This design comes from an exercise in tuning for small area on the open sky130 flow, not from production work.
At most, simulation tests tie the RTL to the original design; equivalence was not proved.
Some runs may be left out. An edit can pass the tests and still lose a function that they never use.
Function not checked in run 3: the RTL went through the layout flow alone.
No activity file was given, so power comes from the tool's default toggle rates.

==> flow/design.v <==
`timescale 1ns / 1ps
module alu(SRC_1,SRC_2,SRC_3,opcode,p_CY,dest,CY,OX,OVF);
input [7:0]SRC_1,SRC_2,SRC_3;
input [3:0]opcode;
input p_CY;
output reg [15:0]dest;
output reg CY,OX,OVF;
reg [3:0]l_nibble,u_nibble;
reg [7:0]temp;
always@(*) begin
dest = 16'h0000;
CY = 1'b0;
OX = 1'b0;
OVF = 1'b0;
l_nibble = 4'h0;
u_nibble = 4'h0;
temp = 8'h00;
case(opcode)
4'b0001 : begin   
    {OX,l_nibble} = SRC_1[3:0] + SRC_2[3:0] + p_CY;
    {CY,u_nibble} = SRC_1[7:4] + SRC_2[7:4] + OX;
    dest = {u_nibble,l_nibble};
end
4'b0010 : begin  
    temp = ~SRC_2 + 1'b1;
    {OX,l_nibble} = SRC_1[3:0] + temp[3:0];
    {CY,u_nibble} = SRC_1[7:4] + temp[7:4] + OX;
    dest = {u_nibble,l_nibble} - p_CY;
end
4'b0111 : dest = SRC_1 & SRC_2;
4'b1000 : dest = SRC_1 ^ SRC_2;
4'b1001 : dest = SRC_1 | SRC_2;
4'b1110 : dest = SRC_3[7] ? {SRC_1,SRC_2} - {8'b00000000,SRC_3} : {SRC_1,SRC_2} + {8'b00000000,SRC_3};
4'b1111 : dest = {SRC_1,SRC_2} + {8'b00000000,SRC_3};
default : ;
endcase
end
endmodule
`timescale 1ns / 1ps
module ram_aoi222 (input a1, a2, b1, b2, c1, c2, output y);
assign y = ~((a1 & a2) | (b1 & b2) | (c1 & c2));
endmodule
module ram_rdbit (input [127:0] sel, input [127:0] d, output y);
wire [42:0] t;
genvar k;
generate
for (k = 0; k < 42; k = k + 1) begin : g
    ram_aoi222 u (.a1(sel[3*k]), .a2(d[3*k]), .b1(sel[3*k+1]), .b2(d[3*k+1]), .c1(sel[3*k+2]), .c2(d[3*k+2]), .y(t[k]));
end
endgenerate
assign t[42] = ~((sel[126] & d[126]) | (sel[127] & d[127]));
assign y = ~&t;
endmodule
module RAM (
    input clk,
    input rst,
    input rd,
    input wr,
    input is_bit_addr,
    input in_bit_data,
    input [7:0] in_data,
    input [7:0] addr,
    output reg out_bit_data,
    output reg [7:0] out_data
);
wire [6:0] baddr = is_bit_addr ? {3'b010, addr[6:3]} : addr[6:0];
wire wen = wr && !rd && !addr[7];
wire [7:0] wdata = rst ? 8'h04 : (is_bit_addr ? {8{in_bit_data}} : in_data);
wire [15:0] hi = 16'd1 << baddr[6:3];
wire [7:0] lo = 8'd1 << baddr[2:0];
wire [7:0] bsel = 8'd1 << addr[2:0];
wire [15:0] whi = {16{rst}} | ({16{wen}} & hi);
wire [7:0] wlo = {8{rst}} | lo;
wire [7:0] bmask = {8{rst | !is_bit_addr}} | bsel;
wire [1023:0] q;
wire [127:0] rsel;
genvar g, b;
generate
for (g = 0; g < 128; g = g + 1) begin : word
    assign rsel[g] = hi[g >> 3] & lo[g & 7];
    if (g >= 32 && g < 48) begin : bitb
        for (b = 0; b < 8; b = b + 1) begin : bt
            reg r;
            wire en = whi[g >> 3] & (wlo[g & 7] & bmask[b]);
            always @(posedge clk) if (en) r <= wdata[b];
            assign q[g*8+b] = r;
        end
    end else begin : byteb
        reg [7:0] r;
        wire en = whi[g >> 3] & wlo[g & 7];
        always @(posedge clk) if (en) r <= wdata;
        assign q[g*8 +: 8] = r;
    end
end
endgenerate
wire [7:0] rbyte;
generate
for (b = 0; b < 8; b = b + 1) begin : rd_bit
    wire [127:0] col;
    for (g = 0; g < 128; g = g + 1) begin : c
        assign col[g] = q[g*8+b];
    end
    ram_rdbit u (.sel(rsel), .d(col), .y(rbyte[b]));
end
endgenerate
always @(posedge clk) begin
    if (rst) begin
        out_data <= 8'h00;
        out_bit_data <= 1'b0;
    end
    else if (rd && !addr[7]) begin
        if (is_bit_addr) out_bit_data <= rbyte[addr[2:0]];
        else out_data <= rbyte;
    end
end
endmodule
module CONTROLLER(
input CONTROLLER_Reset,
input CONTROLLER_Clock,
output [11:0]rom_addr,
output rom_rd,
input [7:0]rom_data,
output reg [7:0]P0,
output reg [7:0]P1,
output reg [7:0]P2,
output reg [7:0]P3,
output reg [7:0]SP,
output reg [7:0]A,
output reg [15:0]PC,
output reg [7:0]PSW,
output reg [1:0]Current_Phase,
output reg [3:0]Current_State
);
localparam CS0 = 2'b00,CS1=2'b01,CS2=2'b10,CS3=2'b11;
reg [7:0]B;
reg [11:0]CONTROLLER_PC_TEMP;
reg CONTROLLER_rd;
reg CONTROLLER_wr;
reg   CONTROLLER_is_bit_addr;
reg   CONTROLLER_in_bit_data;
reg   [7:0]CONTROLLER_in_data;
reg   [7:0] CONTROLLER_addr;
wire   CONTROLLER_out_bit_data;
wire   [7:0] CONTROLLER_out_data;
reg [11:0]CONTROLLER_rom_addr;
reg  CONTROLLER_rom_rd;
wire  [7:0]CONTROLLER_rom_data;
reg [7:0]CONTROLLER_SRC_1,CONTROLLER_SRC_2,CONTROLLER_SRC_3;
reg [3:0]CONTROLLER_ALU_OPCODE;
reg CONTROLLER_p_CY,CONTROLLER_p_AX;
wire [15:0]CONTROLLER_dest;
wire CONTROLLER_CY , CONTROLLER_AX , CONTROLLER_OVF;
reg [7:0]CONTROLLER_OPERAND1,CONTROLLER_OPERAND2,CONTROLLER_OPERAND3;
localparam ES0=4'b0000,ES1=4'b0001,ES2=4'b0010,ES3=4'b0011,ES4=4'b0100,ES5=4'b0101,ES6=4'b0110,ES7=4'b0111,IES4=4'b1000,IES5=4'b1001,IES6=4'b1010,CJNE1 = 4'b1111; 
reg [3:0]Next_State;
reg [1:0]Next_Phase;
reg [7:0]CONTROLLER_OPCODE;
reg [7:0]CONTROLLER_TEMP_STORED_DATA;
reg CANNOT_USED_A_REGISTER;
reg CONTROLLER_A_NOT_USED;
reg [7:0]TEMPRARY_ROM_ADDRESS_STORED;
reg [7:0]TEMPRARY_RAM_ADDRESS_STORED;
reg CONTROLLER_DIRECT_ADDRSSING_A_NOT_USED;
reg CONTROLLER_ALU_NOT_NEEDED;
reg CONTROLLER_ROM_NEEDED;
reg CONTROLLER_IS_BIT_ADDRESSABLE;
reg CONTROLLER_INDIRECT_ADDRESSING_USED;
reg [2:0]MULTICYCLE_OPERATION;
reg CONTROLLER_A_DEINITIALIZE;
reg CONTROLLER_SRC1_DEINITIALIZE;
reg [7:0]CONTROLLER_TEMP_RAM_DATA_STORED;
reg [7:0]TEMP_ROM_DATA;
reg [15:0]DPTR;
reg CONTROLLER_out_bit_data_temp;
reg CONTROLLER_RAM_AND_ROM_BOTH;
reg CALL_TYPE_INSTRUCTION;
reg CONTROLLER_INT_NEEDED;
reg CONTROLLER_rd_q,CONTROLLER_wr_q,CONTROLLER_is_bit_addr_q,CONTROLLER_in_bit_data_q,CONTROLLER_rom_rd_q,CONTROLLER_p_CY_q;
reg [7:0]CONTROLLER_in_data_q,CONTROLLER_addr_q,CONTROLLER_SRC_1_q,CONTROLLER_SRC_2_q,CONTROLLER_SRC_3_q;
reg [11:0]CONTROLLER_rom_addr_q;
reg [3:0]CONTROLLER_ALU_OPCODE_q;
reg [7:0]CONTROLLER_rom_q;
assign rom_addr = CONTROLLER_rom_addr_q;
assign rom_rd = CONTROLLER_rom_rd_q;
assign CONTROLLER_rom_data = CONTROLLER_rom_q;
always@(posedge CONTROLLER_Clock) begin
if(CONTROLLER_Reset == 1'b1) CONTROLLER_rom_q <= 8'h00;
else if(CONTROLLER_rom_rd_q == 1'b1) CONTROLLER_rom_q <= rom_data;
end
 RAM CONTROLLER2 (
    .clk(CONTROLLER_Clock),
    .rst(CONTROLLER_Reset),
    .rd(CONTROLLER_rd_q),
     .wr(CONTROLLER_wr_q),
     .is_bit_addr(CONTROLLER_is_bit_addr_q),
      .in_bit_data(CONTROLLER_in_bit_data_q),
     .in_data(CONTROLLER_in_data_q),
      .addr(CONTROLLER_addr_q),
      .out_bit_data(CONTROLLER_out_bit_data),
    .out_data(CONTROLLER_out_data)
);
alu F98(
        .SRC_1(CONTROLLER_SRC_1_q),
		  .SRC_2(CONTROLLER_SRC_2_q),
		  .SRC_3(CONTROLLER_SRC_3_q),
		  .p_CY(CONTROLLER_p_CY_q),
		  .opcode(CONTROLLER_ALU_OPCODE_q),
		  .dest(CONTROLLER_dest),
		  .CY(CONTROLLER_CY),
		  .OX(CONTROLLER_AX),
		  .OVF(CONTROLLER_OVF)
);
always@(posedge CONTROLLER_Clock)
begin
CONTROLLER_rd = CONTROLLER_rd_q;
CONTROLLER_wr = CONTROLLER_wr_q;
CONTROLLER_is_bit_addr = CONTROLLER_is_bit_addr_q;
CONTROLLER_in_bit_data = CONTROLLER_in_bit_data_q;
CONTROLLER_in_data = CONTROLLER_in_data_q;
CONTROLLER_addr = CONTROLLER_addr_q;
CONTROLLER_rom_addr = CONTROLLER_rom_addr_q;
CONTROLLER_rom_rd = CONTROLLER_rom_rd_q;
CONTROLLER_SRC_1 = CONTROLLER_SRC_1_q;
CONTROLLER_SRC_2 = CONTROLLER_SRC_2_q;
CONTROLLER_SRC_3 = CONTROLLER_SRC_3_q;
CONTROLLER_ALU_OPCODE = CONTROLLER_ALU_OPCODE_q;
CONTROLLER_p_CY = CONTROLLER_p_CY_q;
if(CONTROLLER_Reset == 1'b1) 
begin
Next_Phase = CS0;
Next_State = ES0;
PC[15:0]=16'h0000;
A[7:0]=8'h00;
B[7:0]=8'h00;
PSW[7:0]=8'h00;
CONTROLLER_INT_NEEDED = 1'b0;
CANNOT_USED_A_REGISTER=1'b0;
P0=8'h00;P1=8'h00;P2=8'h00;P3=8'h00;SP=8'h00;
CONTROLLER_PC_TEMP=12'h000;
CONTROLLER_rd=1'b0;CONTROLLER_wr=1'b0;CONTROLLER_is_bit_addr=1'b0;CONTROLLER_in_bit_data=1'b0;
CONTROLLER_in_data=8'h00;CONTROLLER_addr=8'h00;
CONTROLLER_OPCODE=8'h00;CONTROLLER_TEMP_STORED_DATA=8'h00;CONTROLLER_A_NOT_USED=1'b0;
TEMPRARY_ROM_ADDRESS_STORED=8'h00;TEMPRARY_RAM_ADDRESS_STORED=8'h00;
CONTROLLER_DIRECT_ADDRSSING_A_NOT_USED=1'b0;CONTROLLER_ALU_NOT_NEEDED=1'b0;CONTROLLER_ROM_NEEDED=1'b0;
CONTROLLER_IS_BIT_ADDRESSABLE=1'b0;CONTROLLER_INDIRECT_ADDRESSING_USED=1'b0;MULTICYCLE_OPERATION=3'b000;
CONTROLLER_A_DEINITIALIZE=1'b0;CONTROLLER_SRC1_DEINITIALIZE=1'b0;CONTROLLER_TEMP_RAM_DATA_STORED=8'h00;
TEMP_ROM_DATA=8'h00;DPTR=16'h0000;CONTROLLER_out_bit_data_temp=1'b0;CONTROLLER_RAM_AND_ROM_BOTH=1'b0;
CALL_TYPE_INSTRUCTION=1'b0;
Current_Phase=CS0;Current_State=ES0;
CONTROLLER_rom_addr=12'h000;
CONTROLLER_rom_rd=1'b0;
CONTROLLER_SRC_1[7:0]=8'h00;
CONTROLLER_SRC_2=8'h00;
CONTROLLER_SRC_3=8'h00;
CONTROLLER_ALU_OPCODE[3:0]=4'h0;
CONTROLLER_p_CY=1'b0;
CONTROLLER_p_AX=1'b0;
end
else
begin
case(Current_Phase)
CS0:
begin
case(Current_State)
  ES0: begin  P0 = 8'hFF; Next_State = ES1;Next_Phase = CS0;end 
  ES1:begin P1 = 8'hFF; Next_State = ES2;Next_Phase = CS0; end 
  ES2:begin P2 = 8'hFF; Next_State = ES3;Next_Phase = CS0;end 
  ES3: begin P3 = 8'hFF; Next_State = ES4;Next_Phase = CS0;end 
  ES4: begin SP = 8'h07; Next_State = ES5;Next_Phase = CS0;end 
  ES5:begin Next_State = ES0;Next_Phase = CS2;end 
endcase
end
CS2:
begin 
case(Current_State)
ES0: 
begin
CONTROLLER_rom_addr=PC[11:0];
CONTROLLER_rom_rd=1'b1;
Next_State=ES1;
Next_Phase=CS2;
end
ES1: 
begin
CONTROLLER_rom_rd=1'b1;
CONTROLLER_SRC_1 = PC[15:8];
CONTROLLER_SRC_2 =  PC[7:0];
CONTROLLER_SRC_3 = 8'h01;
CONTROLLER_ALU_OPCODE  =4'b1111;
Next_State=ES2;
Next_Phase=CS2;
end
ES2: 
begin 
CONTROLLER_PC_TEMP = CONTROLLER_dest[11:0];
CONTROLLER_OPCODE=CONTROLLER_rom_data[7:0];
CONTROLLER_rom_rd=1'b0;
CONTROLLER_rom_addr=8'h00;
CONTROLLER_A_DEINITIALIZE=1'b0;
CONTROLLER_ALU_NOT_NEEDED = 1'b0;
CONTROLLER_ROM_NEEDED=1'b0;
CONTROLLER_ALU_NOT_NEEDED=1'b0;
CONTROLLER_DIRECT_ADDRSSING_A_NOT_USED = 1'b0;
CONTROLLER_IS_BIT_ADDRESSABLE=1'b0;
CONTROLLER_INDIRECT_ADDRESSING_USED = 1'b0;
MULTICYCLE_OPERATION[2:0]=3'B000;
CONTROLLER_SRC1_DEINITIALIZE=1'B0;
CONTROLLER_RAM_AND_ROM_BOTH = 1'b0;
CALL_TYPE_INSTRUCTION = 1'b0;
casex(CONTROLLER_OPCODE)
8'b0000_0010,8'b0001_0010: begin
CONTROLLER_SRC_3 = 8'h03;
CONTROLLER_rom_rd = 1'b1;
CONTROLLER_rom_addr = CONTROLLER_PC_TEMP;
CONTROLLER_ALU_NOT_NEEDED = 1'b0;
CALL_TYPE_INSTRUCTION = 1'b1;
Next_State=IES6;
Next_Phase=CS2;
end
8'bxxx0_0001 ,8'bxxx1_0001: begin
CONTROLLER_SRC_3 = 8'h02;
CONTROLLER_rom_rd = 1'b1;
CONTROLLER_rom_addr = CONTROLLER_PC_TEMP;
CONTROLLER_ALU_NOT_NEEDED = 1'b0;
CALL_TYPE_INSTRUCTION = 1'b1;
Next_State=IES6;
Next_Phase=CS2;
end
8'b0010_0000,8'b0001_0000 : begin
CONTROLLER_rom_rd = 1'b1;
CONTROLLER_rom_addr = CONTROLLER_PC_TEMP;    
CONTROLLER_SRC_3 = 8'h02;
CONTROLLER_rd=1'b1;
CONTROLLER_is_bit_addr = 1'b1;
CONTROLLER_addr = 8'h03;
CONTROLLER_ROM_NEEDED = 1'b0;
CONTROLLER_INDIRECT_ADDRESSING_USED = 1'b0;
CONTROLLER_ALU_NOT_NEEDED = 1'b1;
Next_State=ES3;
Next_Phase=CS2;
end 
8'b0010_1xxx ,8'b0011_1xxx , 8'b0000_1xxx ,8'b1001_1xxx , 8'b0001_1xxx,8'b1110_1xxx:
begin
CONTROLLER_SRC_3 = 8'h01;
CONTROLLER_addr={3'b000,PSW[4],PSW[3],CONTROLLER_OPCODE[2:0]};
CONTROLLER_rd=1'b1;
CONTROLLER_INT_NEEDED = 1'b0;
CONTROLLER_ALU_NOT_NEEDED = 1'b0;
CONTROLLER_ROM_NEEDED = 1'b0;
if((CONTROLLER_OPCODE & 8'hF8)== (8'b1110_1xxx & 8'hF8) )begin
CONTROLLER_A_DEINITIALIZE = 1'b1;
end
Next_State=ES3;
Next_Phase=CS2;
end
8'b0101_0100 ,8'b0010_0100 ,8'b0011_0100,8'b1001_0100 ,8'b0100_0100 , 8'b0110_0100 ,8'b0111_0100:
begin
CONTROLLER_SRC_3 = 8'h02;
CONTROLLER_rom_addr=CONTROLLER_PC_TEMP[11:0];
CONTROLLER_rom_rd=1'b1;
CONTROLLER_INT_NEEDED = 1'b0;
if(CONTROLLER_OPCODE == 8'b0111_0100) CONTROLLER_A_DEINITIALIZE = 1'b1;
Next_State=ES3;
Next_Phase=CS2;
end
8'b0010_011x , 8'b0011_011x ,8'b1110_011x ,8'b0000_011x ,8'b1001_011x:
begin
CONTROLLER_SRC_3 = 8'h01;
CONTROLLER_addr={3'b000,PSW[4],PSW[3],2'b00,CONTROLLER_OPCODE[0]};
CONTROLLER_rd=1'b1;
CONTROLLER_INT_NEEDED=1'b1;
Next_State=ES3;
Next_Phase=CS2;
end
8'b0010_0101, 8'b0011_0101 ,8'b0101_0101  ,8'b0101_0010 ,8'b1001_0101, 8'b0100_0101 ,8'b0100_0010 , 8'b0110_0101 , 8'b0110_0010,8'b1110_0101,8'b1111_0101,8'b1100_0000:
begin
CONTROLLER_rom_rd = 1'b1;
CONTROLLER_rom_addr = CONTROLLER_PC_TEMP;
CONTROLLER_SRC_3 = 8'h02;
CONTROLLER_INT_NEEDED = 1'b1;
CONTROLLER_ROM_NEEDED=1'b1;
if(CONTROLLER_OPCODE == 8'b1110_0101)CONTROLLER_A_DEINITIALIZE = 1'b1;
if(CONTROLLER_OPCODE == 8'b1111_0101)CONTROLLER_SRC1_DEINITIALIZE = 1'b1;
Next_State=ES3;
Next_Phase=CS2;
end
8'b0111_1xxx : begin
CONTROLLER_rom_rd = 1'b1;
CONTROLLER_rom_addr = CONTROLLER_PC_TEMP;
CONTROLLER_SRC_3 = 8'h02;
CONTROLLER_INT_NEEDED = 1'b0;
CONTROLLER_ALU_NOT_NEEDED = 1'b1;
Next_State=ES3;
Next_Phase=CS2;
end
 8'b1010_1xxx: begin
CONTROLLER_rom_rd = 1'b1;
CONTROLLER_rom_addr = CONTROLLER_PC_TEMP;
CONTROLLER_SRC_3 = 8'h02;
CONTROLLER_INT_NEEDED = 1'b0;
CONTROLLER_ALU_NOT_NEEDED = 1'b1;
CONTROLLER_ROM_NEEDED=1'b1;
Next_State=ES3;
Next_Phase=CS2;
end
8'b1111_1xxx: begin
CONTROLLER_SRC_3 = 8'h01;
CONTROLLER_in_data = A[7:0];
CONTROLLER_addr={3'b000,PSW[4],PSW[3],CONTROLLER_OPCODE[2:0]};
CONTROLLER_wr=1'b1;
Next_State=ES6;
Next_Phase=CS2;
end
8'b1000_1xxx: begin
CONTROLLER_addr={3'b000,PSW[4],PSW[3],CONTROLLER_OPCODE[2:0]};
CONTROLLER_rom_addr = CONTROLLER_PC_TEMP;
CONTROLLER_rom_rd = 1'b1;
CONTROLLER_INT_NEEDED = 1'b0;
CONTROLLER_ALU_NOT_NEEDED = 1'b1;
CONTROLLER_ROM_NEEDED=1'b0;
CONTROLLER_rd = 1'b1;
CONTROLLER_SRC_3 = 8'h02;
CONTROLLER_RAM_AND_ROM_BOTH = 1'b1;
Next_State=ES3;
Next_Phase=CS2;
end
8'b0100_1xxx , 8'b0101_1xxx , 8'b0110_1xxx ,8'b1100_1xxx:begin
CONTROLLER_SRC_3 = 8'h01;
CONTROLLER_addr={3'b000,PSW[4],PSW[3],CONTROLLER_OPCODE[2:0]};
CONTROLLER_rd=1'b1;
CONTROLLER_INT_NEEDED = 1'b0;
CONTROLLER_ALU_NOT_NEEDED = 1'b0;
CONTROLLER_ROM_NEEDED = 1'b0;
Next_State=ES3;
Next_Phase=CS2;
end
8'b0100_011x , 8'b0101_011x , 8'b0110_011x :begin
CONTROLLER_SRC_3 = 8'h01;
CONTROLLER_addr={3'b000,PSW[4],PSW[3],2'b00,CONTROLLER_OPCODE[0]};
CONTROLLER_rd=1'b1;
CONTROLLER_INT_NEEDED = 1'b1;
CONTROLLER_ALU_NOT_NEEDED = 1'b0;
CONTROLLER_ROM_NEEDED = 1'b0;
Next_State=ES3;
Next_Phase=CS2;
end
8'b1000_0010 , 8'b1011_0000 ,8'b1100_0010 ,8'b0111_0010 , 8'b1010_0000,8'b1010_0010,8'b1001_0010 :begin
CONTROLLER_rom_rd = 1'b1;
CONTROLLER_rom_addr = CONTROLLER_PC_TEMP;
CONTROLLER_SRC_3 = 8'h02;
CONTROLLER_INT_NEEDED = 1'b1;
CONTROLLER_ROM_NEEDED=1'b1;
CONTROLLER_IS_BIT_ADDRESSABLE = 1'b1;
Next_State=ES3;
Next_Phase=CS2;
end
8'b1110_0100 , 8'b1111_0100 :begin
CONTROLLER_PC_TEMP[11:0]=CONTROLLER_dest[11:0];
A=(CONTROLLER_OPCODE[5] == 0) ? ~A : 8'h00;
Next_State = ES6;
Next_Phase = CS2;
end
8'b1100_0011, 8'b1011_0011 :begin
CONTROLLER_PC_TEMP[11:0]=CONTROLLER_dest[11:0];
PSW[7]=1'b0;
PSW[7] = (CONTROLLER_OPCODE[5] == 1) ? ~PSW[7] : 1'b0;
Next_State = ES6;
Next_Phase = CS2;
end
8'b0000_0000 :begin
CONTROLLER_PC_TEMP[11:0]=CONTROLLER_dest[11:0];
Next_State = ES6;
Next_Phase = CS2;
end
8'b1000_011x:begin
CONTROLLER_INT_NEEDED = 1'b1;
CONTROLLER_ROM_NEEDED = 1'b0;
CONTROLLER_SRC_3 = 8'h02;
CONTROLLER_addr={3'b000,PSW[4],PSW[3],2'b00,CONTROLLER_OPCODE[0]};
CONTROLLER_rd=1'b1;
CONTROLLER_rom_addr = CONTROLLER_PC_TEMP;
CONTROLLER_rom_rd = 1'b1;
CONTROLLER_ALU_NOT_NEEDED = 1'b1;
CONTROLLER_RAM_AND_ROM_BOTH = 1'b1;
Next_State = ES3;
Next_Phase = CS2;
end
8'b1010_011x :begin
CONTROLLER_SRC_3 = 8'h02;
CONTROLLER_ROM_NEEDED = 1'b1;
CONTROLLER_INT_NEEDED =1'b1;
CONTROLLER_rom_addr = CONTROLLER_PC_TEMP;
CONTROLLER_rom_rd =1'b1;
CONTROLLER_addr={3'b000,PSW[4],PSW[3],2'b00,CONTROLLER_OPCODE[0]};
CONTROLLER_rd=1'b1;
Next_State = ES3;
Next_Phase = CS2;
end
8'b1111_011x:begin
CONTROLLER_SRC_3 = 8'h02;
CONTROLLER_INT_NEEDED = 1'b1;
CONTROLLER_addr={3'b000,PSW[4],PSW[3],2'b00,CONTROLLER_OPCODE[0]};
CONTROLLER_rd=1'b1;
CONTROLLER_ROM_NEEDED = 1'b0;
CONTROLLER_ALU_NOT_NEEDED = 1'b1;
Next_State = ES3;
Next_Phase = CS2;
end
8'b1011_1xxx: begin
CONTROLLER_SRC_1 = CONTROLLER_out_data;
CONTROLLER_SRC_2 = TEMP_ROM_DATA;
CONTROLLER_ALU_OPCODE = 4'b0010;   
Next_State=ES5;
Next_Phase=CS2;
end 
8'b1011_011x: begin
CONTROLLER_SRC_1 = A;
CONTROLLER_SRC_2 = TEMP_ROM_DATA;
CONTROLLER_ALU_OPCODE = 4'b0010;   
Next_State=ES5;
Next_Phase=CS2;
end 
8'b1101_1xxx: begin
CONTROLLER_SRC_1 = CONTROLLER_out_data;
CONTROLLER_SRC_2 = 1'b1;
CONTROLLER_ALU_OPCODE = 4'b0010;   
Next_State=ES5;
Next_Phase=CS2;
end 
8'b1011_0101: begin
CONTROLLER_SRC_1 = A;
CONTROLLER_SRC_2 = CONTROLLER_out_data;
CONTROLLER_ALU_OPCODE = 4'b0010;   
Next_State=ES5;
Next_Phase=CS2;
end 
8'b1011_0100: begin
CONTROLLER_SRC_1 = A;
CONTROLLER_SRC_2 = TEMP_ROM_DATA;
CONTROLLER_ALU_OPCODE = 4'b0010;   
Next_State=ES5;
Next_Phase=CS2;
end 
8'b1101_0101: begin
CONTROLLER_SRC_1 = CONTROLLER_out_data;
CONTROLLER_SRC_2 = 1'b1;
CONTROLLER_ALU_OPCODE = 4'b0010;   
Next_State=ES5;
Next_Phase=CS2;
end 
8'b0010_0000 : begin
if(CONTROLLER_out_bit_data == 1'b1) begin
	CONTROLLER_SRC_1 = PC[15:8];
	CONTROLLER_SRC_2 = PC[7:0];
	CONTROLLER_SRC_3 = CONTROLLER_rom_data;
	CONTROLLER_ALU_OPCODE = 4'b1110;
	Next_State=CJNE1;
	Next_Phase=CS2;
end 
else begin
Next_State=ES6;
Next_Phase=CS2;
end 
end 
8'b0011_0000 : begin
if(CONTROLLER_out_bit_data == 1'b0) begin
	CONTROLLER_SRC_1 = PC[15:8];
	CONTROLLER_SRC_2 = PC[7:0];
	CONTROLLER_SRC_3 = CONTROLLER_rom_data;
	CONTROLLER_ALU_OPCODE = 4'b1110;
	Next_State=CJNE1;
	Next_Phase=CS2;
end 
else begin
Next_State=ES6;
Next_Phase=CS2;
end 
end 
8'b0100_0000 : begin
if(PSW[7] == 1'b1) begin
	CONTROLLER_SRC_1 = PC[15:8];
	CONTROLLER_SRC_2 = PC[7:0];
	CONTROLLER_SRC_3 = CONTROLLER_rom_data;
	CONTROLLER_ALU_OPCODE = 4'b1110;
	Next_State=CJNE1;
	Next_Phase=CS2;
end 
else begin
Next_State=ES6;
Next_Phase=CS2;
end 
end 
8'b0101_0000 : begin
if(PSW[7] == 1'b0) begin
	CONTROLLER_SRC_1 = PC[15:8];
	CONTROLLER_SRC_2 = PC[7:0];
	CONTROLLER_SRC_3 = CONTROLLER_rom_data;
	CONTROLLER_ALU_OPCODE = 4'b1110;
	Next_State=CJNE1;
	Next_Phase=CS2;
end 
else begin
Next_State=ES6;
Next_Phase=CS2;
end 
end 
8'b0111_0000 : begin
if(A != 8'h00) begin
	CONTROLLER_SRC_1 = PC[15:8];
	CONTROLLER_SRC_2 = PC[7:0];
	CONTROLLER_SRC_3 = CONTROLLER_rom_data;
	CONTROLLER_ALU_OPCODE = 4'b1110;
	Next_State=CJNE1;
	Next_Phase=CS2;
end 
else begin
Next_State=ES6;
Next_Phase=CS2;
end 
end 
8'b0110_0000 : begin
if(A == 8'h00) begin
	CONTROLLER_SRC_1 = PC[15:8];
	CONTROLLER_SRC_2 = PC[7:0];
	CONTROLLER_SRC_3 = CONTROLLER_rom_data;
	CONTROLLER_ALU_OPCODE = 4'b1110;
	Next_State=CJNE1;
	Next_Phase=CS2;
end 
else begin
Next_State=ES6;
Next_Phase=CS2;
end 
end 
8'b1000_0000 : begin
CONTROLLER_SRC_1 = PC[15:8];
CONTROLLER_SRC_2 = PC[7:0];
CONTROLLER_SRC_3 = CONTROLLER_rom_data;
CONTROLLER_ALU_OPCODE = 4'b1110;
Next_State=CJNE1;
Next_Phase=CS2;
end 
8'b0010_0011 , 8'b0000_0011 : begin
CONTROLLER_SRC_1 = A;
CONTROLLER_SRC_2 = 2;
CONTROLLER_ALU_OPCODE = (CONTROLLER_OPCODE == 8'b0010_0011 )? 4'B1010 : 4'b1100;
Next_State=ES6;
Next_Phase=CS2;
end 
8'b0011_0011 , 8'b0001_0011 : begin
CONTROLLER_SRC_1 = A;
CONTROLLER_SRC_2 = 2;
CONTROLLER_p_CY = PSW[7];
CONTROLLER_ALU_OPCODE = (CONTROLLER_OPCODE == 8'b0011_0011 )? 4'b1011 : 4'b1101;
Next_State=ES6;
Next_Phase=CS2;
end 
8'b1001_0011 : begin
CONTROLLER_SRC_1 = A;
CONTROLLER_SRC_2 = DPTR[7:0];
CONTROLLER_ALU_OPCODE = 4'b0001;
end 
default : Next_State=ES0;
endcase
end
ES3:
begin
CONTROLLER_PC_TEMP[11:0]=CONTROLLER_dest[11:0];
Next_State=ES4;
Next_Phase=CS2;
if(CONTROLLER_INT_NEEDED == 1'b1)begin Next_State = IES4;Next_Phase = CS2;end
else if(CONTROLLER_ALU_NOT_NEEDED == 1'b1)begin
if(CONTROLLER_ROM_NEEDED == 1'b0)
begin  Next_State =ES5;Next_Phase = CS2;end
else if(CONTROLLER_ROM_NEEDED == 1'b1)
begin Next_State= IES4;Next_Phase = CS2;end
end
end
IES4:
begin
TEMPRARY_ROM_ADDRESS_STORED=CONTROLLER_rom_data[7:0];
TEMPRARY_RAM_ADDRESS_STORED=CONTROLLER_out_data[7:0];
CONTROLLER_addr = (CONTROLLER_ROM_NEEDED == 1'b1) ? CONTROLLER_rom_data : CONTROLLER_out_data [7:0];
CONTROLLER_rd = 1'b1;
if(CONTROLLER_IS_BIT_ADDRESSABLE == 1'b1) CONTROLLER_is_bit_addr = 1'b1;
Next_State = IES6;
Next_Phase = CS2;
if(CONTROLLER_OPCODE == 8'b1100_0010 || CONTROLLER_OPCODE == 8'b1001_0010)
begin
 CONTROLLER_wr = 1'b1;
 CONTROLLER_rd=1'b0;
 CONTROLLER_in_bit_data = (CONTROLLER_OPCODE == 8'b1100_0010)? 1'b0 : PSW[7];
 Next_State = ES6;
Next_Phase = CS2;
end
else if((CONTROLLER_OPCODE & 8'hFE) == (8'b1111_011x & 8'hFE))
begin
CONTROLLER_addr =   CONTROLLER_out_data [7:0];
CONTROLLER_wr = 1'b1;
CONTROLLER_rd = 1'b0;
CONTROLLER_in_data = A;
 Next_State = ES6;
Next_Phase = CS2;
end
end
IES6:begin
Next_State = ES4;
Next_Phase = CS2;
if(CONTROLLER_ALU_NOT_NEEDED == 1'b1) begin Next_State = ES5;Next_Phase = CS2;end
end
ES4: 
begin
Next_State=ES5;
Next_Phase=CS2;
CONTROLLER_TEMP_RAM_DATA_STORED = CONTROLLER_out_data;
casex(CONTROLLER_OPCODE)
8'b1010_011x:begin
CONTROLLER_addr = TEMPRARY_RAM_ADDRESS_STORED;
CONTROLLER_wr = 1'b1;
CONTROLLER_in_data = CONTROLLER_out_data;
CONTROLLER_ALU_OPCODE = 4'b0000;
CALL_TYPE_INSTRUCTION = 1'b1;
PC = CONTROLLER_PC_TEMP;	
Next_State=ES7;
Next_Phase=CS2;
end
8'b0000_0010,8'b0001_0010 :begin
CONTROLLER_rom_addr = CONTROLLER_PC_TEMP +1;
if(CONTROLLER_OPCODE == 8'b0001_0010)begin
CONTROLLER_addr = SP+1'b1;
SP = SP+1'b1;
CONTROLLER_in_data = CONTROLLER_dest;
CONTROLLER_wr = 1'b1;
end
CONTROLLER_PC_TEMP = CONTROLLER_rom_data;
CONTROLLER_rom_rd = 1'b1;
CONTROLLER_ALU_OPCODE = 4'b0000;
end
8'bxxx0_0001 ,8'bxxx1_0001:begin
if((CONTROLLER_OPCODE  & 8'h1F) == (8'bxxx1_0001 & 8'h1F))begin
CONTROLLER_addr = SP+1'b1;
SP = SP+1'b1;
CONTROLLER_in_data = CONTROLLER_dest;
CONTROLLER_wr = 1'b1;
end
CONTROLLER_ALU_OPCODE = 4'b0000;
CONTROLLER_PC_TEMP = CONTROLLER_rom_data;
CONTROLLER_rom_rd = 1'b0;
end
8'b1100_0000 : begin
CONTROLLER_SRC_1 = SP;
CONTROLLER_A_DEINITIALIZE = 1'b0;
CONTROLLER_A_NOT_USED = 1'b1;
CONTROLLER_ALU_OPCODE = 4'b0001;
end
8'b0010_1xxx ,8'b0010_011x, 8'b0010_0101,8'b1110_0101,8'b1110_1xxx:begin 
 CONTROLLER_SRC_1=CONTROLLER_out_data[7:0]; 
 PSW[7]=1'b0;
 CONTROLLER_A_NOT_USED = 1'b0;
CONTROLLER_ALU_OPCODE=4'b0001;
TEMPRARY_ROM_ADDRESS_STORED = 1'b0;
 end
 8'b1001_1xxx , 8'b1001_011x , 8'b1001_0101 :begin 
 CONTROLLER_SRC_1=CONTROLLER_out_data[7:0]; 
 CONTROLLER_A_NOT_USED = 1'b0;
CONTROLLER_ALU_OPCODE=4'b0010;
 end
8'b1001_0100:begin
  CONTROLLER_SRC_1=CONTROLLER_rom_data[7:0]; 
 CONTROLLER_A_NOT_USED = 1'b0;
CONTROLLER_ALU_OPCODE=4'b0010;
end
 8'b0011_1xxx,8'b0011_011x,8'b0011_0101:begin 
 CONTROLLER_SRC_1=CONTROLLER_out_data[7:0];
 CONTROLLER_A_NOT_USED = 1'b0;
CONTROLLER_ALU_OPCODE=4'b0001; 
 end
 8'b0010_0100,8'b0111_0100:begin 
CONTROLLER_SRC_1=CONTROLLER_rom_data[7:0];
PSW[7]=1'b0; 
CONTROLLER_ALU_OPCODE=4'b0001;
CONTROLLER_A_NOT_USED = 1'b0;
CONTROLLER_A_DEINITIALIZE = 1'b0;
end
8'b0011_0100 :begin 
CONTROLLER_SRC_1=CONTROLLER_rom_data[7:0];
CONTROLLER_A_NOT_USED = 1'b0;
CONTROLLER_ALU_OPCODE=4'b0001;
end
8'b0000_1xxx,8'b0001_1xxx:begin 
CONTROLLER_SRC_1=1;
CONTROLLER_A_NOT_USED=1'b1;
PSW[7]=1'b0;
CONTROLLER_ALU_OPCODE=((CONTROLLER_OPCODE & 8'hF8) == (8'b0000_1xxx & 8'hF8))?4'b0001:4'b0010;
end
8'b0000_011x:begin 
CONTROLLER_SRC_1=CONTROLLER_out_data[7:0];
CONTROLLER_A_NOT_USED=1'b1;
PSW[7]=1'b0;
CONTROLLER_ALU_OPCODE=4'b0001;
CONTROLLER_INDIRECT_ADDRESSING_USED=1'b1;
end
8'b0100_1xxx , 8'b0100_011x ,8'b0100_0101 :begin
CONTROLLER_SRC_1=CONTROLLER_out_data[7:0];
CONTROLLER_A_NOT_USED=1'b0;
CONTROLLER_ALU_OPCODE=4'b1001;
end
8'b0101_1xxx , 8'b0101_011x  :begin
CONTROLLER_SRC_1=CONTROLLER_out_data[7:0];
CONTROLLER_A_NOT_USED=1'b0;
CONTROLLER_ALU_OPCODE=4'b0111;
end
8'b0110_1xxx , 8'b0110_011x ,8'b0110_0101 : begin
CONTROLLER_SRC_1=CONTROLLER_out_data[7:0];
CONTROLLER_A_NOT_USED=1'b0;
CONTROLLER_ALU_OPCODE=4'b1000;
end 
8'b0101_0100 :begin
CONTROLLER_SRC_1=CONTROLLER_rom_data[7:0];
CONTROLLER_A_NOT_USED=1'b0;
CONTROLLER_ALU_OPCODE=4'b0111;
end
8'b0100_0100 :begin
CONTROLLER_SRC_1=CONTROLLER_rom_data[7:0];
CONTROLLER_A_NOT_USED=1'b0;
CONTROLLER_ALU_OPCODE=4'b1001;
end
8'b0110_0100 :begin
CONTROLLER_SRC_1=CONTROLLER_rom_data[7:0];
CONTROLLER_A_NOT_USED=1'b0;
CONTROLLER_ALU_OPCODE=4'b1000;
end
8'b0101_0010:begin
CONTROLLER_SRC_1=(CONTROLLER_ROM_NEEDED == 1'b1) ? CONTROLLER_rom_data[7:0] : CONTROLLER_out_data[7:0];
CONTROLLER_A_NOT_USED=1'b0;
CONTROLLER_ALU_OPCODE=4'b1000;
CONTROLLER_DIRECT_ADDRSSING_A_NOT_USED = 1'b1;
end
8'b0100_0010,8'b1111_0101:begin
CONTROLLER_SRC_1=(CONTROLLER_SRC1_DEINITIALIZE == 1'B1)?8'h00:CONTROLLER_out_data;
CONTROLLER_A_NOT_USED=1'b0;
CONTROLLER_ALU_OPCODE=4'b1001;
CONTROLLER_DIRECT_ADDRSSING_A_NOT_USED = 1'b1;
end
8'b1100_1xxx :  begin
A = CONTROLLER_TEMP_RAM_DATA_STORED ^ A;
CONTROLLER_TEMP_RAM_DATA_STORED = A ^ CONTROLLER_TEMP_RAM_DATA_STORED;
A = CONTROLLER_TEMP_RAM_DATA_STORED ^ A;
CONTROLLER_A_NOT_USED = 1'b1;
Next_State = ES5;
Next_Phase = CS2;
CONTROLLER_INDIRECT_ADDRESSING_USED = 1'b0;
end
8'b0110_0010:begin
CONTROLLER_SRC_1=CONTROLLER_out_data;
CONTROLLER_A_NOT_USED=1'b0;
CONTROLLER_ALU_OPCODE=4'b1000;
CONTROLLER_DIRECT_ADDRSSING_A_NOT_USED = 1'b1;
end
8'b1000_0010 : begin
CONTROLLER_ALU_OPCODE = 4'b0000;
PSW[7]=PSW[7]^CONTROLLER_out_bit_data;
Next_State=ES6;
Next_Phase=CS2;
end
8'b0111_0010,8'b1010_0010 : begin
CONTROLLER_ALU_OPCODE = 4'b0000;
PSW[7]=(CONTROLLER_OPCODE == 8'b0111_0010 ? PSW[7]:0)|CONTROLLER_out_bit_data;
Next_State=ES6;
Next_Phase=CS2;
end
8'b1010_0000 : begin
CONTROLLER_ALU_OPCODE = 4'b0000;
PSW[7]=PSW[7]|(~CONTROLLER_out_bit_data);
Next_State=ES6;
Next_Phase=CS2;
end
8'b1011_0000 : begin
CONTROLLER_ALU_OPCODE = 4'b0000;
PSW[7]=PSW[7]^(~CONTROLLER_out_bit_data);
Next_State=ES6;
Next_Phase=CS2;
end
8'b1011_1xxx: begin
CONTROLLER_SRC_1 = CONTROLLER_out_data;
CONTROLLER_SRC_2 = TEMP_ROM_DATA;
CONTROLLER_ALU_OPCODE = 4'b0010;   
Next_State=ES5;
Next_Phase=CS2;
end 
8'b1011_011x: begin
CONTROLLER_SRC_1 = A;
CONTROLLER_SRC_2 = TEMP_ROM_DATA;
CONTROLLER_ALU_OPCODE = 4'b0010;   
Next_State=ES5;
Next_Phase=CS2;
end 
8'b1101_1xxx: begin
CONTROLLER_SRC_1 = CONTROLLER_out_data;
CONTROLLER_SRC_2 = 1'b1;
CONTROLLER_ALU_OPCODE = 4'b0010;   
Next_State=ES5;
Next_Phase=CS2;
end 
8'b1011_0101: begin
CONTROLLER_SRC_1 = A;
CONTROLLER_SRC_2 = CONTROLLER_out_data;
CONTROLLER_ALU_OPCODE = 4'b0010;   
Next_State=ES5;
Next_Phase=CS2;
end 
8'b1011_0100: begin
CONTROLLER_SRC_1 = A;
CONTROLLER_SRC_2 = TEMP_ROM_DATA;
CONTROLLER_ALU_OPCODE = 4'b0010;   
Next_State=ES5;
Next_Phase=CS2;
end 
8'b1101_0101: begin
CONTROLLER_SRC_1 = CONTROLLER_out_data;
CONTROLLER_SRC_2 = 1'b1;
CONTROLLER_ALU_OPCODE = 4'b0010;   
Next_State=ES5;
Next_Phase=CS2;
end 
8'b0010_0000 : begin
if(CONTROLLER_out_bit_data == 1'b1) begin
	CONTROLLER_SRC_1 = PC[15:8];
	CONTROLLER_SRC_2 = PC[7:0];
	CONTROLLER_SRC_3 = CONTROLLER_rom_data;
	CONTROLLER_ALU_OPCODE = 4'b1110;
	Next_State=CJNE1;
	Next_Phase=CS2;
end 
else begin
Next_State=ES6;
Next_Phase=CS2;
end 
end 
8'b0011_0000 : begin
if(CONTROLLER_out_bit_data == 1'b0) begin
	CONTROLLER_SRC_1 = PC[15:8];
	CONTROLLER_SRC_2 = PC[7:0];
	CONTROLLER_SRC_3 = CONTROLLER_rom_data;
	CONTROLLER_ALU_OPCODE = 4'b1110;
	Next_State=CJNE1;
	Next_Phase=CS2;
end 
else begin
Next_State=ES6;
Next_Phase=CS2;
end 
end 
8'b0100_0000 : begin
if(PSW[7] == 1'b1) begin
	CONTROLLER_SRC_1 = PC[15:8];
	CONTROLLER_SRC_2 = PC[7:0];
	CONTROLLER_SRC_3 = CONTROLLER_rom_data;
	CONTROLLER_ALU_OPCODE = 4'b1110;
	Next_State=CJNE1;
	Next_Phase=CS2;
end 
else begin
Next_State=ES6;
Next_Phase=CS2;
end 
end 
8'b0101_0000 : begin
if(PSW[7] == 1'b0) begin
	CONTROLLER_SRC_1 = PC[15:8];
	CONTROLLER_SRC_2 = PC[7:0];
	CONTROLLER_SRC_3 = CONTROLLER_rom_data;
	CONTROLLER_ALU_OPCODE = 4'b1110;
	Next_State=CJNE1;
	Next_Phase=CS2;
end 
else begin
Next_State=ES6;
Next_Phase=CS2;
end 
end 
8'b0111_0000 : begin
if(A != 8'h00) begin
	CONTROLLER_SRC_1 = PC[15:8];
	CONTROLLER_SRC_2 = PC[7:0];
	CONTROLLER_SRC_3 = CONTROLLER_rom_data;
	CONTROLLER_ALU_OPCODE = 4'b1110;
	Next_State=CJNE1;
	Next_Phase=CS2;
end 
else begin
Next_State=ES6;
Next_Phase=CS2;
end 
end 
8'b0110_0000 : begin
if(A == 8'h00) begin
	CONTROLLER_SRC_1 = PC[15:8];
	CONTROLLER_SRC_2 = PC[7:0];
	CONTROLLER_SRC_3 = CONTROLLER_rom_data;
	CONTROLLER_ALU_OPCODE = 4'b1110;
	Next_State=CJNE1;
	Next_Phase=CS2;
end 
else begin
Next_State=ES6;
Next_Phase=CS2;
end 
end 
8'b1000_0000 : begin
CONTROLLER_SRC_1 = PC[15:8];
CONTROLLER_SRC_2 = PC[7:0];
CONTROLLER_SRC_3 = CONTROLLER_rom_data;
CONTROLLER_ALU_OPCODE = 4'b1110;
Next_State=CJNE1;
Next_Phase=CS2;
end 
8'b0010_0011 , 8'b0000_0011 : begin
CONTROLLER_SRC_1 = A;
CONTROLLER_SRC_2 = 2;
CONTROLLER_ALU_OPCODE = (CONTROLLER_OPCODE == 8'b0010_0011 )? 4'B1010 : 4'b1100;
Next_State=ES6;
Next_Phase=CS2;
end 
8'b0011_0011 , 8'b0001_0011 : begin
CONTROLLER_SRC_1 = A;
CONTROLLER_SRC_2 = 2;
CONTROLLER_p_CY = PSW[7];
CONTROLLER_ALU_OPCODE = (CONTROLLER_OPCODE == 8'b0011_0011 )? 4'b1011 : 4'b1101;
Next_State=ES6;
Next_Phase=CS2;
end 
8'b1001_0011 : begin
CONTROLLER_SRC_1 = A;
CONTROLLER_SRC_2 = DPTR[7:0];
CONTROLLER_ALU_OPCODE = 4'b0001;
end 
endcase
CONTROLLER_SRC_2=((CONTROLLER_OPCODE & 8'b11111000) == (8'b0001_1xxx & 8'b11111000))?(CONTROLLER_out_data):((CONTROLLER_A_DEINITIALIZE == 1'b0)?((CONTROLLER_A_NOT_USED == 1'b1)? 1 : A):8'b0);
CONTROLLER_p_CY=PSW[7];
CONTROLLER_addr=(CALL_TYPE_INSTRUCTION == 1'b1)?CONTROLLER_addr:8'h00;
CONTROLLER_rd=(CALL_TYPE_INSTRUCTION == 1'b1)?CONTROLLER_rd:1'b0;
CONTROLLER_rom_rd =(CALL_TYPE_INSTRUCTION == 1'b1)?CONTROLLER_rom_rd:1'b0;
end
ES5:
begin
if(CONTROLLER_A_NOT_USED == 1'b1) 
begin
CONTROLLER_in_data = (CONTROLLER_OPCODE == 8'b1100_0000 ||((CONTROLLER_OPCODE & 8'hF8)  ==  (8'b1100_0101 & 8'hF8)) )?
CONTROLLER_TEMP_RAM_DATA_STORED : CONTROLLER_dest;
CONTROLLER_addr=(CONTROLLER_OPCODE == 8'b1100_0000)?(CONTROLLER_dest):((CONTROLLER_INDIRECT_ADDRESSING_USED == 1'b1) ? TEMPRARY_RAM_ADDRESS_STORED : {3'b000,PSW[4],PSW[3],CONTROLLER_OPCODE[2:0]});
CONTROLLER_wr=1'b1;
if(CONTROLLER_OPCODE == 8'b1100_0000)
begin 
SP = CONTROLLER_dest;
end
end
else if(CONTROLLER_OPCODE == 8'b1001_0011) begin
CONTROLLER_rom_rd=1'b1;
CONTROLLER_rom_addr = CONTROLLER_dest;
Next_State=ES6;
Next_Phase=CS2;
end 
else if(CONTROLLER_OPCODE == 8'b1001_0000) begin
DPTR = {TEMP_ROM_DATA,CONTROLLER_rom_data};
end 
else if(CONTROLLER_OPCODE == 8'b1000_0101) begin
CONTROLLER_rd=1'b1;
CONTROLLER_addr=CONTROLLER_rom_data;
Next_State=CJNE1;
Next_Phase=CS2;
end 
else if(CONTROLLER_OPCODE == 8'b0111_0011) begin
CONTROLLER_PC_TEMP = CONTROLLER_rom_data;
end
else if(CONTROLLER_ALU_NOT_NEEDED == 1'b1) begin
CONTROLLER_in_data =(CONTROLLER_ROM_NEEDED == 1'b1) ? CONTROLLER_out_data :CONTROLLER_rom_data;
CONTROLLER_rom_rd=1'b0;
CONTROLLER_rd=1'b0;
CONTROLLER_addr={3'b000,PSW[4],PSW[3],CONTROLLER_OPCODE[2:0]};
CONTROLLER_wr=1'b1;
end
else if(CONTROLLER_ALU_NOT_NEEDED == 1'b1) begin
CONTROLLER_in_data =(CONTROLLER_ROM_NEEDED == 1'b0) ? CONTROLLER_out_data :CONTROLLER_rom_data;
CONTROLLER_rom_rd=1'b0;
CONTROLLER_rd=1'b0;
CONTROLLER_addr=(CONTROLLER_RAM_AND_ROM_BOTH == 1'b1)?(CONTROLLER_rom_data):{3'b000,PSW[4],PSW[3],CONTROLLER_OPCODE[2:0]};
CONTROLLER_wr=1'b1;
end
else if(CONTROLLER_DIRECT_ADDRSSING_A_NOT_USED == 1'b1) begin
CONTROLLER_in_data = CONTROLLER_dest;
CONTROLLER_addr = TEMPRARY_ROM_ADDRESS_STORED;
CONTROLLER_wr = 1'b1;
end
else if(CONTROLLER_ALU_OPCODE != 4'b0000) begin 
A=CONTROLLER_dest;
PSW[7]=CONTROLLER_CY;
PSW[6]=CONTROLLER_AX;
end
Next_State=ES6;
Next_Phase=CS2;
end
CJNE1: begin
CONTROLLER_PC_TEMP = CONTROLLER_dest;
casex(CONTROLLER_OPCODE) 
8'b0001_0000 : begin
CONTROLLER_out_bit_data_temp = 1'b0;
end 
endcase
Next_State=ES6;
Next_Phase=CS2;
end 
ES6:
begin
PC[11:0]=(CALL_TYPE_INSTRUCTION == 1'b1)?{((((CONTROLLER_OPCODE & 8'h1F) == (8'bxxx0_0001 & 8'h1F ))
                                              ||((CONTROLLER_OPCODE & 8'h1F) == (8'bxxx1_0001 & 8'h1F )))?({PC[15:11],CONTROLLER_OPCODE[7:5]}): CONTROLLER_rom_data),CONTROLLER_PC_TEMP[7:0]}:CONTROLLER_PC_TEMP[11:0];
Next_State=ES7;	
Next_Phase=CS2;
end
ES7:
begin
CONTROLLER_wr=1'b0;
CONTROLLER_addr=8'h00;
CONTROLLER_in_data=8'h00;
CONTROLLER_is_bit_addr = 1'b0;
CONTROLLER_rom_rd=1'b0;
CONTROLLER_rd=1'b0;
Next_State = ES0;
Next_Phase = CS2;
end
endcase
end
endcase
 Current_State=Next_State;
 Current_Phase=Next_Phase;
end
CONTROLLER_rd_q <= CONTROLLER_rd;
CONTROLLER_wr_q <= CONTROLLER_wr;
CONTROLLER_is_bit_addr_q <= CONTROLLER_is_bit_addr;
CONTROLLER_in_bit_data_q <= CONTROLLER_in_bit_data;
CONTROLLER_in_data_q <= CONTROLLER_in_data;
CONTROLLER_addr_q <= CONTROLLER_addr;
CONTROLLER_rom_addr_q <= CONTROLLER_rom_addr;
CONTROLLER_rom_rd_q <= CONTROLLER_rom_rd;
CONTROLLER_SRC_1_q <= CONTROLLER_SRC_1;
CONTROLLER_SRC_2_q <= CONTROLLER_SRC_2;
CONTROLLER_SRC_3_q <= CONTROLLER_SRC_3;
CONTROLLER_ALU_OPCODE_q <= CONTROLLER_ALU_OPCODE;
CONTROLLER_p_CY_q <= CONTROLLER_p_CY;
end
endmodule
==> flow/run.sh <==
#!/bin/bash
# synth_recipe.tcl (not shown) runs the flow's synth.tcl, then flattens the netlist and writes it again
# the make line also repeats each setting of config.mk as NAME=value (left out here)
make -C /OpenROAD-flow-scripts/flow DESIGN_CONFIG=/design/flow/config.mk WORK_HOME=/design/flow/orfs CLKGATE_MAP_FILE= SYNTH_SCRIPT=/design/flow/synth_recipe.tcl finish
==> flow/config.mk <==
export PLATFORM = sky130hd
export DESIGN_NAME = CONTROLLER
export DESIGN_NICKNAME = CONTROLLER
export VERILOG_FILES = /design/flow/design.v
export SDC_FILE = /design/flow/constraint.sdc
export NUM_CORES = 4
export LEC_CHECK = 0
export CAP_MARGIN = 20
export CORE_MARGIN = 2
export CORE_UTILIZATION = 40
export PLACE_DENSITY = 0.6
export SLEW_MARGIN = 20
export SYNTH_HIERARCHICAL = 1
==> flow/constraint.sdc <==
create_clock -name core_clock -period 20.0 [get_ports {CONTROLLER_Clock}]
set_input_delay 4.0000 -clock core_clock [delete_from_list [all_inputs] [get_ports {CONTROLLER_Clock}]]
set_output_delay 4.0000 -clock core_clock [all_outputs]
set_load 0.01 [all_outputs]
Fig. 1: run 1, routed clock nets over the placement
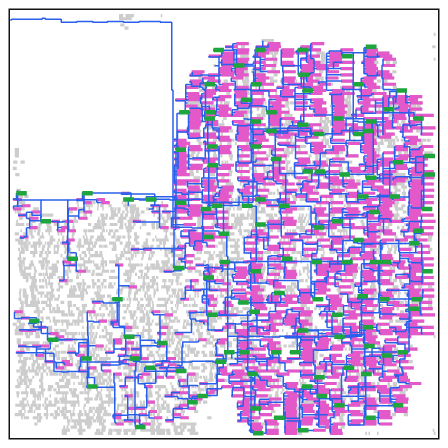
[green] cells driving clock nets | count: 120
[blue] clock wires | length: 14000 um
[magenta] flip-flops | count: 1204
routed clock nets: 121
Setup Skew: 0.0654 ns
power share of the clock group: 42.4%
clock network latency to the later pin of the worst-skew pair: 0.77 ns

Fig. 2: run 1, placement density heat map
37 x 37 tiles, from dark purple (low) to yellow (high), 0 to 100% covered.
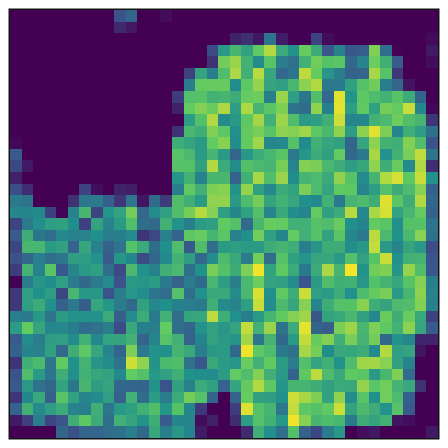
mean over tiles: 42%
fullest tile: 99%
densest ninth of the die: right middle
emptiest ninth of the die: top left
tiles over 75% full: 13%
effective utilization at floorplan: 40.3%
Core ar.: 0.135 mm2
Post-Route Utilization: 45.3%

Fig. 3: run 1, final layout
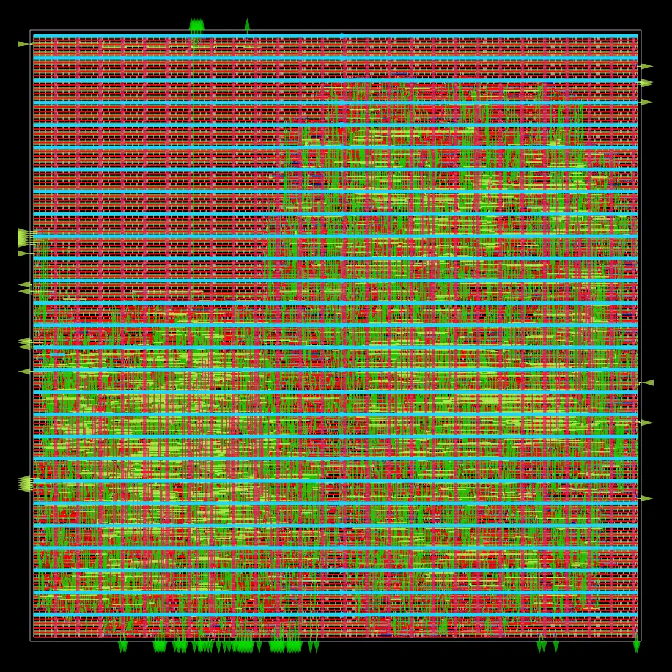
total wire length after detailed routing: 182 mm
Final Instance Area: 0.0613 mm2
Chip Height: 373 um

==> qor.yml, run 1 <==
outcome: "complete, no violations"
floorplan.die_area_mm2: 0.139
global_route.usage.total_pct: 25.2
reg_to_reg_endpoint: "CONTROLLER2.out_bit_data"
number_of_global_route_vias_before_repair: 38463
cts_setup_buffers: 0
seq_area_share_pct: 56.0
n_multi_input_combinational_cell: 2746
htree_levels: 3
globalplace.congestion: 0.978
power.share.sequential_pct: 52.0
max_stage_delay_ns: 0.62
stdcell_count: 6232
clk_share_pct: 6.62
dpl_hpwl_mm: 119
syn-mean-instance-area_um2: 12.6
synth_warnings: 9
synth_cells: 4339
slew_violations: 0
initialDrtViolationCount: 6822
path_clk_slew_ns: 0.06
clock_sinks: 1204
timing.final.crit_period_ns: 6.26
worst_setup_path_start_kind: "flip-flop"
combinationalPowerShare_pct: 5.6
grt_pass1_wl_mm: 264
inv_count: 69
ant_nets: 0
r2r_slack_ns: 14.64
number_of_failing_setup_endpoints_in_the_final_timing_report: 0
net-switching-power_w: 0.00125
die_width_um: 373
cts-root-to-sink-buffers: 3
maxCapViolations: 0
cp-startpoint: "Current_Phase[1]"
critPathTopFamily: "buffers and inverters"
overflow: 0
run 1: per-stage QoR:
| stage | cell area (um2) | hold slack, ns | setup WS (ns) |
|---|---|---|---|
| finish | 61300 | 0.460 | 13.74 |
| global route | 61300 | 0.472 | 13.70 |
| CTS | 61300 | 0.458 | 13.74 |
| detailed placement | 57200 | 0.448 | 13.19 |
| global placement | 57200 | 0.444 | 13.23 |
| floorplan | 54600 | 0.432 | 11.24 |
run 1: worst min-delay path by stage:
| stage | from | to | slack [ns] | cells past startpoint |
|---|---|---|---|---|
| 2_1_floorplan | CONTROLLER_in_bit_data_q | CONTROLLER_in_bit_data_q | 0.43 | 2 |
| 4_1_cts | TEMPRARY_RAM_ADDRESS_STORED[6] | TEMPRARY_RAM_ADDRESS_STORED[6] | 0.46 | 2 |
| 3_3_place_gp | TEMPRARY_RAM_ADDRESS_STORED[1] | TEMPRARY_RAM_ADDRESS_STORED[1] | 0.44 | 2 |
| 5_1_grt | TEMPRARY_RAM_ADDRESS_STORED[6] | TEMPRARY_RAM_ADDRESS_STORED[6] | 0.47 | 2 |
| 3_5_place_dp | TEMPRARY_RAM_ADDRESS_STORED[6] | TEMPRARY_RAM_ADDRESS_STORED[6] | 0.45 | 2 |
| 6_report | TEMPRARY_RAM_ADDRESS_STORED[6] | TEMPRARY_RAM_ADDRESS_STORED[6] | 0.46 | 2 |
run 1: tightest hold or removal path: stages (launching register included):
cell and delay [ns]:
sky130_fd_sc_hd__dfxtp_1 0.31, sky130_fd_sc_hd__nand2_1 0.05, sky130_fd_sc_hd__a21oi_1 0.05
run 1: power by group through the flow:
stage	Sequential (W)	Clock (W)	Combinational, W
after detailed placement	0.00290	0	0.000298
after floorplan	0.00288	0	0.000199
after global placement	0.00290	0	0.000294
after CTS	0.00285	0.00234	0.000299
final	0.00285	0.00232	0.000307
after global routing	0.00285	0.00244	0.000326
run 1: flip-flops by register name, summed over array words and instances (netlist names), 12 cells and up:
name                        count
CONTROLLER2.word.byteb.r      896
PC                             12
CONTROLLER_rom_addr_q          12
CONTROLLER_PC_TEMP             12
CONTROLLER2.word.bitb.bt.r    128
run 1: routing by layer:
metal / GRT usage (%) / wire (um)
met1: 33.6 / 70000
met2: 40.0 / 84300
met3: 5.04 / 19200
met4: 10.9 / 8680
met5: 0 / 7
Fig. 4: run 1, close-up of the layout
Bar = 10 um. Window x 260 to 300, y 260 to 300 um. Cells in grey, sequential cells in the stronger grey; small squares are vias.
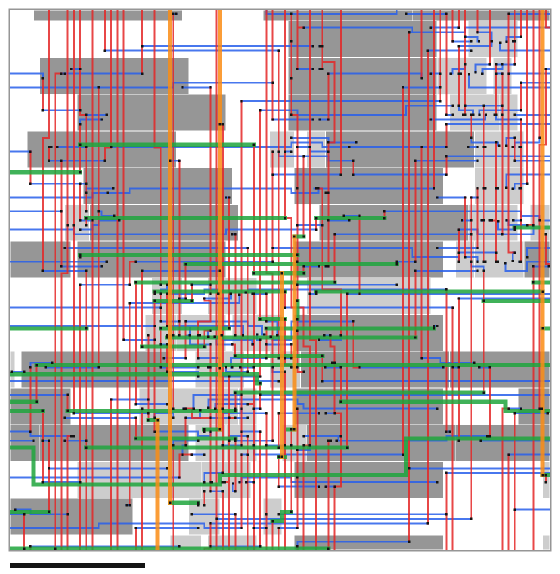

--- run 2 (diff from run 1) ---
--- a/flow/design.v
+++ b/flow/design.v
@@ -881,160 +881,6 @@
 Next_State=ES6;
 Next_Phase=CS2;
 end
-8'b1011_1xxx: begin
-CONTROLLER_SRC_1 = CONTROLLER_out_data;
-CONTROLLER_SRC_2 = TEMP_ROM_DATA;
-CONTROLLER_ALU_OPCODE = 4'b0010;   
-Next_State=ES5;
-Next_Phase=CS2;
-end 
-8'b1011_011x: begin
-CONTROLLER_SRC_1 = A;
-CONTROLLER_SRC_2 = TEMP_ROM_DATA;
-CONTROLLER_ALU_OPCODE = 4'b0010;   
-Next_State=ES5;
-Next_Phase=CS2;
-end 
-8'b1101_1xxx: begin
-CONTROLLER_SRC_1 = CONTROLLER_out_data;
-CONTROLLER_SRC_2 = 1'b1;
-CONTROLLER_ALU_OPCODE = 4'b0010;   
-Next_State=ES5;
-Next_Phase=CS2;
-end 
-8'b1011_0101: begin
-CONTROLLER_SRC_1 = A;
-CONTROLLER_SRC_2 = CONTROLLER_out_data;
-CONTROLLER_ALU_OPCODE = 4'b0010;   
-Next_State=ES5;
-Next_Phase=CS2;
-end 
-8'b1011_0100: begin
-CONTROLLER_SRC_1 = A;
-CONTROLLER_SRC_2 = TEMP_ROM_DATA;
-CONTROLLER_ALU_OPCODE = 4'b0010;   
-Next_State=ES5;
-Next_Phase=CS2;
-end 
-8'b1101_0101: begin
-CONTROLLER_SRC_1 = CONTROLLER_out_data;
-CONTROLLER_SRC_2 = 1'b1;
-CONTROLLER_ALU_OPCODE = 4'b0010;   
-Next_State=ES5;
-Next_Phase=CS2;
-end 
-8'b0010_0000 : begin
-if(CONTROLLER_out_bit_data == 1'b1) begin
-	CONTROLLER_SRC_1 = PC[15:8];
-	CONTROLLER_SRC_2 = PC[7:0];
-	CONTROLLER_SRC_3 = CONTROLLER_rom_data;
-	CONTROLLER_ALU_OPCODE = 4'b1110;
-	Next_State=CJNE1;
-	Next_Phase=CS2;
-end 
-else begin
-Next_State=ES6;
-Next_Phase=CS2;
-end 
-end 
-8'b0011_0000 : begin
-if(CONTROLLER_out_bit_data == 1'b0) begin
-	CONTROLLER_SRC_1 = PC[15:8];
-	CONTROLLER_SRC_2 = PC[7:0];
-	CONTROLLER_SRC_3 = CONTROLLER_rom_data;
-	CONTROLLER_ALU_OPCODE = 4'b1110;
-	Next_State=CJNE1;
-	Next_Phase=CS2;
-end 
-else begin
-Next_State=ES6;
-Next_Phase=CS2;
-end 
-end 
-8'b0100_0000 : begin
-if(PSW[7] == 1'b1) begin
-	CONTROLLER_SRC_1 = PC[15:8];
-	CONTROLLER_SRC_2 = PC[7:0];
-	CONTROLLER_SRC_3 = CONTROLLER_rom_data;
-	CONTROLLER_ALU_OPCODE = 4'b1110;
-	Next_State=CJNE1;
-	Next_Phase=CS2;
-end 
-else begin
-Next_State=ES6;
-Next_Phase=CS2;
-end 
-end 
-8'b0101_0000 : begin
-if(PSW[7] == 1'b0) begin
-	CONTROLLER_SRC_1 = PC[15:8];
-	CONTROLLER_SRC_2 = PC[7:0];
-	CONTROLLER_SRC_3 = CONTROLLER_rom_data;
-	CONTROLLER_ALU_OPCODE = 4'b1110;
-	Next_State=CJNE1;
-	Next_Phase=CS2;
-end 
-else begin
-Next_State=ES6;
-Next_Phase=CS2;
-end 
-end 
-8'b0111_0000 : begin
-if(A != 8'h00) begin
-	CONTROLLER_SRC_1 = PC[15:8];
-	CONTROLLER_SRC_2 = PC[7:0];
-	CONTROLLER_SRC_3 = CONTROLLER_rom_data;
-	CONTROLLER_ALU_OPCODE = 4'b1110;
-	Next_State=CJNE1;
-	Next_Phase=CS2;
-end 
-else begin
-Next_State=ES6;
-Next_Phase=CS2;
-end 
-end 
-8'b0110_0000 : begin
-if(A == 8'h00) begin
-	CONTROLLER_SRC_1 = PC[15:8];
-	CONTROLLER_SRC_2 = PC[7:0];
-	CONTROLLER_SRC_3 = CONTROLLER_rom_data;
-	CONTROLLER_ALU_OPCODE = 4'b1110;
-	Next_State=CJNE1;
-	Next_Phase=CS2;
-end 
-else begin
-Next_State=ES6;
-Next_Phase=CS2;
-end 
-end 
-8'b1000_0000 : begin
-CONTROLLER_SRC_1 = PC[15:8];
-CONTROLLER_SRC_2 = PC[7:0];
-CONTROLLER_SRC_3 = CONTROLLER_rom_data;
-CONTROLLER_ALU_OPCODE = 4'b1110;
-Next_State=CJNE1;
-Next_Phase=CS2;
-end 
-8'b0010_0011 , 8'b0000_0011 : begin
-CONTROLLER_SRC_1 = A;
-CONTROLLER_SRC_2 = 2;
-CONTROLLER_ALU_OPCODE = (CONTROLLER_OPCODE == 8'b0010_0011 )? 4'B1010 : 4'b1100;
-Next_State=ES6;
-Next_Phase=CS2;
-end 
-8'b0011_0011 , 8'b0001_0011 : begin
-CONTROLLER_SRC_1 = A;
-CONTROLLER_SRC_2 = 2;
-CONTROLLER_p_CY = PSW[7];
-CONTROLLER_ALU_OPCODE = (CONTROLLER_OPCODE == 8'b0011_0011 )? 4'b1011 : 4'b1101;
-Next_State=ES6;
-Next_Phase=CS2;
-end 
-8'b1001_0011 : begin
-CONTROLLER_SRC_1 = A;
-CONTROLLER_SRC_2 = DPTR[7:0];
-CONTROLLER_ALU_OPCODE = 4'b0001;
-end 
 endcase
 CONTROLLER_SRC_2=((CONTROLLER_OPCODE & 8'b11111000) == (8'b0001_1xxx & 8'b11111000))?(CONTROLLER_out_data):((CONTROLLER_A_DEINITIALIZE == 1'b0)?((CONTROLLER_A_NOT_USED == 1'b1)? 1 : A):8'b0);
 CONTROLLER_p_CY=PSW[7];
@@ -1055,24 +901,6 @@
 SP = CONTROLLER_dest;
 end
 end
-else if(CONTROLLER_OPCODE == 8'b1001_0011) begin
-CONTROLLER_rom_rd=1'b1;
-CONTROLLER_rom_addr = CONTROLLER_dest;
-Next_State=ES6;
-Next_Phase=CS2;
-end 
-else if(CONTROLLER_OPCODE == 8'b1001_0000) begin
-DPTR = {TEMP_ROM_DATA,CONTROLLER_rom_data};
-end 
-else if(CONTROLLER_OPCODE == 8'b1000_0101) begin
-CONTROLLER_rd=1'b1;
-CONTROLLER_addr=CONTROLLER_rom_data;
-Next_State=CJNE1;
-Next_Phase=CS2;
-end 
-else if(CONTROLLER_OPCODE == 8'b0111_0011) begin
-CONTROLLER_PC_TEMP = CONTROLLER_rom_data;
-end
 else if(CONTROLLER_ALU_NOT_NEEDED == 1'b1) begin
 CONTROLLER_in_data =(CONTROLLER_ROM_NEEDED == 1'b1) ? CONTROLLER_out_data :CONTROLLER_rom_data;
 CONTROLLER_rom_rd=1'b0;
@@ -1080,13 +908,6 @@
 CONTROLLER_addr={3'b000,PSW[4],PSW[3],CONTROLLER_OPCODE[2:0]};
 CONTROLLER_wr=1'b1;
 end
-else if(CONTROLLER_ALU_NOT_NEEDED == 1'b1) begin
-CONTROLLER_in_data =(CONTROLLER_ROM_NEEDED == 1'b0) ? CONTROLLER_out_data :CONTROLLER_rom_data;
-CONTROLLER_rom_rd=1'b0;
-CONTROLLER_rd=1'b0;
-CONTROLLER_addr=(CONTROLLER_RAM_AND_ROM_BOTH == 1'b1)?(CONTROLLER_rom_data):{3'b000,PSW[4],PSW[3],CONTROLLER_OPCODE[2:0]};
-CONTROLLER_wr=1'b1;
-end
 else if(CONTROLLER_DIRECT_ADDRSSING_A_NOT_USED == 1'b1) begin
 CONTROLLER_in_data = CONTROLLER_dest;
 CONTROLLER_addr = TEMPRARY_ROM_ADDRESS_STORED;
--- a/flow/config.mk
+++ b/flow/config.mk
@@ -7,7 +7,10 @@
 export LEC_CHECK = 0
 export CAP_MARGIN = 20
 export CORE_MARGIN = 2
-export CORE_UTILIZATION = 40
-export PLACE_DENSITY = 0.6
+export CORE_UTILIZATION = 60
+export CTS_BUF_LIST = sky130_fd_sc_hd__clkbuf_8
+export CTS_CLUSTER_DIAMETER = 50
+export CTS_CLUSTER_SIZE = 18
+export PLACE_DENSITY = 0.7
 export SLEW_MARGIN = 20
 export SYNTH_HIERARCHICAL = 1
Fig. 5: run 2, close-up of the layout
Bar = 10 um. Window x 204 to 244, y 204 to 244 um. Cells in grey, sequential cells in the stronger grey; small squares are vias.
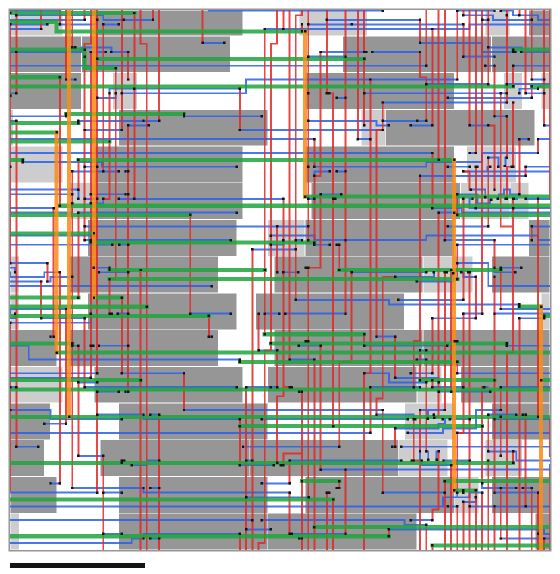
[blue] met1
[red] met2
[orange] met4
[green] met3
most frequent: edfxtp_1 (29), a222oi_1 (5)
netlist names of flops here include: CONTROLLER2.word.byteb.r (29)
cells with their middle in the window: 48
sequential cells in the window: 29

Fig. 6: run 2, routed clock nets over the placement
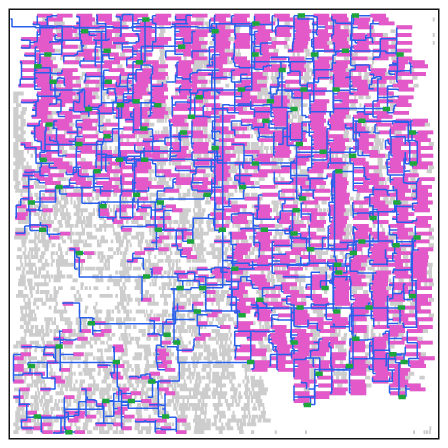
[magenta] flip-flops | count: 1196
[blue] clock wires | length: 12500 um
[green] cells driving clock nets | count: 108
routed clock nets: 109
flops lie: widely spread
power share of the clock group: 35.0%
clock network latency to the later pin of the worst-skew pair: 0.83 ns

==> run 2 against run 1 <==
Against the previous run:
- sequential share of layout area increased by 4.6 points
- design area is 8.0% lower
- synthesized cell count fell by 7.7%
- global-route usage is 9.2 points higher
- register-to-register slack worse by 0.26 ns
- critical endpoint is now Current_State[3]
- combinational power down about 60%
- via count is 7.4% lower
- sequential power down 2%
- maximum frequency is 0.19% lower
- clock skew decreased by 0.0062 ns
==> qor.yml, run 2 <==
cp-startpoint: "Current_State[3]"
biggestRegsByFlops: "CONTROLLER2.word.byteb.r (896), CONTROLLER2.word.bitb.bt.r (128)"
post-place-ws_ns: 13.09  # -0.101 ns
hold_start: "TEMPRARY_ROM_ADDRESS_STORED[0]"
timing.final.crit_period_ns: 6.27  # +0.0118 ns
synth_warnings: 9  # unchanged
dpl_hpwl_mm: 102  # -14%
wirelength_met1_mm: 58.8  # -16%
slew_violations: 0  # unchanged
clock_sinks: 1196  # -0.66%
hold_depth: 2  # unchanged
synth_cells: 4003  # -7.7%
worst_hold_slack_ns: 0.453  # -0.00727 ns
worst_setup_path_start_kind: "flip-flop"
number_of_failing_setup_endpoints_in_the_final_timing_report: 0  # unchanged
globalplace.congestion: 0.976  # -0.13%
die_width_um: 299  # -20%
wl_per_cell_um: 29.8
critPathTopFamily: "flip-flops"
syn-mean-instance-area_um2: 13.0  # +3.7%
maxCapViolations: 0  # unchanged
timing.clock.skew_ns: 0.0592  # -0.00617 ns
floorplan.die_area_mm2: 0.0894  # -36%
stdcell_count: 5264  # -16%
tritoncts_clock_tree: "built"
overflow: 0  # unchanged
total_met2_wirelength_after_detailed_routing_mm: 70.2  # -17%
cts_setup_buffers: 0  # unchanged
number_of_global_route_vias_before_repair: 35438  # -7.9%
outcome: "complete, no violations"
post_dp_cell_area_mm2: 0.0539  # -5.7%
top_signal_layer_used: "met5"
largest_reg_flops: 896  # unchanged
global_route.usage.total_pct: 34.4  # +9.2 points
cts-root-to-sink-buffers: 3  # unchanged
max_stage_delay_ns: 0.79  # +0.17 ns
worst_slack_ns: 13.73  # -0.0118 ns
Fig. 7: run 2, final layout
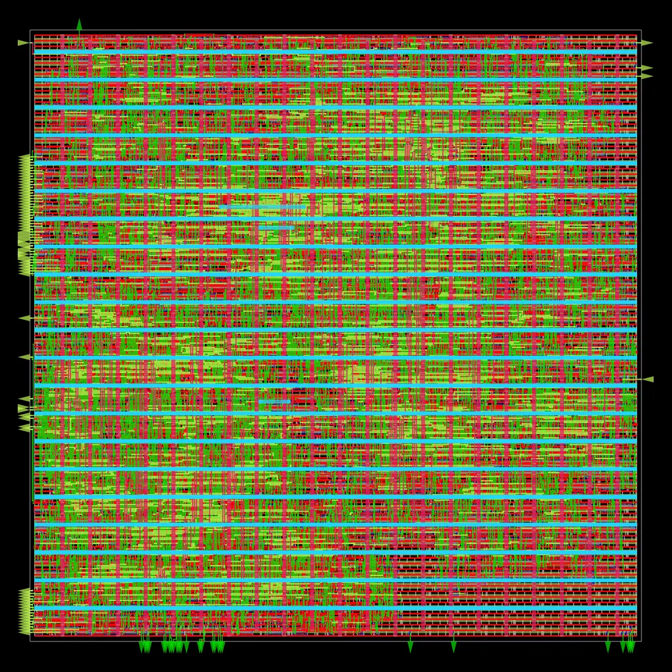
Final Instance Area: 0.0564 mm2
total wire length after detailed routing: 157 mm
Chip Height: 299 um

Fig. 8: run 2, placement density heat map
30 x 30 tiles, from dark purple (low) to yellow (high), 0 to 100% covered.
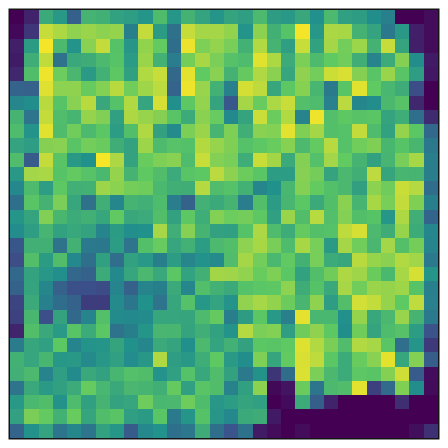
tiles over 75% full: 30%
nearly empty tiles: 3.4%
mean over tiles: 62%
fullest tile: 99%
Core ar.: 0.0865 mm2
Post-Route Utilization: 65.3%
effective utilization at floorplan: 60.4%

run 2: changes by cell type in the layout (fill, tap and decap cells not counted), sizes merged, moves of 11 or more:
cell,delta
a31oi,-29
a21oi,-50
mux2i,-16
clkbuf,-35
mux2,+11
o211ai,-20
clkinv,-18
o21ai,-60
a211oi,+19
inv,+34
buf,-25
run 2: stage by stage:
| stage | power, W | utilization (%) |
|---|---|---|
| after global routing | 0.00462 | 65.2 |
| after global placement | 0.00297 | 62.4 |
| after floorplan | 0.00293 | - |
| after detailed placement | 0.00298 | 62.4 |
| final | 0.00450 | 65.3 |
| after CTS | 0.00451 | 65.2 |
run 2: path summary, 6_finish.rpt:
check / to / slack [ns]
max: Current_State[3] / 13.73
min: TEMPRARY_ROM_ADDRESS_STORED[0] / 0.45
max reg2reg: CONTROLLER2.out_bit_data / 14.38
min reg2reg: TEMPRARY_ROM_ADDRESS_STORED[0] / 0.45
run 2: per-layer routing:
layer	up-vias	GRT usage, %
met5	-	0
met1	18372	49.0
li1	16267	-
met3	462	8.07
met4	6	13.3
met2	2785	51.6
run 2: area by class of cell:
cell class / count / area (um2) / area share (%)
Clock inverter: 89 / 895 / 1.59
Inverter: 65 / 246 / 0.437
Tap cell: 1155 / 1450 / 2.56
Clock buffer: 110 / 1510 / 2.68
Multi-Input combinational cell: 2462 / 16600 / 29.3
Antenna cell: 5 / 12.5 / 0.0222
Timing Repair Buffer: 182 / 1570 / 2.78
Sequential cell: 1196 / 34200 / 60.6
run 2: report_power, final:
| group | internal [W] | switching (W) | leakage [nW] | total, W |
|---|---|---|---|---|
| logic | 0.0000307 | 0.0000923 | 5.57 | 0.000123 |
| clock network | 0.000646 | 0.000929 | 1.22 | 0.00158 |
| registers | 0.00278 | 0.0000277 | 11.9 | 0.00280 |
Fig. 9: run 2, cell classes on the final placement
Fill, decap, tap and diode cells in grey.
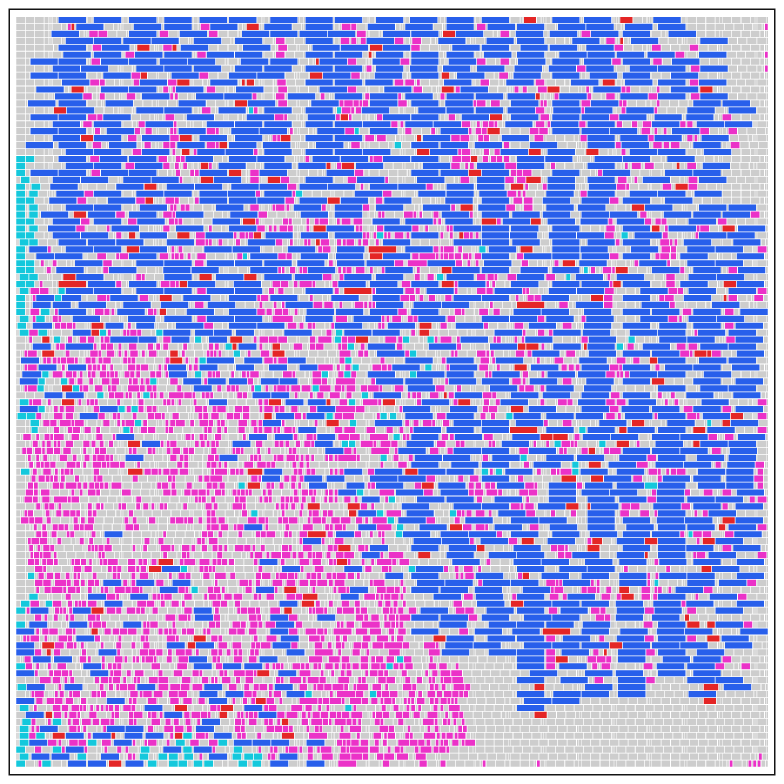

--- run 3 (diff from run 2) ---
--- a/flow/design.v
+++ b/flow/design.v
@@ -15,44 +15,149 @@
 l_nibble = 4'h0;
 u_nibble = 4'h0;
 temp = 8'h00;
-case(opcode)
+case(opcode) 
 4'b0001 : begin   
     {OX,l_nibble} = SRC_1[3:0] + SRC_2[3:0] + p_CY;
     {CY,u_nibble} = SRC_1[7:4] + SRC_2[7:4] + OX;
     dest = {u_nibble,l_nibble};
-end
+    OVF = 1'b0;
+end 
 4'b0010 : begin  
     temp = ~SRC_2 + 1'b1;
     {OX,l_nibble} = SRC_1[3:0] + temp[3:0];
     {CY,u_nibble} = SRC_1[7:4] + temp[7:4] + OX;
     dest = {u_nibble,l_nibble} - p_CY;
+    OVF = 1'b0;
+end 
+4'b0011 : begin   
+dest = SRC_1 * SRC_2;
+if(dest>255) begin
+    OVF = 1'b1;
+    CY = 1'b0;
+    OX = 1'b0;
+end 
+else begin
+    OVF = 1'b0;
+    CY = 1'b0;
+    OX = 1'b0;
+end 
+end 
+4'b0100 : begin
+    if(SRC_2==1'b0) begin
+        dest = 16'h0000;
+        OVF = 1'b1;
+        CY = 1'b0;
+        OX = 1'b0;
+    end 
+    else begin
+        dest[15:8] = SRC_1/SRC_2;
+        dest[7:0] = SRC_1%SRC_2;
+        OVF = 1'b0;
+        CY = 1'b0;
+        OX = 1'b0;  
+    end
 end
-4'b0111 : dest = SRC_1 & SRC_2;
-4'b1000 : dest = SRC_1 ^ SRC_2;
-4'b1001 : dest = SRC_1 | SRC_2;
-4'b1110 : dest = SRC_3[7] ? {SRC_1,SRC_2} - {8'b00000000,SRC_3} : {SRC_1,SRC_2} + {8'b00000000,SRC_3};
-4'b1111 : dest = {SRC_1,SRC_2} + {8'b00000000,SRC_3};
-default : ;
+4'b0101 : begin   
+{OX,l_nibble} = SRC_1[3:0] + SRC_2[3:0];
+{CY,u_nibble} = SRC_1[7:4] + SRC_2[7:4] + OX;
+if(l_nibble>9 || OX==1'b1) begin
+l_nibble = l_nibble + 4'b0110;
+CY = 1'b0 ;
+OVF = 1'b0;
+end 
+if(u_nibble>9 || CY==1'b1) begin
+u_nibble = u_nibble + 4'b0110;
+OX = 1'b0;
+OVF = 1'b0;
+end
+dest = {u_nibble,l_nibble};
+end
+4'b0110 : begin  
+dest = ~SRC_1;
+OX = 1'b0;
+OVF = 1'b0;
+CY = 1'b0 ;
+end 
+4'b0111 : begin  
+dest = SRC_1 & SRC_2;
+OX = 1'b0;
+OVF = 1'b0;
+CY = 1'b0 ;
+end 
+4'b1000 : begin  
+dest = SRC_1 ^ SRC_2;
+OX = 1'b0;
+OVF = 1'b0;
+CY = 1'b0 ;
+end 
+4'b1001 : begin   
+dest = SRC_1 | SRC_2;
+OX = 1'b0;
+OVF = 1'b0;
+CY = 1'b0 ;
+end 
+4'b1010 :  begin  
+case(SRC_2) 
+8'h01 : dest = {SRC_1[6:0],SRC_1[7]};
+8'h02 : dest = {SRC_1[5:0],SRC_1[7:6]};
+8'h03 : dest = {SRC_1[4:0],SRC_1[7:5]};
+8'h04 : dest = {SRC_1[3:0],SRC_1[7:4]};
+8'h05 : dest = {SRC_1[2:0],SRC_1[7:3]};
+8'h06 : dest = {SRC_1[1:0],SRC_1[7:2]};
+8'h07 : dest = {SRC_1[0],SRC_1[7:1]};
+default : dest = SRC_1;
+endcase
+end 
+4'b1011 : begin  
+case(SRC_2) 
+8'h01 : {CY,dest} = {SRC_1,p_CY}; 
+8'h02 : {CY,dest} = {SRC_1[6:0],p_CY,SRC_1[7]};
+8'h03 : {CY,dest} = {SRC_1[5:0],p_CY,SRC_1[7:6]};
+8'h04 : {CY,dest} = {SRC_1[4:0],p_CY,SRC_1[7:5]};
+8'h05 : {CY,dest} = {SRC_1[3:0],p_CY,SRC_1[7:4]};
+8'h06 : {CY,dest} = {SRC_1[2:0],p_CY,SRC_1[7:3]};
+8'h07 : {CY,dest} = {SRC_1[1:0],p_CY,SRC_1[7:2]};
+8'h08 : {CY,dest} = {SRC_1[0],p_CY,SRC_1[7:1]};
+endcase
+end 
+4'b1100: begin  
+case(SRC_2) 
+8'h01 : dest = {SRC_1[0],SRC_1[7:1]};
+8'h02 : dest = {SRC_1[1:0],SRC_1[7:2]};
+8'h03 : dest = {SRC_1[2:0],SRC_1[7:3]};
+8'h04 : dest = {SRC_1[3:0],SRC_1[7:4]};
+8'h05 : dest = {SRC_1[4:0],SRC_1[7:5]};
+8'h06 : dest = {SRC_1[5:0],SRC_1[7:6]};
+8'h07 : dest = {SRC_1[6:0],SRC_1[7]};
+default : dest = SRC_1;
+endcase
+end 
+4'b1101 : begin  
+case(SRC_2) 
+8'h01 : {dest} = {SRC_1[0],p_CY,SRC_1[7:1]};
+8'h02 : {CY,dest} = {SRC_1[1:0],p_CY,SRC_1[7:2]};
+8'h03 : {CY,dest} = {SRC_1[2:0],p_CY,SRC_1[7:3]};
+8'h04 : {CY,dest} = {SRC_1[3:0],p_CY,SRC_1[7:4]};
+8'h05 : {CY,dest} = {SRC_1[4:0],p_CY,SRC_1[7:5]};
+8'h06 : {CY,dest} = {SRC_1[5:0],p_CY,SRC_1[7:6]};
+8'h07 : {CY,dest} = {SRC_1[6:0],p_CY,SRC_1[7]};
+8'h08 : {CY,dest} = {SRC_1[7:0],p_CY};
+default : {CY,dest} = SRC_1;
 endcase
 end
+4'b1110 : begin
+if(SRC_3[7] == 1'b1) dest  = {SRC_1,SRC_2} + (~({8'b00000000,SRC_3})+1'b1) ;
+else if (SRC_3[7] == 1'b0)  dest = {SRC_1,SRC_2} + {8'b00000000,SRC_3};
+end 
+4'b1111: begin
+dest = {SRC_1,SRC_2} + {8'b00000000,SRC_3};
+end 
+endcase
+end 
 endmodule
 `timescale 1ns / 1ps
-module ram_aoi222 (input a1, a2, b1, b2, c1, c2, output y);
-assign y = ~((a1 & a2) | (b1 & b2) | (c1 & c2));
-endmodule
-module ram_rdbit (input [127:0] sel, input [127:0] d, output y);
-wire [42:0] t;
-genvar k;
-generate
-for (k = 0; k < 42; k = k + 1) begin : g
-    ram_aoi222 u (.a1(sel[3*k]), .a2(d[3*k]), .b1(sel[3*k+1]), .b2(d[3*k+1]), .c1(sel[3*k+2]), .c2(d[3*k+2]), .y(t[k]));
-end
-endgenerate
-assign t[42] = ~((sel[126] & d[126]) | (sel[127] & d[127]));
-assign y = ~&t;
-endmodule
 module RAM (
-    input clk,
+    input clk,	
     input rst,
     input rd,
     input wr,
@@ -63,44 +168,25 @@
     output reg out_bit_data,
     output reg [7:0] out_data
 );
-wire [6:0] baddr = is_bit_addr ? {3'b010, addr[6:3]} : addr[6:0];
-wire wen = wr && !rd && !addr[7];
-wire [7:0] wdata = rst ? 8'h04 : (is_bit_addr ? {8{in_bit_data}} : in_data);
-wire [15:0] hi = 16'd1 << baddr[6:3];
-wire [7:0] lo = 8'd1 << baddr[2:0];
-wire [7:0] bsel = 8'd1 << addr[2:0];
-wire [15:0] whi = {16{rst}} | ({16{wen}} & hi);
-wire [7:0] wlo = {8{rst}} | lo;
-wire [7:0] bmask = {8{rst | !is_bit_addr}} | bsel;
-wire [1023:0] q;
-wire [127:0] rsel;
-genvar g, b;
+wire [2047:0] mem_flat;
+wire [7:0] bit_byte_addr = {4'b0010,addr[6:3]};  
+wire [7:0] bit_byte = mem_flat[{bit_byte_addr,3'b000} +: 8];
+genvar g;
 generate
-for (g = 0; g < 128; g = g + 1) begin : word
-    assign rsel[g] = hi[g >> 3] & lo[g & 7];
-    if (g >= 32 && g < 48) begin : bitb
-        for (b = 0; b < 8; b = b + 1) begin : bt
-            reg r;
-            wire en = whi[g >> 3] & (wlo[g & 7] & bmask[b]);
-            always @(posedge clk) if (en) r <= wdata[b];
-            assign q[g*8+b] = r;
+for (g = 0; g < 256; g = g + 1) begin : word
+    reg [7:0] q;
+    always @(posedge clk) begin
+        if (rst)
+            q <= 8'd4;
+        else if (!rd && wr && !addr[7]) begin  
+            if (is_bit_addr) begin
+                if (bit_byte_addr == g) q[addr[2:0]] <= in_bit_data;
+            end
+            else if (addr == g)
+                q <= in_data;
         end
-    end else begin : byteb
-        reg [7:0] r;
-        wire en = whi[g >> 3] & wlo[g & 7];
-        always @(posedge clk) if (en) r <= wdata;
-        assign q[g*8 +: 8] = r;
-    end
-end
-endgenerate
-wire [7:0] rbyte;
-generate
-for (b = 0; b < 8; b = b + 1) begin : rd_bit
-    wire [127:0] col;
-    for (g = 0; g < 128; g = g + 1) begin : c
-        assign col[g] = q[g*8+b];
     end
-    ram_rdbit u (.sel(rsel), .d(col), .y(rbyte[b]));
+    assign mem_flat[g*8 +: 8] = q;
 end
 endgenerate
 always @(posedge clk) begin
@@ -108,9 +194,9 @@
         out_data <= 8'h00;
         out_bit_data <= 1'b0;
     end
-    else if (rd && !addr[7]) begin
-        if (is_bit_addr) out_bit_data <= rbyte[addr[2:0]];
-        else out_data <= rbyte;
+    else if (rd && !addr[7]) begin  
+        if (is_bit_addr) out_bit_data <= bit_byte[addr[2:0]];
+        else out_data <= mem_flat[{addr,3'b000} +: 8];
     end
 end
 endmodule
@@ -881,6 +967,160 @@
 Next_State=ES6;
 Next_Phase=CS2;
 end
+8'b1011_1xxx: begin
+CONTROLLER_SRC_1 = CONTROLLER_out_data;
+CONTROLLER_SRC_2 = TEMP_ROM_DATA;
+CONTROLLER_ALU_OPCODE = 4'b0010;   
+Next_State=ES5;
+Next_Phase=CS2;
+end 
+8'b1011_011x: begin
+CONTROLLER_SRC_1 = A;
+CONTROLLER_SRC_2 = TEMP_ROM_DATA;
+CONTROLLER_ALU_OPCODE = 4'b0010;   
+Next_State=ES5;
+Next_Phase=CS2;
+end 
+8'b1101_1xxx: begin
+CONTROLLER_SRC_1 = CONTROLLER_out_data;
+CONTROLLER_SRC_2 = 1'b1;
+CONTROLLER_ALU_OPCODE = 4'b0010;   
+Next_State=ES5;
+Next_Phase=CS2;
+end 
+8'b1011_0101: begin
+CONTROLLER_SRC_1 = A;
+CONTROLLER_SRC_2 = CONTROLLER_out_data;
+CONTROLLER_ALU_OPCODE = 4'b0010;   
+Next_State=ES5;
+Next_Phase=CS2;
+end 
+8'b1011_0100: begin
+CONTROLLER_SRC_1 = A;
+CONTROLLER_SRC_2 = TEMP_ROM_DATA;
+CONTROLLER_ALU_OPCODE = 4'b0010;   
+Next_State=ES5;
+Next_Phase=CS2;
+end 
+8'b1101_0101: begin
+CONTROLLER_SRC_1 = CONTROLLER_out_data;
+CONTROLLER_SRC_2 = 1'b1;
+CONTROLLER_ALU_OPCODE = 4'b0010;   
+Next_State=ES5;
+Next_Phase=CS2;
+end 
+8'b0010_0000 : begin
+if(CONTROLLER_out_bit_data == 1'b1) begin
+	CONTROLLER_SRC_1 = PC[15:8];
+	CONTROLLER_SRC_2 = PC[7:0];
+	CONTROLLER_SRC_3 = CONTROLLER_rom_data;
+	CONTROLLER_ALU_OPCODE = 4'b1110;
+	Next_State=CJNE1;
+	Next_Phase=CS2;
+end 
+else begin
+Next_State=ES6;
+Next_Phase=CS2;
+end 
+end 
+8'b0011_0000 : begin
+if(CONTROLLER_out_bit_data == 1'b0) begin
+	CONTROLLER_SRC_1 = PC[15:8];
+	CONTROLLER_SRC_2 = PC[7:0];
+	CONTROLLER_SRC_3 = CONTROLLER_rom_data;
+	CONTROLLER_ALU_OPCODE = 4'b1110;
+	Next_State=CJNE1;
+	Next_Phase=CS2;
+end 
+else begin
+Next_State=ES6;
+Next_Phase=CS2;
+end 
+end 
+8'b0100_0000 : begin
+if(PSW[7] == 1'b1) begin
+	CONTROLLER_SRC_1 = PC[15:8];
+	CONTROLLER_SRC_2 = PC[7:0];
+	CONTROLLER_SRC_3 = CONTROLLER_rom_data;
+	CONTROLLER_ALU_OPCODE = 4'b1110;
+	Next_State=CJNE1;
+	Next_Phase=CS2;
+end 
+else begin
+Next_State=ES6;
+Next_Phase=CS2;
+end 
+end 
+8'b0101_0000 : begin
+if(PSW[7] == 1'b0) begin
+	CONTROLLER_SRC_1 = PC[15:8];
+	CONTROLLER_SRC_2 = PC[7:0];
+	CONTROLLER_SRC_3 = CONTROLLER_rom_data;
+	CONTROLLER_ALU_OPCODE = 4'b1110;
+	Next_State=CJNE1;
+	Next_Phase=CS2;
+end 
+else begin
+Next_State=ES6;
+Next_Phase=CS2;
+end 
+end 
+8'b0111_0000 : begin
+if(A != 8'h00) begin
+	CONTROLLER_SRC_1 = PC[15:8];
+	CONTROLLER_SRC_2 = PC[7:0];
+	CONTROLLER_SRC_3 = CONTROLLER_rom_data;
+	CONTROLLER_ALU_OPCODE = 4'b1110;
+	Next_State=CJNE1;
+	Next_Phase=CS2;
+end 
+else begin
+Next_State=ES6;
+Next_Phase=CS2;
+end 
+end 
+8'b0110_0000 : begin
+if(A == 8'h00) begin
+	CONTROLLER_SRC_1 = PC[15:8];
+	CONTROLLER_SRC_2 = PC[7:0];
+	CONTROLLER_SRC_3 = CONTROLLER_rom_data;
+	CONTROLLER_ALU_OPCODE = 4'b1110;
+	Next_State=CJNE1;
+	Next_Phase=CS2;
+end 
+else begin
+Next_State=ES6;
+Next_Phase=CS2;
+end 
+end 
+8'b1000_0000 : begin
+CONTROLLER_SRC_1 = PC[15:8];
+CONTROLLER_SRC_2 = PC[7:0];
+CONTROLLER_SRC_3 = CONTROLLER_rom_data;
+CONTROLLER_ALU_OPCODE = 4'b1110;
+Next_State=CJNE1;
+Next_Phase=CS2;
+end 
+8'b0010_0011 , 8'b0000_0011 : begin
+CONTROLLER_SRC_1 = A;
+CONTROLLER_SRC_2 = 2;
+CONTROLLER_ALU_OPCODE = (CONTROLLER_OPCODE == 8'b0010_0011 )? 4'B1010 : 4'b1100;
+Next_State=ES6;
+Next_Phase=CS2;
+end 
+8'b0011_0011 , 8'b0001_0011 : begin
+CONTROLLER_SRC_1 = A;
+CONTROLLER_SRC_2 = 2;
+CONTROLLER_p_CY = PSW[7];
+CONTROLLER_ALU_OPCODE = (CONTROLLER_OPCODE == 8'b0011_0011 )? 4'b1011 : 4'b1101;
+Next_State=ES6;
+Next_Phase=CS2;
+end 
+8'b1001_0011 : begin
+CONTROLLER_SRC_1 = A;
+CONTROLLER_SRC_2 = DPTR[7:0];
+CONTROLLER_ALU_OPCODE = 4'b0001;
+end 
 endcase
 CONTROLLER_SRC_2=((CONTROLLER_OPCODE & 8'b11111000) == (8'b0001_1xxx & 8'b11111000))?(CONTROLLER_out_data):((CONTROLLER_A_DEINITIALIZE == 1'b0)?((CONTROLLER_A_NOT_USED == 1'b1)? 1 : A):8'b0);
 CONTROLLER_p_CY=PSW[7];
@@ -901,6 +1141,24 @@
 SP = CONTROLLER_dest;
 end
 end
+else if(CONTROLLER_OPCODE == 8'b1001_0011) begin
+CONTROLLER_rom_rd=1'b1;
+CONTROLLER_rom_addr = CONTROLLER_dest;
+Next_State=ES6;
+Next_Phase=CS2;
+end 
+else if(CONTROLLER_OPCODE == 8'b1001_0000) begin
+DPTR = {TEMP_ROM_DATA,CONTROLLER_rom_data};
+end 
+else if(CONTROLLER_OPCODE == 8'b1000_0101) begin
+CONTROLLER_rd=1'b1;
+CONTROLLER_addr=CONTROLLER_rom_data;
+Next_State=CJNE1;
+Next_Phase=CS2;
+end 
+else if(CONTROLLER_OPCODE == 8'b0111_0011) begin
+CONTROLLER_PC_TEMP = CONTROLLER_rom_data;
+end
 else if(CONTROLLER_ALU_NOT_NEEDED == 1'b1) begin
 CONTROLLER_in_data =(CONTROLLER_ROM_NEEDED == 1'b1) ? CONTROLLER_out_data :CONTROLLER_rom_data;
 CONTROLLER_rom_rd=1'b0;
@@ -908,6 +1166,13 @@
 CONTROLLER_addr={3'b000,PSW[4],PSW[3],CONTROLLER_OPCODE[2:0]};
 CONTROLLER_wr=1'b1;
 end
+else if(CONTROLLER_ALU_NOT_NEEDED == 1'b1) begin
+CONTROLLER_in_data =(CONTROLLER_ROM_NEEDED == 1'b0) ? CONTROLLER_out_data :CONTROLLER_rom_data;
+CONTROLLER_rom_rd=1'b0;
+CONTROLLER_rd=1'b0;
+CONTROLLER_addr=(CONTROLLER_RAM_AND_ROM_BOTH == 1'b1)?(CONTROLLER_rom_data):{3'b000,PSW[4],PSW[3],CONTROLLER_OPCODE[2:0]};
+CONTROLLER_wr=1'b1;
+end
 else if(CONTROLLER_DIRECT_ADDRSSING_A_NOT_USED == 1'b1) begin
 CONTROLLER_in_data = CONTROLLER_dest;
 CONTROLLER_addr = TEMPRARY_ROM_ADDRESS_STORED;
==> flow/config.mk (replaced) <==
export PLATFORM = sky130hd
export DESIGN_NAME = CONTROLLER
export DESIGN_NICKNAME = CONTROLLER
export VERILOG_FILES = /design/flow/design.v
export SDC_FILE = /design/flow/constraint.sdc
export NUM_CORES = 4
export LEC_CHECK = 0
export CAP_MARGIN = 20
export CORE_MARGIN = 2
export CORE_UTILIZATION = 40
export PLACE_DENSITY = 0.6
export SLEW_MARGIN = 20
Fig. 10: run 3, cell classes on the final placement
Fill, decap, tap and diode cells in grey.
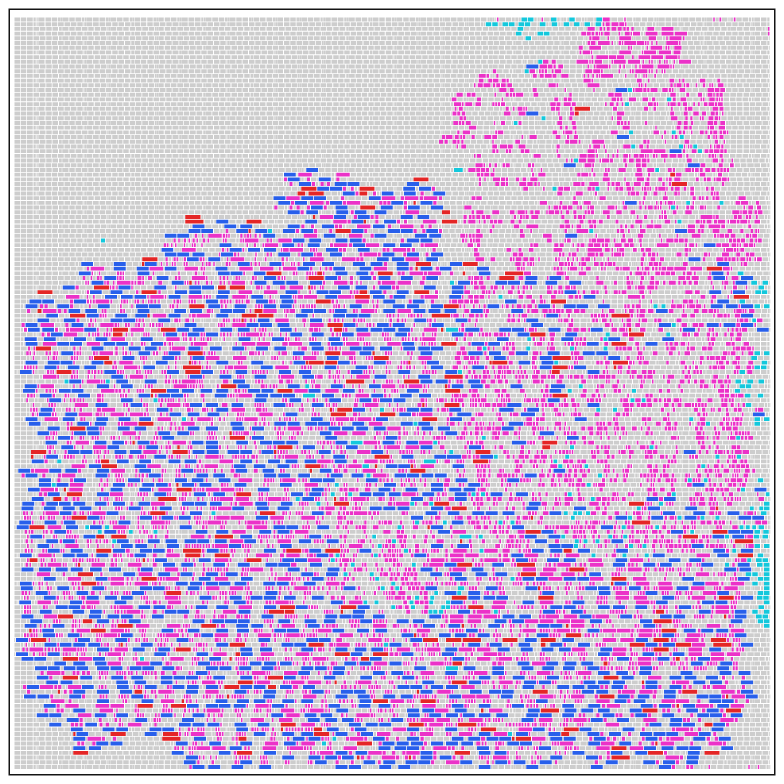
[magenta] all other logic | cells: 6788
[blue] flip-flops | cells: 1476
[cyan] other buffers and delay cells | cells: 276
[red] clock drivers and dummy loads | cells: 286
Core ar.: 0.190 mm2
Post-Route Utilization: 44.5%
Placement Rows: 160

Fig. 11: run 3, final layout
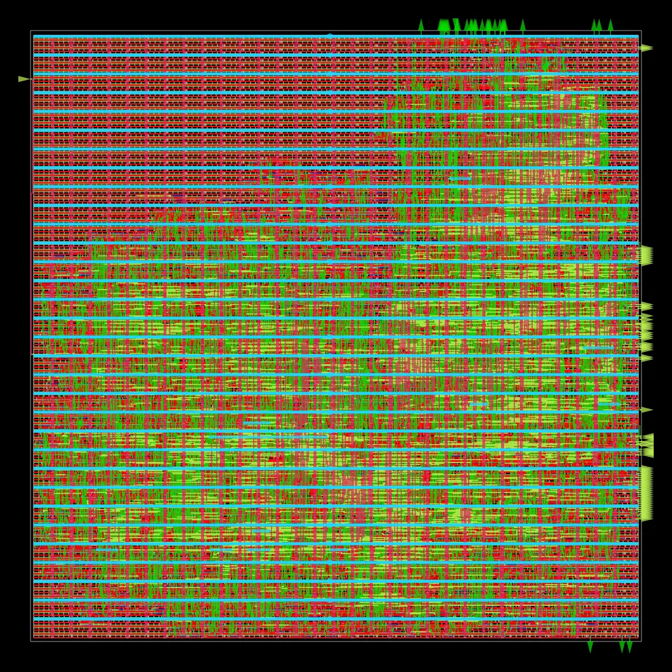
total wire length after detailed routing: 292 mm
non-filler cells, final: 11343
Final Instance Area: 0.0848 mm2

Fig. 12: run 3, routed clock nets over the placement
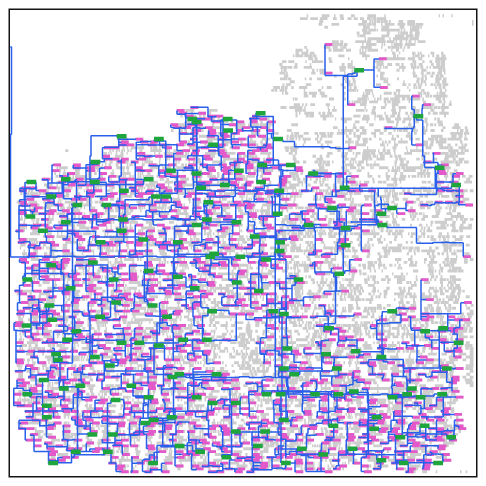
[blue] clock wires | length: 19500 um
[green] cells driving clock nets | count: 162
[magenta] flip-flops | count: 1476
routed clock nets: 163
Clock group: 0.00310 W
Setup Skew: 0.0693 ns
power share of the clock group: 42.2%

Fig. 13: run 3, placement density heat map
22 x 22 tiles, from dark purple (low) to yellow (high), 0 to 100% covered.
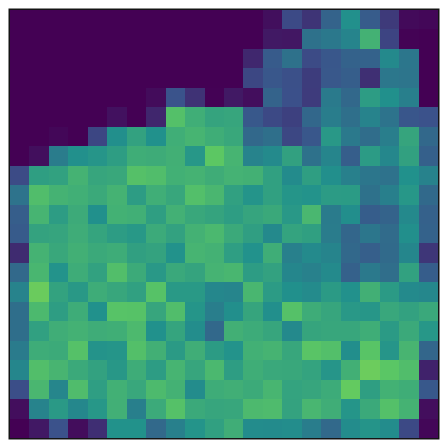
emptiest ninth of the die: top left
fullest tile: 77%
mean over tiles: 42%
nearly empty tiles: 16%
effective utilization at floorplan: 40.3%

==> run 3 against run 2 <==
Against the previous run:
- still clean
- wire length is 86% higher
- flip-flop and latch count increased by 280
- count of clock-buffer cells in the layout up 119
- highest routed layer unchanged
==> qor.yml, run 3 <==
number_of_failing_setup_endpoints_in_the_final_timing_report: 0  # unchanged
synth_cells: 9050  # +130%
maxCapViolations: 0  # unchanged
clock_sinks: 1476  # +23%
net-switching-power_w: 0.00212  # +100%
met2_usage_pct: 42.8  # -8.9 points
cts_setup_buffers: 0  # unchanged
max_stage_delay_ns: 0.82  # +0.03 ns
global_route.usage.met3_pct: 6.86  # -1.2 points
hold_depth: 2  # unchanged
wl_per_cell_um: 25.7  # -14%
clock_latency_ns: 0.83  # about the same
number_of_global_route_vias_before_repair: 65509  # +85%
cts-root-to-sink-buffers: 3  # unchanged
tritoncts_clock_tree: "built"
largest_reg_flops: 1296  # +45%
outcome: "complete, no violations"
hold_start: "CONTROLLER2.word[86].q[7]"
power.internal_w: 0.00522  # +51%
reg_to_reg_endpoint: "CONTROLLER_PC_TEMP[1]"
timing.final.crit_period_ns: 14.94  # +8.66 ns
switching_share_pct: 28.9  # +5.6 points
globalplace.congestion: 1.01  # +3.5%
combinationalPowerShare_pct: 17.6  # +15 points
min_to: "CONTROLLER2.word[86].q[7]"
-- run 3: per-stage QoR --
stage / worst slack [ns] / util [%] / area [um2]
6_report: 5.06 / 44.5 / 84800
3_3_place_gp: 5.43 / 41.6 / 79200
5_1_grt: 4.07 / 44.5 / 84800
3_5_place_dp: 5.32 / 41.6 / 79200
2_1_floorplan: 8.18 / - / 76800
4_1_cts: 5.18 / 44.5 / 84700
-- run 3: routing by layer --
layer / share of wire (%) / wire length [um]
met5: 0.077 / 224
met4: 5.2 / 15200
met3: 11 / 33400
met2: 43 / 125000
met1: 40 / 118000
-- run 3: worst max path at each step --
stage,start,to,slack [ns],cells past startpoint
after floorplan,CONTROLLER_SRC_2_q[5],SP[0],8.18,53
after global placement,CONTROLLER_SRC_2_q[0],CONTROLLER_PC_TEMP[1],5.43,50
after detailed placement,CONTROLLER_SRC_2_q[0],CONTROLLER_PC_TEMP[1],5.32,49
after CTS,CONTROLLER_SRC_2_q[0],CONTROLLER_PC_TEMP[1],5.18,49
after global routing,CONTROLLER_SRC_2_q[0],CONTROLLER_PC_TEMP[1],4.07,49
final,CONTROLLER_SRC_2_q[0],CONTROLLER_PC_TEMP[1],5.06,49
-- run 3: critical path: cells and delay by family, from the launching register on --
kind,cells,cell delay [ns]
mux,1,0.17
buf+inv,4,1.00
simple gates,13,2.93
fa+ha+maj,8,2.83
compound gates,23,6.98
flops,1,0.77
-- run 3: cell type report --
| cell class | count | area, um2 | share of cell area, % |
|---|---|---|---|
| clock buffers | 229 | 4580 | 5.40 |
| flip-flops and latches | 1476 | 29600 | 34.9 |
| well taps | 2511 | 3140 | 3.71 |
| multi-input cells | 6648 | 43600 | 51.5 |
| repair buffers | 276 | 2380 | 2.81 |
| diodes | 6 | 15.0 | 0.0177 |
| inverters | 140 | 533 | 0.629 |
| clock inverters | 57 | 896 | 1.06 |
-- run 3: power groups by stage --
stage / combinational, W / clock, W / sequential [W]
after floorplan: 0.000951 / 0 / 0.00301
after global placement: 0.00127 / 0 / 0.00302
after detailed placement: 0.00127 / 0 / 0.00302
after CTS: 0.00128 / 0.00313 / 0.00295
after global routing: 0.00141 / 0.00325 / 0.00295
final: 0.00129 / 0.00310 / 0.00295
Fig. 14: run 3, close-up of the layout
Bar = 10 um. Window x 312 to 352, y 312 to 352 um. Cells in grey, sequential cells in the stronger grey; small squares are vias.
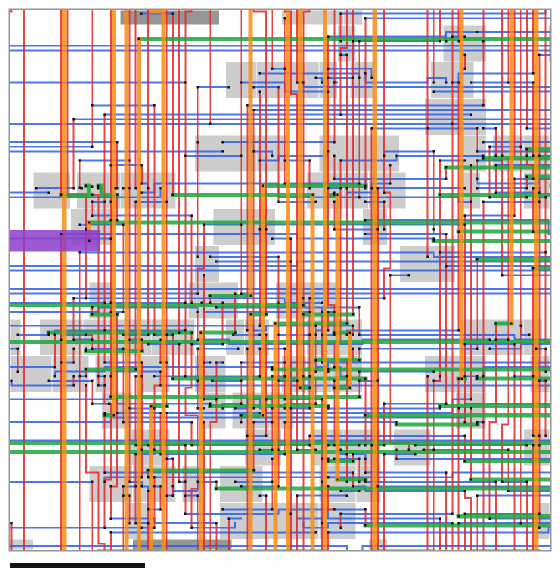

--- run 4 (changed files replaced; the others as in run 3) ---
==> flow/design.v <==
`timescale 1ns / 1ps
module ram_aoi222 (input a1, a2, b1, b2, c1, c2, output y);
assign y = ~((a1 & a2) | (b1 & b2) | (c1 & c2));
endmodule
module ram_rdbit (input [127:0] sel, input [127:0] d, output y);
wire [42:0] t;
genvar k;
generate
for (k = 0; k < 42; k = k + 1) begin : g
    ram_aoi222 u (.a1(sel[3*k]), .a2(d[3*k]), .b1(sel[3*k+1]), .b2(d[3*k+1]), .c1(sel[3*k+2]), .c2(d[3*k+2]), .y(t[k]));
end
endgenerate
assign t[42] = ~((sel[126] & d[126]) | (sel[127] & d[127]));
assign y = ~&t;
endmodule
module RAM (
    input clk,
    input rst,
    input rd,
    input wr,
    input is_bit_addr,
    input in_bit_data,
    input [7:0] in_data,
    input [7:0] addr,
    output reg out_bit_data,
    output reg [7:0] out_data
);
wire [6:0] baddr = is_bit_addr ? {3'b010, addr[6:3]} : addr[6:0];
wire wen = wr && !rd && !addr[7];
wire [7:0] wdata = rst ? 8'h04 : (is_bit_addr ? {8{in_bit_data}} : in_data);
wire [15:0] hi = 16'd1 << baddr[6:3];
wire [7:0] lo = 8'd1 << baddr[2:0];
wire [7:0] bsel = 8'd1 << addr[2:0];
wire [15:0] whi = {16{rst}} | ({16{wen}} & hi);
wire [7:0] wlo = {8{rst}} | lo;
wire [7:0] bmask = {8{rst | !is_bit_addr}} | bsel;
wire [1023:0] q;
wire [127:0] rsel;
genvar g, b;
generate
for (g = 0; g < 128; g = g + 1) begin : word
    assign rsel[g] = hi[g >> 3] & lo[g & 7];
    if (g >= 32 && g < 48) begin : bitb
        for (b = 0; b < 8; b = b + 1) begin : bt
            reg r;
            wire en = whi[g >> 3] & (wlo[g & 7] & bmask[b]);
            always @(posedge clk) if (en) r <= wdata[b];
            assign q[g*8+b] = r;
        end
    end else begin : byteb
        reg [7:0] r;
        wire en = whi[g >> 3] & wlo[g & 7];
        always @(posedge clk) if (en) r <= wdata;
        assign q[g*8 +: 8] = r;
    end
end
endgenerate
wire [7:0] rbyte;
generate
for (b = 0; b < 8; b = b + 1) begin : rd_bit
    wire [127:0] col;
    for (g = 0; g < 128; g = g + 1) begin : c
        assign col[g] = q[g*8+b];
    end
    ram_rdbit u (.sel(rsel), .d(col), .y(rbyte[b]));
end
endgenerate
always @(posedge clk) begin
    if (rst) begin
        out_data <= 8'h00;
        out_bit_data <= 1'b0;
    end
    else if (rd && !addr[7]) begin
        if (is_bit_addr) out_bit_data <= rbyte[addr[2:0]];
        else out_data <= rbyte;
    end
end
endmodule
module CONTROLLER(
input CONTROLLER_Reset,
input CONTROLLER_Clock,
output [11:0]rom_addr,
output rom_rd,
input [7:0]rom_data,
output [7:0]P0,
output [7:0]P1,
output [7:0]P2,
output [7:0]P3,
output [7:0]SP,
output [7:0]A,
output [15:0]PC,
output [7:0]PSW,
output [1:0]Current_Phase,
output [3:0]Current_State
);
localparam ES0=4'd0, ES1=4'd1, ES2=4'd2, ES3=4'd3, ES4=4'd4, ES5=4'd5, ES6=4'd6, ES7=4'd7,
           IES4=4'd8, IES6=4'd10, CJNE1=4'd15;
reg ph2;                  
reg [3:0] st;
reg [11:0] pc;
reg [7:0] acc, sp;
reg cy, ac;
reg p0, p1, p2, p3;
reg [7:0] opc;            
reg [11:0] pct;           
reg int_f;                
reg anu;                  
reg pcy;                  
reg [7:0] tra;            
reg rd_q, wr_q, isb_q, inb_q;
reg [7:0] ind_q, ad_q;
reg [11:0] ra_q;
reg rr_q;
reg [7:0] rom_q;
wire [7:0] od;
wire ob;
assign rom_addr = ra_q;
assign rom_rd = rr_q;
assign P0 = {8{p0}};
assign P1 = {8{p1}};
assign P2 = {8{p2}};
assign P3 = {8{p3}};
assign SP = sp;
assign A = acc;
assign PC = {4'h0, pc};
assign PSW = {cy, ac, 6'b000000};
assign Current_Phase = {ph2, 1'b0};
assign Current_State = st;
RAM CONTROLLER2 (
    .clk(CONTROLLER_Clock),
    .rst(CONTROLLER_Reset),
    .rd(rd_q),
    .wr(wr_q),
    .is_bit_addr(isb_q),
    .in_bit_data(inb_q),
    .in_data(ind_q),
    .addr(ad_q),
    .out_bit_data(ob),
    .out_data(od)
);
always @(posedge CONTROLLER_Clock) begin
    if (CONTROLLER_Reset) rom_q <= 8'h00;
    else if (rr_q) rom_q <= rom_data;
end
function [5:0] grp;         
input [7:0] o;
begin
    grp = 6'd0;
    if (o == 8'h02 || o == 8'h12) grp = 6'd1;                      
    else if (o[3:0] == 4'h1) grp = 6'd2;                           
    else if (o == 8'h20 || o == 8'h10) grp = 6'd3;                 
    else if (o[3] && (o[7:4] == 4'h2 || o[7:4] == 4'h3 || o[7:4] == 4'h0 || o[7:4] == 4'h9 ||
                      o[7:4] == 4'h1 || o[7:4] == 4'hE)) grp = 6'd4;  
    else if (o == 8'h54 || o == 8'h24 || o == 8'h34 || o == 8'h94 || o == 8'h44 || o == 8'h64 ||
             o == 8'h74) grp = 6'd5;                               
    else if (o[3:1] == 3'b011 && (o[7:4] == 4'h2 || o[7:4] == 4'h3 || o[7:4] == 4'hE ||
             o[7:4] == 4'h0 || o[7:4] == 4'h9)) grp = 6'd6;        
    else if (o == 8'h25 || o == 8'h35 || o == 8'h55 || o == 8'h52 || o == 8'h95 || o == 8'h45 ||
             o == 8'h42 || o == 8'h65 || o == 8'h62 || o == 8'hE5 || o == 8'hF5 || o == 8'hC0)
        grp = 6'd7;                                                
    else if (o[7:3] == 5'b01111) grp = 6'd8;                       
    else if (o[7:3] == 5'b10101) grp = 6'd9;                       
    else if (o[7:3] == 5'b11111) grp = 6'd10;                      
    else if (o[7:3] == 5'b10001) grp = 6'd11;                      
    else if (o[3] && (o[7:4] == 4'h4 || o[7:4] == 4'h5 || o[7:4] == 4'h6 || o[7:4] == 4'hC))
        grp = 6'd12;                                               
    else if (o[3:1] == 3'b011 && (o[7:4] == 4'h4 || o[7:4] == 4'h5 || o[7:4] == 4'h6))
        grp = 6'd13;                                               
    else if (o == 8'h82 || o == 8'hB0 || o == 8'hC2 || o == 8'h72 || o == 8'hA0 || o == 8'hA2 ||
             o == 8'h92) grp = 6'd14;                              
    else if (o == 8'hE4 || o == 8'hF4) grp = 6'd15;                
    else if (o == 8'hC3 || o == 8'hB3) grp = 6'd16;                
    else if (o == 8'h00) grp = 6'd17;                              
    else if (o[7:1] == 7'b1000011) grp = 6'd18;                    
    else if (o[7:1] == 7'b1010011) grp = 6'd19;                    
    else if (o[7:1] == 7'b1111011) grp = 6'd20;                    
    else if (o[7:3] == 5'b10111 || o[7:1] == 7'b1011011 || o[7:3] == 5'b11011 ||
             o == 8'hB5 || o == 8'hB4 || o == 8'hD5) grp = 6'd21;  
    else if (o == 8'h30 || o == 8'h40 || o == 8'h50 || o == 8'h70 || o == 8'h60 || o == 8'h80)
        grp = 6'd28;                                               
    else if (o == 8'h23 || o == 8'h03 || o == 8'h33 || o == 8'h13) grp = 6'd34;  
    else if (o == 8'h93) grp = 6'd36;                              
end
endfunction
wire [5:0] gd = grp(rom_q);
wire [5:0] go = grp(opc);
wire o_ann = (go == 6'd3) || (go == 6'd8) || (go == 6'd9) || (go == 6'd11) || (go == 6'd18) || (go == 6'd20);
wire o_rn = (go == 6'd7) || (go == 6'd9) || (go == 6'd14) || (go == 6'd19);
wire o_s3two = !((go == 6'd4) || (go == 6'd6) || (go == 6'd12) || (go == 6'd13));
wire o_call = (go == 6'd1) || (go == 6'd2);
wire o_danu = (opc == 8'h52) || (opc == 8'h42) || (opc == 8'hF5) || (opc == 8'h62);
wire o_push = (opc == 8'hC0);
wire o_dec_r = (opc[7:3] == 5'b00011);
wire o_adeinit = (opc == 8'hE5) || (opc[7:3] == 5'b11101);
reg [11:0] pc_off;
always @(*) begin
    case (st)
        ES2: pc_off = 12'd1;
        ES3: pc_off = o_s3two ? 12'd2 : 12'd1;
        ES4: pc_off = 12'd2;
        default: pc_off = opc[7] ? (12'd0 - {4'h0, opc}) : {4'h0, opc};  
    endcase
end
wire [11:0] pc_sum = pc + pc_off;
reg [7:0] ax, ay;
reg acin;
reg [2:0] aop;    
always @(*) begin
    ax = od;
    ay = acc;
    acin = cy;
    aop = 3'd0;
    if (st == ES4) begin
        ax = pc[7:0];
        ay = (opc == 8'h12) ? 8'h03 : 8'h02;
        acin = 1'b0;
        aop = 3'd6;
    end
    else if (go == 6'd21) begin
        acin = pcy;
        aop = 3'd2;
        if (opc[7:3] == 5'b10111) begin ax = od; ay = 8'h00; end         
        else if (opc[7:1] == 7'b1011011) begin ax = acc; ay = 8'h00; end  
        else if (opc[7:3] == 5'b11011) begin ax = od; ay = 8'h01; end    
        else if (opc == 8'hB5) begin ax = acc; ay = od; end              
        else if (opc == 8'hB4) begin ax = acc; ay = 8'h00; end           
        else begin ax = od; ay = 8'h01; end                              
    end
    else if (o_ann) begin
        ax = 8'h02;
        ay = pc[7:0];
        acin = 1'b0;
        aop = 3'd6;
    end
    else begin
        ay = o_dec_r ? od : (o_adeinit ? 8'h00 : (anu ? 8'h01 : acc));
        if (go == 6'd1 || go == 6'd2) aop = 3'd0;
        else if (o_push) begin ax = sp; aop = 3'd1; end
        else if (opc[7:3] == 5'b00101 || opc[7:1] == 7'b0010011 || opc == 8'h25 || opc == 8'hE5 ||
                 opc[7:3] == 5'b11101) aop = 3'd1;                         
        else if (opc[7:3] == 5'b10011 || opc[7:1] == 7'b1001011 || opc == 8'h95) aop = 3'd2;  
        else if (opc == 8'h94) begin ax = rom_q; aop = 3'd2; end
        else if (opc[7:3] == 5'b00111 || opc[7:1] == 7'b0011011 || opc == 8'h35) aop = 3'd1;  
        else if (opc == 8'h24 || opc == 8'h74 || opc == 8'h34) begin ax = rom_q; aop = 3'd1; end
        else if (opc[7:3] == 5'b00001) begin ax = 8'h01; aop = 3'd1; end    
        else if (opc[7:3] == 5'b00011) begin ax = 8'h01; aop = 3'd2; end    
        else if (opc[7:1] == 7'b0000011) aop = 3'd1;                        
        else if (opc[7:3] == 5'b01001 || opc[7:1] == 7'b0100011 || opc == 8'h45 || opc == 8'h42) aop = 3'd5;
        else if (opc[7:3] == 5'b01011 || opc[7:1] == 7'b0101011) aop = 3'd3;
        else if (opc[7:3] == 5'b01101 || opc[7:1] == 7'b0110011 || opc == 8'h65 || opc == 8'h62) aop = 3'd4;
        else if (opc == 8'h54) begin ax = rom_q; aop = 3'd3; end
        else if (opc == 8'h44) begin ax = rom_q; aop = 3'd5; end
        else if (opc == 8'h64 || opc == 8'h52) begin ax = rom_q; aop = 3'd4; end
        else if (opc == 8'hF5) begin ax = 8'h00; aop = 3'd5; end
        else begin
            ax = (opc == 8'h55) ? 8'h02 : 8'h01;
            acin = 1'b0;
            aop = 3'd6;
        end
    end
end
reg [7:0] dres;
reg dcy, dax;
reg [4:0] lo5, hi5;
reg [7:0] ny;
always @(*) begin
    dres = 8'h00; dcy = 1'b0; dax = 1'b0;
    ny = ~ay + 8'h01;
    lo5 = 5'd0; hi5 = 5'd0;
    case (aop)
        3'd1, 3'd6: begin
            lo5 = ax[3:0] + ay[3:0] + acin;
            hi5 = ax[7:4] + ay[7:4] + lo5[4];
            dres = {hi5[3:0], lo5[3:0]};
            if (aop == 3'd1) begin dcy = hi5[4]; dax = lo5[4]; end
        end
        3'd2: begin
            lo5 = ax[3:0] + ny[3:0];
            hi5 = ax[7:4] + ny[7:4] + lo5[4];
            dres = {hi5[3:0], lo5[3:0]} - acin;
            dcy = hi5[4]; dax = lo5[4];
        end
        3'd3: dres = ax & ay;
        3'd4: dres = ax ^ ay;
        3'd5: dres = ax | ay;
        default: ;
    endcase
end
reg rd, wr, isb, inb;
reg [7:0] ind, ad;
reg [11:0] ra;
reg rr;
reg n_ph2;
reg [3:0] n_st;
reg [11:0] n_pc, n_pct;
reg [7:0] n_acc, n_sp, n_opc, n_tra;
reg n_cy, n_ac, n_int, n_anu, n_pcy;
reg n_p0, n_p1, n_p2, n_p3;
always @(*) begin
    rd = rd_q; wr = wr_q; isb = isb_q; inb = inb_q; ind = ind_q; ad = ad_q;
    ra = ra_q; rr = rr_q;
    n_ph2 = ph2; n_st = st; n_pc = pc; n_pct = pct; n_acc = acc; n_sp = sp; n_opc = opc;
    n_tra = tra; n_cy = cy; n_ac = ac; n_int = int_f; n_anu = anu; n_pcy = pcy;
    n_p0 = p0; n_p1 = p1; n_p2 = p2; n_p3 = p3;
    if (!ph2) begin
        case (st)
            4'd0: n_p0 = 1'b1;
            4'd1: n_p1 = 1'b1;
            4'd2: n_p2 = 1'b1;
            4'd3: n_p3 = 1'b1;
            4'd4: n_sp = 8'h07;
            default: ;
        endcase
        if (st == 4'd5) begin n_st = ES0; n_ph2 = 1'b1; end
        else n_st = st + 4'd1;
    end
    else begin
        case (st)
        ES0: begin ra = pc; rr = 1'b1; n_st = ES1; end
        ES1: begin rr = 1'b1; n_st = ES2; end
        ES2: begin
            n_pct = pc_sum;
            n_opc = rom_q;
            rr = 1'b0;
            case (gd)
                6'd1, 6'd2: begin ra = pc_sum; rr = 1'b1; n_st = IES6; end
                6'd3: begin ra = pc_sum; rr = 1'b1; rd = 1'b1; isb = 1'b1; ad = 8'h03; n_st = ES3; end
                6'd4, 6'd12: begin ad = {5'b0, rom_q[2:0]}; rd = 1'b1; n_int = 1'b0; n_st = ES3; end
                6'd5, 6'd8, 6'd9: begin ra = pc_sum; rr = 1'b1; n_int = 1'b0; n_st = ES3; end
                6'd6, 6'd13, 6'd20: begin ad = {7'b0, rom_q[0]}; rd = 1'b1; n_int = 1'b1; n_st = ES3; end
                6'd7, 6'd14: begin ra = pc_sum; rr = 1'b1; n_int = 1'b1; n_st = ES3; end
                6'd10: begin ind = acc; ad = {5'b0, rom_q[2:0]}; wr = 1'b1; n_st = ES6; end
                6'd11: begin ad = {5'b0, rom_q[2:0]}; ra = pc_sum; rr = 1'b1; n_int = 1'b0; rd = 1'b1; n_st = ES3; end
                6'd15: begin n_acc = 8'h00; n_st = ES6; end
                6'd16: begin n_cy = rom_q[5]; n_st = ES6; end
                6'd17, 6'd34: begin
                    if (rom_q == 8'h33 || rom_q == 8'h13) n_pcy = cy;
                    n_st = ES6;
                end
                6'd18, 6'd19: begin n_int = 1'b1; ad = {7'b0, rom_q[0]}; rd = 1'b1; ra = pc_sum; rr = 1'b1; n_st = ES3; end
                6'd21: n_st = ES5;
                6'd28: begin
                    if ((rom_q == 8'h30 && !ob) || (rom_q == 8'h40 && cy) || (rom_q == 8'h50 && !cy) ||
                        (rom_q == 8'h70 && acc != 8'h00) || (rom_q == 8'h60 && acc == 8'h00) || rom_q == 8'h80)
                        n_st = CJNE1;
                    else n_st = ES6;
                end
                6'd36: ;
                default: n_st = ES0;
            endcase
        end
        ES3: begin
            n_pct = pc_sum;
            if (int_f) n_st = IES4;
            else if (o_ann) n_st = o_rn ? IES4 : ES5;
            else n_st = ES4;
        end
        IES4: begin
            n_tra = od;
            ad = o_rn ? rom_q : od;
            rd = 1'b1;
            if (go == 6'd14) isb = 1'b1;
            n_st = IES6;
            if (opc == 8'hC2 || opc == 8'h92) begin
                wr = 1'b1; rd = 1'b0; inb = (opc == 8'h92) & cy; n_st = ES6;
            end
            else if (go == 6'd20) begin
                ad = od; wr = 1'b1; rd = 1'b0; ind = acc; n_st = ES6;
            end
        end
        IES6: n_st = o_ann ? ES5 : ES4;
        ES4: begin
            n_st = ES5;
            if (go == 6'd19) begin
                ad = tra; wr = 1'b1; ind = od; n_pc = pct; n_st = ES7;
            end
            else if (go == 6'd1 || go == 6'd2) begin
                if (go == 6'd1) ra = pc_sum;
                if (opc == 8'h12 || (go == 6'd2 && opc[4])) begin
                    ad = sp + 8'h01; n_sp = sp + 8'h01; ind = dres; wr = 1'b1;
                end
                n_pct = {4'h0, rom_q};
                rr = (go == 6'd1);
            end
            else if (o_push) n_anu = 1'b1;
            else if (opc[7:3] == 5'b00101 || opc[7:1] == 7'b0010011 || opc == 8'h25 || opc == 8'hE5 ||
                     opc[7:3] == 5'b11101 || opc == 8'h24 || opc == 8'h74) begin
                n_cy = 1'b0; n_anu = 1'b0;
            end
            else if (opc[7:3] == 5'b00001 || opc[7:3] == 5'b00011 || opc[7:1] == 7'b0000011) begin
                n_anu = 1'b1; n_cy = 1'b0;
            end
            else if (opc[7:3] == 5'b11001) begin n_acc = od; n_anu = 1'b1; end    
            else if (opc == 8'h82) begin n_cy = cy ^ ob; n_st = ES6; end
            else if (opc == 8'h72) begin n_cy = cy | ob; n_st = ES6; end
            else if (opc == 8'hA2) begin n_cy = ob; n_st = ES6; end
            else if (opc == 8'hA0) begin n_cy = cy | ~ob; n_st = ES6; end
            else if (opc == 8'hB0) begin n_cy = cy ^ ~ob; n_st = ES6; end
            else if (opc == 8'h55 || opc[7:1] == 7'b1110011) ;                 
            else n_anu = 1'b0;
            n_pcy = n_cy;
            if (!(o_call || go == 6'd19)) begin ad = 8'h00; rd = 1'b0; rr = 1'b0; end
        end
        ES5: begin
            if (anu) begin
                ind = (opc[7:3] == 5'b11000) ? od : dres;
                ad = o_push ? dres : ((opc[7:1] == 7'b0000011) ? tra : {5'b0, opc[2:0]});
                wr = 1'b1;
                if (o_push) n_sp = dres;
            end
            else if (o_ann) begin
                ind = o_rn ? od : rom_q; rr = 1'b0; rd = 1'b0; ad = {5'b0, opc[2:0]}; wr = 1'b1;
            end
            else if (o_danu) begin
                ind = dres; ad = rom_q; wr = 1'b1;
            end
            else if (!o_call) begin
                n_acc = dres; n_cy = dcy; n_ac = dax;
            end
            n_st = ES6;
        end
        CJNE1: begin n_pct = pc_sum; n_st = ES6; end
        ES6: begin
            n_pc = o_call ? {((go == 6'd2) ? {pc[11], opc[7:5]} : rom_q[3:0]), pct[7:0]} : pct;
            n_st = ES7;
        end
        ES7: begin
            wr = 1'b0; ad = 8'h00; ind = 8'h00; isb = 1'b0; rr = 1'b0; rd = 1'b0; n_st = ES0;
        end
        default: ;
        endcase
    end
end
always @(posedge CONTROLLER_Clock) begin
    if (CONTROLLER_Reset) begin
        ph2 <= 1'b0; st <= 4'd0; pc <= 12'h000; acc <= 8'h00; sp <= 8'h00; cy <= 1'b0; ac <= 1'b0;
        p0 <= 1'b0; p1 <= 1'b0; p2 <= 1'b0; p3 <= 1'b0;
        opc <= 8'h00; pct <= 12'h000; int_f <= 1'b0; anu <= 1'b0; pcy <= 1'b0; tra <= 8'h00;
        rd_q <= 1'b0; wr_q <= 1'b0; isb_q <= 1'b0; inb_q <= 1'b0; ind_q <= 8'h00; ad_q <= 8'h00;
        ra_q <= 12'h000; rr_q <= 1'b0;
    end
    else begin
        ph2 <= n_ph2; st <= n_st; pc <= n_pc; acc <= n_acc; sp <= n_sp; cy <= n_cy; ac <= n_ac;
        p0 <= n_p0; p1 <= n_p1; p2 <= n_p2; p3 <= n_p3;
        opc <= n_opc; pct <= n_pct; int_f <= n_int; anu <= n_anu; pcy <= n_pcy; tra <= n_tra;
        rd_q <= rd; wr_q <= wr; isb_q <= isb; inb_q <= inb; ind_q <= ind; ad_q <= ad;
        ra_q <= ra; rr_q <= rr;
    end
end
endmodule
==> flow/config.mk <==
export PLATFORM = sky130hd
export DESIGN_NAME = CONTROLLER
export DESIGN_NICKNAME = CONTROLLER
export VERILOG_FILES = /design/flow/design.v
export SDC_FILE = /design/flow/constraint.sdc
export NUM_CORES = 4
export LEC_CHECK = 0
export CAP_MARGIN = 20
export CORE_MARGIN = 2
export CORE_UTILIZATION = 60
export CTS_BUF_LIST = sky130_fd_sc_hd__clkbuf_8
export CTS_CLUSTER_DIAMETER = 50
export CTS_CLUSTER_SIZE = 18
export PLACE_DENSITY = 0.7
export SLEW_MARGIN = 20
export SYNTH_HIERARCHICAL = 1
Fig. 15: run 4, close-up of the layout
Bar = 10 um. Window x 200 to 240, y 200 to 240 um. Cells in grey, sequential cells in the stronger grey; small squares are vias.
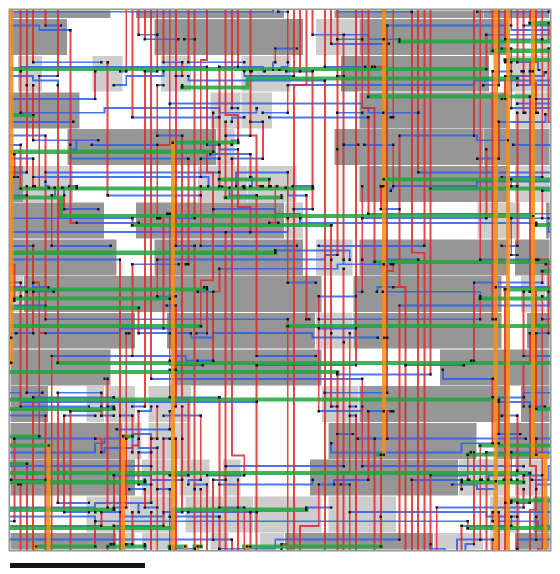
[red] met2
[blue] met1
[orange] met4
[green] met3
netlist names of flops here include: CONTROLLER2.word.byteb.r (26)
cells with their middle in the window: 63
sequential cells in the window: 26
most frequent: edfxtp_1 (26), nand4_1 (7), a222oi_1 (7)

Fig. 16: run 4, final layout
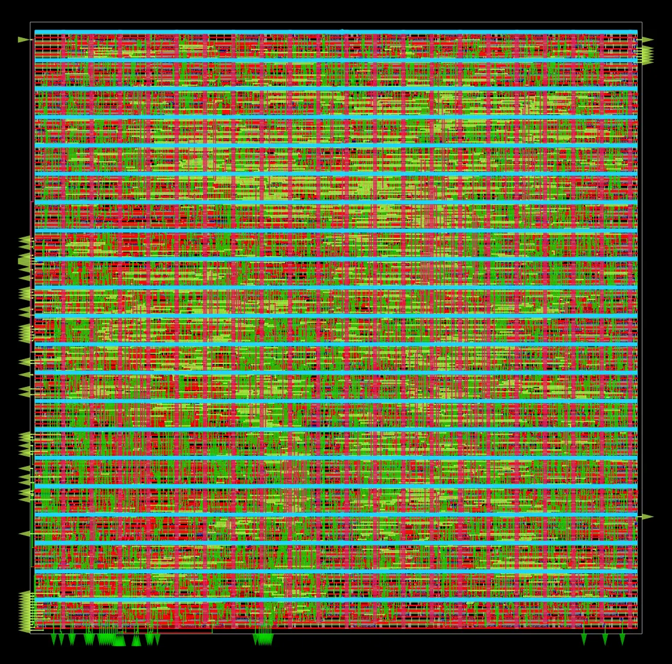
non-filler cells, final: 4949
DIE WIDTH: 293 um

Fig. 17: run 4, cell classes on the final placement
Fill, decap, tap and diode cells in grey.
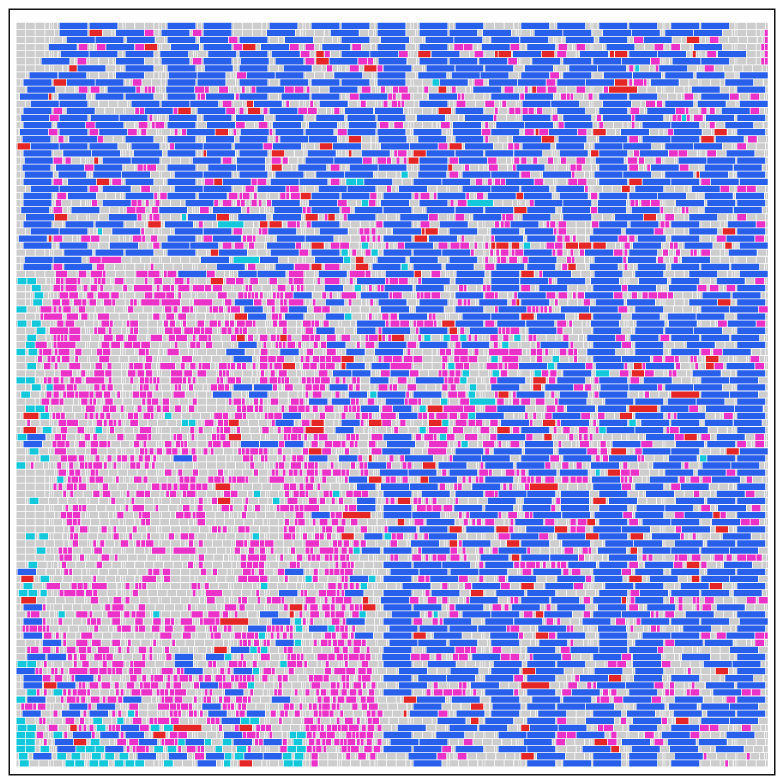
[magenta] all other logic | cells: 2371
[blue] flip-flops | cells: 1144
[cyan] other buffers and delay cells | cells: 178
[red] clock drivers and dummy loads | cells: 184
Placement Rows: 105
Final Instance Area: 0.0542 mm2

Fig. 18: run 4, placement density heat map
29 x 29 tiles, from dark purple (low) to yellow (high), 0 to 100% covered.
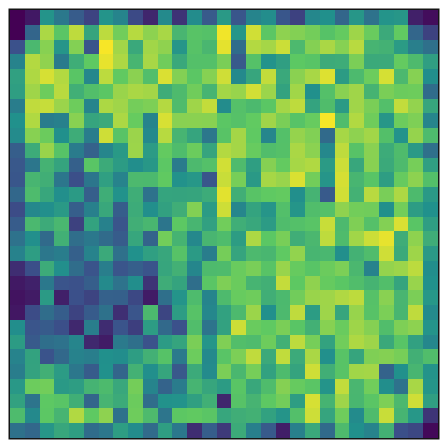
mean over tiles: 62%
tiles over 75% full: 31%
fullest tile: 99%
nearly empty tiles: 0.20%
Post-Route Utilization: 65.9%
effective utilization at floorplan: 60.8%

==> run 4 against run 3 <==
Against the previous run:
- largest cell class is now flip-flops and latches
- non-clock buffer count is 98 lower
- critical path depth is 21 lower
- global-route usage rose by 7.0 points
- maximum frequency increased by 74%
- sequential share of layout area increased by 26 points
- hold slack improved by 0.019 ns
- core utilization is 21 points higher
- largest power group is now sequential cells
- via count fell by 48%
- still clean on timing, DRC and antenna
==> qor.yml, run 4 <==
tritoncts_clock_tree: "built"
grt_pass1_wl_mm: 228
synth_cells: 3762  # -58%
clock_sinks: 1144  # -22%
outcome: "complete, no violations"
wl_per_cell_um: 31.3  # +22%
max_stage_delay_ns: 0.72  # -0.10 ns
number_of_global_route_vias_before_repair: 34452  # -47%
post-place-ws_ns: 11.66  # +6.35 ns
total_wire_length_after_detailed_routing_mm: 155  # -47%
worst_slack_ns: 11.41  # +6.35 ns
post_dp_cell_area_mm2: 0.0518  # -35%
biggestRegsByFlops: "CONTROLLER2.word.byteb.r (896), CONTROLLER2.word.bitb.bt.r (128)"
min_to: "ind_q[0]"
met2_usage_pct: 55.2  # +12 points
number_of_enable_flip_flop_cells_after_synthesis: 1024
timing.clock.skew_ns: 0.0914  # +0.0221 ns
maxCapViolations: 0  # unchanged
global_route.usage.met3_pct: 7.51  # +0.65 points
cts_setup_buffers: 0  # unchanged
number_of_failing_setup_endpoints_in_the_final_timing_report: 0  # unchanged
design.core.area_mm2: 0.0824  # -57%
cts-root-to-sink-buffers: 3  # unchanged
hold_start: "ind_q[0]"
hold_depth: 2  # unchanged
timing.final.crit_period_ns: 8.59  # -6.35 ns
globalplace.congestion: 0.954  # -5.6%
-- run 4: Yosys stat by module, one instance, submodules excluded --
module | flops+latches | cells inside
ram_rdbit | 0 | 16
CONTROLLER | 111 | 1654
ram_aoi222 | 0 | 1
RAM | 1033 | 1644
-- run 4: cell families after synthesis --
family	synth area share, %
AO/OA/AOI/OAI	16.5
XOR/XNOR	0.854
adder cells (fa/ha/maj)	1.41
buffers and inverters	3.07
flip-flops	66.1
multiplexers	1.62
other	0.00748
AND/OR/NAND/NOR	10.4
-- run 4: final cells by class --
cell class | count | area, um2
diodes | 2 | 5.00
fillers | 6021 | 28100
repair buffers | 178 | 1640
clock buffers | 106 | 1460
well taps | 1070 | 1340
flip-flops and latches | 1144 | 33200
multi-input cells | 2312 | 15600
inverters | 59 | 224
clock inverters | 78 | 807
-- run 4: power breakdown --
part           internal (W)  switching (W)  leakage, nW  total [W]
registers           0.00267      0.0000284         11.5    0.00270
clock network      0.000638       0.000860         1.15    0.00150
logic             0.0000464       0.000122         5.76   0.000169
total               0.00336        0.00101         18.4    0.00437
-- run 4: layer usage --
metal | wire length, um | vias up
met2 | 70200 | 2510
met1 | 58800 | 17936
li1 | - | 15354
met5 | 0 | -
met4 | 7290 | 0
met3 | 18600 | 431
-- run 4: critical path: cells and delay by family, from the launching register on --
| kind | cells | cell delay [ns] |
|---|---|---|
| AO/OA/AOI/OAI | 12 | 2.34 |
| AND/OR/NAND/NOR | 6 | 2.27 |
| adder cells (fa/ha/maj) | 5 | 2.09 |
| buffers and inverters | 4 | 0.81 |
| flip-flops | 1 | 0.72 |
| XOR/XNOR | 1 | 0.12 |
-- run 4: worst max-delay path by stage --
| stage | from | end | slack, ns | cells after the start |
|---|---|---|---|---|
| 6_report | opc[1] | sp[6] | 11.41 | 28 |
| 5_1_grt | opc[1] | ad_q[6] | 11.04 | 28 |
| 4_1_cts | opc[1] | ad_q[6] | 11.59 | 28 |
| 3_5_place_dp | opc[1] | sp[6] | 11.66 | 28 |
| 3_3_place_gp | opc[1] | sp[6] | 11.71 | 28 |
| 2_1_floorplan | CONTROLLER_Reset | CONTROLLER2.word[0].byteb.r[4] | 11.24 | 3 |
Fig. 19: run 4, routed clock nets over the placement
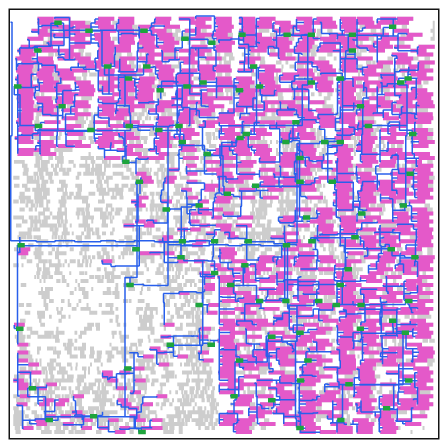

--- run 5 (diff from run 4) ---
--- a/flow/design.v
+++ b/flow/design.v
@@ -27,42 +27,30 @@
 );
 wire [6:0] baddr = is_bit_addr ? {3'b010, addr[6:3]} : addr[6:0];
 wire wen = wr && !rd && !addr[7];
-wire [7:0] wdata = rst ? 8'h04 : (is_bit_addr ? {8{in_bit_data}} : in_data);
-wire [15:0] hi = 16'd1 << baddr[6:3];
-wire [7:0] lo = 8'd1 << baddr[2:0];
-wire [7:0] bsel = 8'd1 << addr[2:0];
-wire [15:0] whi = {16{rst}} | ({16{wen}} & hi);
-wire [7:0] wlo = {8{rst}} | lo;
-wire [7:0] bmask = {8{rst | !is_bit_addr}} | bsel;
+wire [15:0] hi = {16{rst}} | (16'd1 << baddr[6:3]);
+wire [7:0] lo = {8{rst}} | (8'd1 << baddr[2:0]);
+wire [127:0] sel;
 wire [1023:0] q;
-wire [127:0] rsel;
+wire [7:0] rbyte;
+wire [7:0] bsel = 8'd1 << addr[2:0];
+wire [7:0] wbyte = is_bit_addr ? ((rbyte & ~bsel) | ({8{in_bit_data}} & bsel)) : in_data;
+wire [7:0] d = rst ? 8'h04 : (wen ? wbyte : rbyte);
 genvar g, b;
 generate
 for (g = 0; g < 128; g = g + 1) begin : word
-    assign rsel[g] = hi[g >> 3] & lo[g & 7];
-    if (g >= 32 && g < 48) begin : bitb
-        for (b = 0; b < 8; b = b + 1) begin : bt
-            reg r;
-            wire en = whi[g >> 3] & (wlo[g & 7] & bmask[b]);
-            always @(posedge clk) if (en) r <= wdata[b];
-            assign q[g*8+b] = r;
-        end
-    end else begin : byteb
-        reg [7:0] r;
-        wire en = whi[g >> 3] & wlo[g & 7];
-        always @(posedge clk) if (en) r <= wdata;
-        assign q[g*8 +: 8] = r;
-    end
+    assign sel[g] = hi[g >> 3] & lo[g & 7];
+    reg [7:0] r;
+    always @(posedge clk) if (sel[g]) r <= d;
+    assign q[g*8 +: 8] = r;
 end
 endgenerate
-wire [7:0] rbyte;
 generate
 for (b = 0; b < 8; b = b + 1) begin : rd_bit
     wire [127:0] col;
     for (g = 0; g < 128; g = g + 1) begin : c
         assign col[g] = q[g*8+b];
     end
-    ram_rdbit u (.sel(rsel), .d(col), .y(rbyte[b]));
+    ram_rdbit u (.sel(sel), .d(col), .y(rbyte[b]));
 end
 endgenerate
 always @(posedge clk) begin
@@ -195,10 +183,11 @@
 reg [11:0] pc_off;
 always @(*) begin
     case (st)
+        ES0: pc_off = 12'd0;
         ES2: pc_off = 12'd1;
         ES3: pc_off = o_s3two ? 12'd2 : 12'd1;
         ES4: pc_off = 12'd2;
-        default: pc_off = opc[7] ? (12'd0 - {4'h0, opc}) : {4'h0, opc};  
+        default: pc_off = {{5{opc[7]}}, opc[6:0]};  
     endcase
 end
 wire [11:0] pc_sum = pc + pc_off;
@@ -261,24 +250,21 @@
 end
 reg [7:0] dres;
 reg dcy, dax;
-reg [4:0] lo5, hi5;
-reg [7:0] ny;
+wire a_sub = (aop == 3'd2);
+wire [7:0] ty = a_sub ? ~ay : ay;
+wire c0 = a_sub ? 1'b1 : acin;
+wire [4:0] lo5 = ax[3:0] + ty[3:0] + c0;
+wire [4:0] hi5 = ax[7:4] + ty[7:4] + lo5[4];
+wire [7:0] sum = {hi5[3:0], lo5[3:0]};
 always @(*) begin
     dres = 8'h00; dcy = 1'b0; dax = 1'b0;
-    ny = ~ay + 8'h01;
-    lo5 = 5'd0; hi5 = 5'd0;
     case (aop)
-        3'd1, 3'd6: begin
-            lo5 = ax[3:0] + ay[3:0] + acin;
-            hi5 = ax[7:4] + ay[7:4] + lo5[4];
-            dres = {hi5[3:0], lo5[3:0]};
-            if (aop == 3'd1) begin dcy = hi5[4]; dax = lo5[4]; end
-        end
+        3'd1: begin dres = sum; dcy = hi5[4]; dax = lo5[4]; end
+        3'd6: dres = sum;
         3'd2: begin
-            lo5 = ax[3:0] + ny[3:0];
-            hi5 = ax[7:4] + ny[7:4] + lo5[4];
-            dres = {hi5[3:0], lo5[3:0]} - acin;
-            dcy = hi5[4]; dax = lo5[4];
+            dres = sum - acin;
+            dcy = hi5[4] & (ay != 8'h00);
+            dax = lo5[4] & (ay[3:0] != 4'h0);
         end
         3'd3: dres = ax & ay;
         3'd4: dres = ax ^ ay;
@@ -316,28 +302,31 @@
     end
     else begin
         case (st)
-        ES0: begin ra = pc; rr = 1'b1; n_st = ES1; end
+        ES0: begin ra = pc_sum; rr = 1'b1; n_st = ES1; end
         ES1: begin rr = 1'b1; n_st = ES2; end
         ES2: begin
             n_pct = pc_sum;
             n_opc = rom_q;
             rr = 1'b0;
+            ra = pc_sum;
+            ind = acc;
+            ad = (gd == 6'd3) ? 8'h03 : (rom_q[3] ? {5'b0, rom_q[2:0]} : {7'b0, rom_q[0]});
             case (gd)
-                6'd1, 6'd2: begin ra = pc_sum; rr = 1'b1; n_st = IES6; end
-                6'd3: begin ra = pc_sum; rr = 1'b1; rd = 1'b1; isb = 1'b1; ad = 8'h03; n_st = ES3; end
-                6'd4, 6'd12: begin ad = {5'b0, rom_q[2:0]}; rd = 1'b1; n_int = 1'b0; n_st = ES3; end
-                6'd5, 6'd8, 6'd9: begin ra = pc_sum; rr = 1'b1; n_int = 1'b0; n_st = ES3; end
-                6'd6, 6'd13, 6'd20: begin ad = {7'b0, rom_q[0]}; rd = 1'b1; n_int = 1'b1; n_st = ES3; end
-                6'd7, 6'd14: begin ra = pc_sum; rr = 1'b1; n_int = 1'b1; n_st = ES3; end
-                6'd10: begin ind = acc; ad = {5'b0, rom_q[2:0]}; wr = 1'b1; n_st = ES6; end
-                6'd11: begin ad = {5'b0, rom_q[2:0]}; ra = pc_sum; rr = 1'b1; n_int = 1'b0; rd = 1'b1; n_st = ES3; end
+                6'd1, 6'd2: begin rr = 1'b1; n_st = IES6; end
+                6'd3: begin rr = 1'b1; rd = 1'b1; isb = 1'b1; n_st = ES3; end
+                6'd4, 6'd12: begin rd = 1'b1; n_int = 1'b0; n_st = ES3; end
+                6'd5, 6'd8, 6'd9: begin rr = 1'b1; n_int = 1'b0; n_st = ES3; end
+                6'd6, 6'd13, 6'd20: begin rd = 1'b1; n_int = 1'b1; n_st = ES3; end
+                6'd7, 6'd14: begin rr = 1'b1; n_int = 1'b1; n_st = ES3; end
+                6'd10: begin wr = 1'b1; n_st = ES6; end
+                6'd11: begin rr = 1'b1; n_int = 1'b0; rd = 1'b1; n_st = ES3; end
                 6'd15: begin n_acc = 8'h00; n_st = ES6; end
                 6'd16: begin n_cy = rom_q[5]; n_st = ES6; end
                 6'd17, 6'd34: begin
                     if (rom_q == 8'h33 || rom_q == 8'h13) n_pcy = cy;
                     n_st = ES6;
                 end
-                6'd18, 6'd19: begin n_int = 1'b1; ad = {7'b0, rom_q[0]}; rd = 1'b1; ra = pc_sum; rr = 1'b1; n_st = ES3; end
+                6'd18, 6'd19: begin n_int = 1'b1; rd = 1'b1; rr = 1'b1; n_st = ES3; end
                 6'd21: n_st = ES5;
                 6'd28: begin
                     if ((rom_q == 8'h30 && !ob) || (rom_q == 8'h40 && cy) || (rom_q == 8'h50 && !cy) ||
@@ -357,6 +346,7 @@
         end
         IES4: begin
             n_tra = od;
+            ind = acc;
             ad = o_rn ? rom_q : od;
             rd = 1'b1;
             if (go == 6'd14) isb = 1'b1;
@@ -365,7 +355,7 @@
                 wr = 1'b1; rd = 1'b0; inb = (opc == 8'h92) & cy; n_st = ES6;
             end
             else if (go == 6'd20) begin
-                ad = od; wr = 1'b1; rd = 1'b0; ind = acc; n_st = ES6;
+                ad = od; wr = 1'b1; rd = 1'b0; n_st = ES6;
             end
         end
         IES6: n_st = o_ann ? ES5 : ES4;
@@ -399,7 +389,7 @@
             else if (opc == 8'h55 || opc[7:1] == 7'b1110011) ;                 
             else n_anu = 1'b0;
             n_pcy = n_cy;
-            if (!(o_call || go == 6'd19)) begin ad = 8'h00; rd = 1'b0; rr = 1'b0; end
+            if (!(o_call || go == 6'd19)) begin rd = 1'b0; rr = 1'b0; end   
         end
         ES5: begin
             if (anu) begin
@@ -425,7 +415,7 @@
             n_st = ES7;
         end
         ES7: begin
-            wr = 1'b0; ad = 8'h00; ind = 8'h00; isb = 1'b0; rr = 1'b0; rd = 1'b0; n_st = ES0;
+            wr = 1'b0; isb = 1'b0; rr = 1'b0; rd = 1'b0; n_st = ES0;   
         end
         default: ;
         endcase
Fig. 20: run 5, routed clock nets over the placement
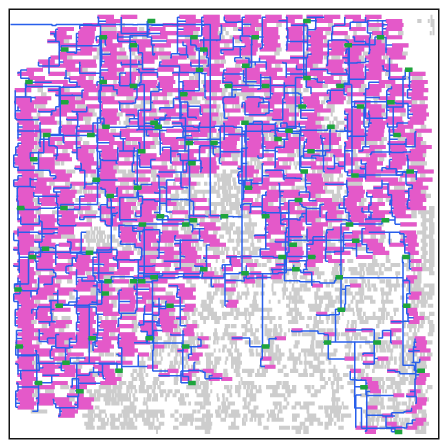
[green] cells driving clock nets | count: 96
[magenta] flip-flops | count: 1144
[blue] clock wires | length: 11300 um
flops lie: widely spread
Clock group: 0.00147 W
Setup Skew: 0.0685 ns
power share of the clock group: 32.5%
clock network latency to the later pin of the worst-skew pair: 0.78 ns

Fig. 21: run 5, cell classes on the final placement
Fill, decap, tap and diode cells in grey.
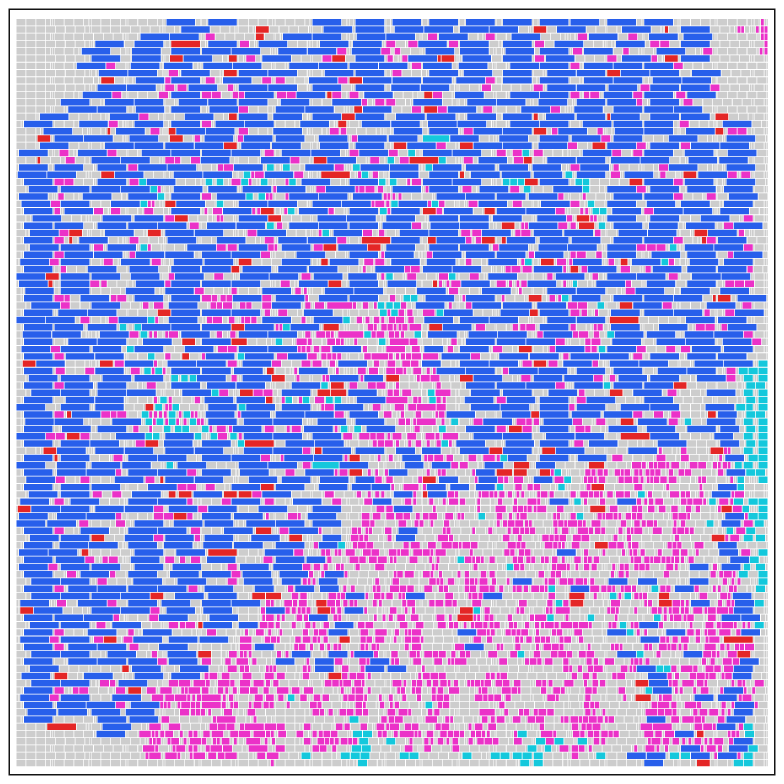
[red] clock drivers and dummy loads | cells: 173
[blue] flip-flops | cells: 1144
[magenta] all other logic | cells: 2001
[cyan] other buffers and delay cells | cells: 246
Placement Rows: 103
Post-Route Utilization: 66.5%

==> run 5 against run 4 <==
Against the previous run:
- via count shrank 9.5%
- design area shrank 3.3%
- synthesized cell count shrank 11%
- register-to-register slack gained 0.30 ns
- count of clock-buffer cells in the layout shrank 9
- non-clock buffer count grew 68
- core utilization grew 0.69 points
- first-iteration DRC count shrank 7.1%
- cell count shrank 6.7%
- total power grew 3.7%
- wire length shrank 16%
- critical path type is now input port to flip-flop
- highest routed layer is now met5
==> qor.yml, run 5 <==
cp.buffers_inverters: 4  # unchanged
total_wire_length_after_detailed_routing_mm: 130  # -16%
synth.area.mux_share_pct: 1.23  # -0.40 points
post-place-ws_ns: 10.25  # -1.41 ns
clock_sinks: 1144  # unchanged
design_area_mm2: 0.0525  # -3.3%
fmaxAchievable_ghz: 0.110
final_layout_size_suffix_gt1_share_pct: 11.6
synth-xor-area-share_pct: 0.550  # -0.30 points
number_of_enable_flip_flop_cells_after_synthesis: 1024  # unchanged
post_dp_cell_area_mm2: 0.0501  # -3.3%
asyncSetResetFlopFracSynth_pct: 0
cts_setup_buffers: 0  # unchanged
adder_cell_share_of_the_synthesized_area_pct: 1.23  # -0.19 points
globalplace.congestion: 0.999  # +4.7%
yosys.area_share.simple_pct: 9.09  # -1.3 points
maxCapViolations: 0  # unchanged
number_of_cells_on_the_critical_path: 12  # -57%
cts-root-to-sink-buffers: 3  # unchanged
number_of_failing_setup_endpoints_in_the_final_timing_report: 0  # unchanged
filler_cell_count: 5615  # -6.7%
timing.final.crit_period_ns: 9.12  # +0.529 ns
outcome: "complete, no violations"
tritoncts_clock_tree: "built"
max_stage_delay_ns: 1.01  # +0.29 ns
worst_slack_ns: 10.88  # -0.529 ns
sequential_cell_area_mm2: 0.0332  # unchanged
grt_pass1_wl_mm: 194  # -15%
cp-startpoint: "CONTROLLER_Reset"
multiInputGateArea_mm2: 0.0135  # -14%
synth_cells: 3336  # -11%
synth_compound_gate_area_share_pct: 15.7  # -0.82 points
wl_per_cell_um: 28.1  # -10%
synth.yosys.seq_area_share_pct: 69.4
dominant_combinational_cell_family_by_area_after_synthesis: "compound AO/OA/AOI/OAI gates"
cp-endpoint: "CONTROLLER2.word[93].r[7]"
critPathTopFamily: "simple AND/OR/NAND/NOR gates"
die_width_um: 286  # -2.4%
Fig. 22: run 5, close-up of the layout
Bar = 10 um. Window x 195 to 235, y 195 to 235 um. Cells in grey, sequential cells in the stronger grey; small squares are vias.
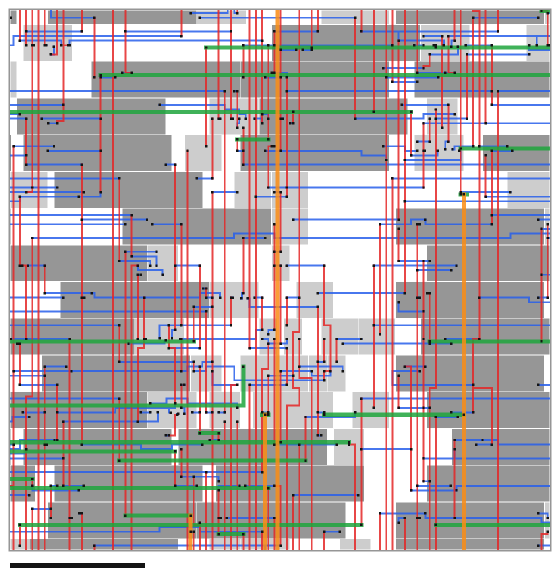
[orange] met4
[blue] met1
[red] met2
[green] met3
cells with their middle in the window: 59
netlist names of flops here include: CONTROLLER2.word.r (30)
most frequent: edfxtp_1 (30), buf_4 (8), a222oi_1 (7)
sequential cells in the window: 30

Fig. 23: run 5, placement density heat map
29 x 29 tiles, from dark purple (low) to yellow (high), 0 to 100% covered.
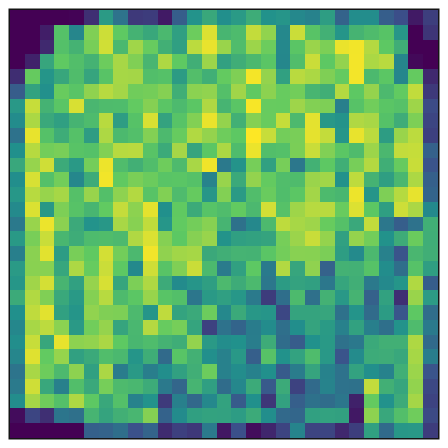
tiles over 75% full: 34%
fullest tile: 100%
nearly empty tiles: 2.3%
Core ar.: 0.0789 mm2
effective utilization at floorplan: 60.5%

run 5: cell families after synthesis:
family / Yosys count
AO/OA/AOI/OAI: 924
XOR/XNOR: 30
adder cells (fa/ha/maj): 44
buffers and inverters: 250
flip-flops: 1144
multiplexers: 57
other: 1
AND/OR/NAND/NOR: 886
run 5: worst min-delay path by stage:
stage / startpoint / end / slack [ns]
finish: ra_q[7] / ra_q[7] / 0.47
global route: pct[11] / pct[11] / 0.48
CTS: pct[2] / pct[2] / 0.47
detailed placement: ra_q[7] / ra_q[7] / 0.45
global placement: pct[11] / pct[11] / 0.44
floorplan: ad_q[5] / ad_q[5] / 0.42
run 5: final cells by class:
class / instances / share of cell area [%]
Sequential cell: 1144 / 63.2
Multi-Input combinational cell: 1952 / 25.7
Timing Repair Buffer: 246 / 4.01
Clock buffer: 97 / 2.54
Tap cell: 1050 / 2.50
Clock inverter: 76 / 1.71
Inverter: 49 / 0.350
Antenna cell: 1 / 0.00477
run 5: per-stage QoR:
step | cells | utilization [%]
6_report | 4615 | 66.5
5_1_grt | 4615 | 66.5
4_1_cts | 4611 | 66.3
3_5_place_dp | 4438 | 63.5
3_3_place_gp | 4436 | 63.5
2_1_floorplan | 3346 | -
run 5: where the power goes:
| part | internal, W | switching, W | leakage (nW) |
|---|---|---|---|
| clock | 0.000631 | 0.000842 | 1.11 |
| sequential | 0.00270 | 0.0000272 | 10.3 |
| combinational | 0.0000960 | 0.000230 | 5.42 |
run 5: modules after synthesis (local to each module, per instance):
| module | copies in the design | area (um2) | flops+latches |
|---|---|---|---|
| ram_rdbit | 8 | 97.6 | 0 |
| RAM | 1 | 32500 | 1033 |
| ram_aoi222 | 336 | 10.0 | 0 |
| CONTROLLER | 1 | 11100 | 111 |
run 5: worst min-delay path, stage by stage (launching register included):
cell	delay, ns
sky130_fd_sc_hd__dfxtp_1	0.32
sky130_fd_sc_hd__nand2_1	0.05
sky130_fd_sc_hd__a21oi_1	0.05
run 5: metal layers:
metal	wire length, um	vias up	part of all wire, %	track usage, %
met5	13	-	0.010	0
met4	4410	2	3.4	9.73
met3	13900	309	11	5.85
met2	58400	2063	45	47.0
met1	52900	16239	41	46.5
li1	-	14168	-	-
Fig. 24: run 5, final layout
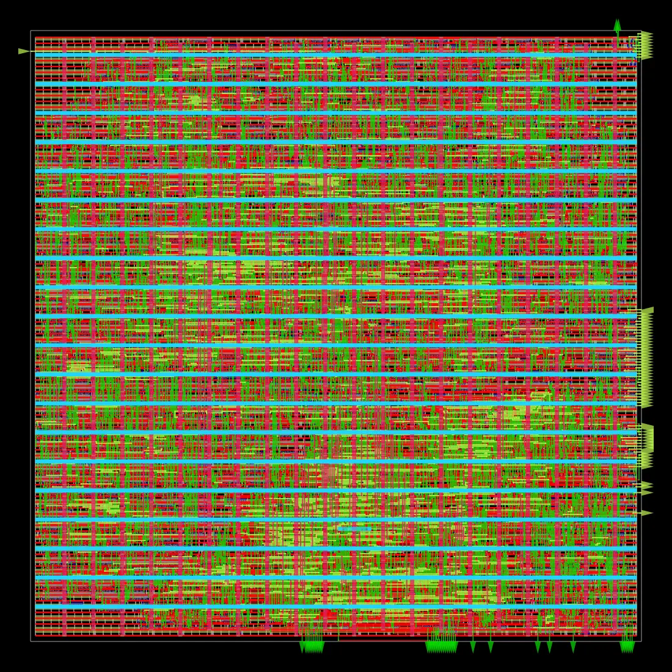

==> run 6: a larger rewrite; changed files in full <==
removed: flow/run.sh
==> flow/design.v <==
`timescale 1ns / 1ps
module ram_aoi222 (input a1, a2, b1, b2, c1, c2, output y);
assign y = ~((a1 & a2) | (b1 & b2) | (c1 & c2));
endmodule
module ram_rdbit (input [127:0] sel, input [127:0] d, output y);
wire [42:0] t;
genvar k;
generate
for (k = 0; k < 42; k = k + 1) begin : g
    ram_aoi222 u (.a1(sel[3*k]), .a2(d[3*k]), .b1(sel[3*k+1]), .b2(d[3*k+1]), .c1(sel[3*k+2]), .c2(d[3*k+2]), .y(t[k]));
end
endgenerate
assign t[42] = ~((sel[126] & d[126]) | (sel[127] & d[127]));
assign y = ~&t;
endmodule
module RAM (
    input clk,
    input rst,
    input rd,
    input wr,
    input is_bit_addr,
    input in_bit_data,
    input [7:0] in_data,
    input [7:0] addr,
    output reg out_bit_data,
    output reg [7:0] out_data
);
wire [6:0] baddr = is_bit_addr ? {3'b010, addr[6:3]} : addr[6:0];
wire wen = wr && !rd && !addr[7];
wire [15:0] hi = {16{rst}} | (16'd1 << baddr[6:3]);
wire [7:0] lo = {8{rst}} | (8'd1 << baddr[2:0]);
wire [127:0] sel;
wire [1023:0] q;
wire [7:0] rbyte;
wire [7:0] bsel = 8'd1 << addr[2:0];
wire [7:0] wbyte = is_bit_addr ? ((rbyte & ~bsel) | ({8{in_bit_data}} & bsel)) : in_data;
wire [7:0] d = rst ? 8'h04 : (wen ? wbyte : rbyte);
genvar g, b;
generate
for (g = 0; g < 128; g = g + 1) begin : word
    assign sel[g] = hi[g >> 3] & lo[g & 7];
    reg [7:0] r;
    always @(posedge clk) if (sel[g]) r <= d;
    assign q[g*8 +: 8] = r;
end
endgenerate
generate
for (b = 0; b < 8; b = b + 1) begin : rd_bit
    wire [127:0] col;
    for (g = 0; g < 128; g = g + 1) begin : c
        assign col[g] = q[g*8+b];
    end
    ram_rdbit u (.sel(sel), .d(col), .y(rbyte[b]));
end
endgenerate
always @(posedge clk) begin
    if (rst) begin
        out_data <= 8'h00;
        out_bit_data <= 1'b0;
    end
    else if (rd && !addr[7]) begin
        if (is_bit_addr) out_bit_data <= rbyte[addr[2:0]];
        else out_data <= rbyte;
    end
end
endmodule
module CONTROLLER(
input CONTROLLER_Reset,
input CONTROLLER_Clock,
output [11:0]rom_addr,
output rom_rd,
input [7:0]rom_data,
output [7:0]P0,
output [7:0]P1,
output [7:0]P2,
output [7:0]P3,
output [7:0]SP,
output [7:0]A,
output [15:0]PC,
output [7:0]PSW,
output [1:0]Current_Phase,
output [3:0]Current_State
);
localparam ES0=4'd0, ES1=4'd1, ES2=4'd2, ES3=4'd3, ES4=4'd4, ES5=4'd5, ES6=4'd6, ES7=4'd7,
           IES4=4'd8, IES6=4'd10, CJNE1=4'd15;
reg ph2;                  
reg [3:0] st;
reg [11:0] pc;
reg [7:0] acc, sp;
reg cy, ac;
reg p0, p1, p2, p3;
reg [7:0] opc;            
reg [11:0] pct;           
reg int_f;                
reg anu;                  
reg pcy;                  
reg [7:0] tra;            
reg rd_q, wr_q, isb_q, inb_q;
reg [7:0] ind_q, ad_q;
reg [11:0] ra_q;
reg rr_q;
reg [7:0] rom_q;
wire [7:0] od;
wire ob;
assign rom_addr = ra_q;
assign rom_rd = rr_q;
assign P0 = {8{p0}};
assign P1 = {8{p1}};
assign P2 = {8{p2}};
assign P3 = {8{p3}};
assign SP = sp;
assign A = acc;
assign PC = {4'h0, pc};
assign PSW = {cy, ac, 6'b000000};
assign Current_Phase = {ph2, 1'b0};
assign Current_State = st;
RAM CONTROLLER2 (
    .clk(CONTROLLER_Clock),
    .rst(CONTROLLER_Reset),
    .rd(rd_q),
    .wr(wr_q),
    .is_bit_addr(isb_q),
    .in_bit_data(inb_q),
    .in_data(ind_q),
    .addr(ad_q),
    .out_bit_data(ob),
    .out_data(od)
);
always @(posedge CONTROLLER_Clock) begin
    if (CONTROLLER_Reset) rom_q <= 8'h00;
    else if (rr_q) rom_q <= rom_data;
end
function c1;
input [7:0] o;
c1 = o == 8'h02 || o == 8'h12;
endfunction
function c2;
input [7:0] o;
c2 = o[3:0] == 4'h1;
endfunction
function c3;
input [7:0] o;
c3 = o == 8'h20 || o == 8'h10;
endfunction
function c4;
input [7:0] o;
c4 = o[3] && (o[7:4] == 4'h2 || o[7:4] == 4'h3 || o[7:4] == 4'h0 || o[7:4] == 4'h9 || o[7:4] == 4'h1 || o[7:4] == 4'hE);
endfunction
function c5;
input [7:0] o;
c5 = o == 8'h54 || o == 8'h24 || o == 8'h34 || o == 8'h94 || o == 8'h44 || o == 8'h64 || o == 8'h74;
endfunction
function c6;
input [7:0] o;
c6 = o[3:1] == 3'b011 && (o[7:4] == 4'h2 || o[7:4] == 4'h3 || o[7:4] == 4'hE || o[7:4] == 4'h0 || o[7:4] == 4'h9);
endfunction
function c7;
input [7:0] o;
c7 = o == 8'h25 || o == 8'h35 || o == 8'h55 || o == 8'h52 || o == 8'h95 || o == 8'h45 || o == 8'h42 || o == 8'h65 || o == 8'h62 || o == 8'hE5 || o == 8'hF5 || o == 8'hC0;
endfunction
function c8;
input [7:0] o;
c8 = o[7:3] == 5'b01111;
endfunction
function c9;
input [7:0] o;
c9 = o[7:3] == 5'b10101;
endfunction
function c10;
input [7:0] o;
c10 = o[7:3] == 5'b11111;
endfunction
function c11;
input [7:0] o;
c11 = o[7:3] == 5'b10001;
endfunction
function c12;
input [7:0] o;
c12 = o[3] && (o[7:4] == 4'h4 || o[7:4] == 4'h5 || o[7:4] == 4'h6 || o[7:4] == 4'hC);
endfunction
function c13;
input [7:0] o;
c13 = o[3:1] == 3'b011 && (o[7:4] == 4'h4 || o[7:4] == 4'h5 || o[7:4] == 4'h6);
endfunction
function c14;
input [7:0] o;
c14 = o == 8'h82 || o == 8'hB0 || o == 8'hC2 || o == 8'h72 || o == 8'hA0 || o == 8'hA2 || o == 8'h92;
endfunction
function c15;
input [7:0] o;
c15 = o == 8'hE4 || o == 8'hF4;
endfunction
function c16;
input [7:0] o;
c16 = o == 8'hC3 || o == 8'hB3;
endfunction
function c17;
input [7:0] o;
c17 = o == 8'h00;
endfunction
function c18;
input [7:0] o;
c18 = o[7:1] == 7'b1000011;
endfunction
function c19;
input [7:0] o;
c19 = o[7:1] == 7'b1010011;
endfunction
function c20;
input [7:0] o;
c20 = o[7:1] == 7'b1111011;
endfunction
function c21;
input [7:0] o;
c21 = o[7:3] == 5'b10111 || o[7:1] == 7'b1011011 || o[7:3] == 5'b11011 || o == 8'hB5 || o == 8'hB4 || o == 8'hD5;
endfunction
function c28;
input [7:0] o;
c28 = o == 8'h30 || o == 8'h40 || o == 8'h50 || o == 8'h70 || o == 8'h60 || o == 8'h80;
endfunction
function c34;
input [7:0] o;
c34 = o == 8'h23 || o == 8'h03 || o == 8'h33 || o == 8'h13;
endfunction
function c36;
input [7:0] o;
c36 = o == 8'h93;
endfunction
wire d1 = c1(rom_q);
wire d2 = c2(rom_q);
wire d3 = c3(rom_q);
wire d4 = c4(rom_q);
wire d5 = c5(rom_q);
wire d6 = c6(rom_q);
wire d7 = c7(rom_q);
wire d8 = c8(rom_q);
wire d9 = c9(rom_q);
wire d10 = c10(rom_q);
wire d11 = c11(rom_q);
wire d12 = c12(rom_q);
wire d13 = c13(rom_q);
wire d14 = c14(rom_q);
wire d15 = c15(rom_q);
wire d16 = c16(rom_q);
wire d17 = c17(rom_q);
wire d18 = c18(rom_q);
wire d19 = c19(rom_q);
wire d20 = c20(rom_q);
wire d21 = c21(rom_q);
wire d28 = c28(rom_q);
wire d34 = c34(rom_q);
wire d36 = c36(rom_q);
wire k1 = c1(opc);
wire k2 = c2(opc);
wire k3 = c3(opc);
wire k4 = c4(opc);
wire k5 = c5(opc);
wire k6 = c6(opc);
wire k7 = c7(opc);
wire k8 = c8(opc);
wire k9 = c9(opc);
wire k10 = c10(opc);
wire k11 = c11(opc);
wire k12 = c12(opc);
wire k13 = c13(opc);
wire k14 = c14(opc);
wire k15 = c15(opc);
wire k16 = c16(opc);
wire k17 = c17(opc);
wire k18 = c18(opc);
wire k19 = c19(opc);
wire k20 = c20(opc);
wire k21 = c21(opc);
wire k28 = c28(opc);
wire k34 = c34(opc);
wire k36 = c36(opc);
wire o_ann = (k3) || (k8) || (k9) || (k11) || (k18) || (k20);
wire o_rn = (k7) || (k9) || (k14) || (k19);
wire o_s3two = !((k4) || (k6) || (k12) || (k13));
wire o_call = (k1) || (k2);
wire o_danu = (opc == 8'h52) || (opc == 8'h42) || (opc == 8'hF5) || (opc == 8'h62);
wire o_push = (opc == 8'hC0);
wire o_dec_r = (opc[7:3] == 5'b00011);
wire o_adeinit = (opc == 8'hE5) || (opc[7:3] == 5'b11101);
reg [11:0] pc_off;
always @(*) begin
    case (st)
        ES0: pc_off = 12'd0;
        ES2: pc_off = 12'd1;
        ES3: pc_off = o_s3two ? 12'd2 : 12'd1;
        ES4: pc_off = 12'd2;
        default: pc_off = {{5{opc[7]}}, opc[6:0]};  
    endcase
end
wire [11:0] pc_sum = pc + pc_off;
wire s_es4 = (st == ES4);                  
wire s_cj = !s_es4 & k21;                  
wire s_pc2 = !s_es4 & o_ann;               
wire s_gen = !s_es4 & !k21 & !o_ann;       
wire e_add_od = (opc[7:3] == 5'b00101) | (opc[7:1] == 7'b0010011) | (opc == 8'h25) | (opc == 8'hE5) |
                (opc[7:3] == 5'b11101) | (opc[7:3] == 5'b00111) | (opc[7:1] == 7'b0011011) | (opc == 8'h35) |
                (opc[7:1] == 7'b0000011);
wire e_sub_od = (opc[7:3] == 5'b10011) | (opc[7:1] == 7'b1001011) | (opc == 8'h95);
wire e_or_od  = (opc[7:3] == 5'b01001) | (opc[7:1] == 7'b0100011) | (opc == 8'h45) | (opc == 8'h42);
wire e_and_od = (opc[7:3] == 5'b01011) | (opc[7:1] == 7'b0101011);
wire e_xor_od = (opc[7:3] == 5'b01101) | (opc[7:1] == 7'b0110011) | (opc == 8'h65) | (opc == 8'h62);
wire e_add_rom = (opc == 8'h24) | (opc == 8'h74) | (opc == 8'h34);
wire e_sub_rom = (opc == 8'h94);
wire e_and_rom = (opc == 8'h54);
wire e_or_rom  = (opc == 8'h44);
wire e_xor_rom = (opc == 8'h64) | (opc == 8'h52);
wire e_inc_r = (opc[7:3] == 5'b00001);
wire e_dec_r = (opc[7:3] == 5'b00011);
wire e_or_0 = (opc == 8'hF5);
wire e_f1 = (opc[7:3] == 5'b11001) | (opc[7:1] == 7'b1110011);    
wire e_f2 = (opc == 8'h55);                                       
wire j_x_od = (opc[7:3] == 5'b10111) | (opc[7:3] == 5'b11011) | (opc == 8'hD5);
wire j_y_1  = (opc[7:3] == 5'b11011) | (opc == 8'hD5);
wire j_y_od = (opc == 8'hB5);
wire x_od  = (s_gen & (e_add_od | e_sub_od | e_or_od | e_and_od | e_xor_od)) | (s_cj & j_x_od);
wire x_acc = s_cj & !j_x_od;
wire x_rom = s_gen & (e_add_rom | e_sub_rom | e_and_rom | e_or_rom | e_xor_rom);
wire x_sp  = s_gen & o_push;
wire x_pc  = s_es4;
wire x_1   = s_gen & (e_inc_r | e_dec_r | e_f1);
wire x_2   = (s_gen & e_f2) | s_pc2;
wire [7:0] ax = ({8{x_od}} & od) | ({8{x_acc}} & acc) | ({8{x_rom}} & rom_q) | ({8{x_sp}} & sp) |
                ({8{x_pc}} & pc[7:0]) | {6'b0, x_2, x_1};
wire g_y_od  = o_dec_r;
wire g_y_0   = !o_dec_r & o_adeinit;
wire g_y_1   = !o_dec_r & !o_adeinit & anu;
wire g_y_acc = !o_dec_r & !o_adeinit & !anu;
wire y_od  = (s_gen & g_y_od) | (s_cj & j_y_od);
wire y_acc = s_gen & g_y_acc;
wire y_pc  = s_pc2;
wire y_1   = (s_gen & g_y_1) | (s_cj & j_y_1) | (s_es4 & (opc == 8'h12));    
wire y_2   = s_es4;                                                       
wire [7:0] ay = ({8{y_od}} & od) | ({8{y_acc}} & acc) | ({8{y_pc}} & pc[7:0]) | {6'b0, y_2, y_1};
wire acin = s_cj ? pcy : (s_gen & !(e_f1 | e_f2) & cy);
wire op_add = s_gen & (e_add_od | e_add_rom | e_inc_r | o_push);
wire op_sub = s_cj | (s_gen & (e_sub_od | e_sub_rom | e_dec_r));
wire op_and = s_gen & (e_and_od | e_and_rom);
wire op_xor = s_gen & (e_xor_od | e_xor_rom);
wire op_or  = s_gen & (e_or_od | e_or_rom | e_or_0);
wire op_nf  = s_es4 | s_pc2 | (s_gen & (e_f1 | e_f2));
wire [2:0] aop = op_add ? 3'd1 : op_sub ? 3'd2 : op_and ? 3'd3 : op_xor ? 3'd4 : op_or ? 3'd5 : op_nf ? 3'd6 : 3'd0;
reg [7:0] dres;
reg dcy, dax;
wire a_sub = (aop == 3'd2);
wire [7:0] ty = a_sub ? ~ay : ay;
wire c0 = a_sub ? 1'b1 : acin;
wire [4:0] lo5 = ax[3:0] + ty[3:0] + c0;
wire [4:0] hi5 = ax[7:4] + ty[7:4] + lo5[4];
wire [7:0] sum = {hi5[3:0], lo5[3:0]};
always @(*) begin
    dres = 8'h00; dcy = 1'b0; dax = 1'b0;
    case (aop)
        3'd1: begin dres = sum; dcy = hi5[4]; dax = lo5[4]; end
        3'd6: dres = sum;
        3'd2: begin
            dres = sum - acin;
            dcy = hi5[4] & (ay != 8'h00);
            dax = lo5[4] & (ay[3:0] != 4'h0);
        end
        3'd3: dres = ax & ay;
        3'd4: dres = ax ^ ay;
        3'd5: dres = ax | ay;
        default: ;
    endcase
end
reg rd, wr, isb, inb;
reg [7:0] ind, ad;
reg [11:0] ra;
reg rr;
reg n_ph2;
reg [3:0] n_st;
reg [11:0] n_pc, n_pct;
reg [7:0] n_acc, n_sp, n_opc, n_tra;
reg n_cy, n_ac, n_int, n_anu, n_pcy;
reg n_p0, n_p1, n_p2, n_p3;
always @(*) begin
    rd = rd_q; wr = wr_q; isb = isb_q; inb = inb_q; ind = ind_q; ad = ad_q;
    ra = ra_q; rr = rr_q;
    n_ph2 = ph2; n_st = st; n_pc = pc; n_pct = pct; n_acc = acc; n_sp = sp; n_opc = opc;
    n_tra = tra; n_cy = cy; n_ac = ac; n_int = int_f; n_anu = anu; n_pcy = pcy;
    n_p0 = p0; n_p1 = p1; n_p2 = p2; n_p3 = p3;
    if (!ph2) begin
        case (st)
            4'd0: n_p0 = 1'b1;
            4'd1: n_p1 = 1'b1;
            4'd2: n_p2 = 1'b1;
            4'd3: n_p3 = 1'b1;
            4'd4: n_sp = 8'h07;
            default: ;
        endcase
        if (st == 4'd5) begin n_st = ES0; n_ph2 = 1'b1; end
        else n_st = st + 4'd1;
    end
    else begin
        case (st)
        ES0: begin ra = pc_sum; rr = 1'b1; n_st = ES1; end
        ES1: begin rr = 1'b1; n_st = ES2; end
        ES2: begin
            n_pct = pc_sum;
            n_opc = rom_q;
            rr = 1'b0;
            ra = pc_sum;
            ind = acc;
            ad = (d3) ? 8'h03 : (rom_q[3] ? {5'b0, rom_q[2:0]} : {7'b0, rom_q[0]});
            case (1'b1)
                d1, d2: begin rr = 1'b1; n_st = IES6; end
                d3: begin rr = 1'b1; rd = 1'b1; isb = 1'b1; n_st = ES3; end
                d4, d12: begin rd = 1'b1; n_int = 1'b0; n_st = ES3; end
                d5, d8, d9: begin rr = 1'b1; n_int = 1'b0; n_st = ES3; end
                d6, d13, d20: begin rd = 1'b1; n_int = 1'b1; n_st = ES3; end
                d7, d14: begin rr = 1'b1; n_int = 1'b1; n_st = ES3; end
                d10: begin wr = 1'b1; n_st = ES6; end
                d11: begin rr = 1'b1; n_int = 1'b0; rd = 1'b1; n_st = ES3; end
                d15: begin n_acc = 8'h00; n_st = ES6; end
                d16: begin n_cy = rom_q[5]; n_st = ES6; end
                d17, d34: begin
                    if (rom_q == 8'h33 || rom_q == 8'h13) n_pcy = cy;
                    n_st = ES6;
                end
                d18, d19: begin n_int = 1'b1; rd = 1'b1; rr = 1'b1; n_st = ES3; end
                d21: n_st = ES5;
                d28: begin
                    if ((rom_q == 8'h30 && !ob) || (rom_q == 8'h40 && cy) || (rom_q == 8'h50 && !cy) ||
                        (rom_q == 8'h70 && acc != 8'h00) || (rom_q == 8'h60 && acc == 8'h00) || rom_q == 8'h80)
                        n_st = CJNE1;
                    else n_st = ES6;
                end
                d36: ;
                default: n_st = ES0;
            endcase
        end
        ES3: begin
            n_pct = pc_sum;
            if (int_f) n_st = IES4;
            else if (o_ann) n_st = o_rn ? IES4 : ES5;
            else n_st = ES4;
        end
        IES4: begin
            n_tra = od;
            ind = acc;
            ad = o_rn ? rom_q : od;
            rd = 1'b1;
            if (k14) isb = 1'b1;
            n_st = IES6;
            if (opc == 8'hC2 || opc == 8'h92) begin
                wr = 1'b1; rd = 1'b0; inb = (opc == 8'h92) & cy; n_st = ES6;
            end
            else if (k20) begin
                ad = od; wr = 1'b1; rd = 1'b0; n_st = ES6;
            end
        end
        IES6: n_st = o_ann ? ES5 : ES4;
        ES4: begin
            n_st = ES5;
            if (k19) begin
                ad = tra; wr = 1'b1; ind = od; n_pc = pct; n_st = ES7;
            end
            else if (k1 || k2) begin
                if (k1) ra = pc_sum;
                if (opc == 8'h12 || (k2 && opc[4])) begin
                    ad = sp + 8'h01; n_sp = sp + 8'h01; ind = dres; wr = 1'b1;
                end
                n_pct = {4'h0, rom_q};
                rr = (k1);
            end
            else if (o_push) n_anu = 1'b1;
            else if (opc[7:3] == 5'b00101 || opc[7:1] == 7'b0010011 || opc == 8'h25 || opc == 8'hE5 ||
                     opc[7:3] == 5'b11101 || opc == 8'h24 || opc == 8'h74) begin
                n_cy = 1'b0; n_anu = 1'b0;
            end
            else if (opc[7:3] == 5'b00001 || opc[7:3] == 5'b00011 || opc[7:1] == 7'b0000011) begin
                n_anu = 1'b1; n_cy = 1'b0;
            end
            else if (opc[7:3] == 5'b11001) begin n_acc = od; n_anu = 1'b1; end    
            else if (opc == 8'h82) begin n_cy = cy ^ ob; n_st = ES6; end
            else if (opc == 8'h72) begin n_cy = cy | ob; n_st = ES6; end
            else if (opc == 8'hA2) begin n_cy = ob; n_st = ES6; end
            else if (opc == 8'hA0) begin n_cy = cy | ~ob; n_st = ES6; end
            else if (opc == 8'hB0) begin n_cy = cy ^ ~ob; n_st = ES6; end
            else if (opc == 8'h55 || opc[7:1] == 7'b1110011) ;                 
            else n_anu = 1'b0;
            n_pcy = n_cy;
            if (!(o_call || k19)) begin rd = 1'b0; rr = 1'b0; end   
        end
        ES5: begin
            if (anu) begin
                ind = (opc[7:3] == 5'b11000) ? od : dres;
                ad = o_push ? dres : ((opc[7:1] == 7'b0000011) ? tra : {5'b0, opc[2:0]});
                wr = 1'b1;
                if (o_push) n_sp = dres;
            end
            else if (o_ann) begin
                ind = o_rn ? od : rom_q; rr = 1'b0; rd = 1'b0; ad = {5'b0, opc[2:0]}; wr = 1'b1;
            end
            else if (o_danu) begin
                ind = dres; ad = rom_q; wr = 1'b1;
            end
            else if (!o_call) begin
                n_acc = dres; n_cy = dcy; n_ac = dax;
            end
            n_st = ES6;
        end
        CJNE1: begin n_pct = pc_sum; n_st = ES6; end
        ES6: begin
            n_pc = o_call ? {((k2) ? {pc[11], opc[7:5]} : rom_q[3:0]), pct[7:0]} : pct;
            n_st = ES7;
        end
        ES7: begin
            wr = 1'b0; isb = 1'b0; rr = 1'b0; rd = 1'b0; n_st = ES0;   
        end
        default: ;
        endcase
    end
end
always @(posedge CONTROLLER_Clock) begin
    if (CONTROLLER_Reset) begin
        ph2 <= 1'b0; st <= 4'd0; pc <= 12'h000; acc <= 8'h00; sp <= 8'h00; cy <= 1'b0; ac <= 1'b0;
        p0 <= 1'b0; p1 <= 1'b0; p2 <= 1'b0; p3 <= 1'b0;
        opc <= 8'h00; pct <= 12'h000; int_f <= 1'b0; anu <= 1'b0; pcy <= 1'b0; tra <= 8'h00;
        rd_q <= 1'b0; wr_q <= 1'b0; isb_q <= 1'b0; inb_q <= 1'b0; ind_q <= 8'h00; ad_q <= 8'h00;
        ra_q <= 12'h000; rr_q <= 1'b0;
    end
    else begin
        ph2 <= n_ph2; st <= n_st; pc <= n_pc; acc <= n_acc; sp <= n_sp; cy <= n_cy; ac <= n_ac;
        p0 <= n_p0; p1 <= n_p1; p2 <= n_p2; p3 <= n_p3;
        opc <= n_opc; pct <= n_pct; int_f <= n_int; anu <= n_anu; pcy <= n_pcy; tra <= n_tra;
        rd_q <= rd; wr_q <= wr; isb_q <= isb; inb_q <= inb; ind_q <= ind; ad_q <= ad;
        ra_q <= ra; rr_q <= rr;
    end
end
endmodule
==> flow/flow/run.sh <==
#!/bin/bash
# The standard layout flow (standard.sh, unchanged synthesis), with two settings changed:
#  - the port buffers that global placement inserts are sky130_fd_sc_hd__buf_1
#    (every input and output port still gets its own buffer);
#  - clock tree synthesis runs with the same options as the standard flow's
#    (clustering 18 sinks / 50 um, clkbuf_8), but without dummy loads.
set -o pipefail
export BUFFER_PORTS_ARGS="-buffer_cell sky130_fd_sc_hd__buf_1"
export CTS_ARGS="-sink_clustering_enable -repair_clock_nets -sink_clustering_size 18 -sink_clustering_max_diameter 50 -buf_list sky130_fd_sc_hd__clkbuf_8 -dont_use_dummy_load"
bash standard.sh > standard_flow.log 2>&1
status=$?
tail -20 standard_flow.log
exit $status
==> flow/standard.sh <==
#!/bin/bash
# synth_recipe.tcl (not shown) runs the flow's synth.tcl, then flattens the netlist and writes it again
# the make line also repeats each setting of config.mk as NAME=value (left out here)
make -C /OpenROAD-flow-scripts/flow DESIGN_CONFIG=/design/flow/config.mk WORK_HOME=/design/flow/orfs CLKGATE_MAP_FILE= SYNTH_SCRIPT=/design/flow/synth_recipe.tcl "${@:-finish}"
Fig. 25: run 6, final layout
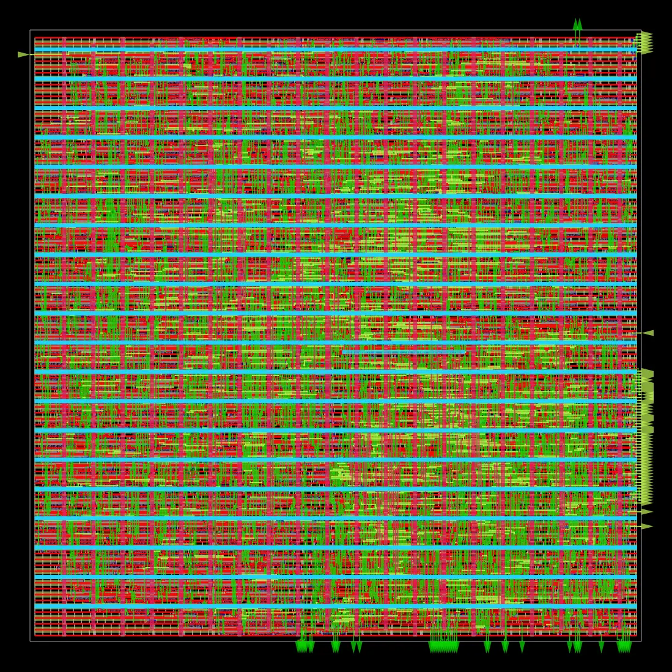
Final Instance Area: 0.0506 mm2
I/O pin count: 101

Fig. 26: run 6, close-up of the layout
Bar = 10 um. Window x 193 to 233, y 193 to 233 um. Cells in grey, sequential cells in the stronger grey; small squares are vias.
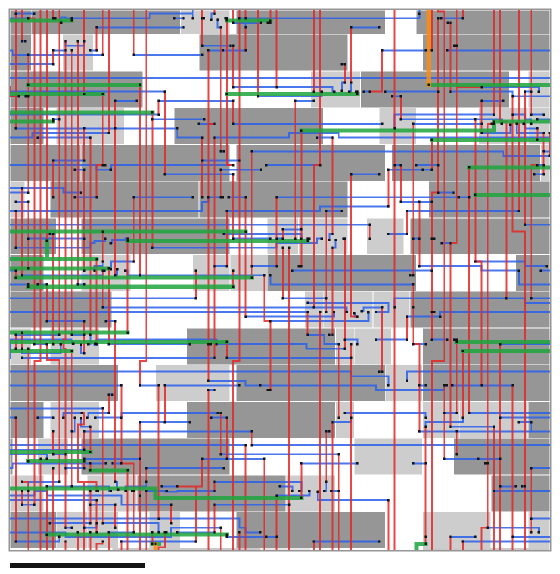
[orange] met4
[blue] met1
[red] met2
[green] met3
most frequent: edfxtp_1 (29), a222oi_1 (10), buf_4 (8)
sequential cells in the window: 29
cells with their middle in the window: 64
netlist names of flops here include: CONTROLLER2.word.r (29)

==> run 6 against run 5 <==
Against the previous run:
- wire length down 6.1%
- sequential power hardly changed
- still clean
- highest routed layer unchanged
- clock skew is 0.064 ns higher
- sequential share of layout area is 2.3 points higher
- synthesized area shrank 1.7%
- core utilization is 1.2 points lower
==> qor.yml, run 6 <==
max_stage_delay_ns: 0.84  # -0.17 ns
path_clk_slew_ns: 0.07
fmaxAchievable_ghz: 0.114  # +4.1%
total_wire_length_after_detailed_routing_mm: 122  # -6.1%
number_of_failing_setup_endpoints_in_the_final_timing_report: 0  # unchanged
cts-root-to-sink-buffers: 3  # unchanged
grt_pass1_wl_mm: 185  # -4.8%
wl_per_cell_um: 27.4  # -2.3%
final_nets: 3452
yosysUniqueCellTypes: 104
worst-slew-pin-transition_ns: 1.18
number_of_enable_flip_flop_cells_after_synthesis: 1024  # unchanged
post_dp_cell_area_mm2: 0.0491  # -2.0%
clock_latency_ns: 0.77  # about the same
tritoncts_clock_tree: "built"
timing.final.crit_period_ns: 8.76  # -0.360 ns
outcome: "complete, no violations"
cts_setup_buffers: 0  # unchanged
timing.clock.skew_ns: 0.133  # +0.0644 ns
clock_power_share_pct: 27.7  # -4.8 points
yosys-top-cells-count: "sky130_fd_sc_hd__edfxtp_1, sky130_fd_sc_hd__a222oi_1, sky130_fd_sc_hd__nor2_1"
globalplace.congestion: 0.939  # -6.0%
postSynth.topFlopCell: "sky130_fd_sc_hd__edfxtp_1"
switching_share_pct: 21.8  # -2.4 points
clock_sinks: 1144  # unchanged
combinationalPowerShare_pct: 6.4  # -0.8 points
net-switching-power_w: 0.000903  # -18%
power.share.sequential_pct: 65.9  # +5.6 points
maxCapViolations: 0  # unchanged
power.internal_w: 0.00323  # -5.8%
asyncSetResetFlopFracSynth_pct: 0  # unchanged
yosysMostFrequentCell: "sky130_fd_sc_hd__edfxtp_1"
power_leakage_nw: 15.8
critPathMaxFanout: 86
synth.yosys.seq_area_share_pct: 70.6  # +1.2 points
synth_cells: 3206  # -3.9%
die_width_um: 284  # -0.83%
finalSetupTns_ns: 0
critical_path.cell_chain: "clkbuf_4 > buf_4 > a311oi_4 > buf_4 > nor2_1 > buf_4 > a222oi_1 > nand4_1 > nor4_2 > nand4_1 > o21ai_0 > a21oi_4 > buf_4"
final_layout_size_suffix_gt1_share_pct: 10.9  # -0.67 points
Fig. 27: run 6, cell classes on the final placement
Fill, decap, tap and diode cells in grey.
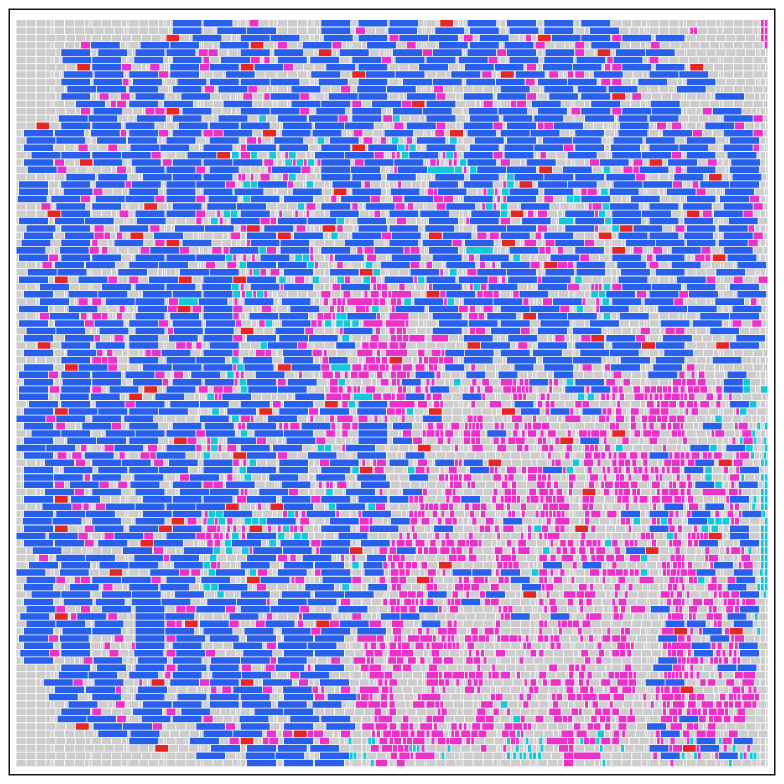
[magenta] all other logic | cells: 1884
[cyan] other buffers and delay cells | cells: 266
[blue] flip-flops | cells: 1144
[red] cells driving clock nets | cells: 103
Core ar.: 0.0775 mm2
sequential portion of the cell area: 65.5%
Post-Route Utilization: 65.4%
Placement Rows: 102

Fig. 28: run 6, placement density heat map
28 x 28 tiles, from dark purple (low) to yellow (high), 0 to 100% covered.
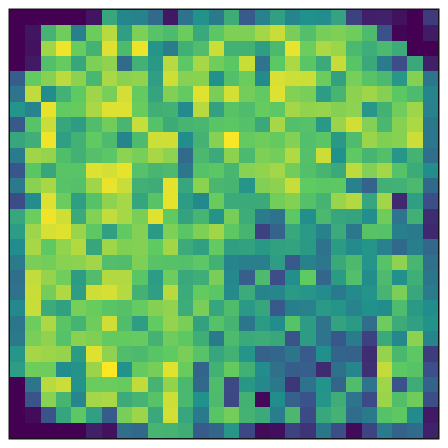
mean over tiles: 61%
tiles over 75% full: 33%
emptiest ninth of the die: bottom right
nearly empty tiles: 2.7%
fullest tile: 100%
effective utilization at floorplan: 60.6%

## run 6: cell type report
class	count	area, um2
fillers	5533	26800
multi-input cells	1833	12800
inverters	51	191
diodes	1	2.50
clock buffers	103	1420
flip-flops and latches	1144	33200
well taps	1040	1300
repair buffers	266	1760
## run 6: power by group through the flow
stage	Clock, W	Combinational [W]	Sequential, W
finish	0.00115	0.000265	0.00272
global route	0.00125	0.000284	0.00273
CTS	0.00117	0.000262	0.00272
detailed placement	0	0.000262	0.00278
global placement	0	0.000252	0.00277
floorplan	0	0.000157	0.00277
## run 6: per-module statistics from Yosys (local to each module, per instance)
module	copies in the design	cells	flops+latches	area, um2
CONTROLLER	1	1425	111	10400
ram_rdbit	8	16	0	97.6
ram_aoi222	336	1	0	10.0
RAM	1	1317	1033	32500
## run 6: final timing paths
check                   startpoint                         to  slack, ns  cells past startpoint
hold reg to reg             pct[2]                      pc[2]       0.44                      2
setup / recovery  CONTROLLER_Reset  CONTROLLER2.word[60].r[4]      11.24                     13
hold / removal              pct[2]                      pc[2]       0.44                      2
setup reg to reg            opc[5]                    ad_q[7]      12.86                     21
## run 6: logic make-up (layout without fill, tap and decap cells)
group	Yosys count	after routing	share of synthesized area [%]
AND/OR/NAND/NOR	841	841	8.86
multiplexers	49	49	1.08
other	1	12	0.00799
AO/OA/AOI/OAI	849	849	14.9
flip-flops	1144	1144	70.6
XOR/XNOR	38	38	0.709
adder cells (fa/ha/maj)	45	45	1.27
buffers and inverters	239	420	2.56
## run 6: worst max-delay path: cells and delay by family
family | cells | cell delay (ns)
compound gates | 4 | 1.30
buf+inv | 5 | 1.84
simple gates | 4 | 1.78
## run 6: metal layers
metal  global-route usage, %  share of wire (%)  up-vias
met2                    46.7                 47     1896
met1                    42.8                 40    15609
met3                    4.32                9.2      308
met5                       0              0.045        -
met4                    11.1                3.8        2
li1                        -                  -    13640
## run 6: metrics by stage
stage	setup WS (ns)	cells
6_report	11.24	4438
5_1_grt	11.04	4438
4_1_cts	11.12	4432
3_5_place_dp	10.35	4329
3_3_place_gp	9.91	4327
2_1_floorplan	7.74	3216
Fig. 29: run 6, routed clock nets over the placement
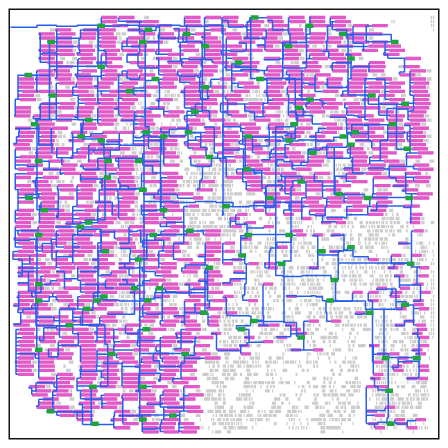

--- run 7 (diff from run 6) ---
==> flow/run.sh (new file) <==
#!/bin/bash
# synth_recipe.tcl (not shown) runs the flow's synth.tcl, then flattens the netlist and writes it again
# the make line also repeats each setting of config.mk as NAME=value (left out here)
make -C /OpenROAD-flow-scripts/flow DESIGN_CONFIG=/design/flow/config.mk WORK_HOME=/design/flow/orfs CLKGATE_MAP_FILE= SYNTH_SCRIPT=/design/flow/synth_recipe.tcl finish
removed: flow/flow/run.sh
removed: flow/standard.sh
Fig. 30: run 7, routed clock nets over the placement
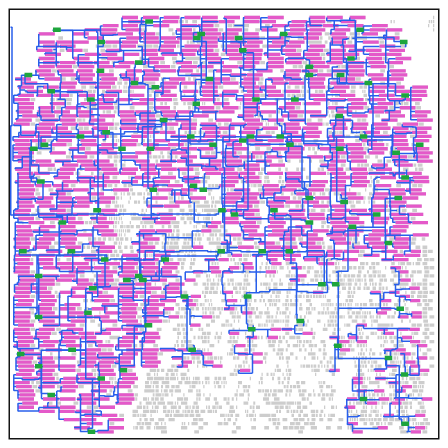
[blue] clock wires | length: 11300 um
[magenta] flip-flops | count: 1144
[green] cells driving clock nets | count: 97
flops lie: widely spread
routed clock nets: 98
power share of the clock group: 33.0%
Setup Skew: 0.0745 ns

Fig. 31: run 7, final layout
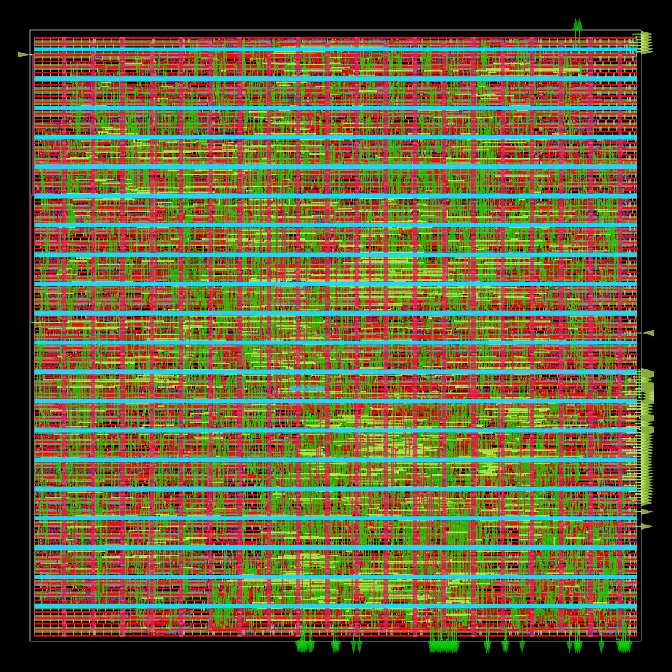
non-filler cells, final: 4502
DIE WIDTH: 284 um
Final Instance Area: 0.0519 mm2

Fig. 32: run 7, close-up of the layout
Bar = 10 um. Window x 193 to 233, y 193 to 233 um. Cells in grey, sequential cells in the stronger grey; small squares are vias.
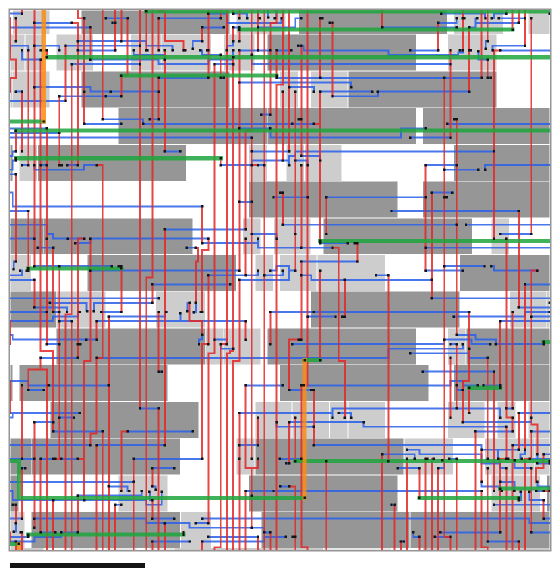
[red] met2
[orange] met4
[blue] met1
[green] met3
sequential cells in the window: 30
cells with their middle in the window: 73
most frequent: edfxtp_1 (30), nor2_1 (14), buf_4 (13)
netlist names of flops here include: CONTROLLER2.word.r (30)

Fig. 33: run 7, placement density heat map
28 x 28 tiles, from dark purple (low) to yellow (high), 0 to 100% covered.
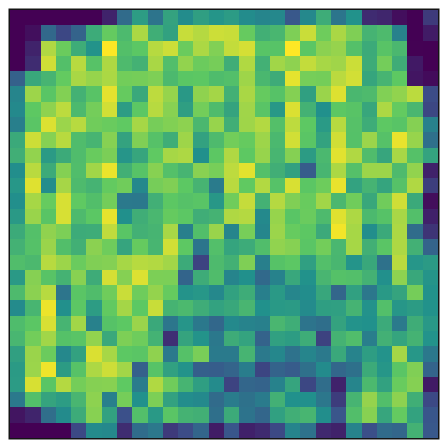
tiles over 75% full: 34%
nearly empty tiles: 2.3%
mean over tiles: 63%
fullest tile: 100%
Post-Route Utilization: 66.9%

==> run 7 against run 6 <==
Against the previous run:
- clock power increased by 28%
- die area unchanged
- first-iteration DRC count rose by 1.0%
- non-clock buffer count decreased by 10
- count of clock-buffer cells in the layout fell by 5
- register-to-register slack worse by 0.13 ns
- design area grew 2.4%
- cell count is 1.4% higher
- maximum frequency increased by 2.9%
- critical endpoint is now CONTROLLER2.word[7].r[2]
- flip-flop and latch count stayed put
- wire length down 0.19%
- total power rose by 8.0%
==> qor.yml, run 7 <==
timing.slew.headroom_pct: 20.9
path_clk_slew_ns: 0.10  # +0.03 ns
ant_nets: 0
final_layout_size_suffix_gt1_share_pct: 12.2  # +1.3 points
critical_path.cell_chain: "buf_4 > buf_4 > a31oi_1 > nor2_1 > buf_4 > a222oi_1 > nand4_1 > nor4_1 > nand4_1 > mux2i_1 > a21oi_1 > a211o_4 > buf_16"
dpl_hpwl_mm: 77.5
asyncSetResetFlopFracSynth_pct: 0  # unchanged
synth.yosys.seq_area_share_pct: 70.6  # unchanged
outcome: "complete, no violations"
total_wire_length_after_detailed_routing_mm: 122  # -0.19%
grtUsageMet1_pct: 44.9  # +2.1 points
postSynth.topFlopCell: "sky130_fd_sc_hd__edfxtp_1"
clock_latency_ns: 0.78  # about the same
maxCapViolations: 0  # unchanged
finalSetupTns_ns: 0  # unchanged
yosysMostFrequentCell: "sky130_fd_sc_hd__edfxtp_1"
clock_sinks: 1144  # unchanged
cts_setup_buffers: 0  # unchanged
overflow: 0
number_of_failing_setup_endpoints_in_the_final_timing_report: 0  # unchanged
registers.top_by_ff_count: "CONTROLLER2.word.r"
critPathMaxFanout: 75  # -13%
globalplace.congestion: 0.957  # +2.0%
post-place-ws_ns: 10.43  # +0.0842 ns
yosys-top-cells-count: "sky130_fd_sc_hd__edfxtp_1, sky130_fd_sc_hd__a222oi_1, sky130_fd_sc_hd__nor2_1"
tritoncts_clock_tree: "built"
worst-slew-pin-transition_ns: 1.18  # -0.00628 ns
number_of_enable_flip_flop_cells_after_synthesis: 1024  # unchanged
timing.final.crit_period_ns: 8.51  # -0.243 ns
power_leakage_nw: 16.3  # +3.2%
initial_utilization_pct: 60.6  # unchanged
grt_most_used_layer: "met2"
boundaryPins: 101  # unchanged
largest_reg_flops: 1024
worst_slack_ns: 11.49  # +0.243 ns
yosysUniqueCellTypes: 104  # unchanged
met2_usage_pct: 45.3  # -1.4 points
global_route.usage.met3_pct: 4.70  # +0.39 points
final_nets: 3436  # -0.46%
placedCellCount: 4321  # -0.18%
required_ns: 20.45
design.core.area_mm2: 0.0775  # unchanged
wl_per_cell_um: 27.0  # -1.6%
grt_pass1_wl_mm: 184  # -0.50%
cts-root-to-sink-buffers: 3  # unchanged
fmaxAchievable_ghz: 0.117  # +2.9%
row_count: 102  # unchanged
max_stage_delay_ns: 0.85  # about the same
[run 7: cell counts after synthesis]
Identical to the previous run, type by type.
[run 7: per-stage QoR]
step	hold WS (ns)	total power, W	instance area, um2	util [%]
2_1_floorplan	0.420	0.00293	47000	-
3_3_place_gp	0.435	0.00303	49500	63.9
3_5_place_dp	0.447	0.00304	49500	63.9
4_1_cts	0.467	0.00448	51800	66.8
5_1_grt	0.470	0.00460	51900	66.9
6_report	0.471	0.00446	51900	66.9
[run 7: Yosys stat by module, one instance, submodules excluded]
module | flops+latches | area, um2
CONTROLLER | 111 | 10400
RAM | 1033 | 32500
ram_aoi222 | 0 | 10.0
ram_rdbit | 0 | 97.6
[run 7: final timing paths]
| kind | start | endpoint | slack, ns | cells after the start |
|---|---|---|---|---|
| setup / recovery | CONTROLLER_Reset | CONTROLLER2.word[7].r[2] | 11.49 | 13 |
| hold / removal | pct[2] | pct[2] | 0.47 | 2 |
| setup reg to reg | opc[5] | acc[7] | 12.73 | 21 |
| hold reg to reg | pct[2] | pct[2] | 0.47 | 2 |
[run 7: logic make-up (layout without fill, tap and decap cells)]
logic type      count (synthesis)  in the layout  share of synthesized area (%)
flops                        1144           1144                           70.6
other cells                     1             13                        0.00799
compound gates                849            849                           14.9
simple gates                  841            841                           8.86
mux                            49             49                           1.08
xor+xnor                       38             38                          0.709
fa+ha+maj                      45             45                           1.27
buf+inv                       239            483                           2.56
[run 7: cell type report]
type                    instances  area [um2]
well taps                    1040        1300
repair buffers                256        2170
clock buffers                  98        1350
diodes                          2        5.00
fillers                      5389       25600
inverters                      51         191
clock inverters                78         885
multi-input cells            1833       12800
flip-flops and latches       1144       33200
[run 7: worst max-delay path: cells and delay by family]
family	cells	cell delay, ns
AO/OA/AOI/OAI	4	1.97
AND/OR/NAND/NOR	4	1.46
buffers and inverters	4	1.15
multiplexers	1	0.25
[run 7: power by group]
part	internal [W]	switching, W	total (W)	leakage, nW
combinational	0.0000797	0.000189	0.000269	4.97
sequential	0.00270	0.0000245	0.00272	10.3
clock	0.000634	0.000837	0.00147	1.12
[run 7: layer usage]
layer | wire length [um] | vias to the layer above
li1 | - | 13710
met1 | 50300 | 15776
met2 | 55900 | 1827
met3 | 11900 | 261
met4 | 3400 | 2
met5 | 13 | -
Fig. 34: run 7, cell classes on the final placement
Fill, decap, tap and diode cells in grey.
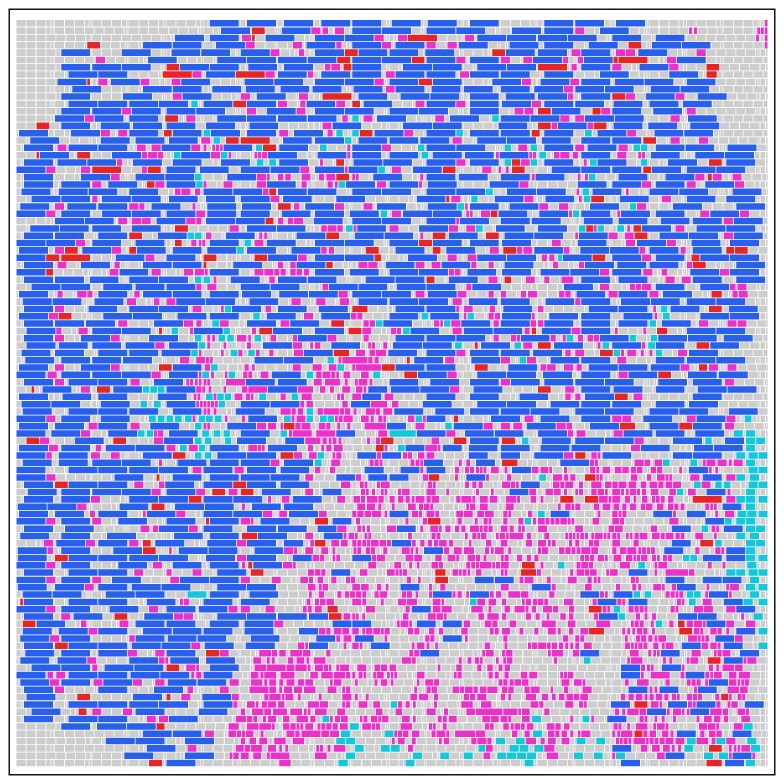

## Run 8: files that changed since run 7, shown whole
removed: flow/run.sh
==> flow/design.v <==
`timescale 1ns / 1ps
module ram_aoi222 (input a1, a2, b1, b2, c1, c2, output y);
assign y = ~((a1 & a2) | (b1 & b2) | (c1 & c2));
endmodule
module ram_rdbit (input [127:0] sel, input [127:0] d, output y);
wire [42:0] t;
genvar k;
generate
for (k = 0; k < 42; k = k + 1) begin : g
    ram_aoi222 u (.a1(sel[3*k]), .a2(d[3*k]), .b1(sel[3*k+1]), .b2(d[3*k+1]), .c1(sel[3*k+2]), .c2(d[3*k+2]), .y(t[k]));
end
endgenerate
assign t[42] = ~((sel[126] & d[126]) | (sel[127] & d[127]));
assign y = ~&t;
endmodule
module RAM (
    input clk,
    input rst,
    input rd,
    input wr,
    input is_bit_addr,
    input in_bit_data,
    input [7:0] in_data,
    input [7:0] addr,
    output reg out_bit_data,
    output reg [7:0] out_data
);
wire [6:0] baddr = is_bit_addr ? {3'b010, addr[6:3]} : addr[6:0];
wire wen = wr && !rd && !addr[7];
wire [15:0] hi = {16{rst}} | (16'd1 << baddr[6:3]);
wire [7:0] lo = {8{rst}} | (8'd1 << baddr[2:0]);
wire [127:0] sel;
wire [1023:0] q;
wire [7:0] rbyte;
wire [7:0] bsel = 8'd1 << addr[2:0];
wire [7:0] wbyte = is_bit_addr ? ((rbyte & ~bsel) | ({8{in_bit_data}} & bsel)) : in_data;
wire [7:0] d = rst ? 8'h04 : (wen ? wbyte : rbyte);
genvar g, b;
generate
for (g = 0; g < 128; g = g + 1) begin : word
    assign sel[g] = hi[g >> 3] & lo[g & 7];
    reg [7:0] r;
    always @(posedge clk) if (sel[g]) r <= d;
    assign q[g*8 +: 8] = r;
end
endgenerate
generate
for (b = 0; b < 8; b = b + 1) begin : rd_bit
    wire [127:0] col;
    for (g = 0; g < 128; g = g + 1) begin : c
        assign col[g] = q[g*8+b];
    end
    ram_rdbit u (.sel(sel), .d(col), .y(rbyte[b]));
end
endgenerate
always @(posedge clk) begin
    if (rst) begin
        out_data <= 8'h00;
        out_bit_data <= 1'b0;
    end
    else if (rd && !addr[7]) begin
        if (is_bit_addr) out_bit_data <= rbyte[addr[2:0]];
        else out_data <= rbyte;
    end
end
endmodule
module CONTROLLER(
input CONTROLLER_Reset,
input CONTROLLER_Clock,
output [11:0]rom_addr,
output rom_rd,
input [7:0]rom_data,
output [7:0]P0,
output [7:0]P1,
output [7:0]P2,
output [7:0]P3,
output [7:0]SP,
output [7:0]A,
output [15:0]PC,
output [7:0]PSW,
output [1:0]Current_Phase,
output [3:0]Current_State
);
localparam ES0=4'd0, ES1=4'd1, ES2=4'd2, ES3=4'd3, ES4=4'd4, ES5=4'd5, ES6=4'd6, ES7=4'd7,
           IES4=4'd8, IES6=4'd10, CJNE1=4'd15;
reg ph2;                  
reg [3:0] st;
reg [11:0] pc;
reg [7:0] acc, sp;
reg cy, ac;
reg p0, p1, p2, p3;
reg [7:0] opc;            
reg [11:0] pct;           
reg int_f;                
reg anu;                  
reg pcy;                  
reg rd_q, wr_q, isb_q, inb_q;
reg [7:0] ind_q, ad_q;
reg [11:0] ra_q;
reg rr_q;
reg [7:0] rom_q;
wire [7:0] od;
wire ob;
assign rom_addr = ra_q;
assign rom_rd = rr_q;
assign P0 = {8{p0}};
assign P1 = {8{p1}};
assign P2 = {8{p2}};
assign P3 = {8{p3}};
assign SP = sp;
assign A = acc;
assign PC = {4'h0, pc};
assign PSW = {cy, ac, 6'b000000};
assign Current_Phase = {ph2, 1'b0};
assign Current_State = st;
RAM CONTROLLER2 (
    .clk(CONTROLLER_Clock),
    .rst(CONTROLLER_Reset),
    .rd(rd_q),
    .wr(wr_q),
    .is_bit_addr(isb_q),
    .in_bit_data(inb_q),
    .in_data(ind_q),
    .addr(ad_q),
    .out_bit_data(ob),
    .out_data(od)
);
always @(posedge CONTROLLER_Clock) begin
    if (CONTROLLER_Reset) rom_q <= 8'h00;
    else if (rr_q) rom_q <= rom_data;
end
function c1;
input [7:0] o;
c1 = o == 8'h02 || o == 8'h12;
endfunction
function c2;
input [7:0] o;
c2 = o[3:0] == 4'h1;
endfunction
function c3;
input [7:0] o;
c3 = o == 8'h20 || o == 8'h10;
endfunction
function c4;
input [7:0] o;
c4 = o[3] && (o[7:4] == 4'h2 || o[7:4] == 4'h3 || o[7:4] == 4'h0 || o[7:4] == 4'h9 || o[7:4] == 4'h1 || o[7:4] == 4'hE);
endfunction
function c5;
input [7:0] o;
c5 = o == 8'h54 || o == 8'h24 || o == 8'h34 || o == 8'h94 || o == 8'h44 || o == 8'h64 || o == 8'h74;
endfunction
function c6;
input [7:0] o;
c6 = o[3:1] == 3'b011 && (o[7:4] == 4'h2 || o[7:4] == 4'h3 || o[7:4] == 4'hE || o[7:4] == 4'h0 || o[7:4] == 4'h9);
endfunction
function c7;
input [7:0] o;
c7 = o == 8'h25 || o == 8'h35 || o == 8'h55 || o == 8'h52 || o == 8'h95 || o == 8'h45 || o == 8'h42 || o == 8'h65 || o == 8'h62 || o == 8'hE5 || o == 8'hF5 || o == 8'hC0;
endfunction
function c8;
input [7:0] o;
c8 = o[7:3] == 5'b01111;
endfunction
function c9;
input [7:0] o;
c9 = o[7:3] == 5'b10101;
endfunction
function c10;
input [7:0] o;
c10 = o[7:3] == 5'b11111;
endfunction
function c11;
input [7:0] o;
c11 = o[7:3] == 5'b10001;
endfunction
function c12;
input [7:0] o;
c12 = o[3] && (o[7:4] == 4'h4 || o[7:4] == 4'h5 || o[7:4] == 4'h6 || o[7:4] == 4'hC);
endfunction
function c13;
input [7:0] o;
c13 = o[3:1] == 3'b011 && (o[7:4] == 4'h4 || o[7:4] == 4'h5 || o[7:4] == 4'h6);
endfunction
function c14;
input [7:0] o;
c14 = o == 8'h82 || o == 8'hB0 || o == 8'hC2 || o == 8'h72 || o == 8'hA0 || o == 8'hA2 || o == 8'h92;
endfunction
function c15;
input [7:0] o;
c15 = o == 8'hE4 || o == 8'hF4;
endfunction
function c16;
input [7:0] o;
c16 = o == 8'hC3 || o == 8'hB3;
endfunction
function c17;
input [7:0] o;
c17 = o == 8'h00;
endfunction
function c18;
input [7:0] o;
c18 = o[7:1] == 7'b1000011;
endfunction
function c19;
input [7:0] o;
c19 = o[7:1] == 7'b1010011;
endfunction
function c20;
input [7:0] o;
c20 = o[7:1] == 7'b1111011;
endfunction
function c21;
input [7:0] o;
c21 = o[7:3] == 5'b10111 || o[7:1] == 7'b1011011 || o[7:3] == 5'b11011 || o == 8'hB5 || o == 8'hB4 || o == 8'hD5;
endfunction
function c28;
input [7:0] o;
c28 = o == 8'h30 || o == 8'h40 || o == 8'h50 || o == 8'h70 || o == 8'h60 || o == 8'h80;
endfunction
function c34;
input [7:0] o;
c34 = o == 8'h23 || o == 8'h03 || o == 8'h33 || o == 8'h13;
endfunction
function c36;
input [7:0] o;
c36 = o == 8'h93;
endfunction
wire d1 = c1(rom_q);
wire d2 = c2(rom_q);
wire d3 = c3(rom_q);
wire d4 = c4(rom_q);
wire d5 = c5(rom_q);
wire d6 = c6(rom_q);
wire d7 = c7(rom_q);
wire d8 = c8(rom_q);
wire d9 = c9(rom_q);
wire d10 = c10(rom_q);
wire d11 = c11(rom_q);
wire d12 = c12(rom_q);
wire d13 = c13(rom_q);
wire d14 = c14(rom_q);
wire d15 = c15(rom_q);
wire d16 = c16(rom_q);
wire d17 = c17(rom_q);
wire d18 = c18(rom_q);
wire d19 = c19(rom_q);
wire d20 = c20(rom_q);
wire d21 = c21(rom_q);
wire d28 = c28(rom_q);
wire d34 = c34(rom_q);
wire d36 = c36(rom_q);
wire k1 = c1(opc);
wire k2 = c2(opc);
wire k3 = c3(opc);
wire k4 = c4(opc);
wire k5 = c5(opc);
wire k6 = c6(opc);
wire k7 = c7(opc);
wire k8 = c8(opc);
wire k9 = c9(opc);
wire k10 = c10(opc);
wire k11 = c11(opc);
wire k12 = c12(opc);
wire k13 = c13(opc);
wire k14 = c14(opc);
wire k15 = c15(opc);
wire k16 = c16(opc);
wire k17 = c17(opc);
wire k18 = c18(opc);
wire k19 = c19(opc);
wire k20 = c20(opc);
wire k21 = c21(opc);
wire k28 = c28(opc);
wire k34 = c34(opc);
wire k36 = c36(opc);
wire o_ann = (k3) || (k8) || (k9) || (k11) || (k18) || (k20);
wire o_rn = (k7) || (k9) || (k14) || (k19);
wire o_s3two = !((k4) || (k6) || (k12) || (k13));
wire o_call = (k1) || (k2);
wire o_danu = (opc == 8'h52) || (opc == 8'h42) || (opc == 8'hF5) || (opc == 8'h62);
wire o_push = (opc == 8'hC0);
wire o_dec_r = (opc[7:3] == 5'b00011);
wire o_adeinit = (opc == 8'hE5) || (opc[7:3] == 5'b11101);
reg [11:0] pc_off;
always @(*) begin
    case (st)
        ES0: pc_off = 12'd0;
        ES2: pc_off = 12'd1;
        ES3: pc_off = o_s3two ? 12'd2 : 12'd1;
        ES4: pc_off = 12'd2;
        default: pc_off = {{5{opc[7]}}, opc[6:0]};  
    endcase
end
wire [11:0] pc_sum = pc + pc_off;
wire s_es4 = (st == ES4);                  
wire s_cj = !s_es4 & k21;                  
wire s_pc2 = !s_es4 & o_ann;               
wire s_gen = !s_es4 & !k21 & !o_ann;       
wire e_add_od = (opc[7:3] == 5'b00101) | (opc[7:1] == 7'b0010011) | (opc == 8'h25) | (opc == 8'hE5) |
                (opc[7:3] == 5'b11101) | (opc[7:3] == 5'b00111) | (opc[7:1] == 7'b0011011) | (opc == 8'h35) |
                (opc[7:1] == 7'b0000011);
wire e_sub_od = (opc[7:3] == 5'b10011) | (opc[7:1] == 7'b1001011) | (opc == 8'h95);
wire e_or_od  = (opc[7:3] == 5'b01001) | (opc[7:1] == 7'b0100011) | (opc == 8'h45) | (opc == 8'h42);
wire e_and_od = (opc[7:3] == 5'b01011) | (opc[7:1] == 7'b0101011);
wire e_xor_od = (opc[7:3] == 5'b01101) | (opc[7:1] == 7'b0110011) | (opc == 8'h65) | (opc == 8'h62);
wire e_add_rom = (opc == 8'h24) | (opc == 8'h74) | (opc == 8'h34);
wire e_sub_rom = (opc == 8'h94);
wire e_and_rom = (opc == 8'h54);
wire e_or_rom  = (opc == 8'h44);
wire e_xor_rom = (opc == 8'h64) | (opc == 8'h52);
wire e_inc_r = (opc[7:3] == 5'b00001);
wire e_dec_r = (opc[7:3] == 5'b00011);
wire e_or_0 = (opc == 8'hF5);
wire e_f1 = (opc[7:3] == 5'b11001) | (opc[7:1] == 7'b1110011);    
wire e_f2 = (opc == 8'h55);                                       
wire j_x_od = (opc[7:3] == 5'b10111) | (opc[7:3] == 5'b11011) | (opc == 8'hD5);
wire j_y_1  = (opc[7:3] == 5'b11011) | (opc == 8'hD5);
wire j_y_od = (opc == 8'hB5);
wire x_od  = (s_gen & (e_add_od | e_sub_od | e_or_od | e_and_od | e_xor_od)) | (s_cj & j_x_od);
wire x_acc = s_cj & !j_x_od;
wire x_rom = s_gen & (e_add_rom | e_sub_rom | e_and_rom | e_or_rom | e_xor_rom);
wire x_sp  = s_gen & o_push;
wire x_pc  = s_es4;
wire x_1   = s_gen & (e_inc_r | e_dec_r | e_f1);
wire x_2   = (s_gen & e_f2) | s_pc2;
wire [7:0] ax = ({8{x_od}} & od) | ({8{x_acc}} & acc) | ({8{x_rom}} & rom_q) | ({8{x_sp}} & sp) |
                ({8{x_pc}} & pc[7:0]) | {6'b0, x_2, x_1};
wire g_y_od  = o_dec_r;
wire g_y_0   = !o_dec_r & o_adeinit;
wire g_y_1   = !o_dec_r & !o_adeinit & anu;
wire g_y_acc = !o_dec_r & !o_adeinit & !anu;
wire y_od  = (s_gen & g_y_od) | (s_cj & j_y_od);
wire y_acc = s_gen & g_y_acc;
wire y_pc  = s_pc2;
wire y_1   = (s_gen & g_y_1) | (s_cj & j_y_1) | (s_es4 & (opc == 8'h12));    
wire y_2   = s_es4;                                                       
wire [7:0] ay = ({8{y_od}} & od) | ({8{y_acc}} & acc) | ({8{y_pc}} & pc[7:0]) | {6'b0, y_2, y_1};
wire acin = s_cj ? pcy : (s_gen & !(e_f1 | e_f2) & cy);
wire op_add = s_gen & (e_add_od | e_add_rom | e_inc_r | o_push);
wire op_sub = s_cj | (s_gen & (e_sub_od | e_sub_rom | e_dec_r));
wire op_and = s_gen & (e_and_od | e_and_rom);
wire op_xor = s_gen & (e_xor_od | e_xor_rom);
wire op_or  = s_gen & (e_or_od | e_or_rom | e_or_0);
wire op_nf  = s_es4 | s_pc2 | (s_gen & (e_f1 | e_f2));
wire [2:0] aop = op_add ? 3'd1 : op_sub ? 3'd2 : op_and ? 3'd3 : op_xor ? 3'd4 : op_or ? 3'd5 : op_nf ? 3'd6 : 3'd0;
reg [7:0] dres;
reg dcy, dax;
wire a_sub = (aop == 3'd2);
wire [7:0] ty = a_sub ? ~ay : ay;
wire c0 = a_sub ? 1'b1 : acin;
wire [4:0] lo5 = ax[3:0] + ty[3:0] + c0;
wire [4:0] hi5 = ax[7:4] + ty[7:4] + lo5[4];
wire [7:0] sum = {hi5[3:0], lo5[3:0]};
always @(*) begin
    dres = 8'h00; dcy = 1'b0; dax = 1'b0;
    case (aop)
        3'd1: begin dres = sum; dcy = hi5[4]; dax = lo5[4]; end
        3'd6: dres = sum;
        3'd2: begin
            dres = sum - acin;
            dcy = hi5[4] & (ay != 8'h00);
            dax = lo5[4] & (ay[3:0] != 4'h0);
        end
        3'd3: dres = ax & ay;
        3'd4: dres = ax ^ ay;
        3'd5: dres = ax | ay;
        default: ;
    endcase
end
wire t_es0 = ph2 & (st == ES0);
wire t_es2 = ph2 & (st == ES2);
wire t_es3 = ph2 & (st == ES3);
wire t_ies4 = ph2 & (st == IES4);
wire t_es4 = ph2 & (st == ES4);
wire t_es5 = ph2 & (st == ES5);
wire t_es6 = ph2 & (st == ES6);
wire t_cj1 = ph2 & (st == CJNE1);
wire o_calls = (opc == 8'h12) | (k2 & opc[4]);       
wire o_inci = (opc[7:1] == 7'b0000011);
wire o_c0fam = (opc[7:3] == 5'b11000);
wire [7:0] sp1 = sp + 8'h01;
wire [7:0] opc3 = {5'b0, opc[2:0]};
wire [7:0] ad2 = d3 ? 8'h03 : (rom_q[3] ? {5'b0, rom_q[2:0]} : {7'b0, rom_q[0]});
wire e5a = t_es5 & anu;
wire e5n = t_es5 & !anu & o_ann;
wire e5d = t_es5 & !anu & !o_ann & o_danu;
wire e5r = t_es5 & !anu & !o_ann & !o_danu & !o_call;    
wire a_es2 = t_es2;
wire a_rom = (t_ies4 & o_rn) | e5d;
wire a_od = t_ies4 & !o_rn;
wire a_ind = t_es4 & k19;           
wire a_sp1 = t_es4 & o_calls;
wire a_dres = e5a & o_push;
wire a_opc = (e5a & !o_push & !o_inci) | e5n;
wire a_hold = !(a_es2 | a_rom | a_od | a_ind | a_sp1 | a_dres | a_opc);    
wire [7:0] ad_n = ({8{a_es2}} & ad2) | ({8{a_rom}} & rom_q) | ({8{a_od}} & od) | ({8{a_ind}} & ind_q) |
                  ({8{a_sp1}} & sp1) | ({8{a_dres}} & dres) | ({8{a_opc}} & opc3) | ({8{a_hold}} & ad_q);
wire i_acc = t_es2 | (t_ies4 & k20);
wire i_od = (t_ies4 & !k20) | (t_es4 & k19) | (e5a & o_c0fam) | (e5n & o_rn);
wire i_dres = (t_es4 & o_calls) | (e5a & !o_c0fam) | e5d;
wire i_rom = e5n & !o_rn;
wire i_hold = !(i_acc | i_od | i_dres | i_rom);
wire [7:0] ind_n = ({8{i_acc}} & acc) | ({8{i_od}} & od) | ({8{i_dres}} & dres) | ({8{i_rom}} & rom_q) |
                   ({8{i_hold}} & ind_q);
wire s_7 = !ph2 & (st == 4'd4);
wire s_sp1 = t_es4 & o_calls;
wire s_dres = e5a & o_push;
wire s_hold = !(s_7 | s_sp1 | s_dres);
wire [7:0] sp_n = {5'b0, {3{s_7}}} | ({8{s_sp1}} & sp1) | ({8{s_dres}} & dres) | ({8{s_hold}} & sp);
wire p_sum = t_es2 | t_es3 | t_cj1;
wire p_rom = t_es4 & o_call;
wire p_hold = !(p_sum | p_rom);
wire [11:0] pct_n = ({12{p_sum}} & pc_sum) | ({12{p_rom}} & {4'h0, rom_q}) | ({12{p_hold}} & pct);
wire c_pct = (t_es4 & k19) | (t_es6 & !o_call);
wire c_jmp = t_es6 & o_call;
wire c_hold = !(c_pct | c_jmp);
wire [11:0] pc_n = ({12{c_pct}} & pct) | ({12{c_jmp}} & {(k2 ? {pc[11], opc[7:5]} : rom_q[3:0]), pct[7:0]}) |
                   ({12{c_hold}} & pc);
wire r_sum = t_es0 | t_es2 | (t_es4 & k1);
wire [11:0] ra_n = r_sum ? pc_sum : ra_q;
wire e4_clr = (opc[7:3] == 5'b00101) | (opc[7:1] == 7'b0010011) | (opc == 8'h25) | (opc == 8'hE5) |
              (opc[7:3] == 5'b11101) | (opc == 8'h24) | (opc == 8'h74) |
              (opc[7:3] == 5'b00001) | (opc[7:3] == 5'b00011) | o_inci;    
wire e4_xch = (opc[7:3] == 5'b11001);
wire u_zero = t_es2 & d15;
wire u_od = t_es4 & e4_xch;
wire u_hold = !(u_zero | u_od | e5r);
wire [7:0] acc_n = ({8{u_od}} & od) | ({8{e5r}} & dres) | ({8{u_hold}} & acc);
reg cy4;         
always @(*) begin
    cy4 = cy;
    if (e4_clr) cy4 = 1'b0;
    else if (opc == 8'h82) cy4 = cy ^ ob;
    else if (opc == 8'h72) cy4 = cy | ob;
    else if (opc == 8'hA2) cy4 = ob;
    else if (opc == 8'hA0) cy4 = cy | ~ob;
    else if (opc == 8'hB0) cy4 = cy ^ ~ob;
end
wire cy_n = (t_es2 & d16) ? rom_q[5] : t_es4 ? cy4 : e5r ? dcy : cy;
wire ac_n = e5r ? dax : ac;
wire pcy_n = (t_es2 & (rom_q == 8'h33 || rom_q == 8'h13)) ? cy : t_es4 ? cy4 : pcy;
wire [7:0] opc_n = t_es2 ? rom_q : opc;
wire t_es1 = ph2 & (st == ES1);
wire t_ies6 = ph2 & (st == IES6);
wire t_es7 = ph2 & (st == ES7);
wire t_cs0 = !ph2;
wire i4_w = (opc == 8'hC2) | (opc == 8'h92) | k20;      
wire e4_bit = (opc == 8'h82) | (opc == 8'h72) | (opc == 8'hA2) | (opc == 8'hA0) | (opc == 8'hB0);
wire d_es3 = d3 | d4 | d12 | d5 | d8 | d9 | d6 | d13 | d20 | d7 | d14 | d11 | d18 | d19;
wire d_es6 = d10 | d15 | d16 | d17 | d34;
wire d_jmp = (rom_q == 8'h30 && !ob) || (rom_q == 8'h40 && cy) || (rom_q == 8'h50 && !cy) ||
             (rom_q == 8'h70 && acc != 8'h00) || (rom_q == 8'h60 && acc == 8'h00) || rom_q == 8'h80;
wire d_rd = d3 | d4 | d12 | d6 | d13 | d20 | d11 | d18 | d19;
wire d_rr = d1 | d2 | d3 | d5 | d8 | d9 | d7 | d14 | d11 | d18 | d19;
reg [3:0] st_n;
reg ph2_n;
always @(*) begin
    ph2_n = ph2;
    st_n = st;
    if (!ph2) begin
        if (st == 4'd5) begin st_n = ES0; ph2_n = 1'b1; end
        else st_n = st + 4'd1;
    end
    else case (st)
        ES0: st_n = ES1;
        ES1: st_n = ES2;
        ES2: st_n = (d1 | d2) ? IES6 : d_es3 ? ES3 : d_es6 ? ES6 : d21 ? ES5 : d28 ? (d_jmp ? CJNE1 : ES6) :
                    d36 ? ES2 : ES0;
        ES3: st_n = int_f ? IES4 : o_ann ? (o_rn ? IES4 : ES5) : ES4;
        IES4: st_n = i4_w ? ES6 : IES6;
        IES6: st_n = o_ann ? ES5 : ES4;
        ES4: st_n = k19 ? ES7 : e4_bit ? ES6 : ES5;
        ES5, CJNE1: st_n = ES6;
        ES6: st_n = ES7;
        ES7: st_n = ES0;
        default: ;
    endcase
end
wire rd_set = (t_es2 & d_rd) | (t_ies4 & !i4_w);
wire rd_clr = (t_ies4 & i4_w) | (t_es4 & !(o_call | k19)) | e5n | t_es7;
wire rd_n = rd_set | (rd_q & !rd_clr);
wire wr_set = (t_es2 & d10) | (t_ies4 & i4_w) | (t_es4 & (k19 | o_calls)) | e5a | e5n | e5d;
wire wr_n = wr_set | (wr_q & !t_es7);
wire isb_n = (t_es2 & d3) | (t_ies4 & k14) | (isb_q & !t_es7);
wire inb_n = (t_ies4 & ((opc == 8'hC2) | (opc == 8'h92))) ? ((opc == 8'h92) & cy) : inb_q;
wire rr_set = t_es0 | t_es1 | (t_es2 & d_rr) | (t_es4 & k1);
wire rr_clr = (t_es2 & !d_rr) | (t_es4 & !k1 & !k19) | e5n | t_es7;
wire rr_n = rr_set | (rr_q & !rr_clr);
wire int_n = (t_es2 & (d6 | d13 | d20 | d7 | d14 | d18 | d19)) |
             (int_f & !(t_es2 & (d4 | d12 | d5 | d8 | d9 | d11)));
wire e4_anu1 = o_push | (opc[7:3] == 5'b00001) | (opc[7:3] == 5'b00011) | o_inci | e4_xch;
wire e4_anuk = k19 | k1 | k2 | e4_bit | (opc == 8'h55) | (opc[7:1] == 7'b1110011);
wire anu_n = t_es4 ? (e4_anu1 | (e4_anuk & anu)) : anu;
wire p0_n = p0 | (t_cs0 & (st == 4'd0));
wire p1_n = p1 | (t_cs0 & (st == 4'd1));
wire p2_n = p2 | (t_cs0 & (st == 4'd2));
wire p3_n = p3 | (t_cs0 & (st == 4'd3));
always @(posedge CONTROLLER_Clock) begin
    if (CONTROLLER_Reset) begin
        ph2 <= 1'b0; st <= 4'd0; pc <= 12'h000; acc <= 8'h00; sp <= 8'h00; cy <= 1'b0; ac <= 1'b0;
        p0 <= 1'b0; p1 <= 1'b0; p2 <= 1'b0; p3 <= 1'b0;
        opc <= 8'h00; pct <= 12'h000; int_f <= 1'b0; anu <= 1'b0; pcy <= 1'b0;
        rd_q <= 1'b0; wr_q <= 1'b0; isb_q <= 1'b0; inb_q <= 1'b0; ind_q <= 8'h00; ad_q <= 8'h00;
        ra_q <= 12'h000; rr_q <= 1'b0;
    end
    else begin
        ph2 <= ph2_n; st <= st_n; pc <= pc_n; acc <= acc_n; sp <= sp_n; cy <= cy_n; ac <= ac_n;
        p0 <= p0_n; p1 <= p1_n; p2 <= p2_n; p3 <= p3_n;
        opc <= opc_n; pct <= pct_n; int_f <= int_n; anu <= anu_n; pcy <= pcy_n;
        rd_q <= rd_n; wr_q <= wr_n; isb_q <= isb_n; inb_q <= inb_n; ind_q <= ind_n; ad_q <= ad_n;
        ra_q <= ra_n; rr_q <= rr_n;
    end
end
endmodule
==> flow/flow/run.sh <==
#!/bin/bash
# The standard layout flow (standard.sh, unchanged synthesis), with two settings changed:
#  - the port buffers that global placement inserts are sky130_fd_sc_hd__buf_1
#    (every input and output port still gets its own buffer);
#  - clock tree synthesis clusters at most 10 sinks within 40 um per clkbuf_4 leaf
#    buffer, and inserts no dummy loads.
set -o pipefail
export BUFFER_PORTS_ARGS="-buffer_cell sky130_fd_sc_hd__buf_1"
export CTS_ARGS="-sink_clustering_enable -repair_clock_nets -sink_clustering_size 10 -sink_clustering_max_diameter 40 -buf_list sky130_fd_sc_hd__clkbuf_4 -dont_use_dummy_load"
bash standard.sh > standard_flow.log 2>&1
status=$?
tail -20 standard_flow.log
exit $status
==> flow/standard.sh <==
#!/bin/bash
# synth_recipe.tcl (not shown) runs the flow's synth.tcl, then flattens the netlist and writes it again
# the make line also repeats each setting of config.mk as NAME=value (left out here)
make -C /OpenROAD-flow-scripts/flow DESIGN_CONFIG=/design/flow/config.mk WORK_HOME=/design/flow/orfs CLKGATE_MAP_FILE= SYNTH_SCRIPT=/design/flow/synth_recipe.tcl "${@:-finish}"
==> flow/config.mk <==
export PLATFORM = sky130hd
export DESIGN_NAME = CONTROLLER
export DESIGN_NICKNAME = CONTROLLER
export VERILOG_FILES = /design/flow/design.v
export SDC_FILE = /design/flow/constraint.sdc
export NUM_CORES = 4
export LEC_CHECK = 0
export CAP_MARGIN = 20
export CORE_MARGIN = 2
export CORE_UTILIZATION = 60
export PLACE_DENSITY = 0.7
export SLEW_MARGIN = 20
export SYNTH_HIERARCHICAL = 1
Fig. 35: run 8, cell classes on the final placement
Fill, decap, tap and diode cells in grey.
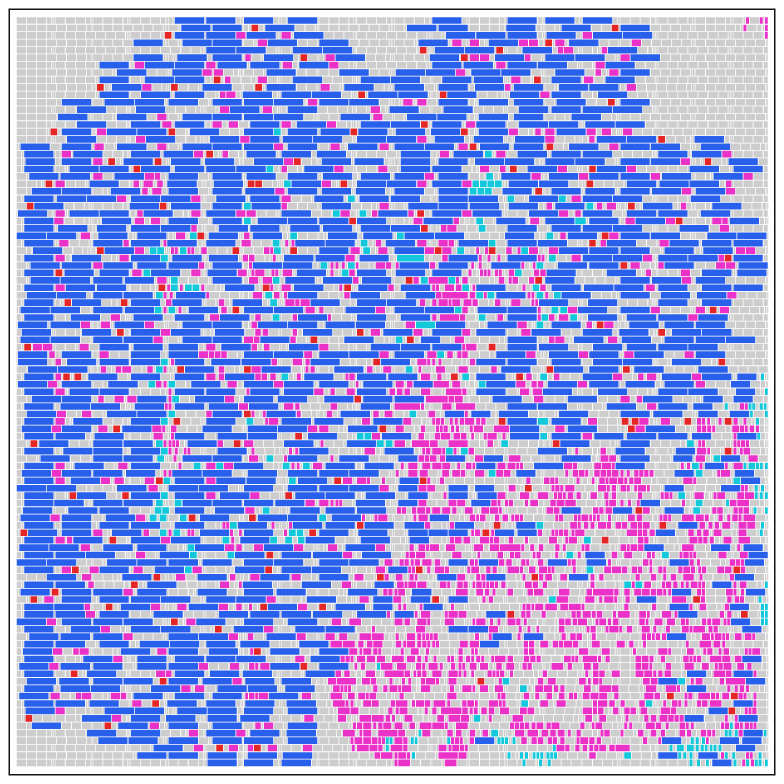
[red] cells driving clock nets | cells: 150
[blue] flip-flops | cells: 1136
[magenta] all other logic | cells: 1742
[cyan] other buffers and delay cells | cells: 247
Placement Rows: 101
Core ar.: 0.0757 mm2

Fig. 36: run 8, routed clock nets over the placement
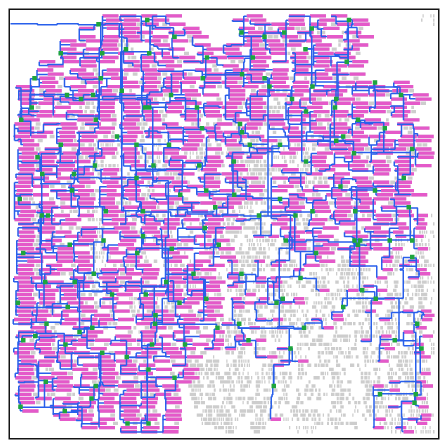
[green] cells driving clock nets | count: 150
[blue] clock wires | length: 11700 um
[magenta] flip-flops | count: 1136
flops lie: widely spread
clock network latency to the later pin of the worst-skew pair: 1.04 ns
Clock group: 0.00104 W
Setup Skew: 0.133 ns
power share of the clock group: 25.9%

==> run 8 against run 7 <==
Against the previous run:
- still clean
- sequential share of layout area rose by 3.5 points
- clock power shrank 29%
- cell count decreased by 5.4%
- setup slack got worse by 0.11 ns
- largest cell class unchanged
- largest power group unchanged
==> qor.yml, run 8 <==
number_of_failing_setup_endpoints_in_the_final_timing_report: 0  # unchanged
net-switching-power_w: 0.000908  # -14%
post-place-ws_ns: 10.57  # +0.134 ns
worst-slew-pin-transition_ns: 1.21  # +0.0300 ns
wl_per_cell_um: 27.2  # +0.82%
die_width_um: 280  # -1.3%
largest_reg_flops: 1024  # unchanged
dpl_hpwl_mm: 73.6  # -5.1%
clock_sinks: 1136  # -0.70%
switching_share_pct: 22.6  # -0.90 points
fmaxAchievable_ghz: 0.116  # -1.2%
registers.top_by_ff_count: "CONTROLLER2.word.r"
stdcell_count: 4257  # -5.4%
critPathMaxFanout: 69  # -8.0%
final_layout_size_suffix_gt1_share_pct: 11.8  # -0.38 points
grt_pass1_wl_mm: 176  # -4.5%
number_of_enable_flip_flop_cells_after_synthesis: 1024  # unchanged
finalSetupTns_ns: 0  # unchanged
globalplace.congestion: 0.921  # -3.8%
number_of_global_route_vias_before_repair: 29058
cts-root-to-sink-buffers: 3  # unchanged
final_nets: 3330  # -3.1%
maxCapViolations: 0  # unchanged
required_ns: 20.58  # +0.13 ns
yosysMostFrequentCell: "sky130_fd_sc_hd__edfxtp_1"
yosysUniqueCellTypes: 96  # -7.7%
path_clk_slew_ns: 0.08  # -0.02 ns
hold_start: "pct[2]"
worst_slack_ns: 11.38  # -0.106 ns
critical_path.cell_chain: "clkbuf_4 > a31oi_1 > nor2_1 > buf_4 > a222oi_1 > nand4_1 > nor4_1 > nand4_1 > o22ai_1 > nor2_4 > buf_4"
regToRegStartpoint: "opc[1]"
asyncSetResetFlopFracSynth_pct: 0  # unchanged
power.internal_w: 0.00310  # -9.1%
placedCellCount: 4100  # -5.1%
critical_path_arrival_ns: 9.20
power_leakage_nw: 15.4  # -5.8%
combinationalPowerShare_pct: 6.6  # +0.6 points
residual_drc_count: 0
timing.slew.headroom_pct: 19.3  # -1.7 points
power_density_mw_per_mm2: 81.9
cts_setup_buffers: 0  # unchanged
postSynth.topFlopCell: "sky130_fd_sc_hd__edfxtp_1"
floorplan.die_area_mm2: 0.0784
outcome: "complete, no violations"
timing.final.crit_period_ns: 8.62  # +0.106 ns
synth.yosys.seq_area_share_pct: 72.2  # +1.6 points
cp-startpoint: "CONTROLLER_Reset"
power.share.sequential_pct: 67.5  # +6.5 points
fin_total_pwr_w: 0.00401  # -10%
yosys-top-cells-count: "sky130_fd_sc_hd__edfxtp_1, sky130_fd_sc_hd__a222oi_1, sky130_fd_sc_hd__nor2_1"
total_wire_length_after_detailed_routing_mm: 116  # -4.7%
Fig. 37: run 8, close-up of the layout
Bar = 10 um. Window x 190 to 230, y 190 to 230 um. Cells in grey, sequential cells in the stronger grey; small squares are vias.
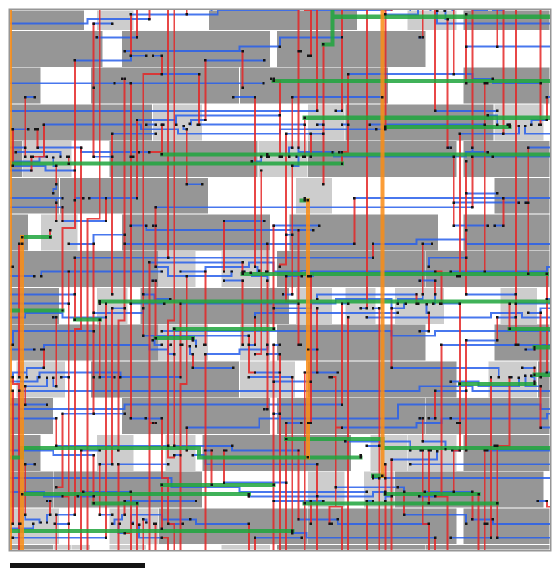
[red] met2
[orange] met4
[green] met3
[blue] met1
most frequent: edfxtp_1 (35), a222oi_1 (13), clkbuf_4 (7)
sequential cells in the window: 35
cells with their middle in the window: 64
netlist names of flops here include: CONTROLLER2.word.r (35)

Fig. 38: run 8, placement density heat map
28 x 28 tiles, from dark purple (low) to yellow (high), 0 to 100% covered.
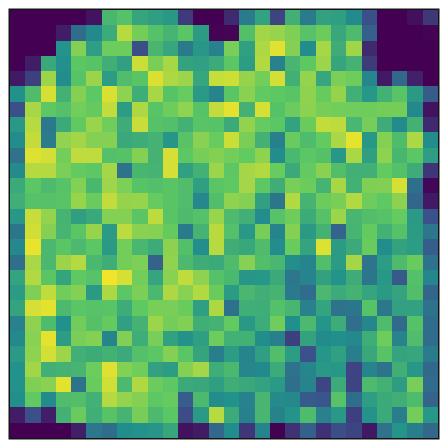
nearly empty tiles: 4.7%
mean over tiles: 61%
tiles over 75% full: 31%
fullest tile: 98%
effective utilization at floorplan: 60.4%
Post-Route Utilization: 64.6%

==> run 8: changes by cell type after synthesis, moves of 14 or more <==
| cell | before | now |
|---|---|---|
| sky130_fd_sc_hd__clkbuf_1 | 80 | 65 |
| sky130_fd_sc_hd__o21ai_0 | 76 | 54 |
| sky130_fd_sc_hd__inv_1 | 50 | 29 |
| sky130_fd_sc_hd__nand3_1 | 54 | 34 |
| sky130_fd_sc_hd__mux2i_1 | 43 | 25 |
| sky130_fd_sc_hd__a222oi_1 | 344 | 358 |
| sky130_fd_sc_hd__nor2_1 | 296 | 273 |
==> run 8: metal layers <==
metal	routed length, um	up-vias	global-route usage [%]
met5	0	-	0
met4	4520	0	12.0
met3	10400	311	5.20
met2	55000	1708	46.6
met1	46000	15013	41.1
li1	-	13179	-
==> run 8: through the flow <==
stage / utilization, % / hold slack [ns] / area, um2
after floorplan: - / 0.436 / 45700
after global placement: 62.9 / 0.447 / 47700
after detailed placement: 63.0 / 0.451 / 47700
after CTS: 64.5 / 0.441 / 48800
after global routing: 64.6 / 0.461 / 48900
final: 64.6 / 0.444 / 48900
==> run 8: cell type report <==
type,count,area [um2]
Clock buffer,150,1130
Multi-Input combinational cell,1710,11900
Fill cell,5449,26800
Sequential cell,1136,33000
Antenna cell,4,10.0
Inverter,32,120
Timing Repair Buffer,247,1560
Tap cell,978,1220
==> run 8: cells by family after synthesis <==
group           Yosys count  share of synthesized area (%)
compound gates          783                           14.3
other cells               1                        0.00821
fa+ha+maj                43                           1.26
flops                  1136                           72.2
mux                      30                          0.696
buf+inv                 192                           2.20
simple gates            809                           8.69
xor+xnor                 34                          0.652
==> run 8: critical path, delay by kind of cell <==
family	cells	cell delay, ns
buffers and inverters	3	1.20
AOI/OAI and AO/OA	3	1.84
and+or+nand+nor	5	2.05
==> run 8: path summary, 6_finish.rpt <==
check	endpoint	slack, ns	depth (start not counted)
worst max-delay path	CONTROLLER2.word[93].r[5]	11.38	11
worst max register to register	sp[7]	12.59	21
worst min register to register	pc[2]	0.44	2
worst min-delay path	pc[2]	0.44	2
==> run 8: power groups by stage <==
stage / logic (W) / registers, W / clock network, W
6_report: 0.000265 / 0.00271 / 0.00104
3_3_place_gp: 0.000255 / 0.00276 / 0
2_1_floorplan: 0.000161 / 0.00276 / 0
5_1_grt: 0.000285 / 0.00272 / 0.00115
3_5_place_dp: 0.000264 / 0.00276 / 0
4_1_cts: 0.000264 / 0.00271 / 0.00106
Fig. 39: run 8, final layout
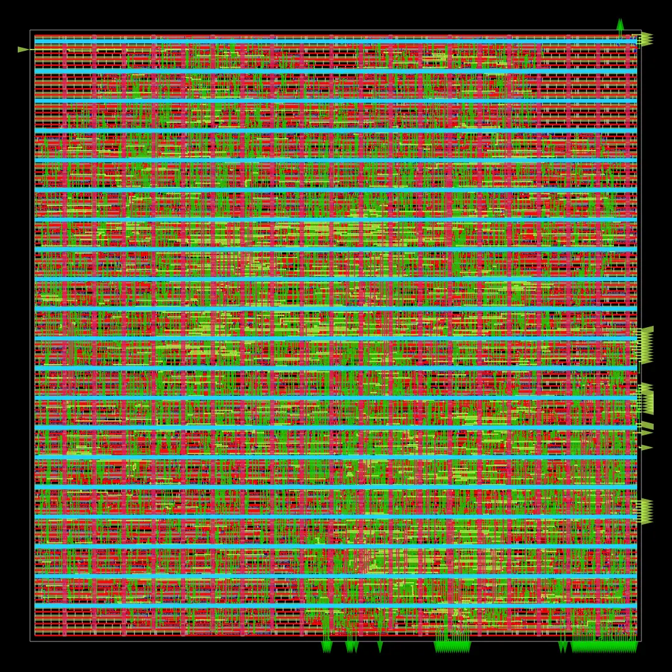

--- run 9 (diff from run 8) ---
--- a/flow/design.v
+++ b/flow/design.v
@@ -13,6 +13,9 @@
 assign t[42] = ~((sel[126] & d[126]) | (sel[127] & d[127]));
 assign y = ~&t;
 endmodule
+module ram_nor2 (input a, b, output y);
+assign y = ~(a | b);
+endmodule
 module RAM (
     input clk,
     input rst,
@@ -27,9 +30,9 @@
 );
 wire [6:0] baddr = is_bit_addr ? {3'b010, addr[6:3]} : addr[6:0];
 wire wen = wr && !rd && !addr[7];
-wire [15:0] hi = {16{rst}} | (16'd1 << baddr[6:3]);
-wire [7:0] lo = {8{rst}} | (8'd1 << baddr[2:0]);
-wire [127:0] sel;
+wire [15:0] hin = ~({16{rst}} | (16'd1 << baddr[6:3]));
+wire [7:0] lon = ~({8{rst}} | (8'd1 << baddr[2:0]));
+wire [127:0] sel, rsel;
 wire [1023:0] q;
 wire [7:0] rbyte;
 wire [7:0] bsel = 8'd1 << addr[2:0];
@@ -38,7 +41,8 @@
 genvar g, b;
 generate
 for (g = 0; g < 128; g = g + 1) begin : word
-    assign sel[g] = hi[g >> 3] & lo[g & 7];
+    ram_nor2 uw (.a(hin[g >> 3]), .b(lon[g & 7]), .y(sel[g]));
+    ram_nor2 ur (.a(hin[g >> 3]), .b(lon[g & 7]), .y(rsel[g]));
     reg [7:0] r;
     always @(posedge clk) if (sel[g]) r <= d;
     assign q[g*8 +: 8] = r;
@@ -50,7 +54,7 @@
     for (g = 0; g < 128; g = g + 1) begin : c
         assign col[g] = q[g*8+b];
     end
-    ram_rdbit u (.sel(sel), .d(col), .y(rbyte[b]));
+    ram_rdbit u (.sel(rsel), .d(col), .y(rbyte[b]));
 end
 endgenerate
 always @(posedge clk) begin
--- a/flow/config.mk
+++ b/flow/config.mk
@@ -7,7 +7,7 @@
 export LEC_CHECK = 0
 export CAP_MARGIN = 20
 export CORE_MARGIN = 2
-export CORE_UTILIZATION = 60
-export PLACE_DENSITY = 0.7
+export CORE_UTILIZATION = 70
+export PLACE_DENSITY = 0.8
 export SLEW_MARGIN = 20
 export SYNTH_HIERARCHICAL = 1
Fig. 40: run 9, final layout
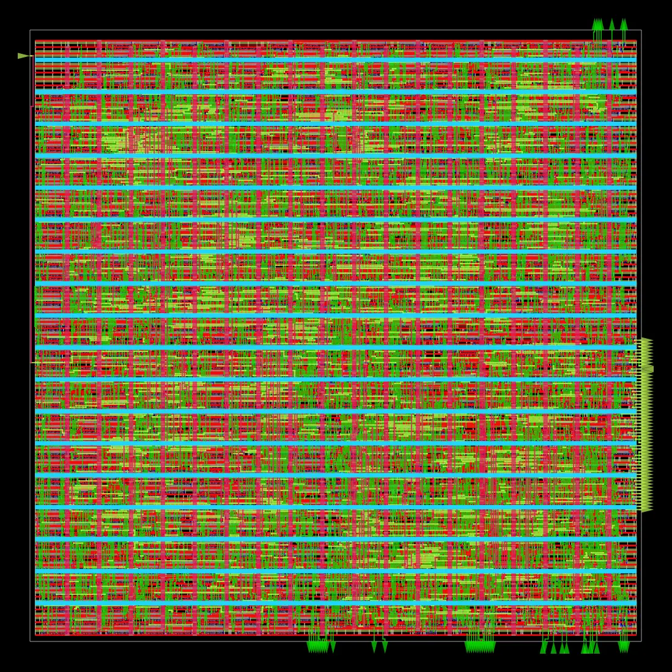
Placement Rows: 93
non-filler cells, final: 4125
DIE WIDTH: 260 um
Post-Route Utilization: 74.7%

Fig. 41: run 9, placement density heat map
26 x 26 tiles, from dark purple (low) to yellow (high), 0 to 100% covered.
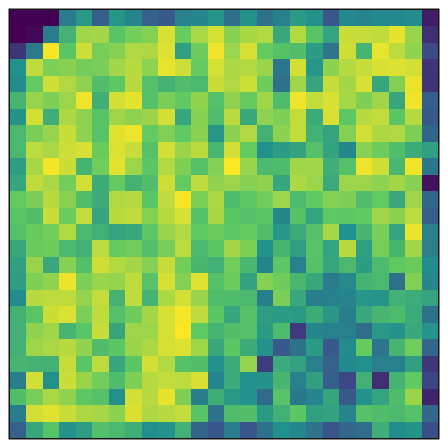
fullest tile: 100%
tiles over 75% full: 48%
nearly empty tiles: 0.60%
Core ar.: 0.0647 mm2
effective utilization at floorplan: 71.0%

==> run 9 against run 8 <==
Against the previous run:
- still clean
- synthesized cell count up 2.9%
- via count up 3.9%
- clock skew is 0.049 ns higher
- die area decreased by 14%
- global-route usage is 6.1 points higher
- critical endpoint is now CONTROLLER2.word[126].r[6]
- largest power group unchanged
==> qor.yml, run 9 <==
outcome: "complete, no violations"
regToRegStartpoint: "opc[3]"
synth-xor-area-share_pct: 0.572  # -0.080 points
wirelength_met1_mm: 44.5  # -3.2%
grt_pass1_wl_mm: 180  # +2.5%
post-place-ws_ns: 9.83  # -0.739 ns
power.internal_w: 0.00307  # -1.1%
registers.top_by_ff_count: "CONTROLLER2.word.r"
maxCapViolations: 0  # unchanged
synth_compound_gate_area_share_pct: 14.4  # +0.072 points
largest_reg_flops: 1024  # unchanged
path_clk_slew_ns: 0.10  # +0.02 ns
post_dp_cell_area_mm2: 0.0473  # -0.86%
synth.area.mux_share_pct: 0.640  # -0.056 points
synth.yosys.seq_area_share_pct: 71.8  # -0.43 points
fmaxAchievable_ghz: 0.106  # -8.4%
cp-startpoint: "CONTROLLER_Reset"
total_wire_length_after_detailed_routing_mm: 120  # +3.8%
yosysMostFrequentCell: "sky130_fd_sc_hd__edfxtp_1"
yosys-top-cells-count: "sky130_fd_sc_hd__edfxtp_1, sky130_fd_sc_hd__nor2_1, sky130_fd_sc_hd__a222oi_1"
dominant_combinational_cell_family_by_area_after_synthesis: "compound AO/OA/AOI/OAI gates"
clock_sinks: 1136  # unchanged
filler_cell_count: 3977  # -27%
power.share.sequential_pct: 68.3  # +0.8 points
power_density_mw_per_mm2: 82.2  # +0.31%
cts_setup_buffers: 0  # unchanged
placedCellCount: 3983  # -2.9%
worst_hold_slack_ns: 0.399  # -0.0445 ns
Fig. 42: run 9, routed clock nets over the placement
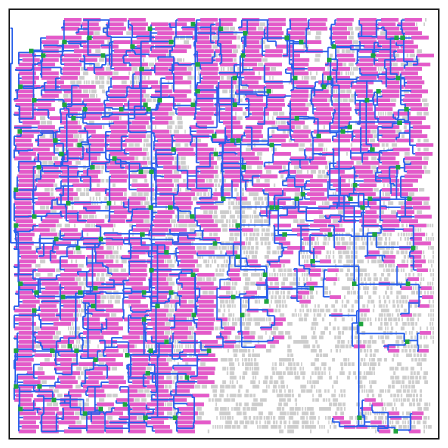
[magenta] flip-flops | count: 1136
[blue] clock wires | length: 11100 um
[green] cells driving clock nets | count: 141
routed clock nets: 142
flops lie: widely spread
power share of the clock group: 25.4%
Setup Skew: 0.182 ns
Clock group: 0.00101 W

Fig. 43: run 9, cell classes on the final placement
Fill, decap, tap and diode cells in grey.
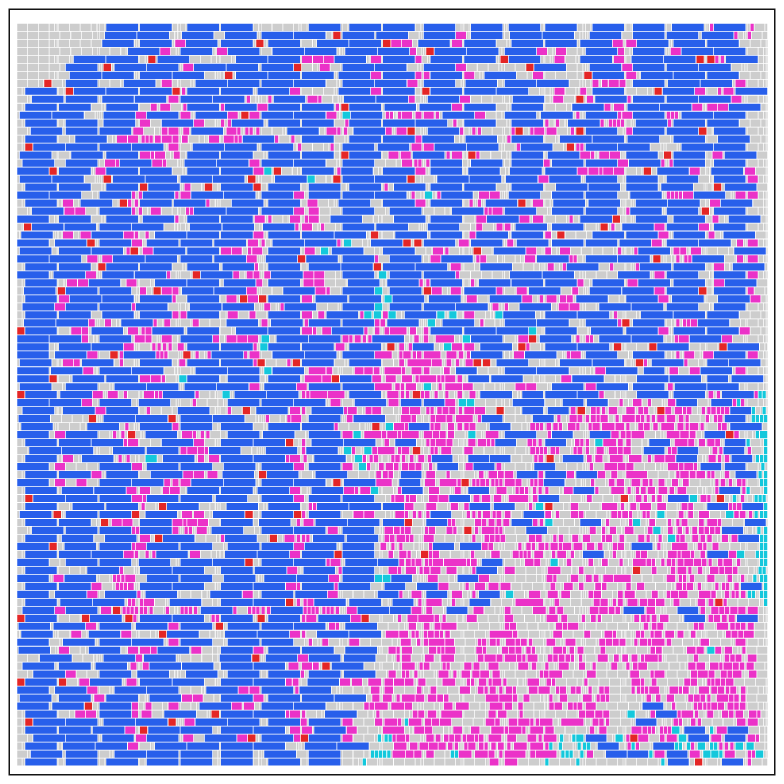
[red] cells driving clock nets | cells: 141
[blue] flip-flops | cells: 1136
[magenta] all other logic | cells: 1840
[cyan] other buffers and delay cells | cells: 152
Final Instance Area: 0.0483 mm2
sequential portion of the cell area: 68.2%

==> run 9: cells by family after synthesis <==
logic type               count (synthesis)
AO/OA/AOI/OAI                          794
flip-flops                            1136
AND/OR/NAND/NOR                        890
other                                    1
buffers and inverters                  195
adder cells (fa/ha/maj)                 43
multiplexers                            28
XOR/XNOR                                30
==> run 9: layout make-up <==
| cell class | count | area, um2 | area share, % |
|---|---|---|---|
| Timing Repair Buffer | 152 | 815 | 1.68 |
| Antenna cell | 1 | 2.50 | 0.00518 |
| Clock buffer | 141 | 1060 | 2.19 |
| Sequential cell | 1136 | 33000 | 68.2 |
| Tap cell | 855 | 1070 | 2.21 |
| Inverter | 44 | 165 | 0.342 |
| Multi-Input combinational cell | 1796 | 12200 | 25.3 |
==> run 9: how the worst max path moves through the flow <==
stage / slack (ns) / cells after the start / endpoint
2_1_floorplan: 9.86 / 10 / CONTROLLER2.word[0].r[3]
3_3_place_gp: 10.01 / 14 / CONTROLLER2.word[49].r[6]
3_5_place_dp: 9.83 / 14 / CONTROLLER2.word[43].r[6]
4_1_cts: 10.87 / 14 / CONTROLLER2.word[126].r[6]
5_1_grt: 10.44 / 14 / CONTROLLER2.word[126].r[6]
6_report: 10.59 / 14 / CONTROLLER2.word[126].r[6]
==> run 9: worst register-to-register path, stage by stage (launching register included) <==
cell and delay (ns):
sky130_fd_sc_hd__dfxtp_1 0.80, sky130_fd_sc_hd__buf_4 0.34, sky130_fd_sc_hd__and3b_1 0.30, sky130_fd_sc_hd__a32o_2 0.33
sky130_fd_sc_hd__a221o_2 0.64, sky130_fd_sc_hd__or2_1 0.42, sky130_fd_sc_hd__nor2_1 0.79, sky130_fd_sc_hd__a22o_1 0.27
sky130_fd_sc_hd__a2111o_1 0.12, sky130_fd_sc_hd__inv_1 0.07, sky130_fd_sc_hd__fa_1 0.41, sky130_fd_sc_hd__fa_1 0.47
sky130_fd_sc_hd__o21ai_0 0.16, sky130_fd_sc_hd__a21oi_1 0.14, sky130_fd_sc_hd__fa_1 0.45, sky130_fd_sc_hd__fa_1 0.48
sky130_fd_sc_hd__xor2_1 0.27, sky130_fd_sc_hd__and3_1 0.21, sky130_fd_sc_hd__o211ai_1 0.12, sky130_fd_sc_hd__xor2_1 0.18
sky130_fd_sc_hd__o211ai_1 0.38, sky130_fd_sc_hd__nand2_1 0.16, sky130_fd_sc_hd__a31oi_1 0.21
Fig. 44: run 9, close-up of the layout
Bar = 10 um. Window x 175 to 215, y 175 to 215 um. Cells in grey, sequential cells in the stronger grey; small squares are vias.
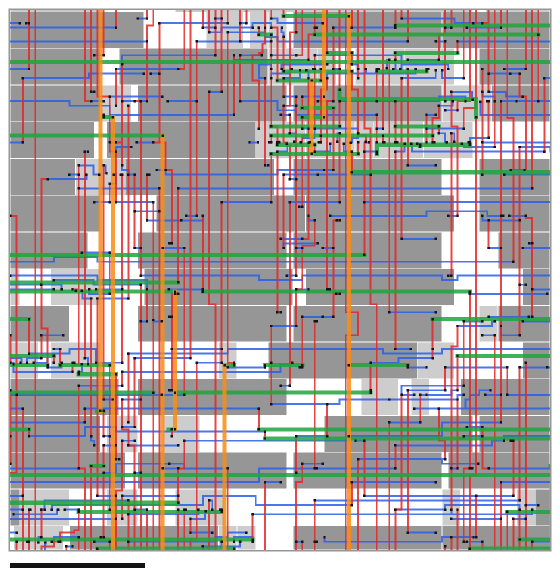

--- run 10 (diff from run 9) ---
--- a/flow/design.v
+++ b/flow/design.v
@@ -92,7 +92,6 @@
 reg [11:0] pc;
 reg [7:0] acc, sp;
 reg cy, ac;
-reg p0, p1, p2, p3;
 reg [7:0] opc;            
 reg [11:0] pct;           
 reg int_f;                
@@ -107,6 +106,10 @@
 wire ob;
 assign rom_addr = ra_q;
 assign rom_rd = rr_q;
+wire p0 = ph2 | (st != 4'd0);
+wire p1 = ph2 | (st >= 4'd2);
+wire p2 = ph2 | (st >= 4'd3);
+wire p3 = ph2 | (st >= 4'd4);
 assign P0 = {8{p0}};
 assign P1 = {8{p1}};
 assign P2 = {8{p2}};
@@ -495,21 +498,15 @@
 wire e4_anu1 = o_push | (opc[7:3] == 5'b00001) | (opc[7:3] == 5'b00011) | o_inci | e4_xch;
 wire e4_anuk = k19 | k1 | k2 | e4_bit | (opc == 8'h55) | (opc[7:1] == 7'b1110011);
 wire anu_n = t_es4 ? (e4_anu1 | (e4_anuk & anu)) : anu;
-wire p0_n = p0 | (t_cs0 & (st == 4'd0));
-wire p1_n = p1 | (t_cs0 & (st == 4'd1));
-wire p2_n = p2 | (t_cs0 & (st == 4'd2));
-wire p3_n = p3 | (t_cs0 & (st == 4'd3));
 always @(posedge CONTROLLER_Clock) begin
     if (CONTROLLER_Reset) begin
         ph2 <= 1'b0; st <= 4'd0; pc <= 12'h000; acc <= 8'h00; sp <= 8'h00; cy <= 1'b0; ac <= 1'b0;
-        p0 <= 1'b0; p1 <= 1'b0; p2 <= 1'b0; p3 <= 1'b0;
         opc <= 8'h00; pct <= 12'h000; int_f <= 1'b0; anu <= 1'b0; pcy <= 1'b0;
         rd_q <= 1'b0; wr_q <= 1'b0; isb_q <= 1'b0; inb_q <= 1'b0; ind_q <= 8'h00; ad_q <= 8'h00;
         ra_q <= 12'h000; rr_q <= 1'b0;
     end
     else begin
         ph2 <= ph2_n; st <= st_n; pc <= pc_n; acc <= acc_n; sp <= sp_n; cy <= cy_n; ac <= ac_n;
-        p0 <= p0_n; p1 <= p1_n; p2 <= p2_n; p3 <= p3_n;
         opc <= opc_n; pct <= pct_n; int_f <= int_n; anu <= anu_n; pcy <= pcy_n;
         rd_q <= rd_n; wr_q <= wr_n; isb_q <= isb_n; inb_q <= inb_n; ind_q <= ind_n; ad_q <= ad_n;
         ra_q <= ra_n; rr_q <= rr_n;
Fig. 45: run 10, close-up of the layout
Bar = 10 um. Window x 175 to 215, y 175 to 215 um. Cells in grey, sequential cells in the stronger grey; small squares are vias.
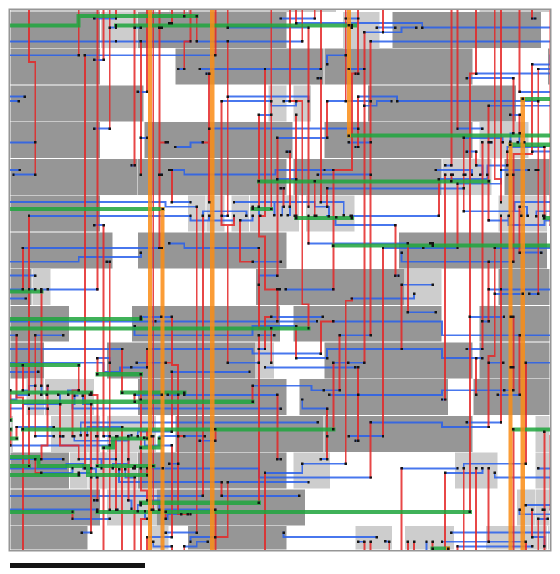
[green] met3
[orange] met4
[red] met2
[blue] met1
netlist names of flops here include: CONTROLLER2.word.r (32), sp (1)
most frequent: edfxtp_1 (32), nor2_1 (10), a222oi_1 (10)
cells with their middle in the window: 63
sequential cells in the window: 33

Fig. 46: run 10, cell classes on the final placement
Fill, decap, tap and diode cells in grey.
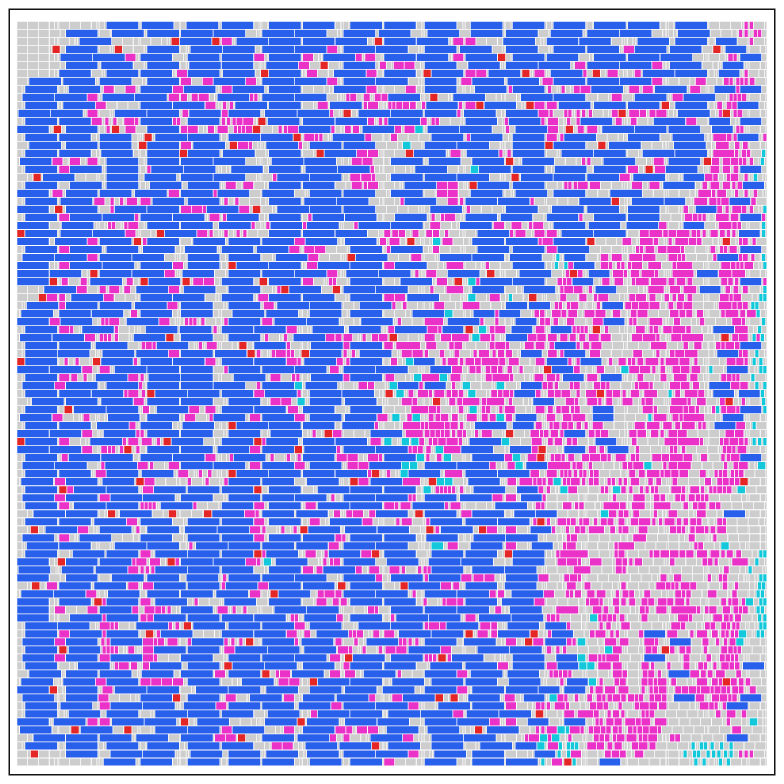
[magenta] all other logic | cells: 1825
[red] cells driving clock nets | cells: 144
[blue] flip-flops | cells: 1132
[cyan] other buffers and delay cells | cells: 153
sequential portion of the cell area: 68.4%
Post-Route Utilization: 74.7%

==> run 10 against run 9 <==
Against the previous run:
- non-clock buffer count is 1 higher
- clock power hardly changed
- maximum frequency is 6.5% higher
- combinational power is 8.4% higher
- global-route usage is 0.31 points higher
- still clean on timing, DRC and antenna
==> qor.yml, run 10 <==
outcome: "complete, no violations"
number_of_global_route_vias_before_repair: 29395
stdcell_count: 4110  # -0.36%
maxCapViolations: 0  # unchanged
number_of_buffers_created_by_cts: 144
cp-endpoint: "CONTROLLER2.word[46].r[2]"
path_clk_slew_ns: 0.10  # about the same
synth.area.mux_share_pct: 0.673  # +0.034 points
fmaxAchievable_ghz: 0.113  # +6.5%
htree_levels: 4
power.share.sequential_pct: 67.6  # -0.7 points
synth_compound_gate_area_share_pct: 14.2  # -0.15 points
yosysMostFrequentCell: "sky130_fd_sc_hd__edfxtp_1"
drt_first_pass_iters: 14
synth.yosys.seq_area_share_pct: 72.0  # +0.23 points
syn-mean-instance-area_um2: 14.8
io_buffers: 89
regToRegStartpoint: "opc[1]"
row_count: 93  # unchanged
registers.top_by_ff_count: "CONTROLLER2.word.r"
die_width_um: 260  # -0.28%
largest_reg_flops: 1024  # unchanged
synth-xor-area-share_pct: 0.594  # +0.022 points
grt_pass1_wl_mm: 180  # -0.13%
number_of_enable_flip_flop_cells_after_synthesis: 1024
comb_power_w: 0.000271
power_density_mw_per_mm2: 83.2  # +1.2%
cts_setup_buffers: 0  # unchanged
globalplace.congestion: 1.01
total_wire_length_after_detailed_routing_mm: 120  # -0.21%
placedCellCount: 3965  # -0.45%
power.internal_w: 0.00307  # +0.16%
period_share_pct: 44.2
yosys-top-cells-count: "sky130_fd_sc_hd__edfxtp_1, sky130_fd_sc_hd__nor2_1, sky130_fd_sc_hd__a222oi_1"
layout-area-overhead-vs-synth_pct: 5.32
final_layout_size_suffix_gt1_share_pct: 8.21
layout_common_cells: "sky130_fd_sc_hd__edfxtp_1, sky130_fd_sc_hd__nor2_1, sky130_fd_sc_hd__a222oi_1, sky130_fd_sc_hd__nand2_1, sky130_fd_sc_hd__clkbuf_4"
clock_sinks: 1132  # -0.35%
yosys.area_share.simple_pct: 9.28
critPathMaxFanout: 83
clock-root-buffer: "sky130_fd_sc_hd__clkbuf_4"
synth_area_leader_cell: "sky130_fd_sc_hd__edfxtp_1"
cp-startpoint: "CONTROLLER_Reset"
ant_nets: 0
dominant_combinational_cell_family_by_area_after_synthesis: "compound AO/OA/AOI/OAI gates"
final_nets: 3309
Fig. 47: run 10, placement density heat map
26 x 26 tiles, from dark purple (low) to yellow (high), 0 to 100% covered.
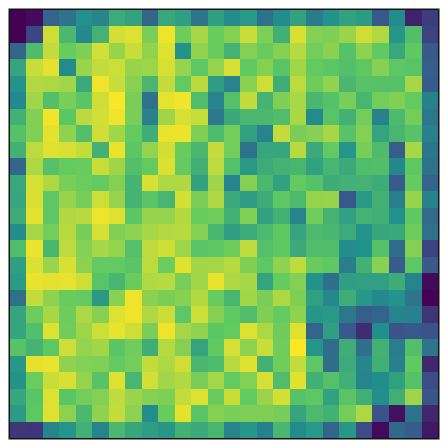
emptiest ninth of the die: bottom right
mean over tiles: 70%
tiles over 75% full: 50%
effective utilization at floorplan: 70.9%
Core ar.: 0.0645 mm2

Fig. 48: run 10, routed clock nets over the placement
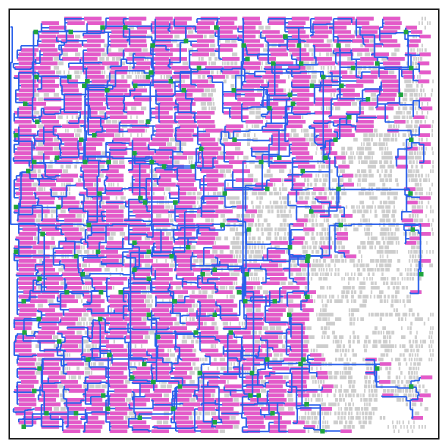
[magenta] flip-flops | count: 1132
[green] cells driving clock nets | count: 144
[blue] clock wires | length: 11500 um
flops lie: widely spread
clock network latency to the later pin of the worst-skew pair: 1.06 ns
Setup Skew: 0.143 ns
power share of the clock group: 25.7%
Clock group: 0.00103 W

[run 10: changes by cell type in the layout (fill, tap and decap cells not counted), sizes merged, moves of 10 or more]
cell | previous run | this run
a21oi | 130 | 147
o21ai | 75 | 63
nand2 | 179 | 190
nor2 | 375 | 389
nor3 | 42 | 30
nand3 | 22 | 36
a222oi | 361 | 350
a31oi | 30 | 20
[run 10: worst max-delay path: stages]
cell and delay [ns]:
sky130_fd_sc_hd__clkbuf_4 0.29, sky130_fd_sc_hd__buf_4 0.42, sky130_fd_sc_hd__a21oi_4 0.57, sky130_fd_sc_hd__buf_4 0.49
sky130_fd_sc_hd__nor2_1 0.25, sky130_fd_sc_hd__a222oi_1 0.52, sky130_fd_sc_hd__nand4_1 0.24, sky130_fd_sc_hd__nor4_1 0.81
sky130_fd_sc_hd__nand4_1 0.35, sky130_fd_sc_hd__mux2i_1 0.22, sky130_fd_sc_hd__a21oi_1 0.11, sky130_fd_sc_hd__a211o_4 0.54
sky130_fd_sc_hd__buf_4 0.44
[run 10: final cells by class]
type	instances	area, um2
Sequential cell	1132	32900
Fill cell	4049	16300
Multi-Input combinational cell	1789	12100
Clock buffer	144	1080
Tap cell	855	1070
Timing Repair Buffer	153	822
Inverter	36	135
Antenna cell	1	2.50
[run 10: stage by stage]
step	setup slack [ns]	cell area, um2	hold WS, ns	util, %
after global placement	10.40	47000	0.440	73.0
after global routing	11.05	48100	0.477	74.7
final	11.16	48100	0.461	74.7
after floorplan	9.86	45700	0.436	-
after detailed placement	10.33	47000	0.450	73.0
after CTS	11.39	48100	0.454	74.7
[run 10: logic make-up (layout without fill, tap and decap cells)]
family,count (synthesis),in the layout
multiplexers,29,29
XOR/XNOR,31,31
other,1,12
AND/OR/NAND/NOR,894,894
AO/OA/AOI/OAI,781,781
adder cells (fa/ha/maj),43,43
flip-flops,1132,1132
buffers and inverters,181,333
[run 10: Yosys stat by module (local to each module, per instance)]
module,copies in the design,flip-flops and latches
CONTROLLER,1,99
RAM,1,1033
ram_aoi222,336,0
ram_nor2,256,0
ram_rdbit,8,0
[run 10: metal layers]
metal / track usage [%] / vias to the layer above / wire length, um
met1: 48.5 / 14971 / 42200
li1: - / 13189 / -
met3: 7.87 / 369 / 14900
met2: 56.3 / 2418 / 56700
met4: 17.4 / 0 / 6230
met5: 0 / - / 0
Fig. 49: run 10, final layout
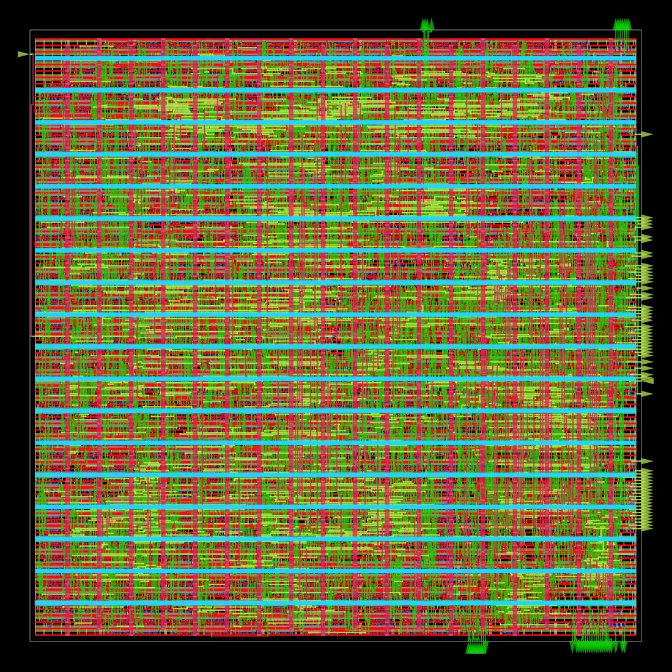

==> run 11: too many edits to list; what changed since run 10 <==
flow/design.v: 515 -> 491 lines; modules unchanged: 4
  CONTROLLER: edited, 445 -> 421 lines
Fig. 50: run 11, final layout
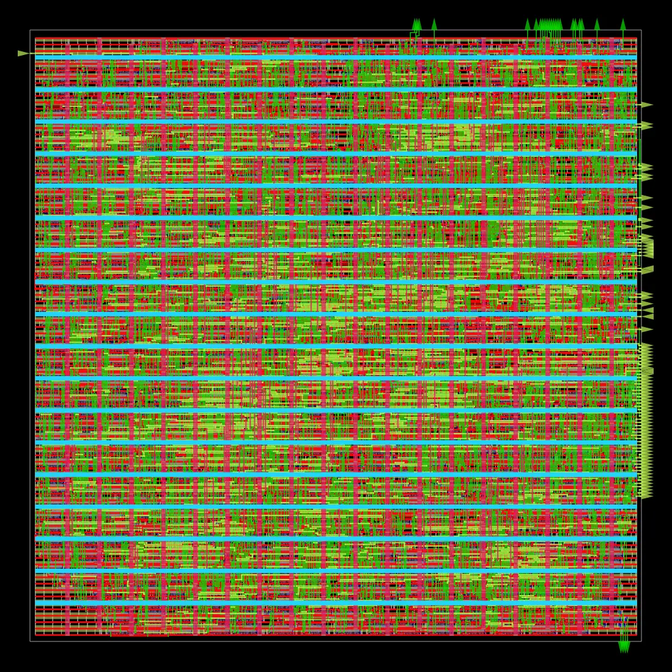
non-filler cells, final: 4044
overall die area: 0.0672 mm2
Final Instance Area: 0.0480 mm2
total wire length after detailed routing: 120 mm

Fig. 51: run 11, routed clock nets over the placement
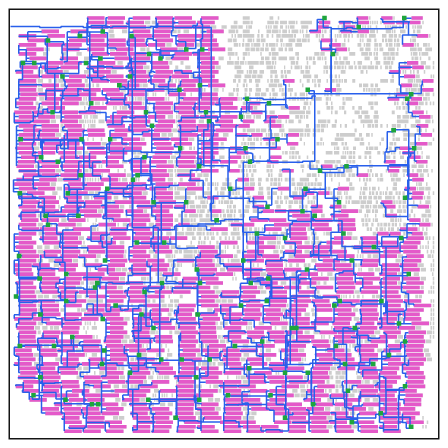
[magenta] flip-flops | count: 1132
[green] cells driving clock nets | count: 145
[blue] clock wires | length: 11000 um
routed clock nets: 146
flops lie: widely spread
Setup Skew: 0.155 ns
power share of the clock group: 25.4%
Clock group: 0.00102 W
clock network latency to the later pin of the worst-skew pair: 1.05 ns

==> run 11 against run 10 <==
Against the previous run:
- combinational power is 8.9% higher
- maximum frequency down 1.4%
- still clean on timing, DRC and antenna
- sequential power about the same
- setup slack worse by 0.12 ns
- critical endpoint is now CONTROLLER2.word[75].r[7]
- wire length hardly changed
- design area down 0.24%
- via count shrank 1.1%
- flip-flop and latch count unchanged
==> qor.yml, run 11 <==
outcome: "complete, no violations"
final_nets: 3243  # -2.0%
period_share_pct: 44.8  # +0.61 points
critPathMaxFanout: 64  # -23%
fmaxAchievable_ghz: 0.112  # -1.4%
grt_pass1_wl_mm: 180  # +0.12%
timing.critical_path.slowest_stage_cell: "sky130_fd_sc_hd__nor4_1"
clock-root-buffer: "sky130_fd_sc_hd__clkbuf_4"
globalplace.congestion: 1.00  # -0.29%
design.core.area_mm2: 0.0645  # unchanged
yosysMostFrequentCell: "sky130_fd_sc_hd__edfxtp_1"
layout_common_cells: "sky130_fd_sc_hd__edfxtp_1, sky130_fd_sc_hd__nor2_1, sky130_fd_sc_hd__a222oi_1, sky130_fd_sc_hd__clkbuf_4, sky130_fd_sc_hd__nand2_1"
clock_sinks: 1132  # unchanged
final_layout_size_suffix_gt1_share_pct: 8.53  # +0.33 points
critical_path.cell_chain: "clkbuf_4 > buf_4 > a21oi_4 > buf_4 > nor2_1 > a222oi_1 > nand4_1 > nor4_1 > nand4_1 > o21ai_0 > a21oi_4 > buf_4 > buf_4"
number_of_global_route_vias_before_repair: 29107  # -0.98%
initial_utilization_pct: 70.7  # -0.20 points
critPathTopFamily: "buffers and inverters"
number_of_buffers_created_by_cts: 145  # +0.69%
path_clk_slew_ns: 0.09  # about the same
htree_levels: 4  # unchanged
yosys-top-cells-count: "sky130_fd_sc_hd__edfxtp_1, sky130_fd_sc_hd__nor2_1, sky130_fd_sc_hd__a222oi_1"
regToRegStartpoint: "opc[3]"
drt_first_pass_iters: 9  # -5
io_buffers: 89  # unchanged
Fig. 52: run 11, close-up of the layout
Bar = 10 um. Window x 174 to 214, y 174 to 214 um. Cells in grey, sequential cells in the stronger grey; small squares are vias.
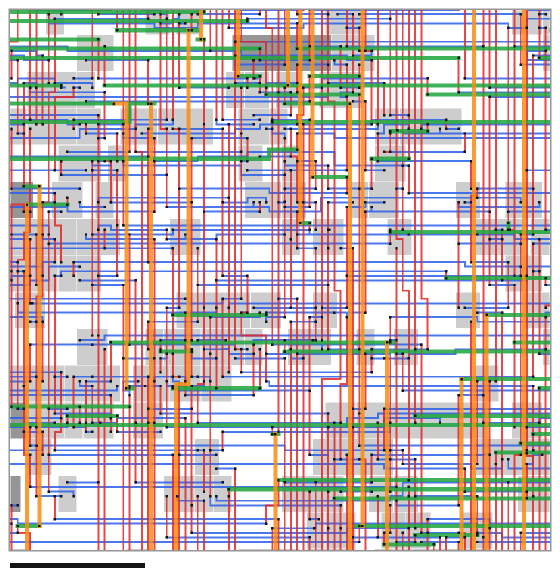
[red] met2
[orange] met4
[green] met3
[blue] met1
sequential cells in the window: 1
most frequent: nand2_1 (10), nor2_1 (8), o21ai_0 (8)
cells with their middle in the window: 90
netlist names of flops here include: anu (1)

Fig. 53: run 11, cell classes on the final placement
Fill, decap, tap and diode cells in grey.
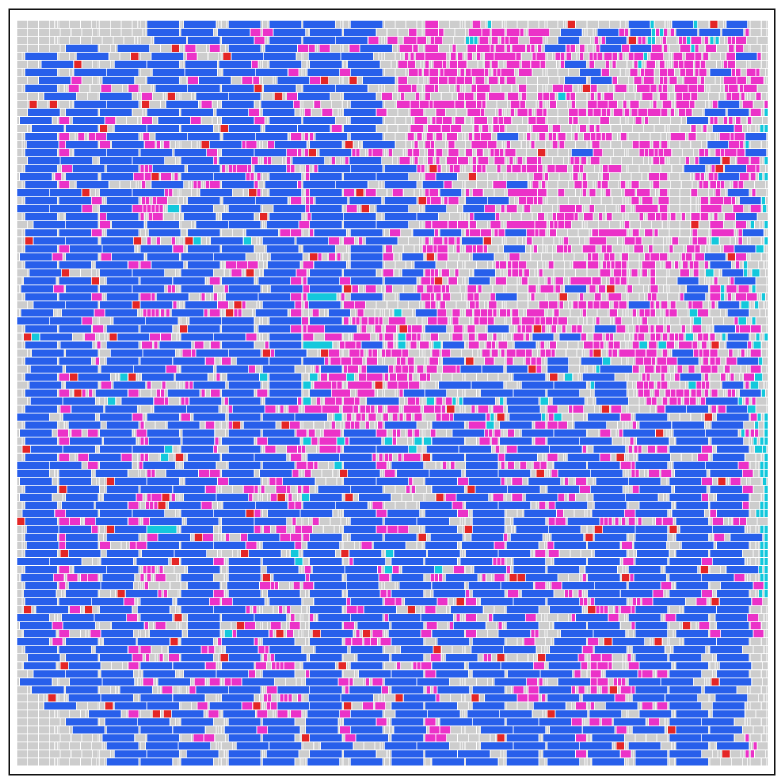
[red] cells driving clock nets | cells: 145
[blue] flip-flops | cells: 1132
[cyan] other buffers and delay cells | cells: 147
[magenta] all other logic | cells: 1764
sequential portion of the cell area: 68.5%
Post-Route Utilization: 74.5%

[run 11: worst max path at each step]
stage                           from                          to  slack (ns)  cells after the start
CTS                 CONTROLLER_Reset   CONTROLLER2.word[75].r[2]       11.24                     13
detailed placement  CONTROLLER_Reset   CONTROLLER2.word[94].r[2]       10.16                     13
global placement    CONTROLLER_Reset   CONTROLLER2.word[90].r[2]       10.44                     13
floorplan           CONTROLLER_Reset    CONTROLLER2.word[0].r[3]        9.86                     10
finish              CONTROLLER_Reset   CONTROLLER2.word[75].r[7]       11.04                     13
global route        CONTROLLER_Reset  CONTROLLER2.word[111].r[4]       10.94                     12
[run 11: per-module statistics from Yosys (local to each module, per instance)]
module	copies in the design	flip-flops and latches	cells inside
ram_rdbit	8	0	16
ram_aoi222	336	0	1
ram_nor2	256	0	1
RAM	1	1033	1181
CONTROLLER	1	99	1121
[run 11: area by class of cell]
type,count,area [um2]
diodes,1,2.50
clock buffers,145,1090
fillers,3935,16400
inverters,33,124
multi-input cells,1731,12000
flip-flops and latches,1132,32900
well taps,855,1070
repair buffers,147,837
[run 11: metrics by stage]
stage	power (W)	setup WS [ns]	instance area, um2	instances	utilization (%)
3_5_place_dp	0.00305	10.16	46900	3895	72.7
6_report	0.00403	11.04	48000	4044	74.5
3_3_place_gp	0.00303	10.44	46800	3894	72.6
5_1_grt	0.00414	10.94	48000	4044	74.5
2_1_floorplan	0.00294	9.86	45600	3032	-
4_1_cts	0.00402	11.24	47900	4040	74.4
[run 11: cell families (layout without fill, tap and decap cells)]
group,after synthesis,in the layout,synth area share [%]
mux,50,50,1.13
fa+ha+maj,43,43,1.26
flops,1132,1132,72.2
other cells,1,12,0.00823
xor+xnor,35,35,0.689
simple gates,851,851,9.01
buf+inv,169,325,2.00
compound gates,741,741,13.7
[run 11: metal layers]
layer / wire length [um] / up-vias / part of all wire [%] / track usage, %
li1: - / 12955 / - / -
met1: 43400 / 14904 / 36 / 50.8
met2: 55900 / 2407 / 47 / 55.4
met3: 15800 / 353 / 13 / 7.97
met4: 5030 / 0 / 4.2 / 14.5
met5: 0 / - / 0 / 0
[run 11: where the power goes]
| group | internal (W) | total, W | switching [W] |
|---|---|---|---|
| Combinational | 0.0000718 | 0.000295 | 0.000223 |
| Clock | 0.000334 | 0.00102 | 0.000688 |
| Sequential | 0.00268 | 0.00271 | 0.0000325 |

[afterwards: timing with drivers on the ports]
Ports are ideal in the flow. The routed layouts listed here were re-timed in OpenROAD. Step 1 sets driving cells, clkbuf_16 on the clock port and buf_2 on the other inputs (assumed; they add their load-dependent delay and slew). Step 2 times the ports against the registers' clock, not the clock port: input delays grow and output delays shrink by t, the midpoint of the rising clock arrivals with the driver on. Slacks: ideal / step 1 / step 2; pairs: ideal / step 1.
run | t, ns | setup slack, ns | worst setup path after step 2
run 1 | 0.799 | 13.738 / 13.666 / 13.077 | input to register
run 2 | 0.869 | 13.726 / 13.654 / 12.937 | input to register
run 3 | 0.880 | 5.065 / 5.065 / 5.065 | register to register
run 4 | 0.804 | 11.412 / 11.412 / 11.412 | register to register
run 5 | 0.806 | 10.883 / 10.913 / 10.107 | input to register
run 6 | 0.767 | 11.243 / 11.290 / 10.523 | input to register
run 7 | 0.799 | 11.486 / 11.515 / 10.716 | input to register
run 8 | 1.040 | 11.380 / 11.373 / 10.334 | input to register
run 9 | 1.012 | 10.592 / 10.630 / 9.618 | input to register
run 10 | 1.050 | 11.162 / 11.196 / 10.146 | input to register
run 11 | 1.035 | 11.040 / 11.073 / 10.038 | input to register
After both steps setup and hold are still met in every run listed. The setup slack of run 8, which loses most, moves by -0.007 ns with the drivers and by -1.046 ns with both steps.
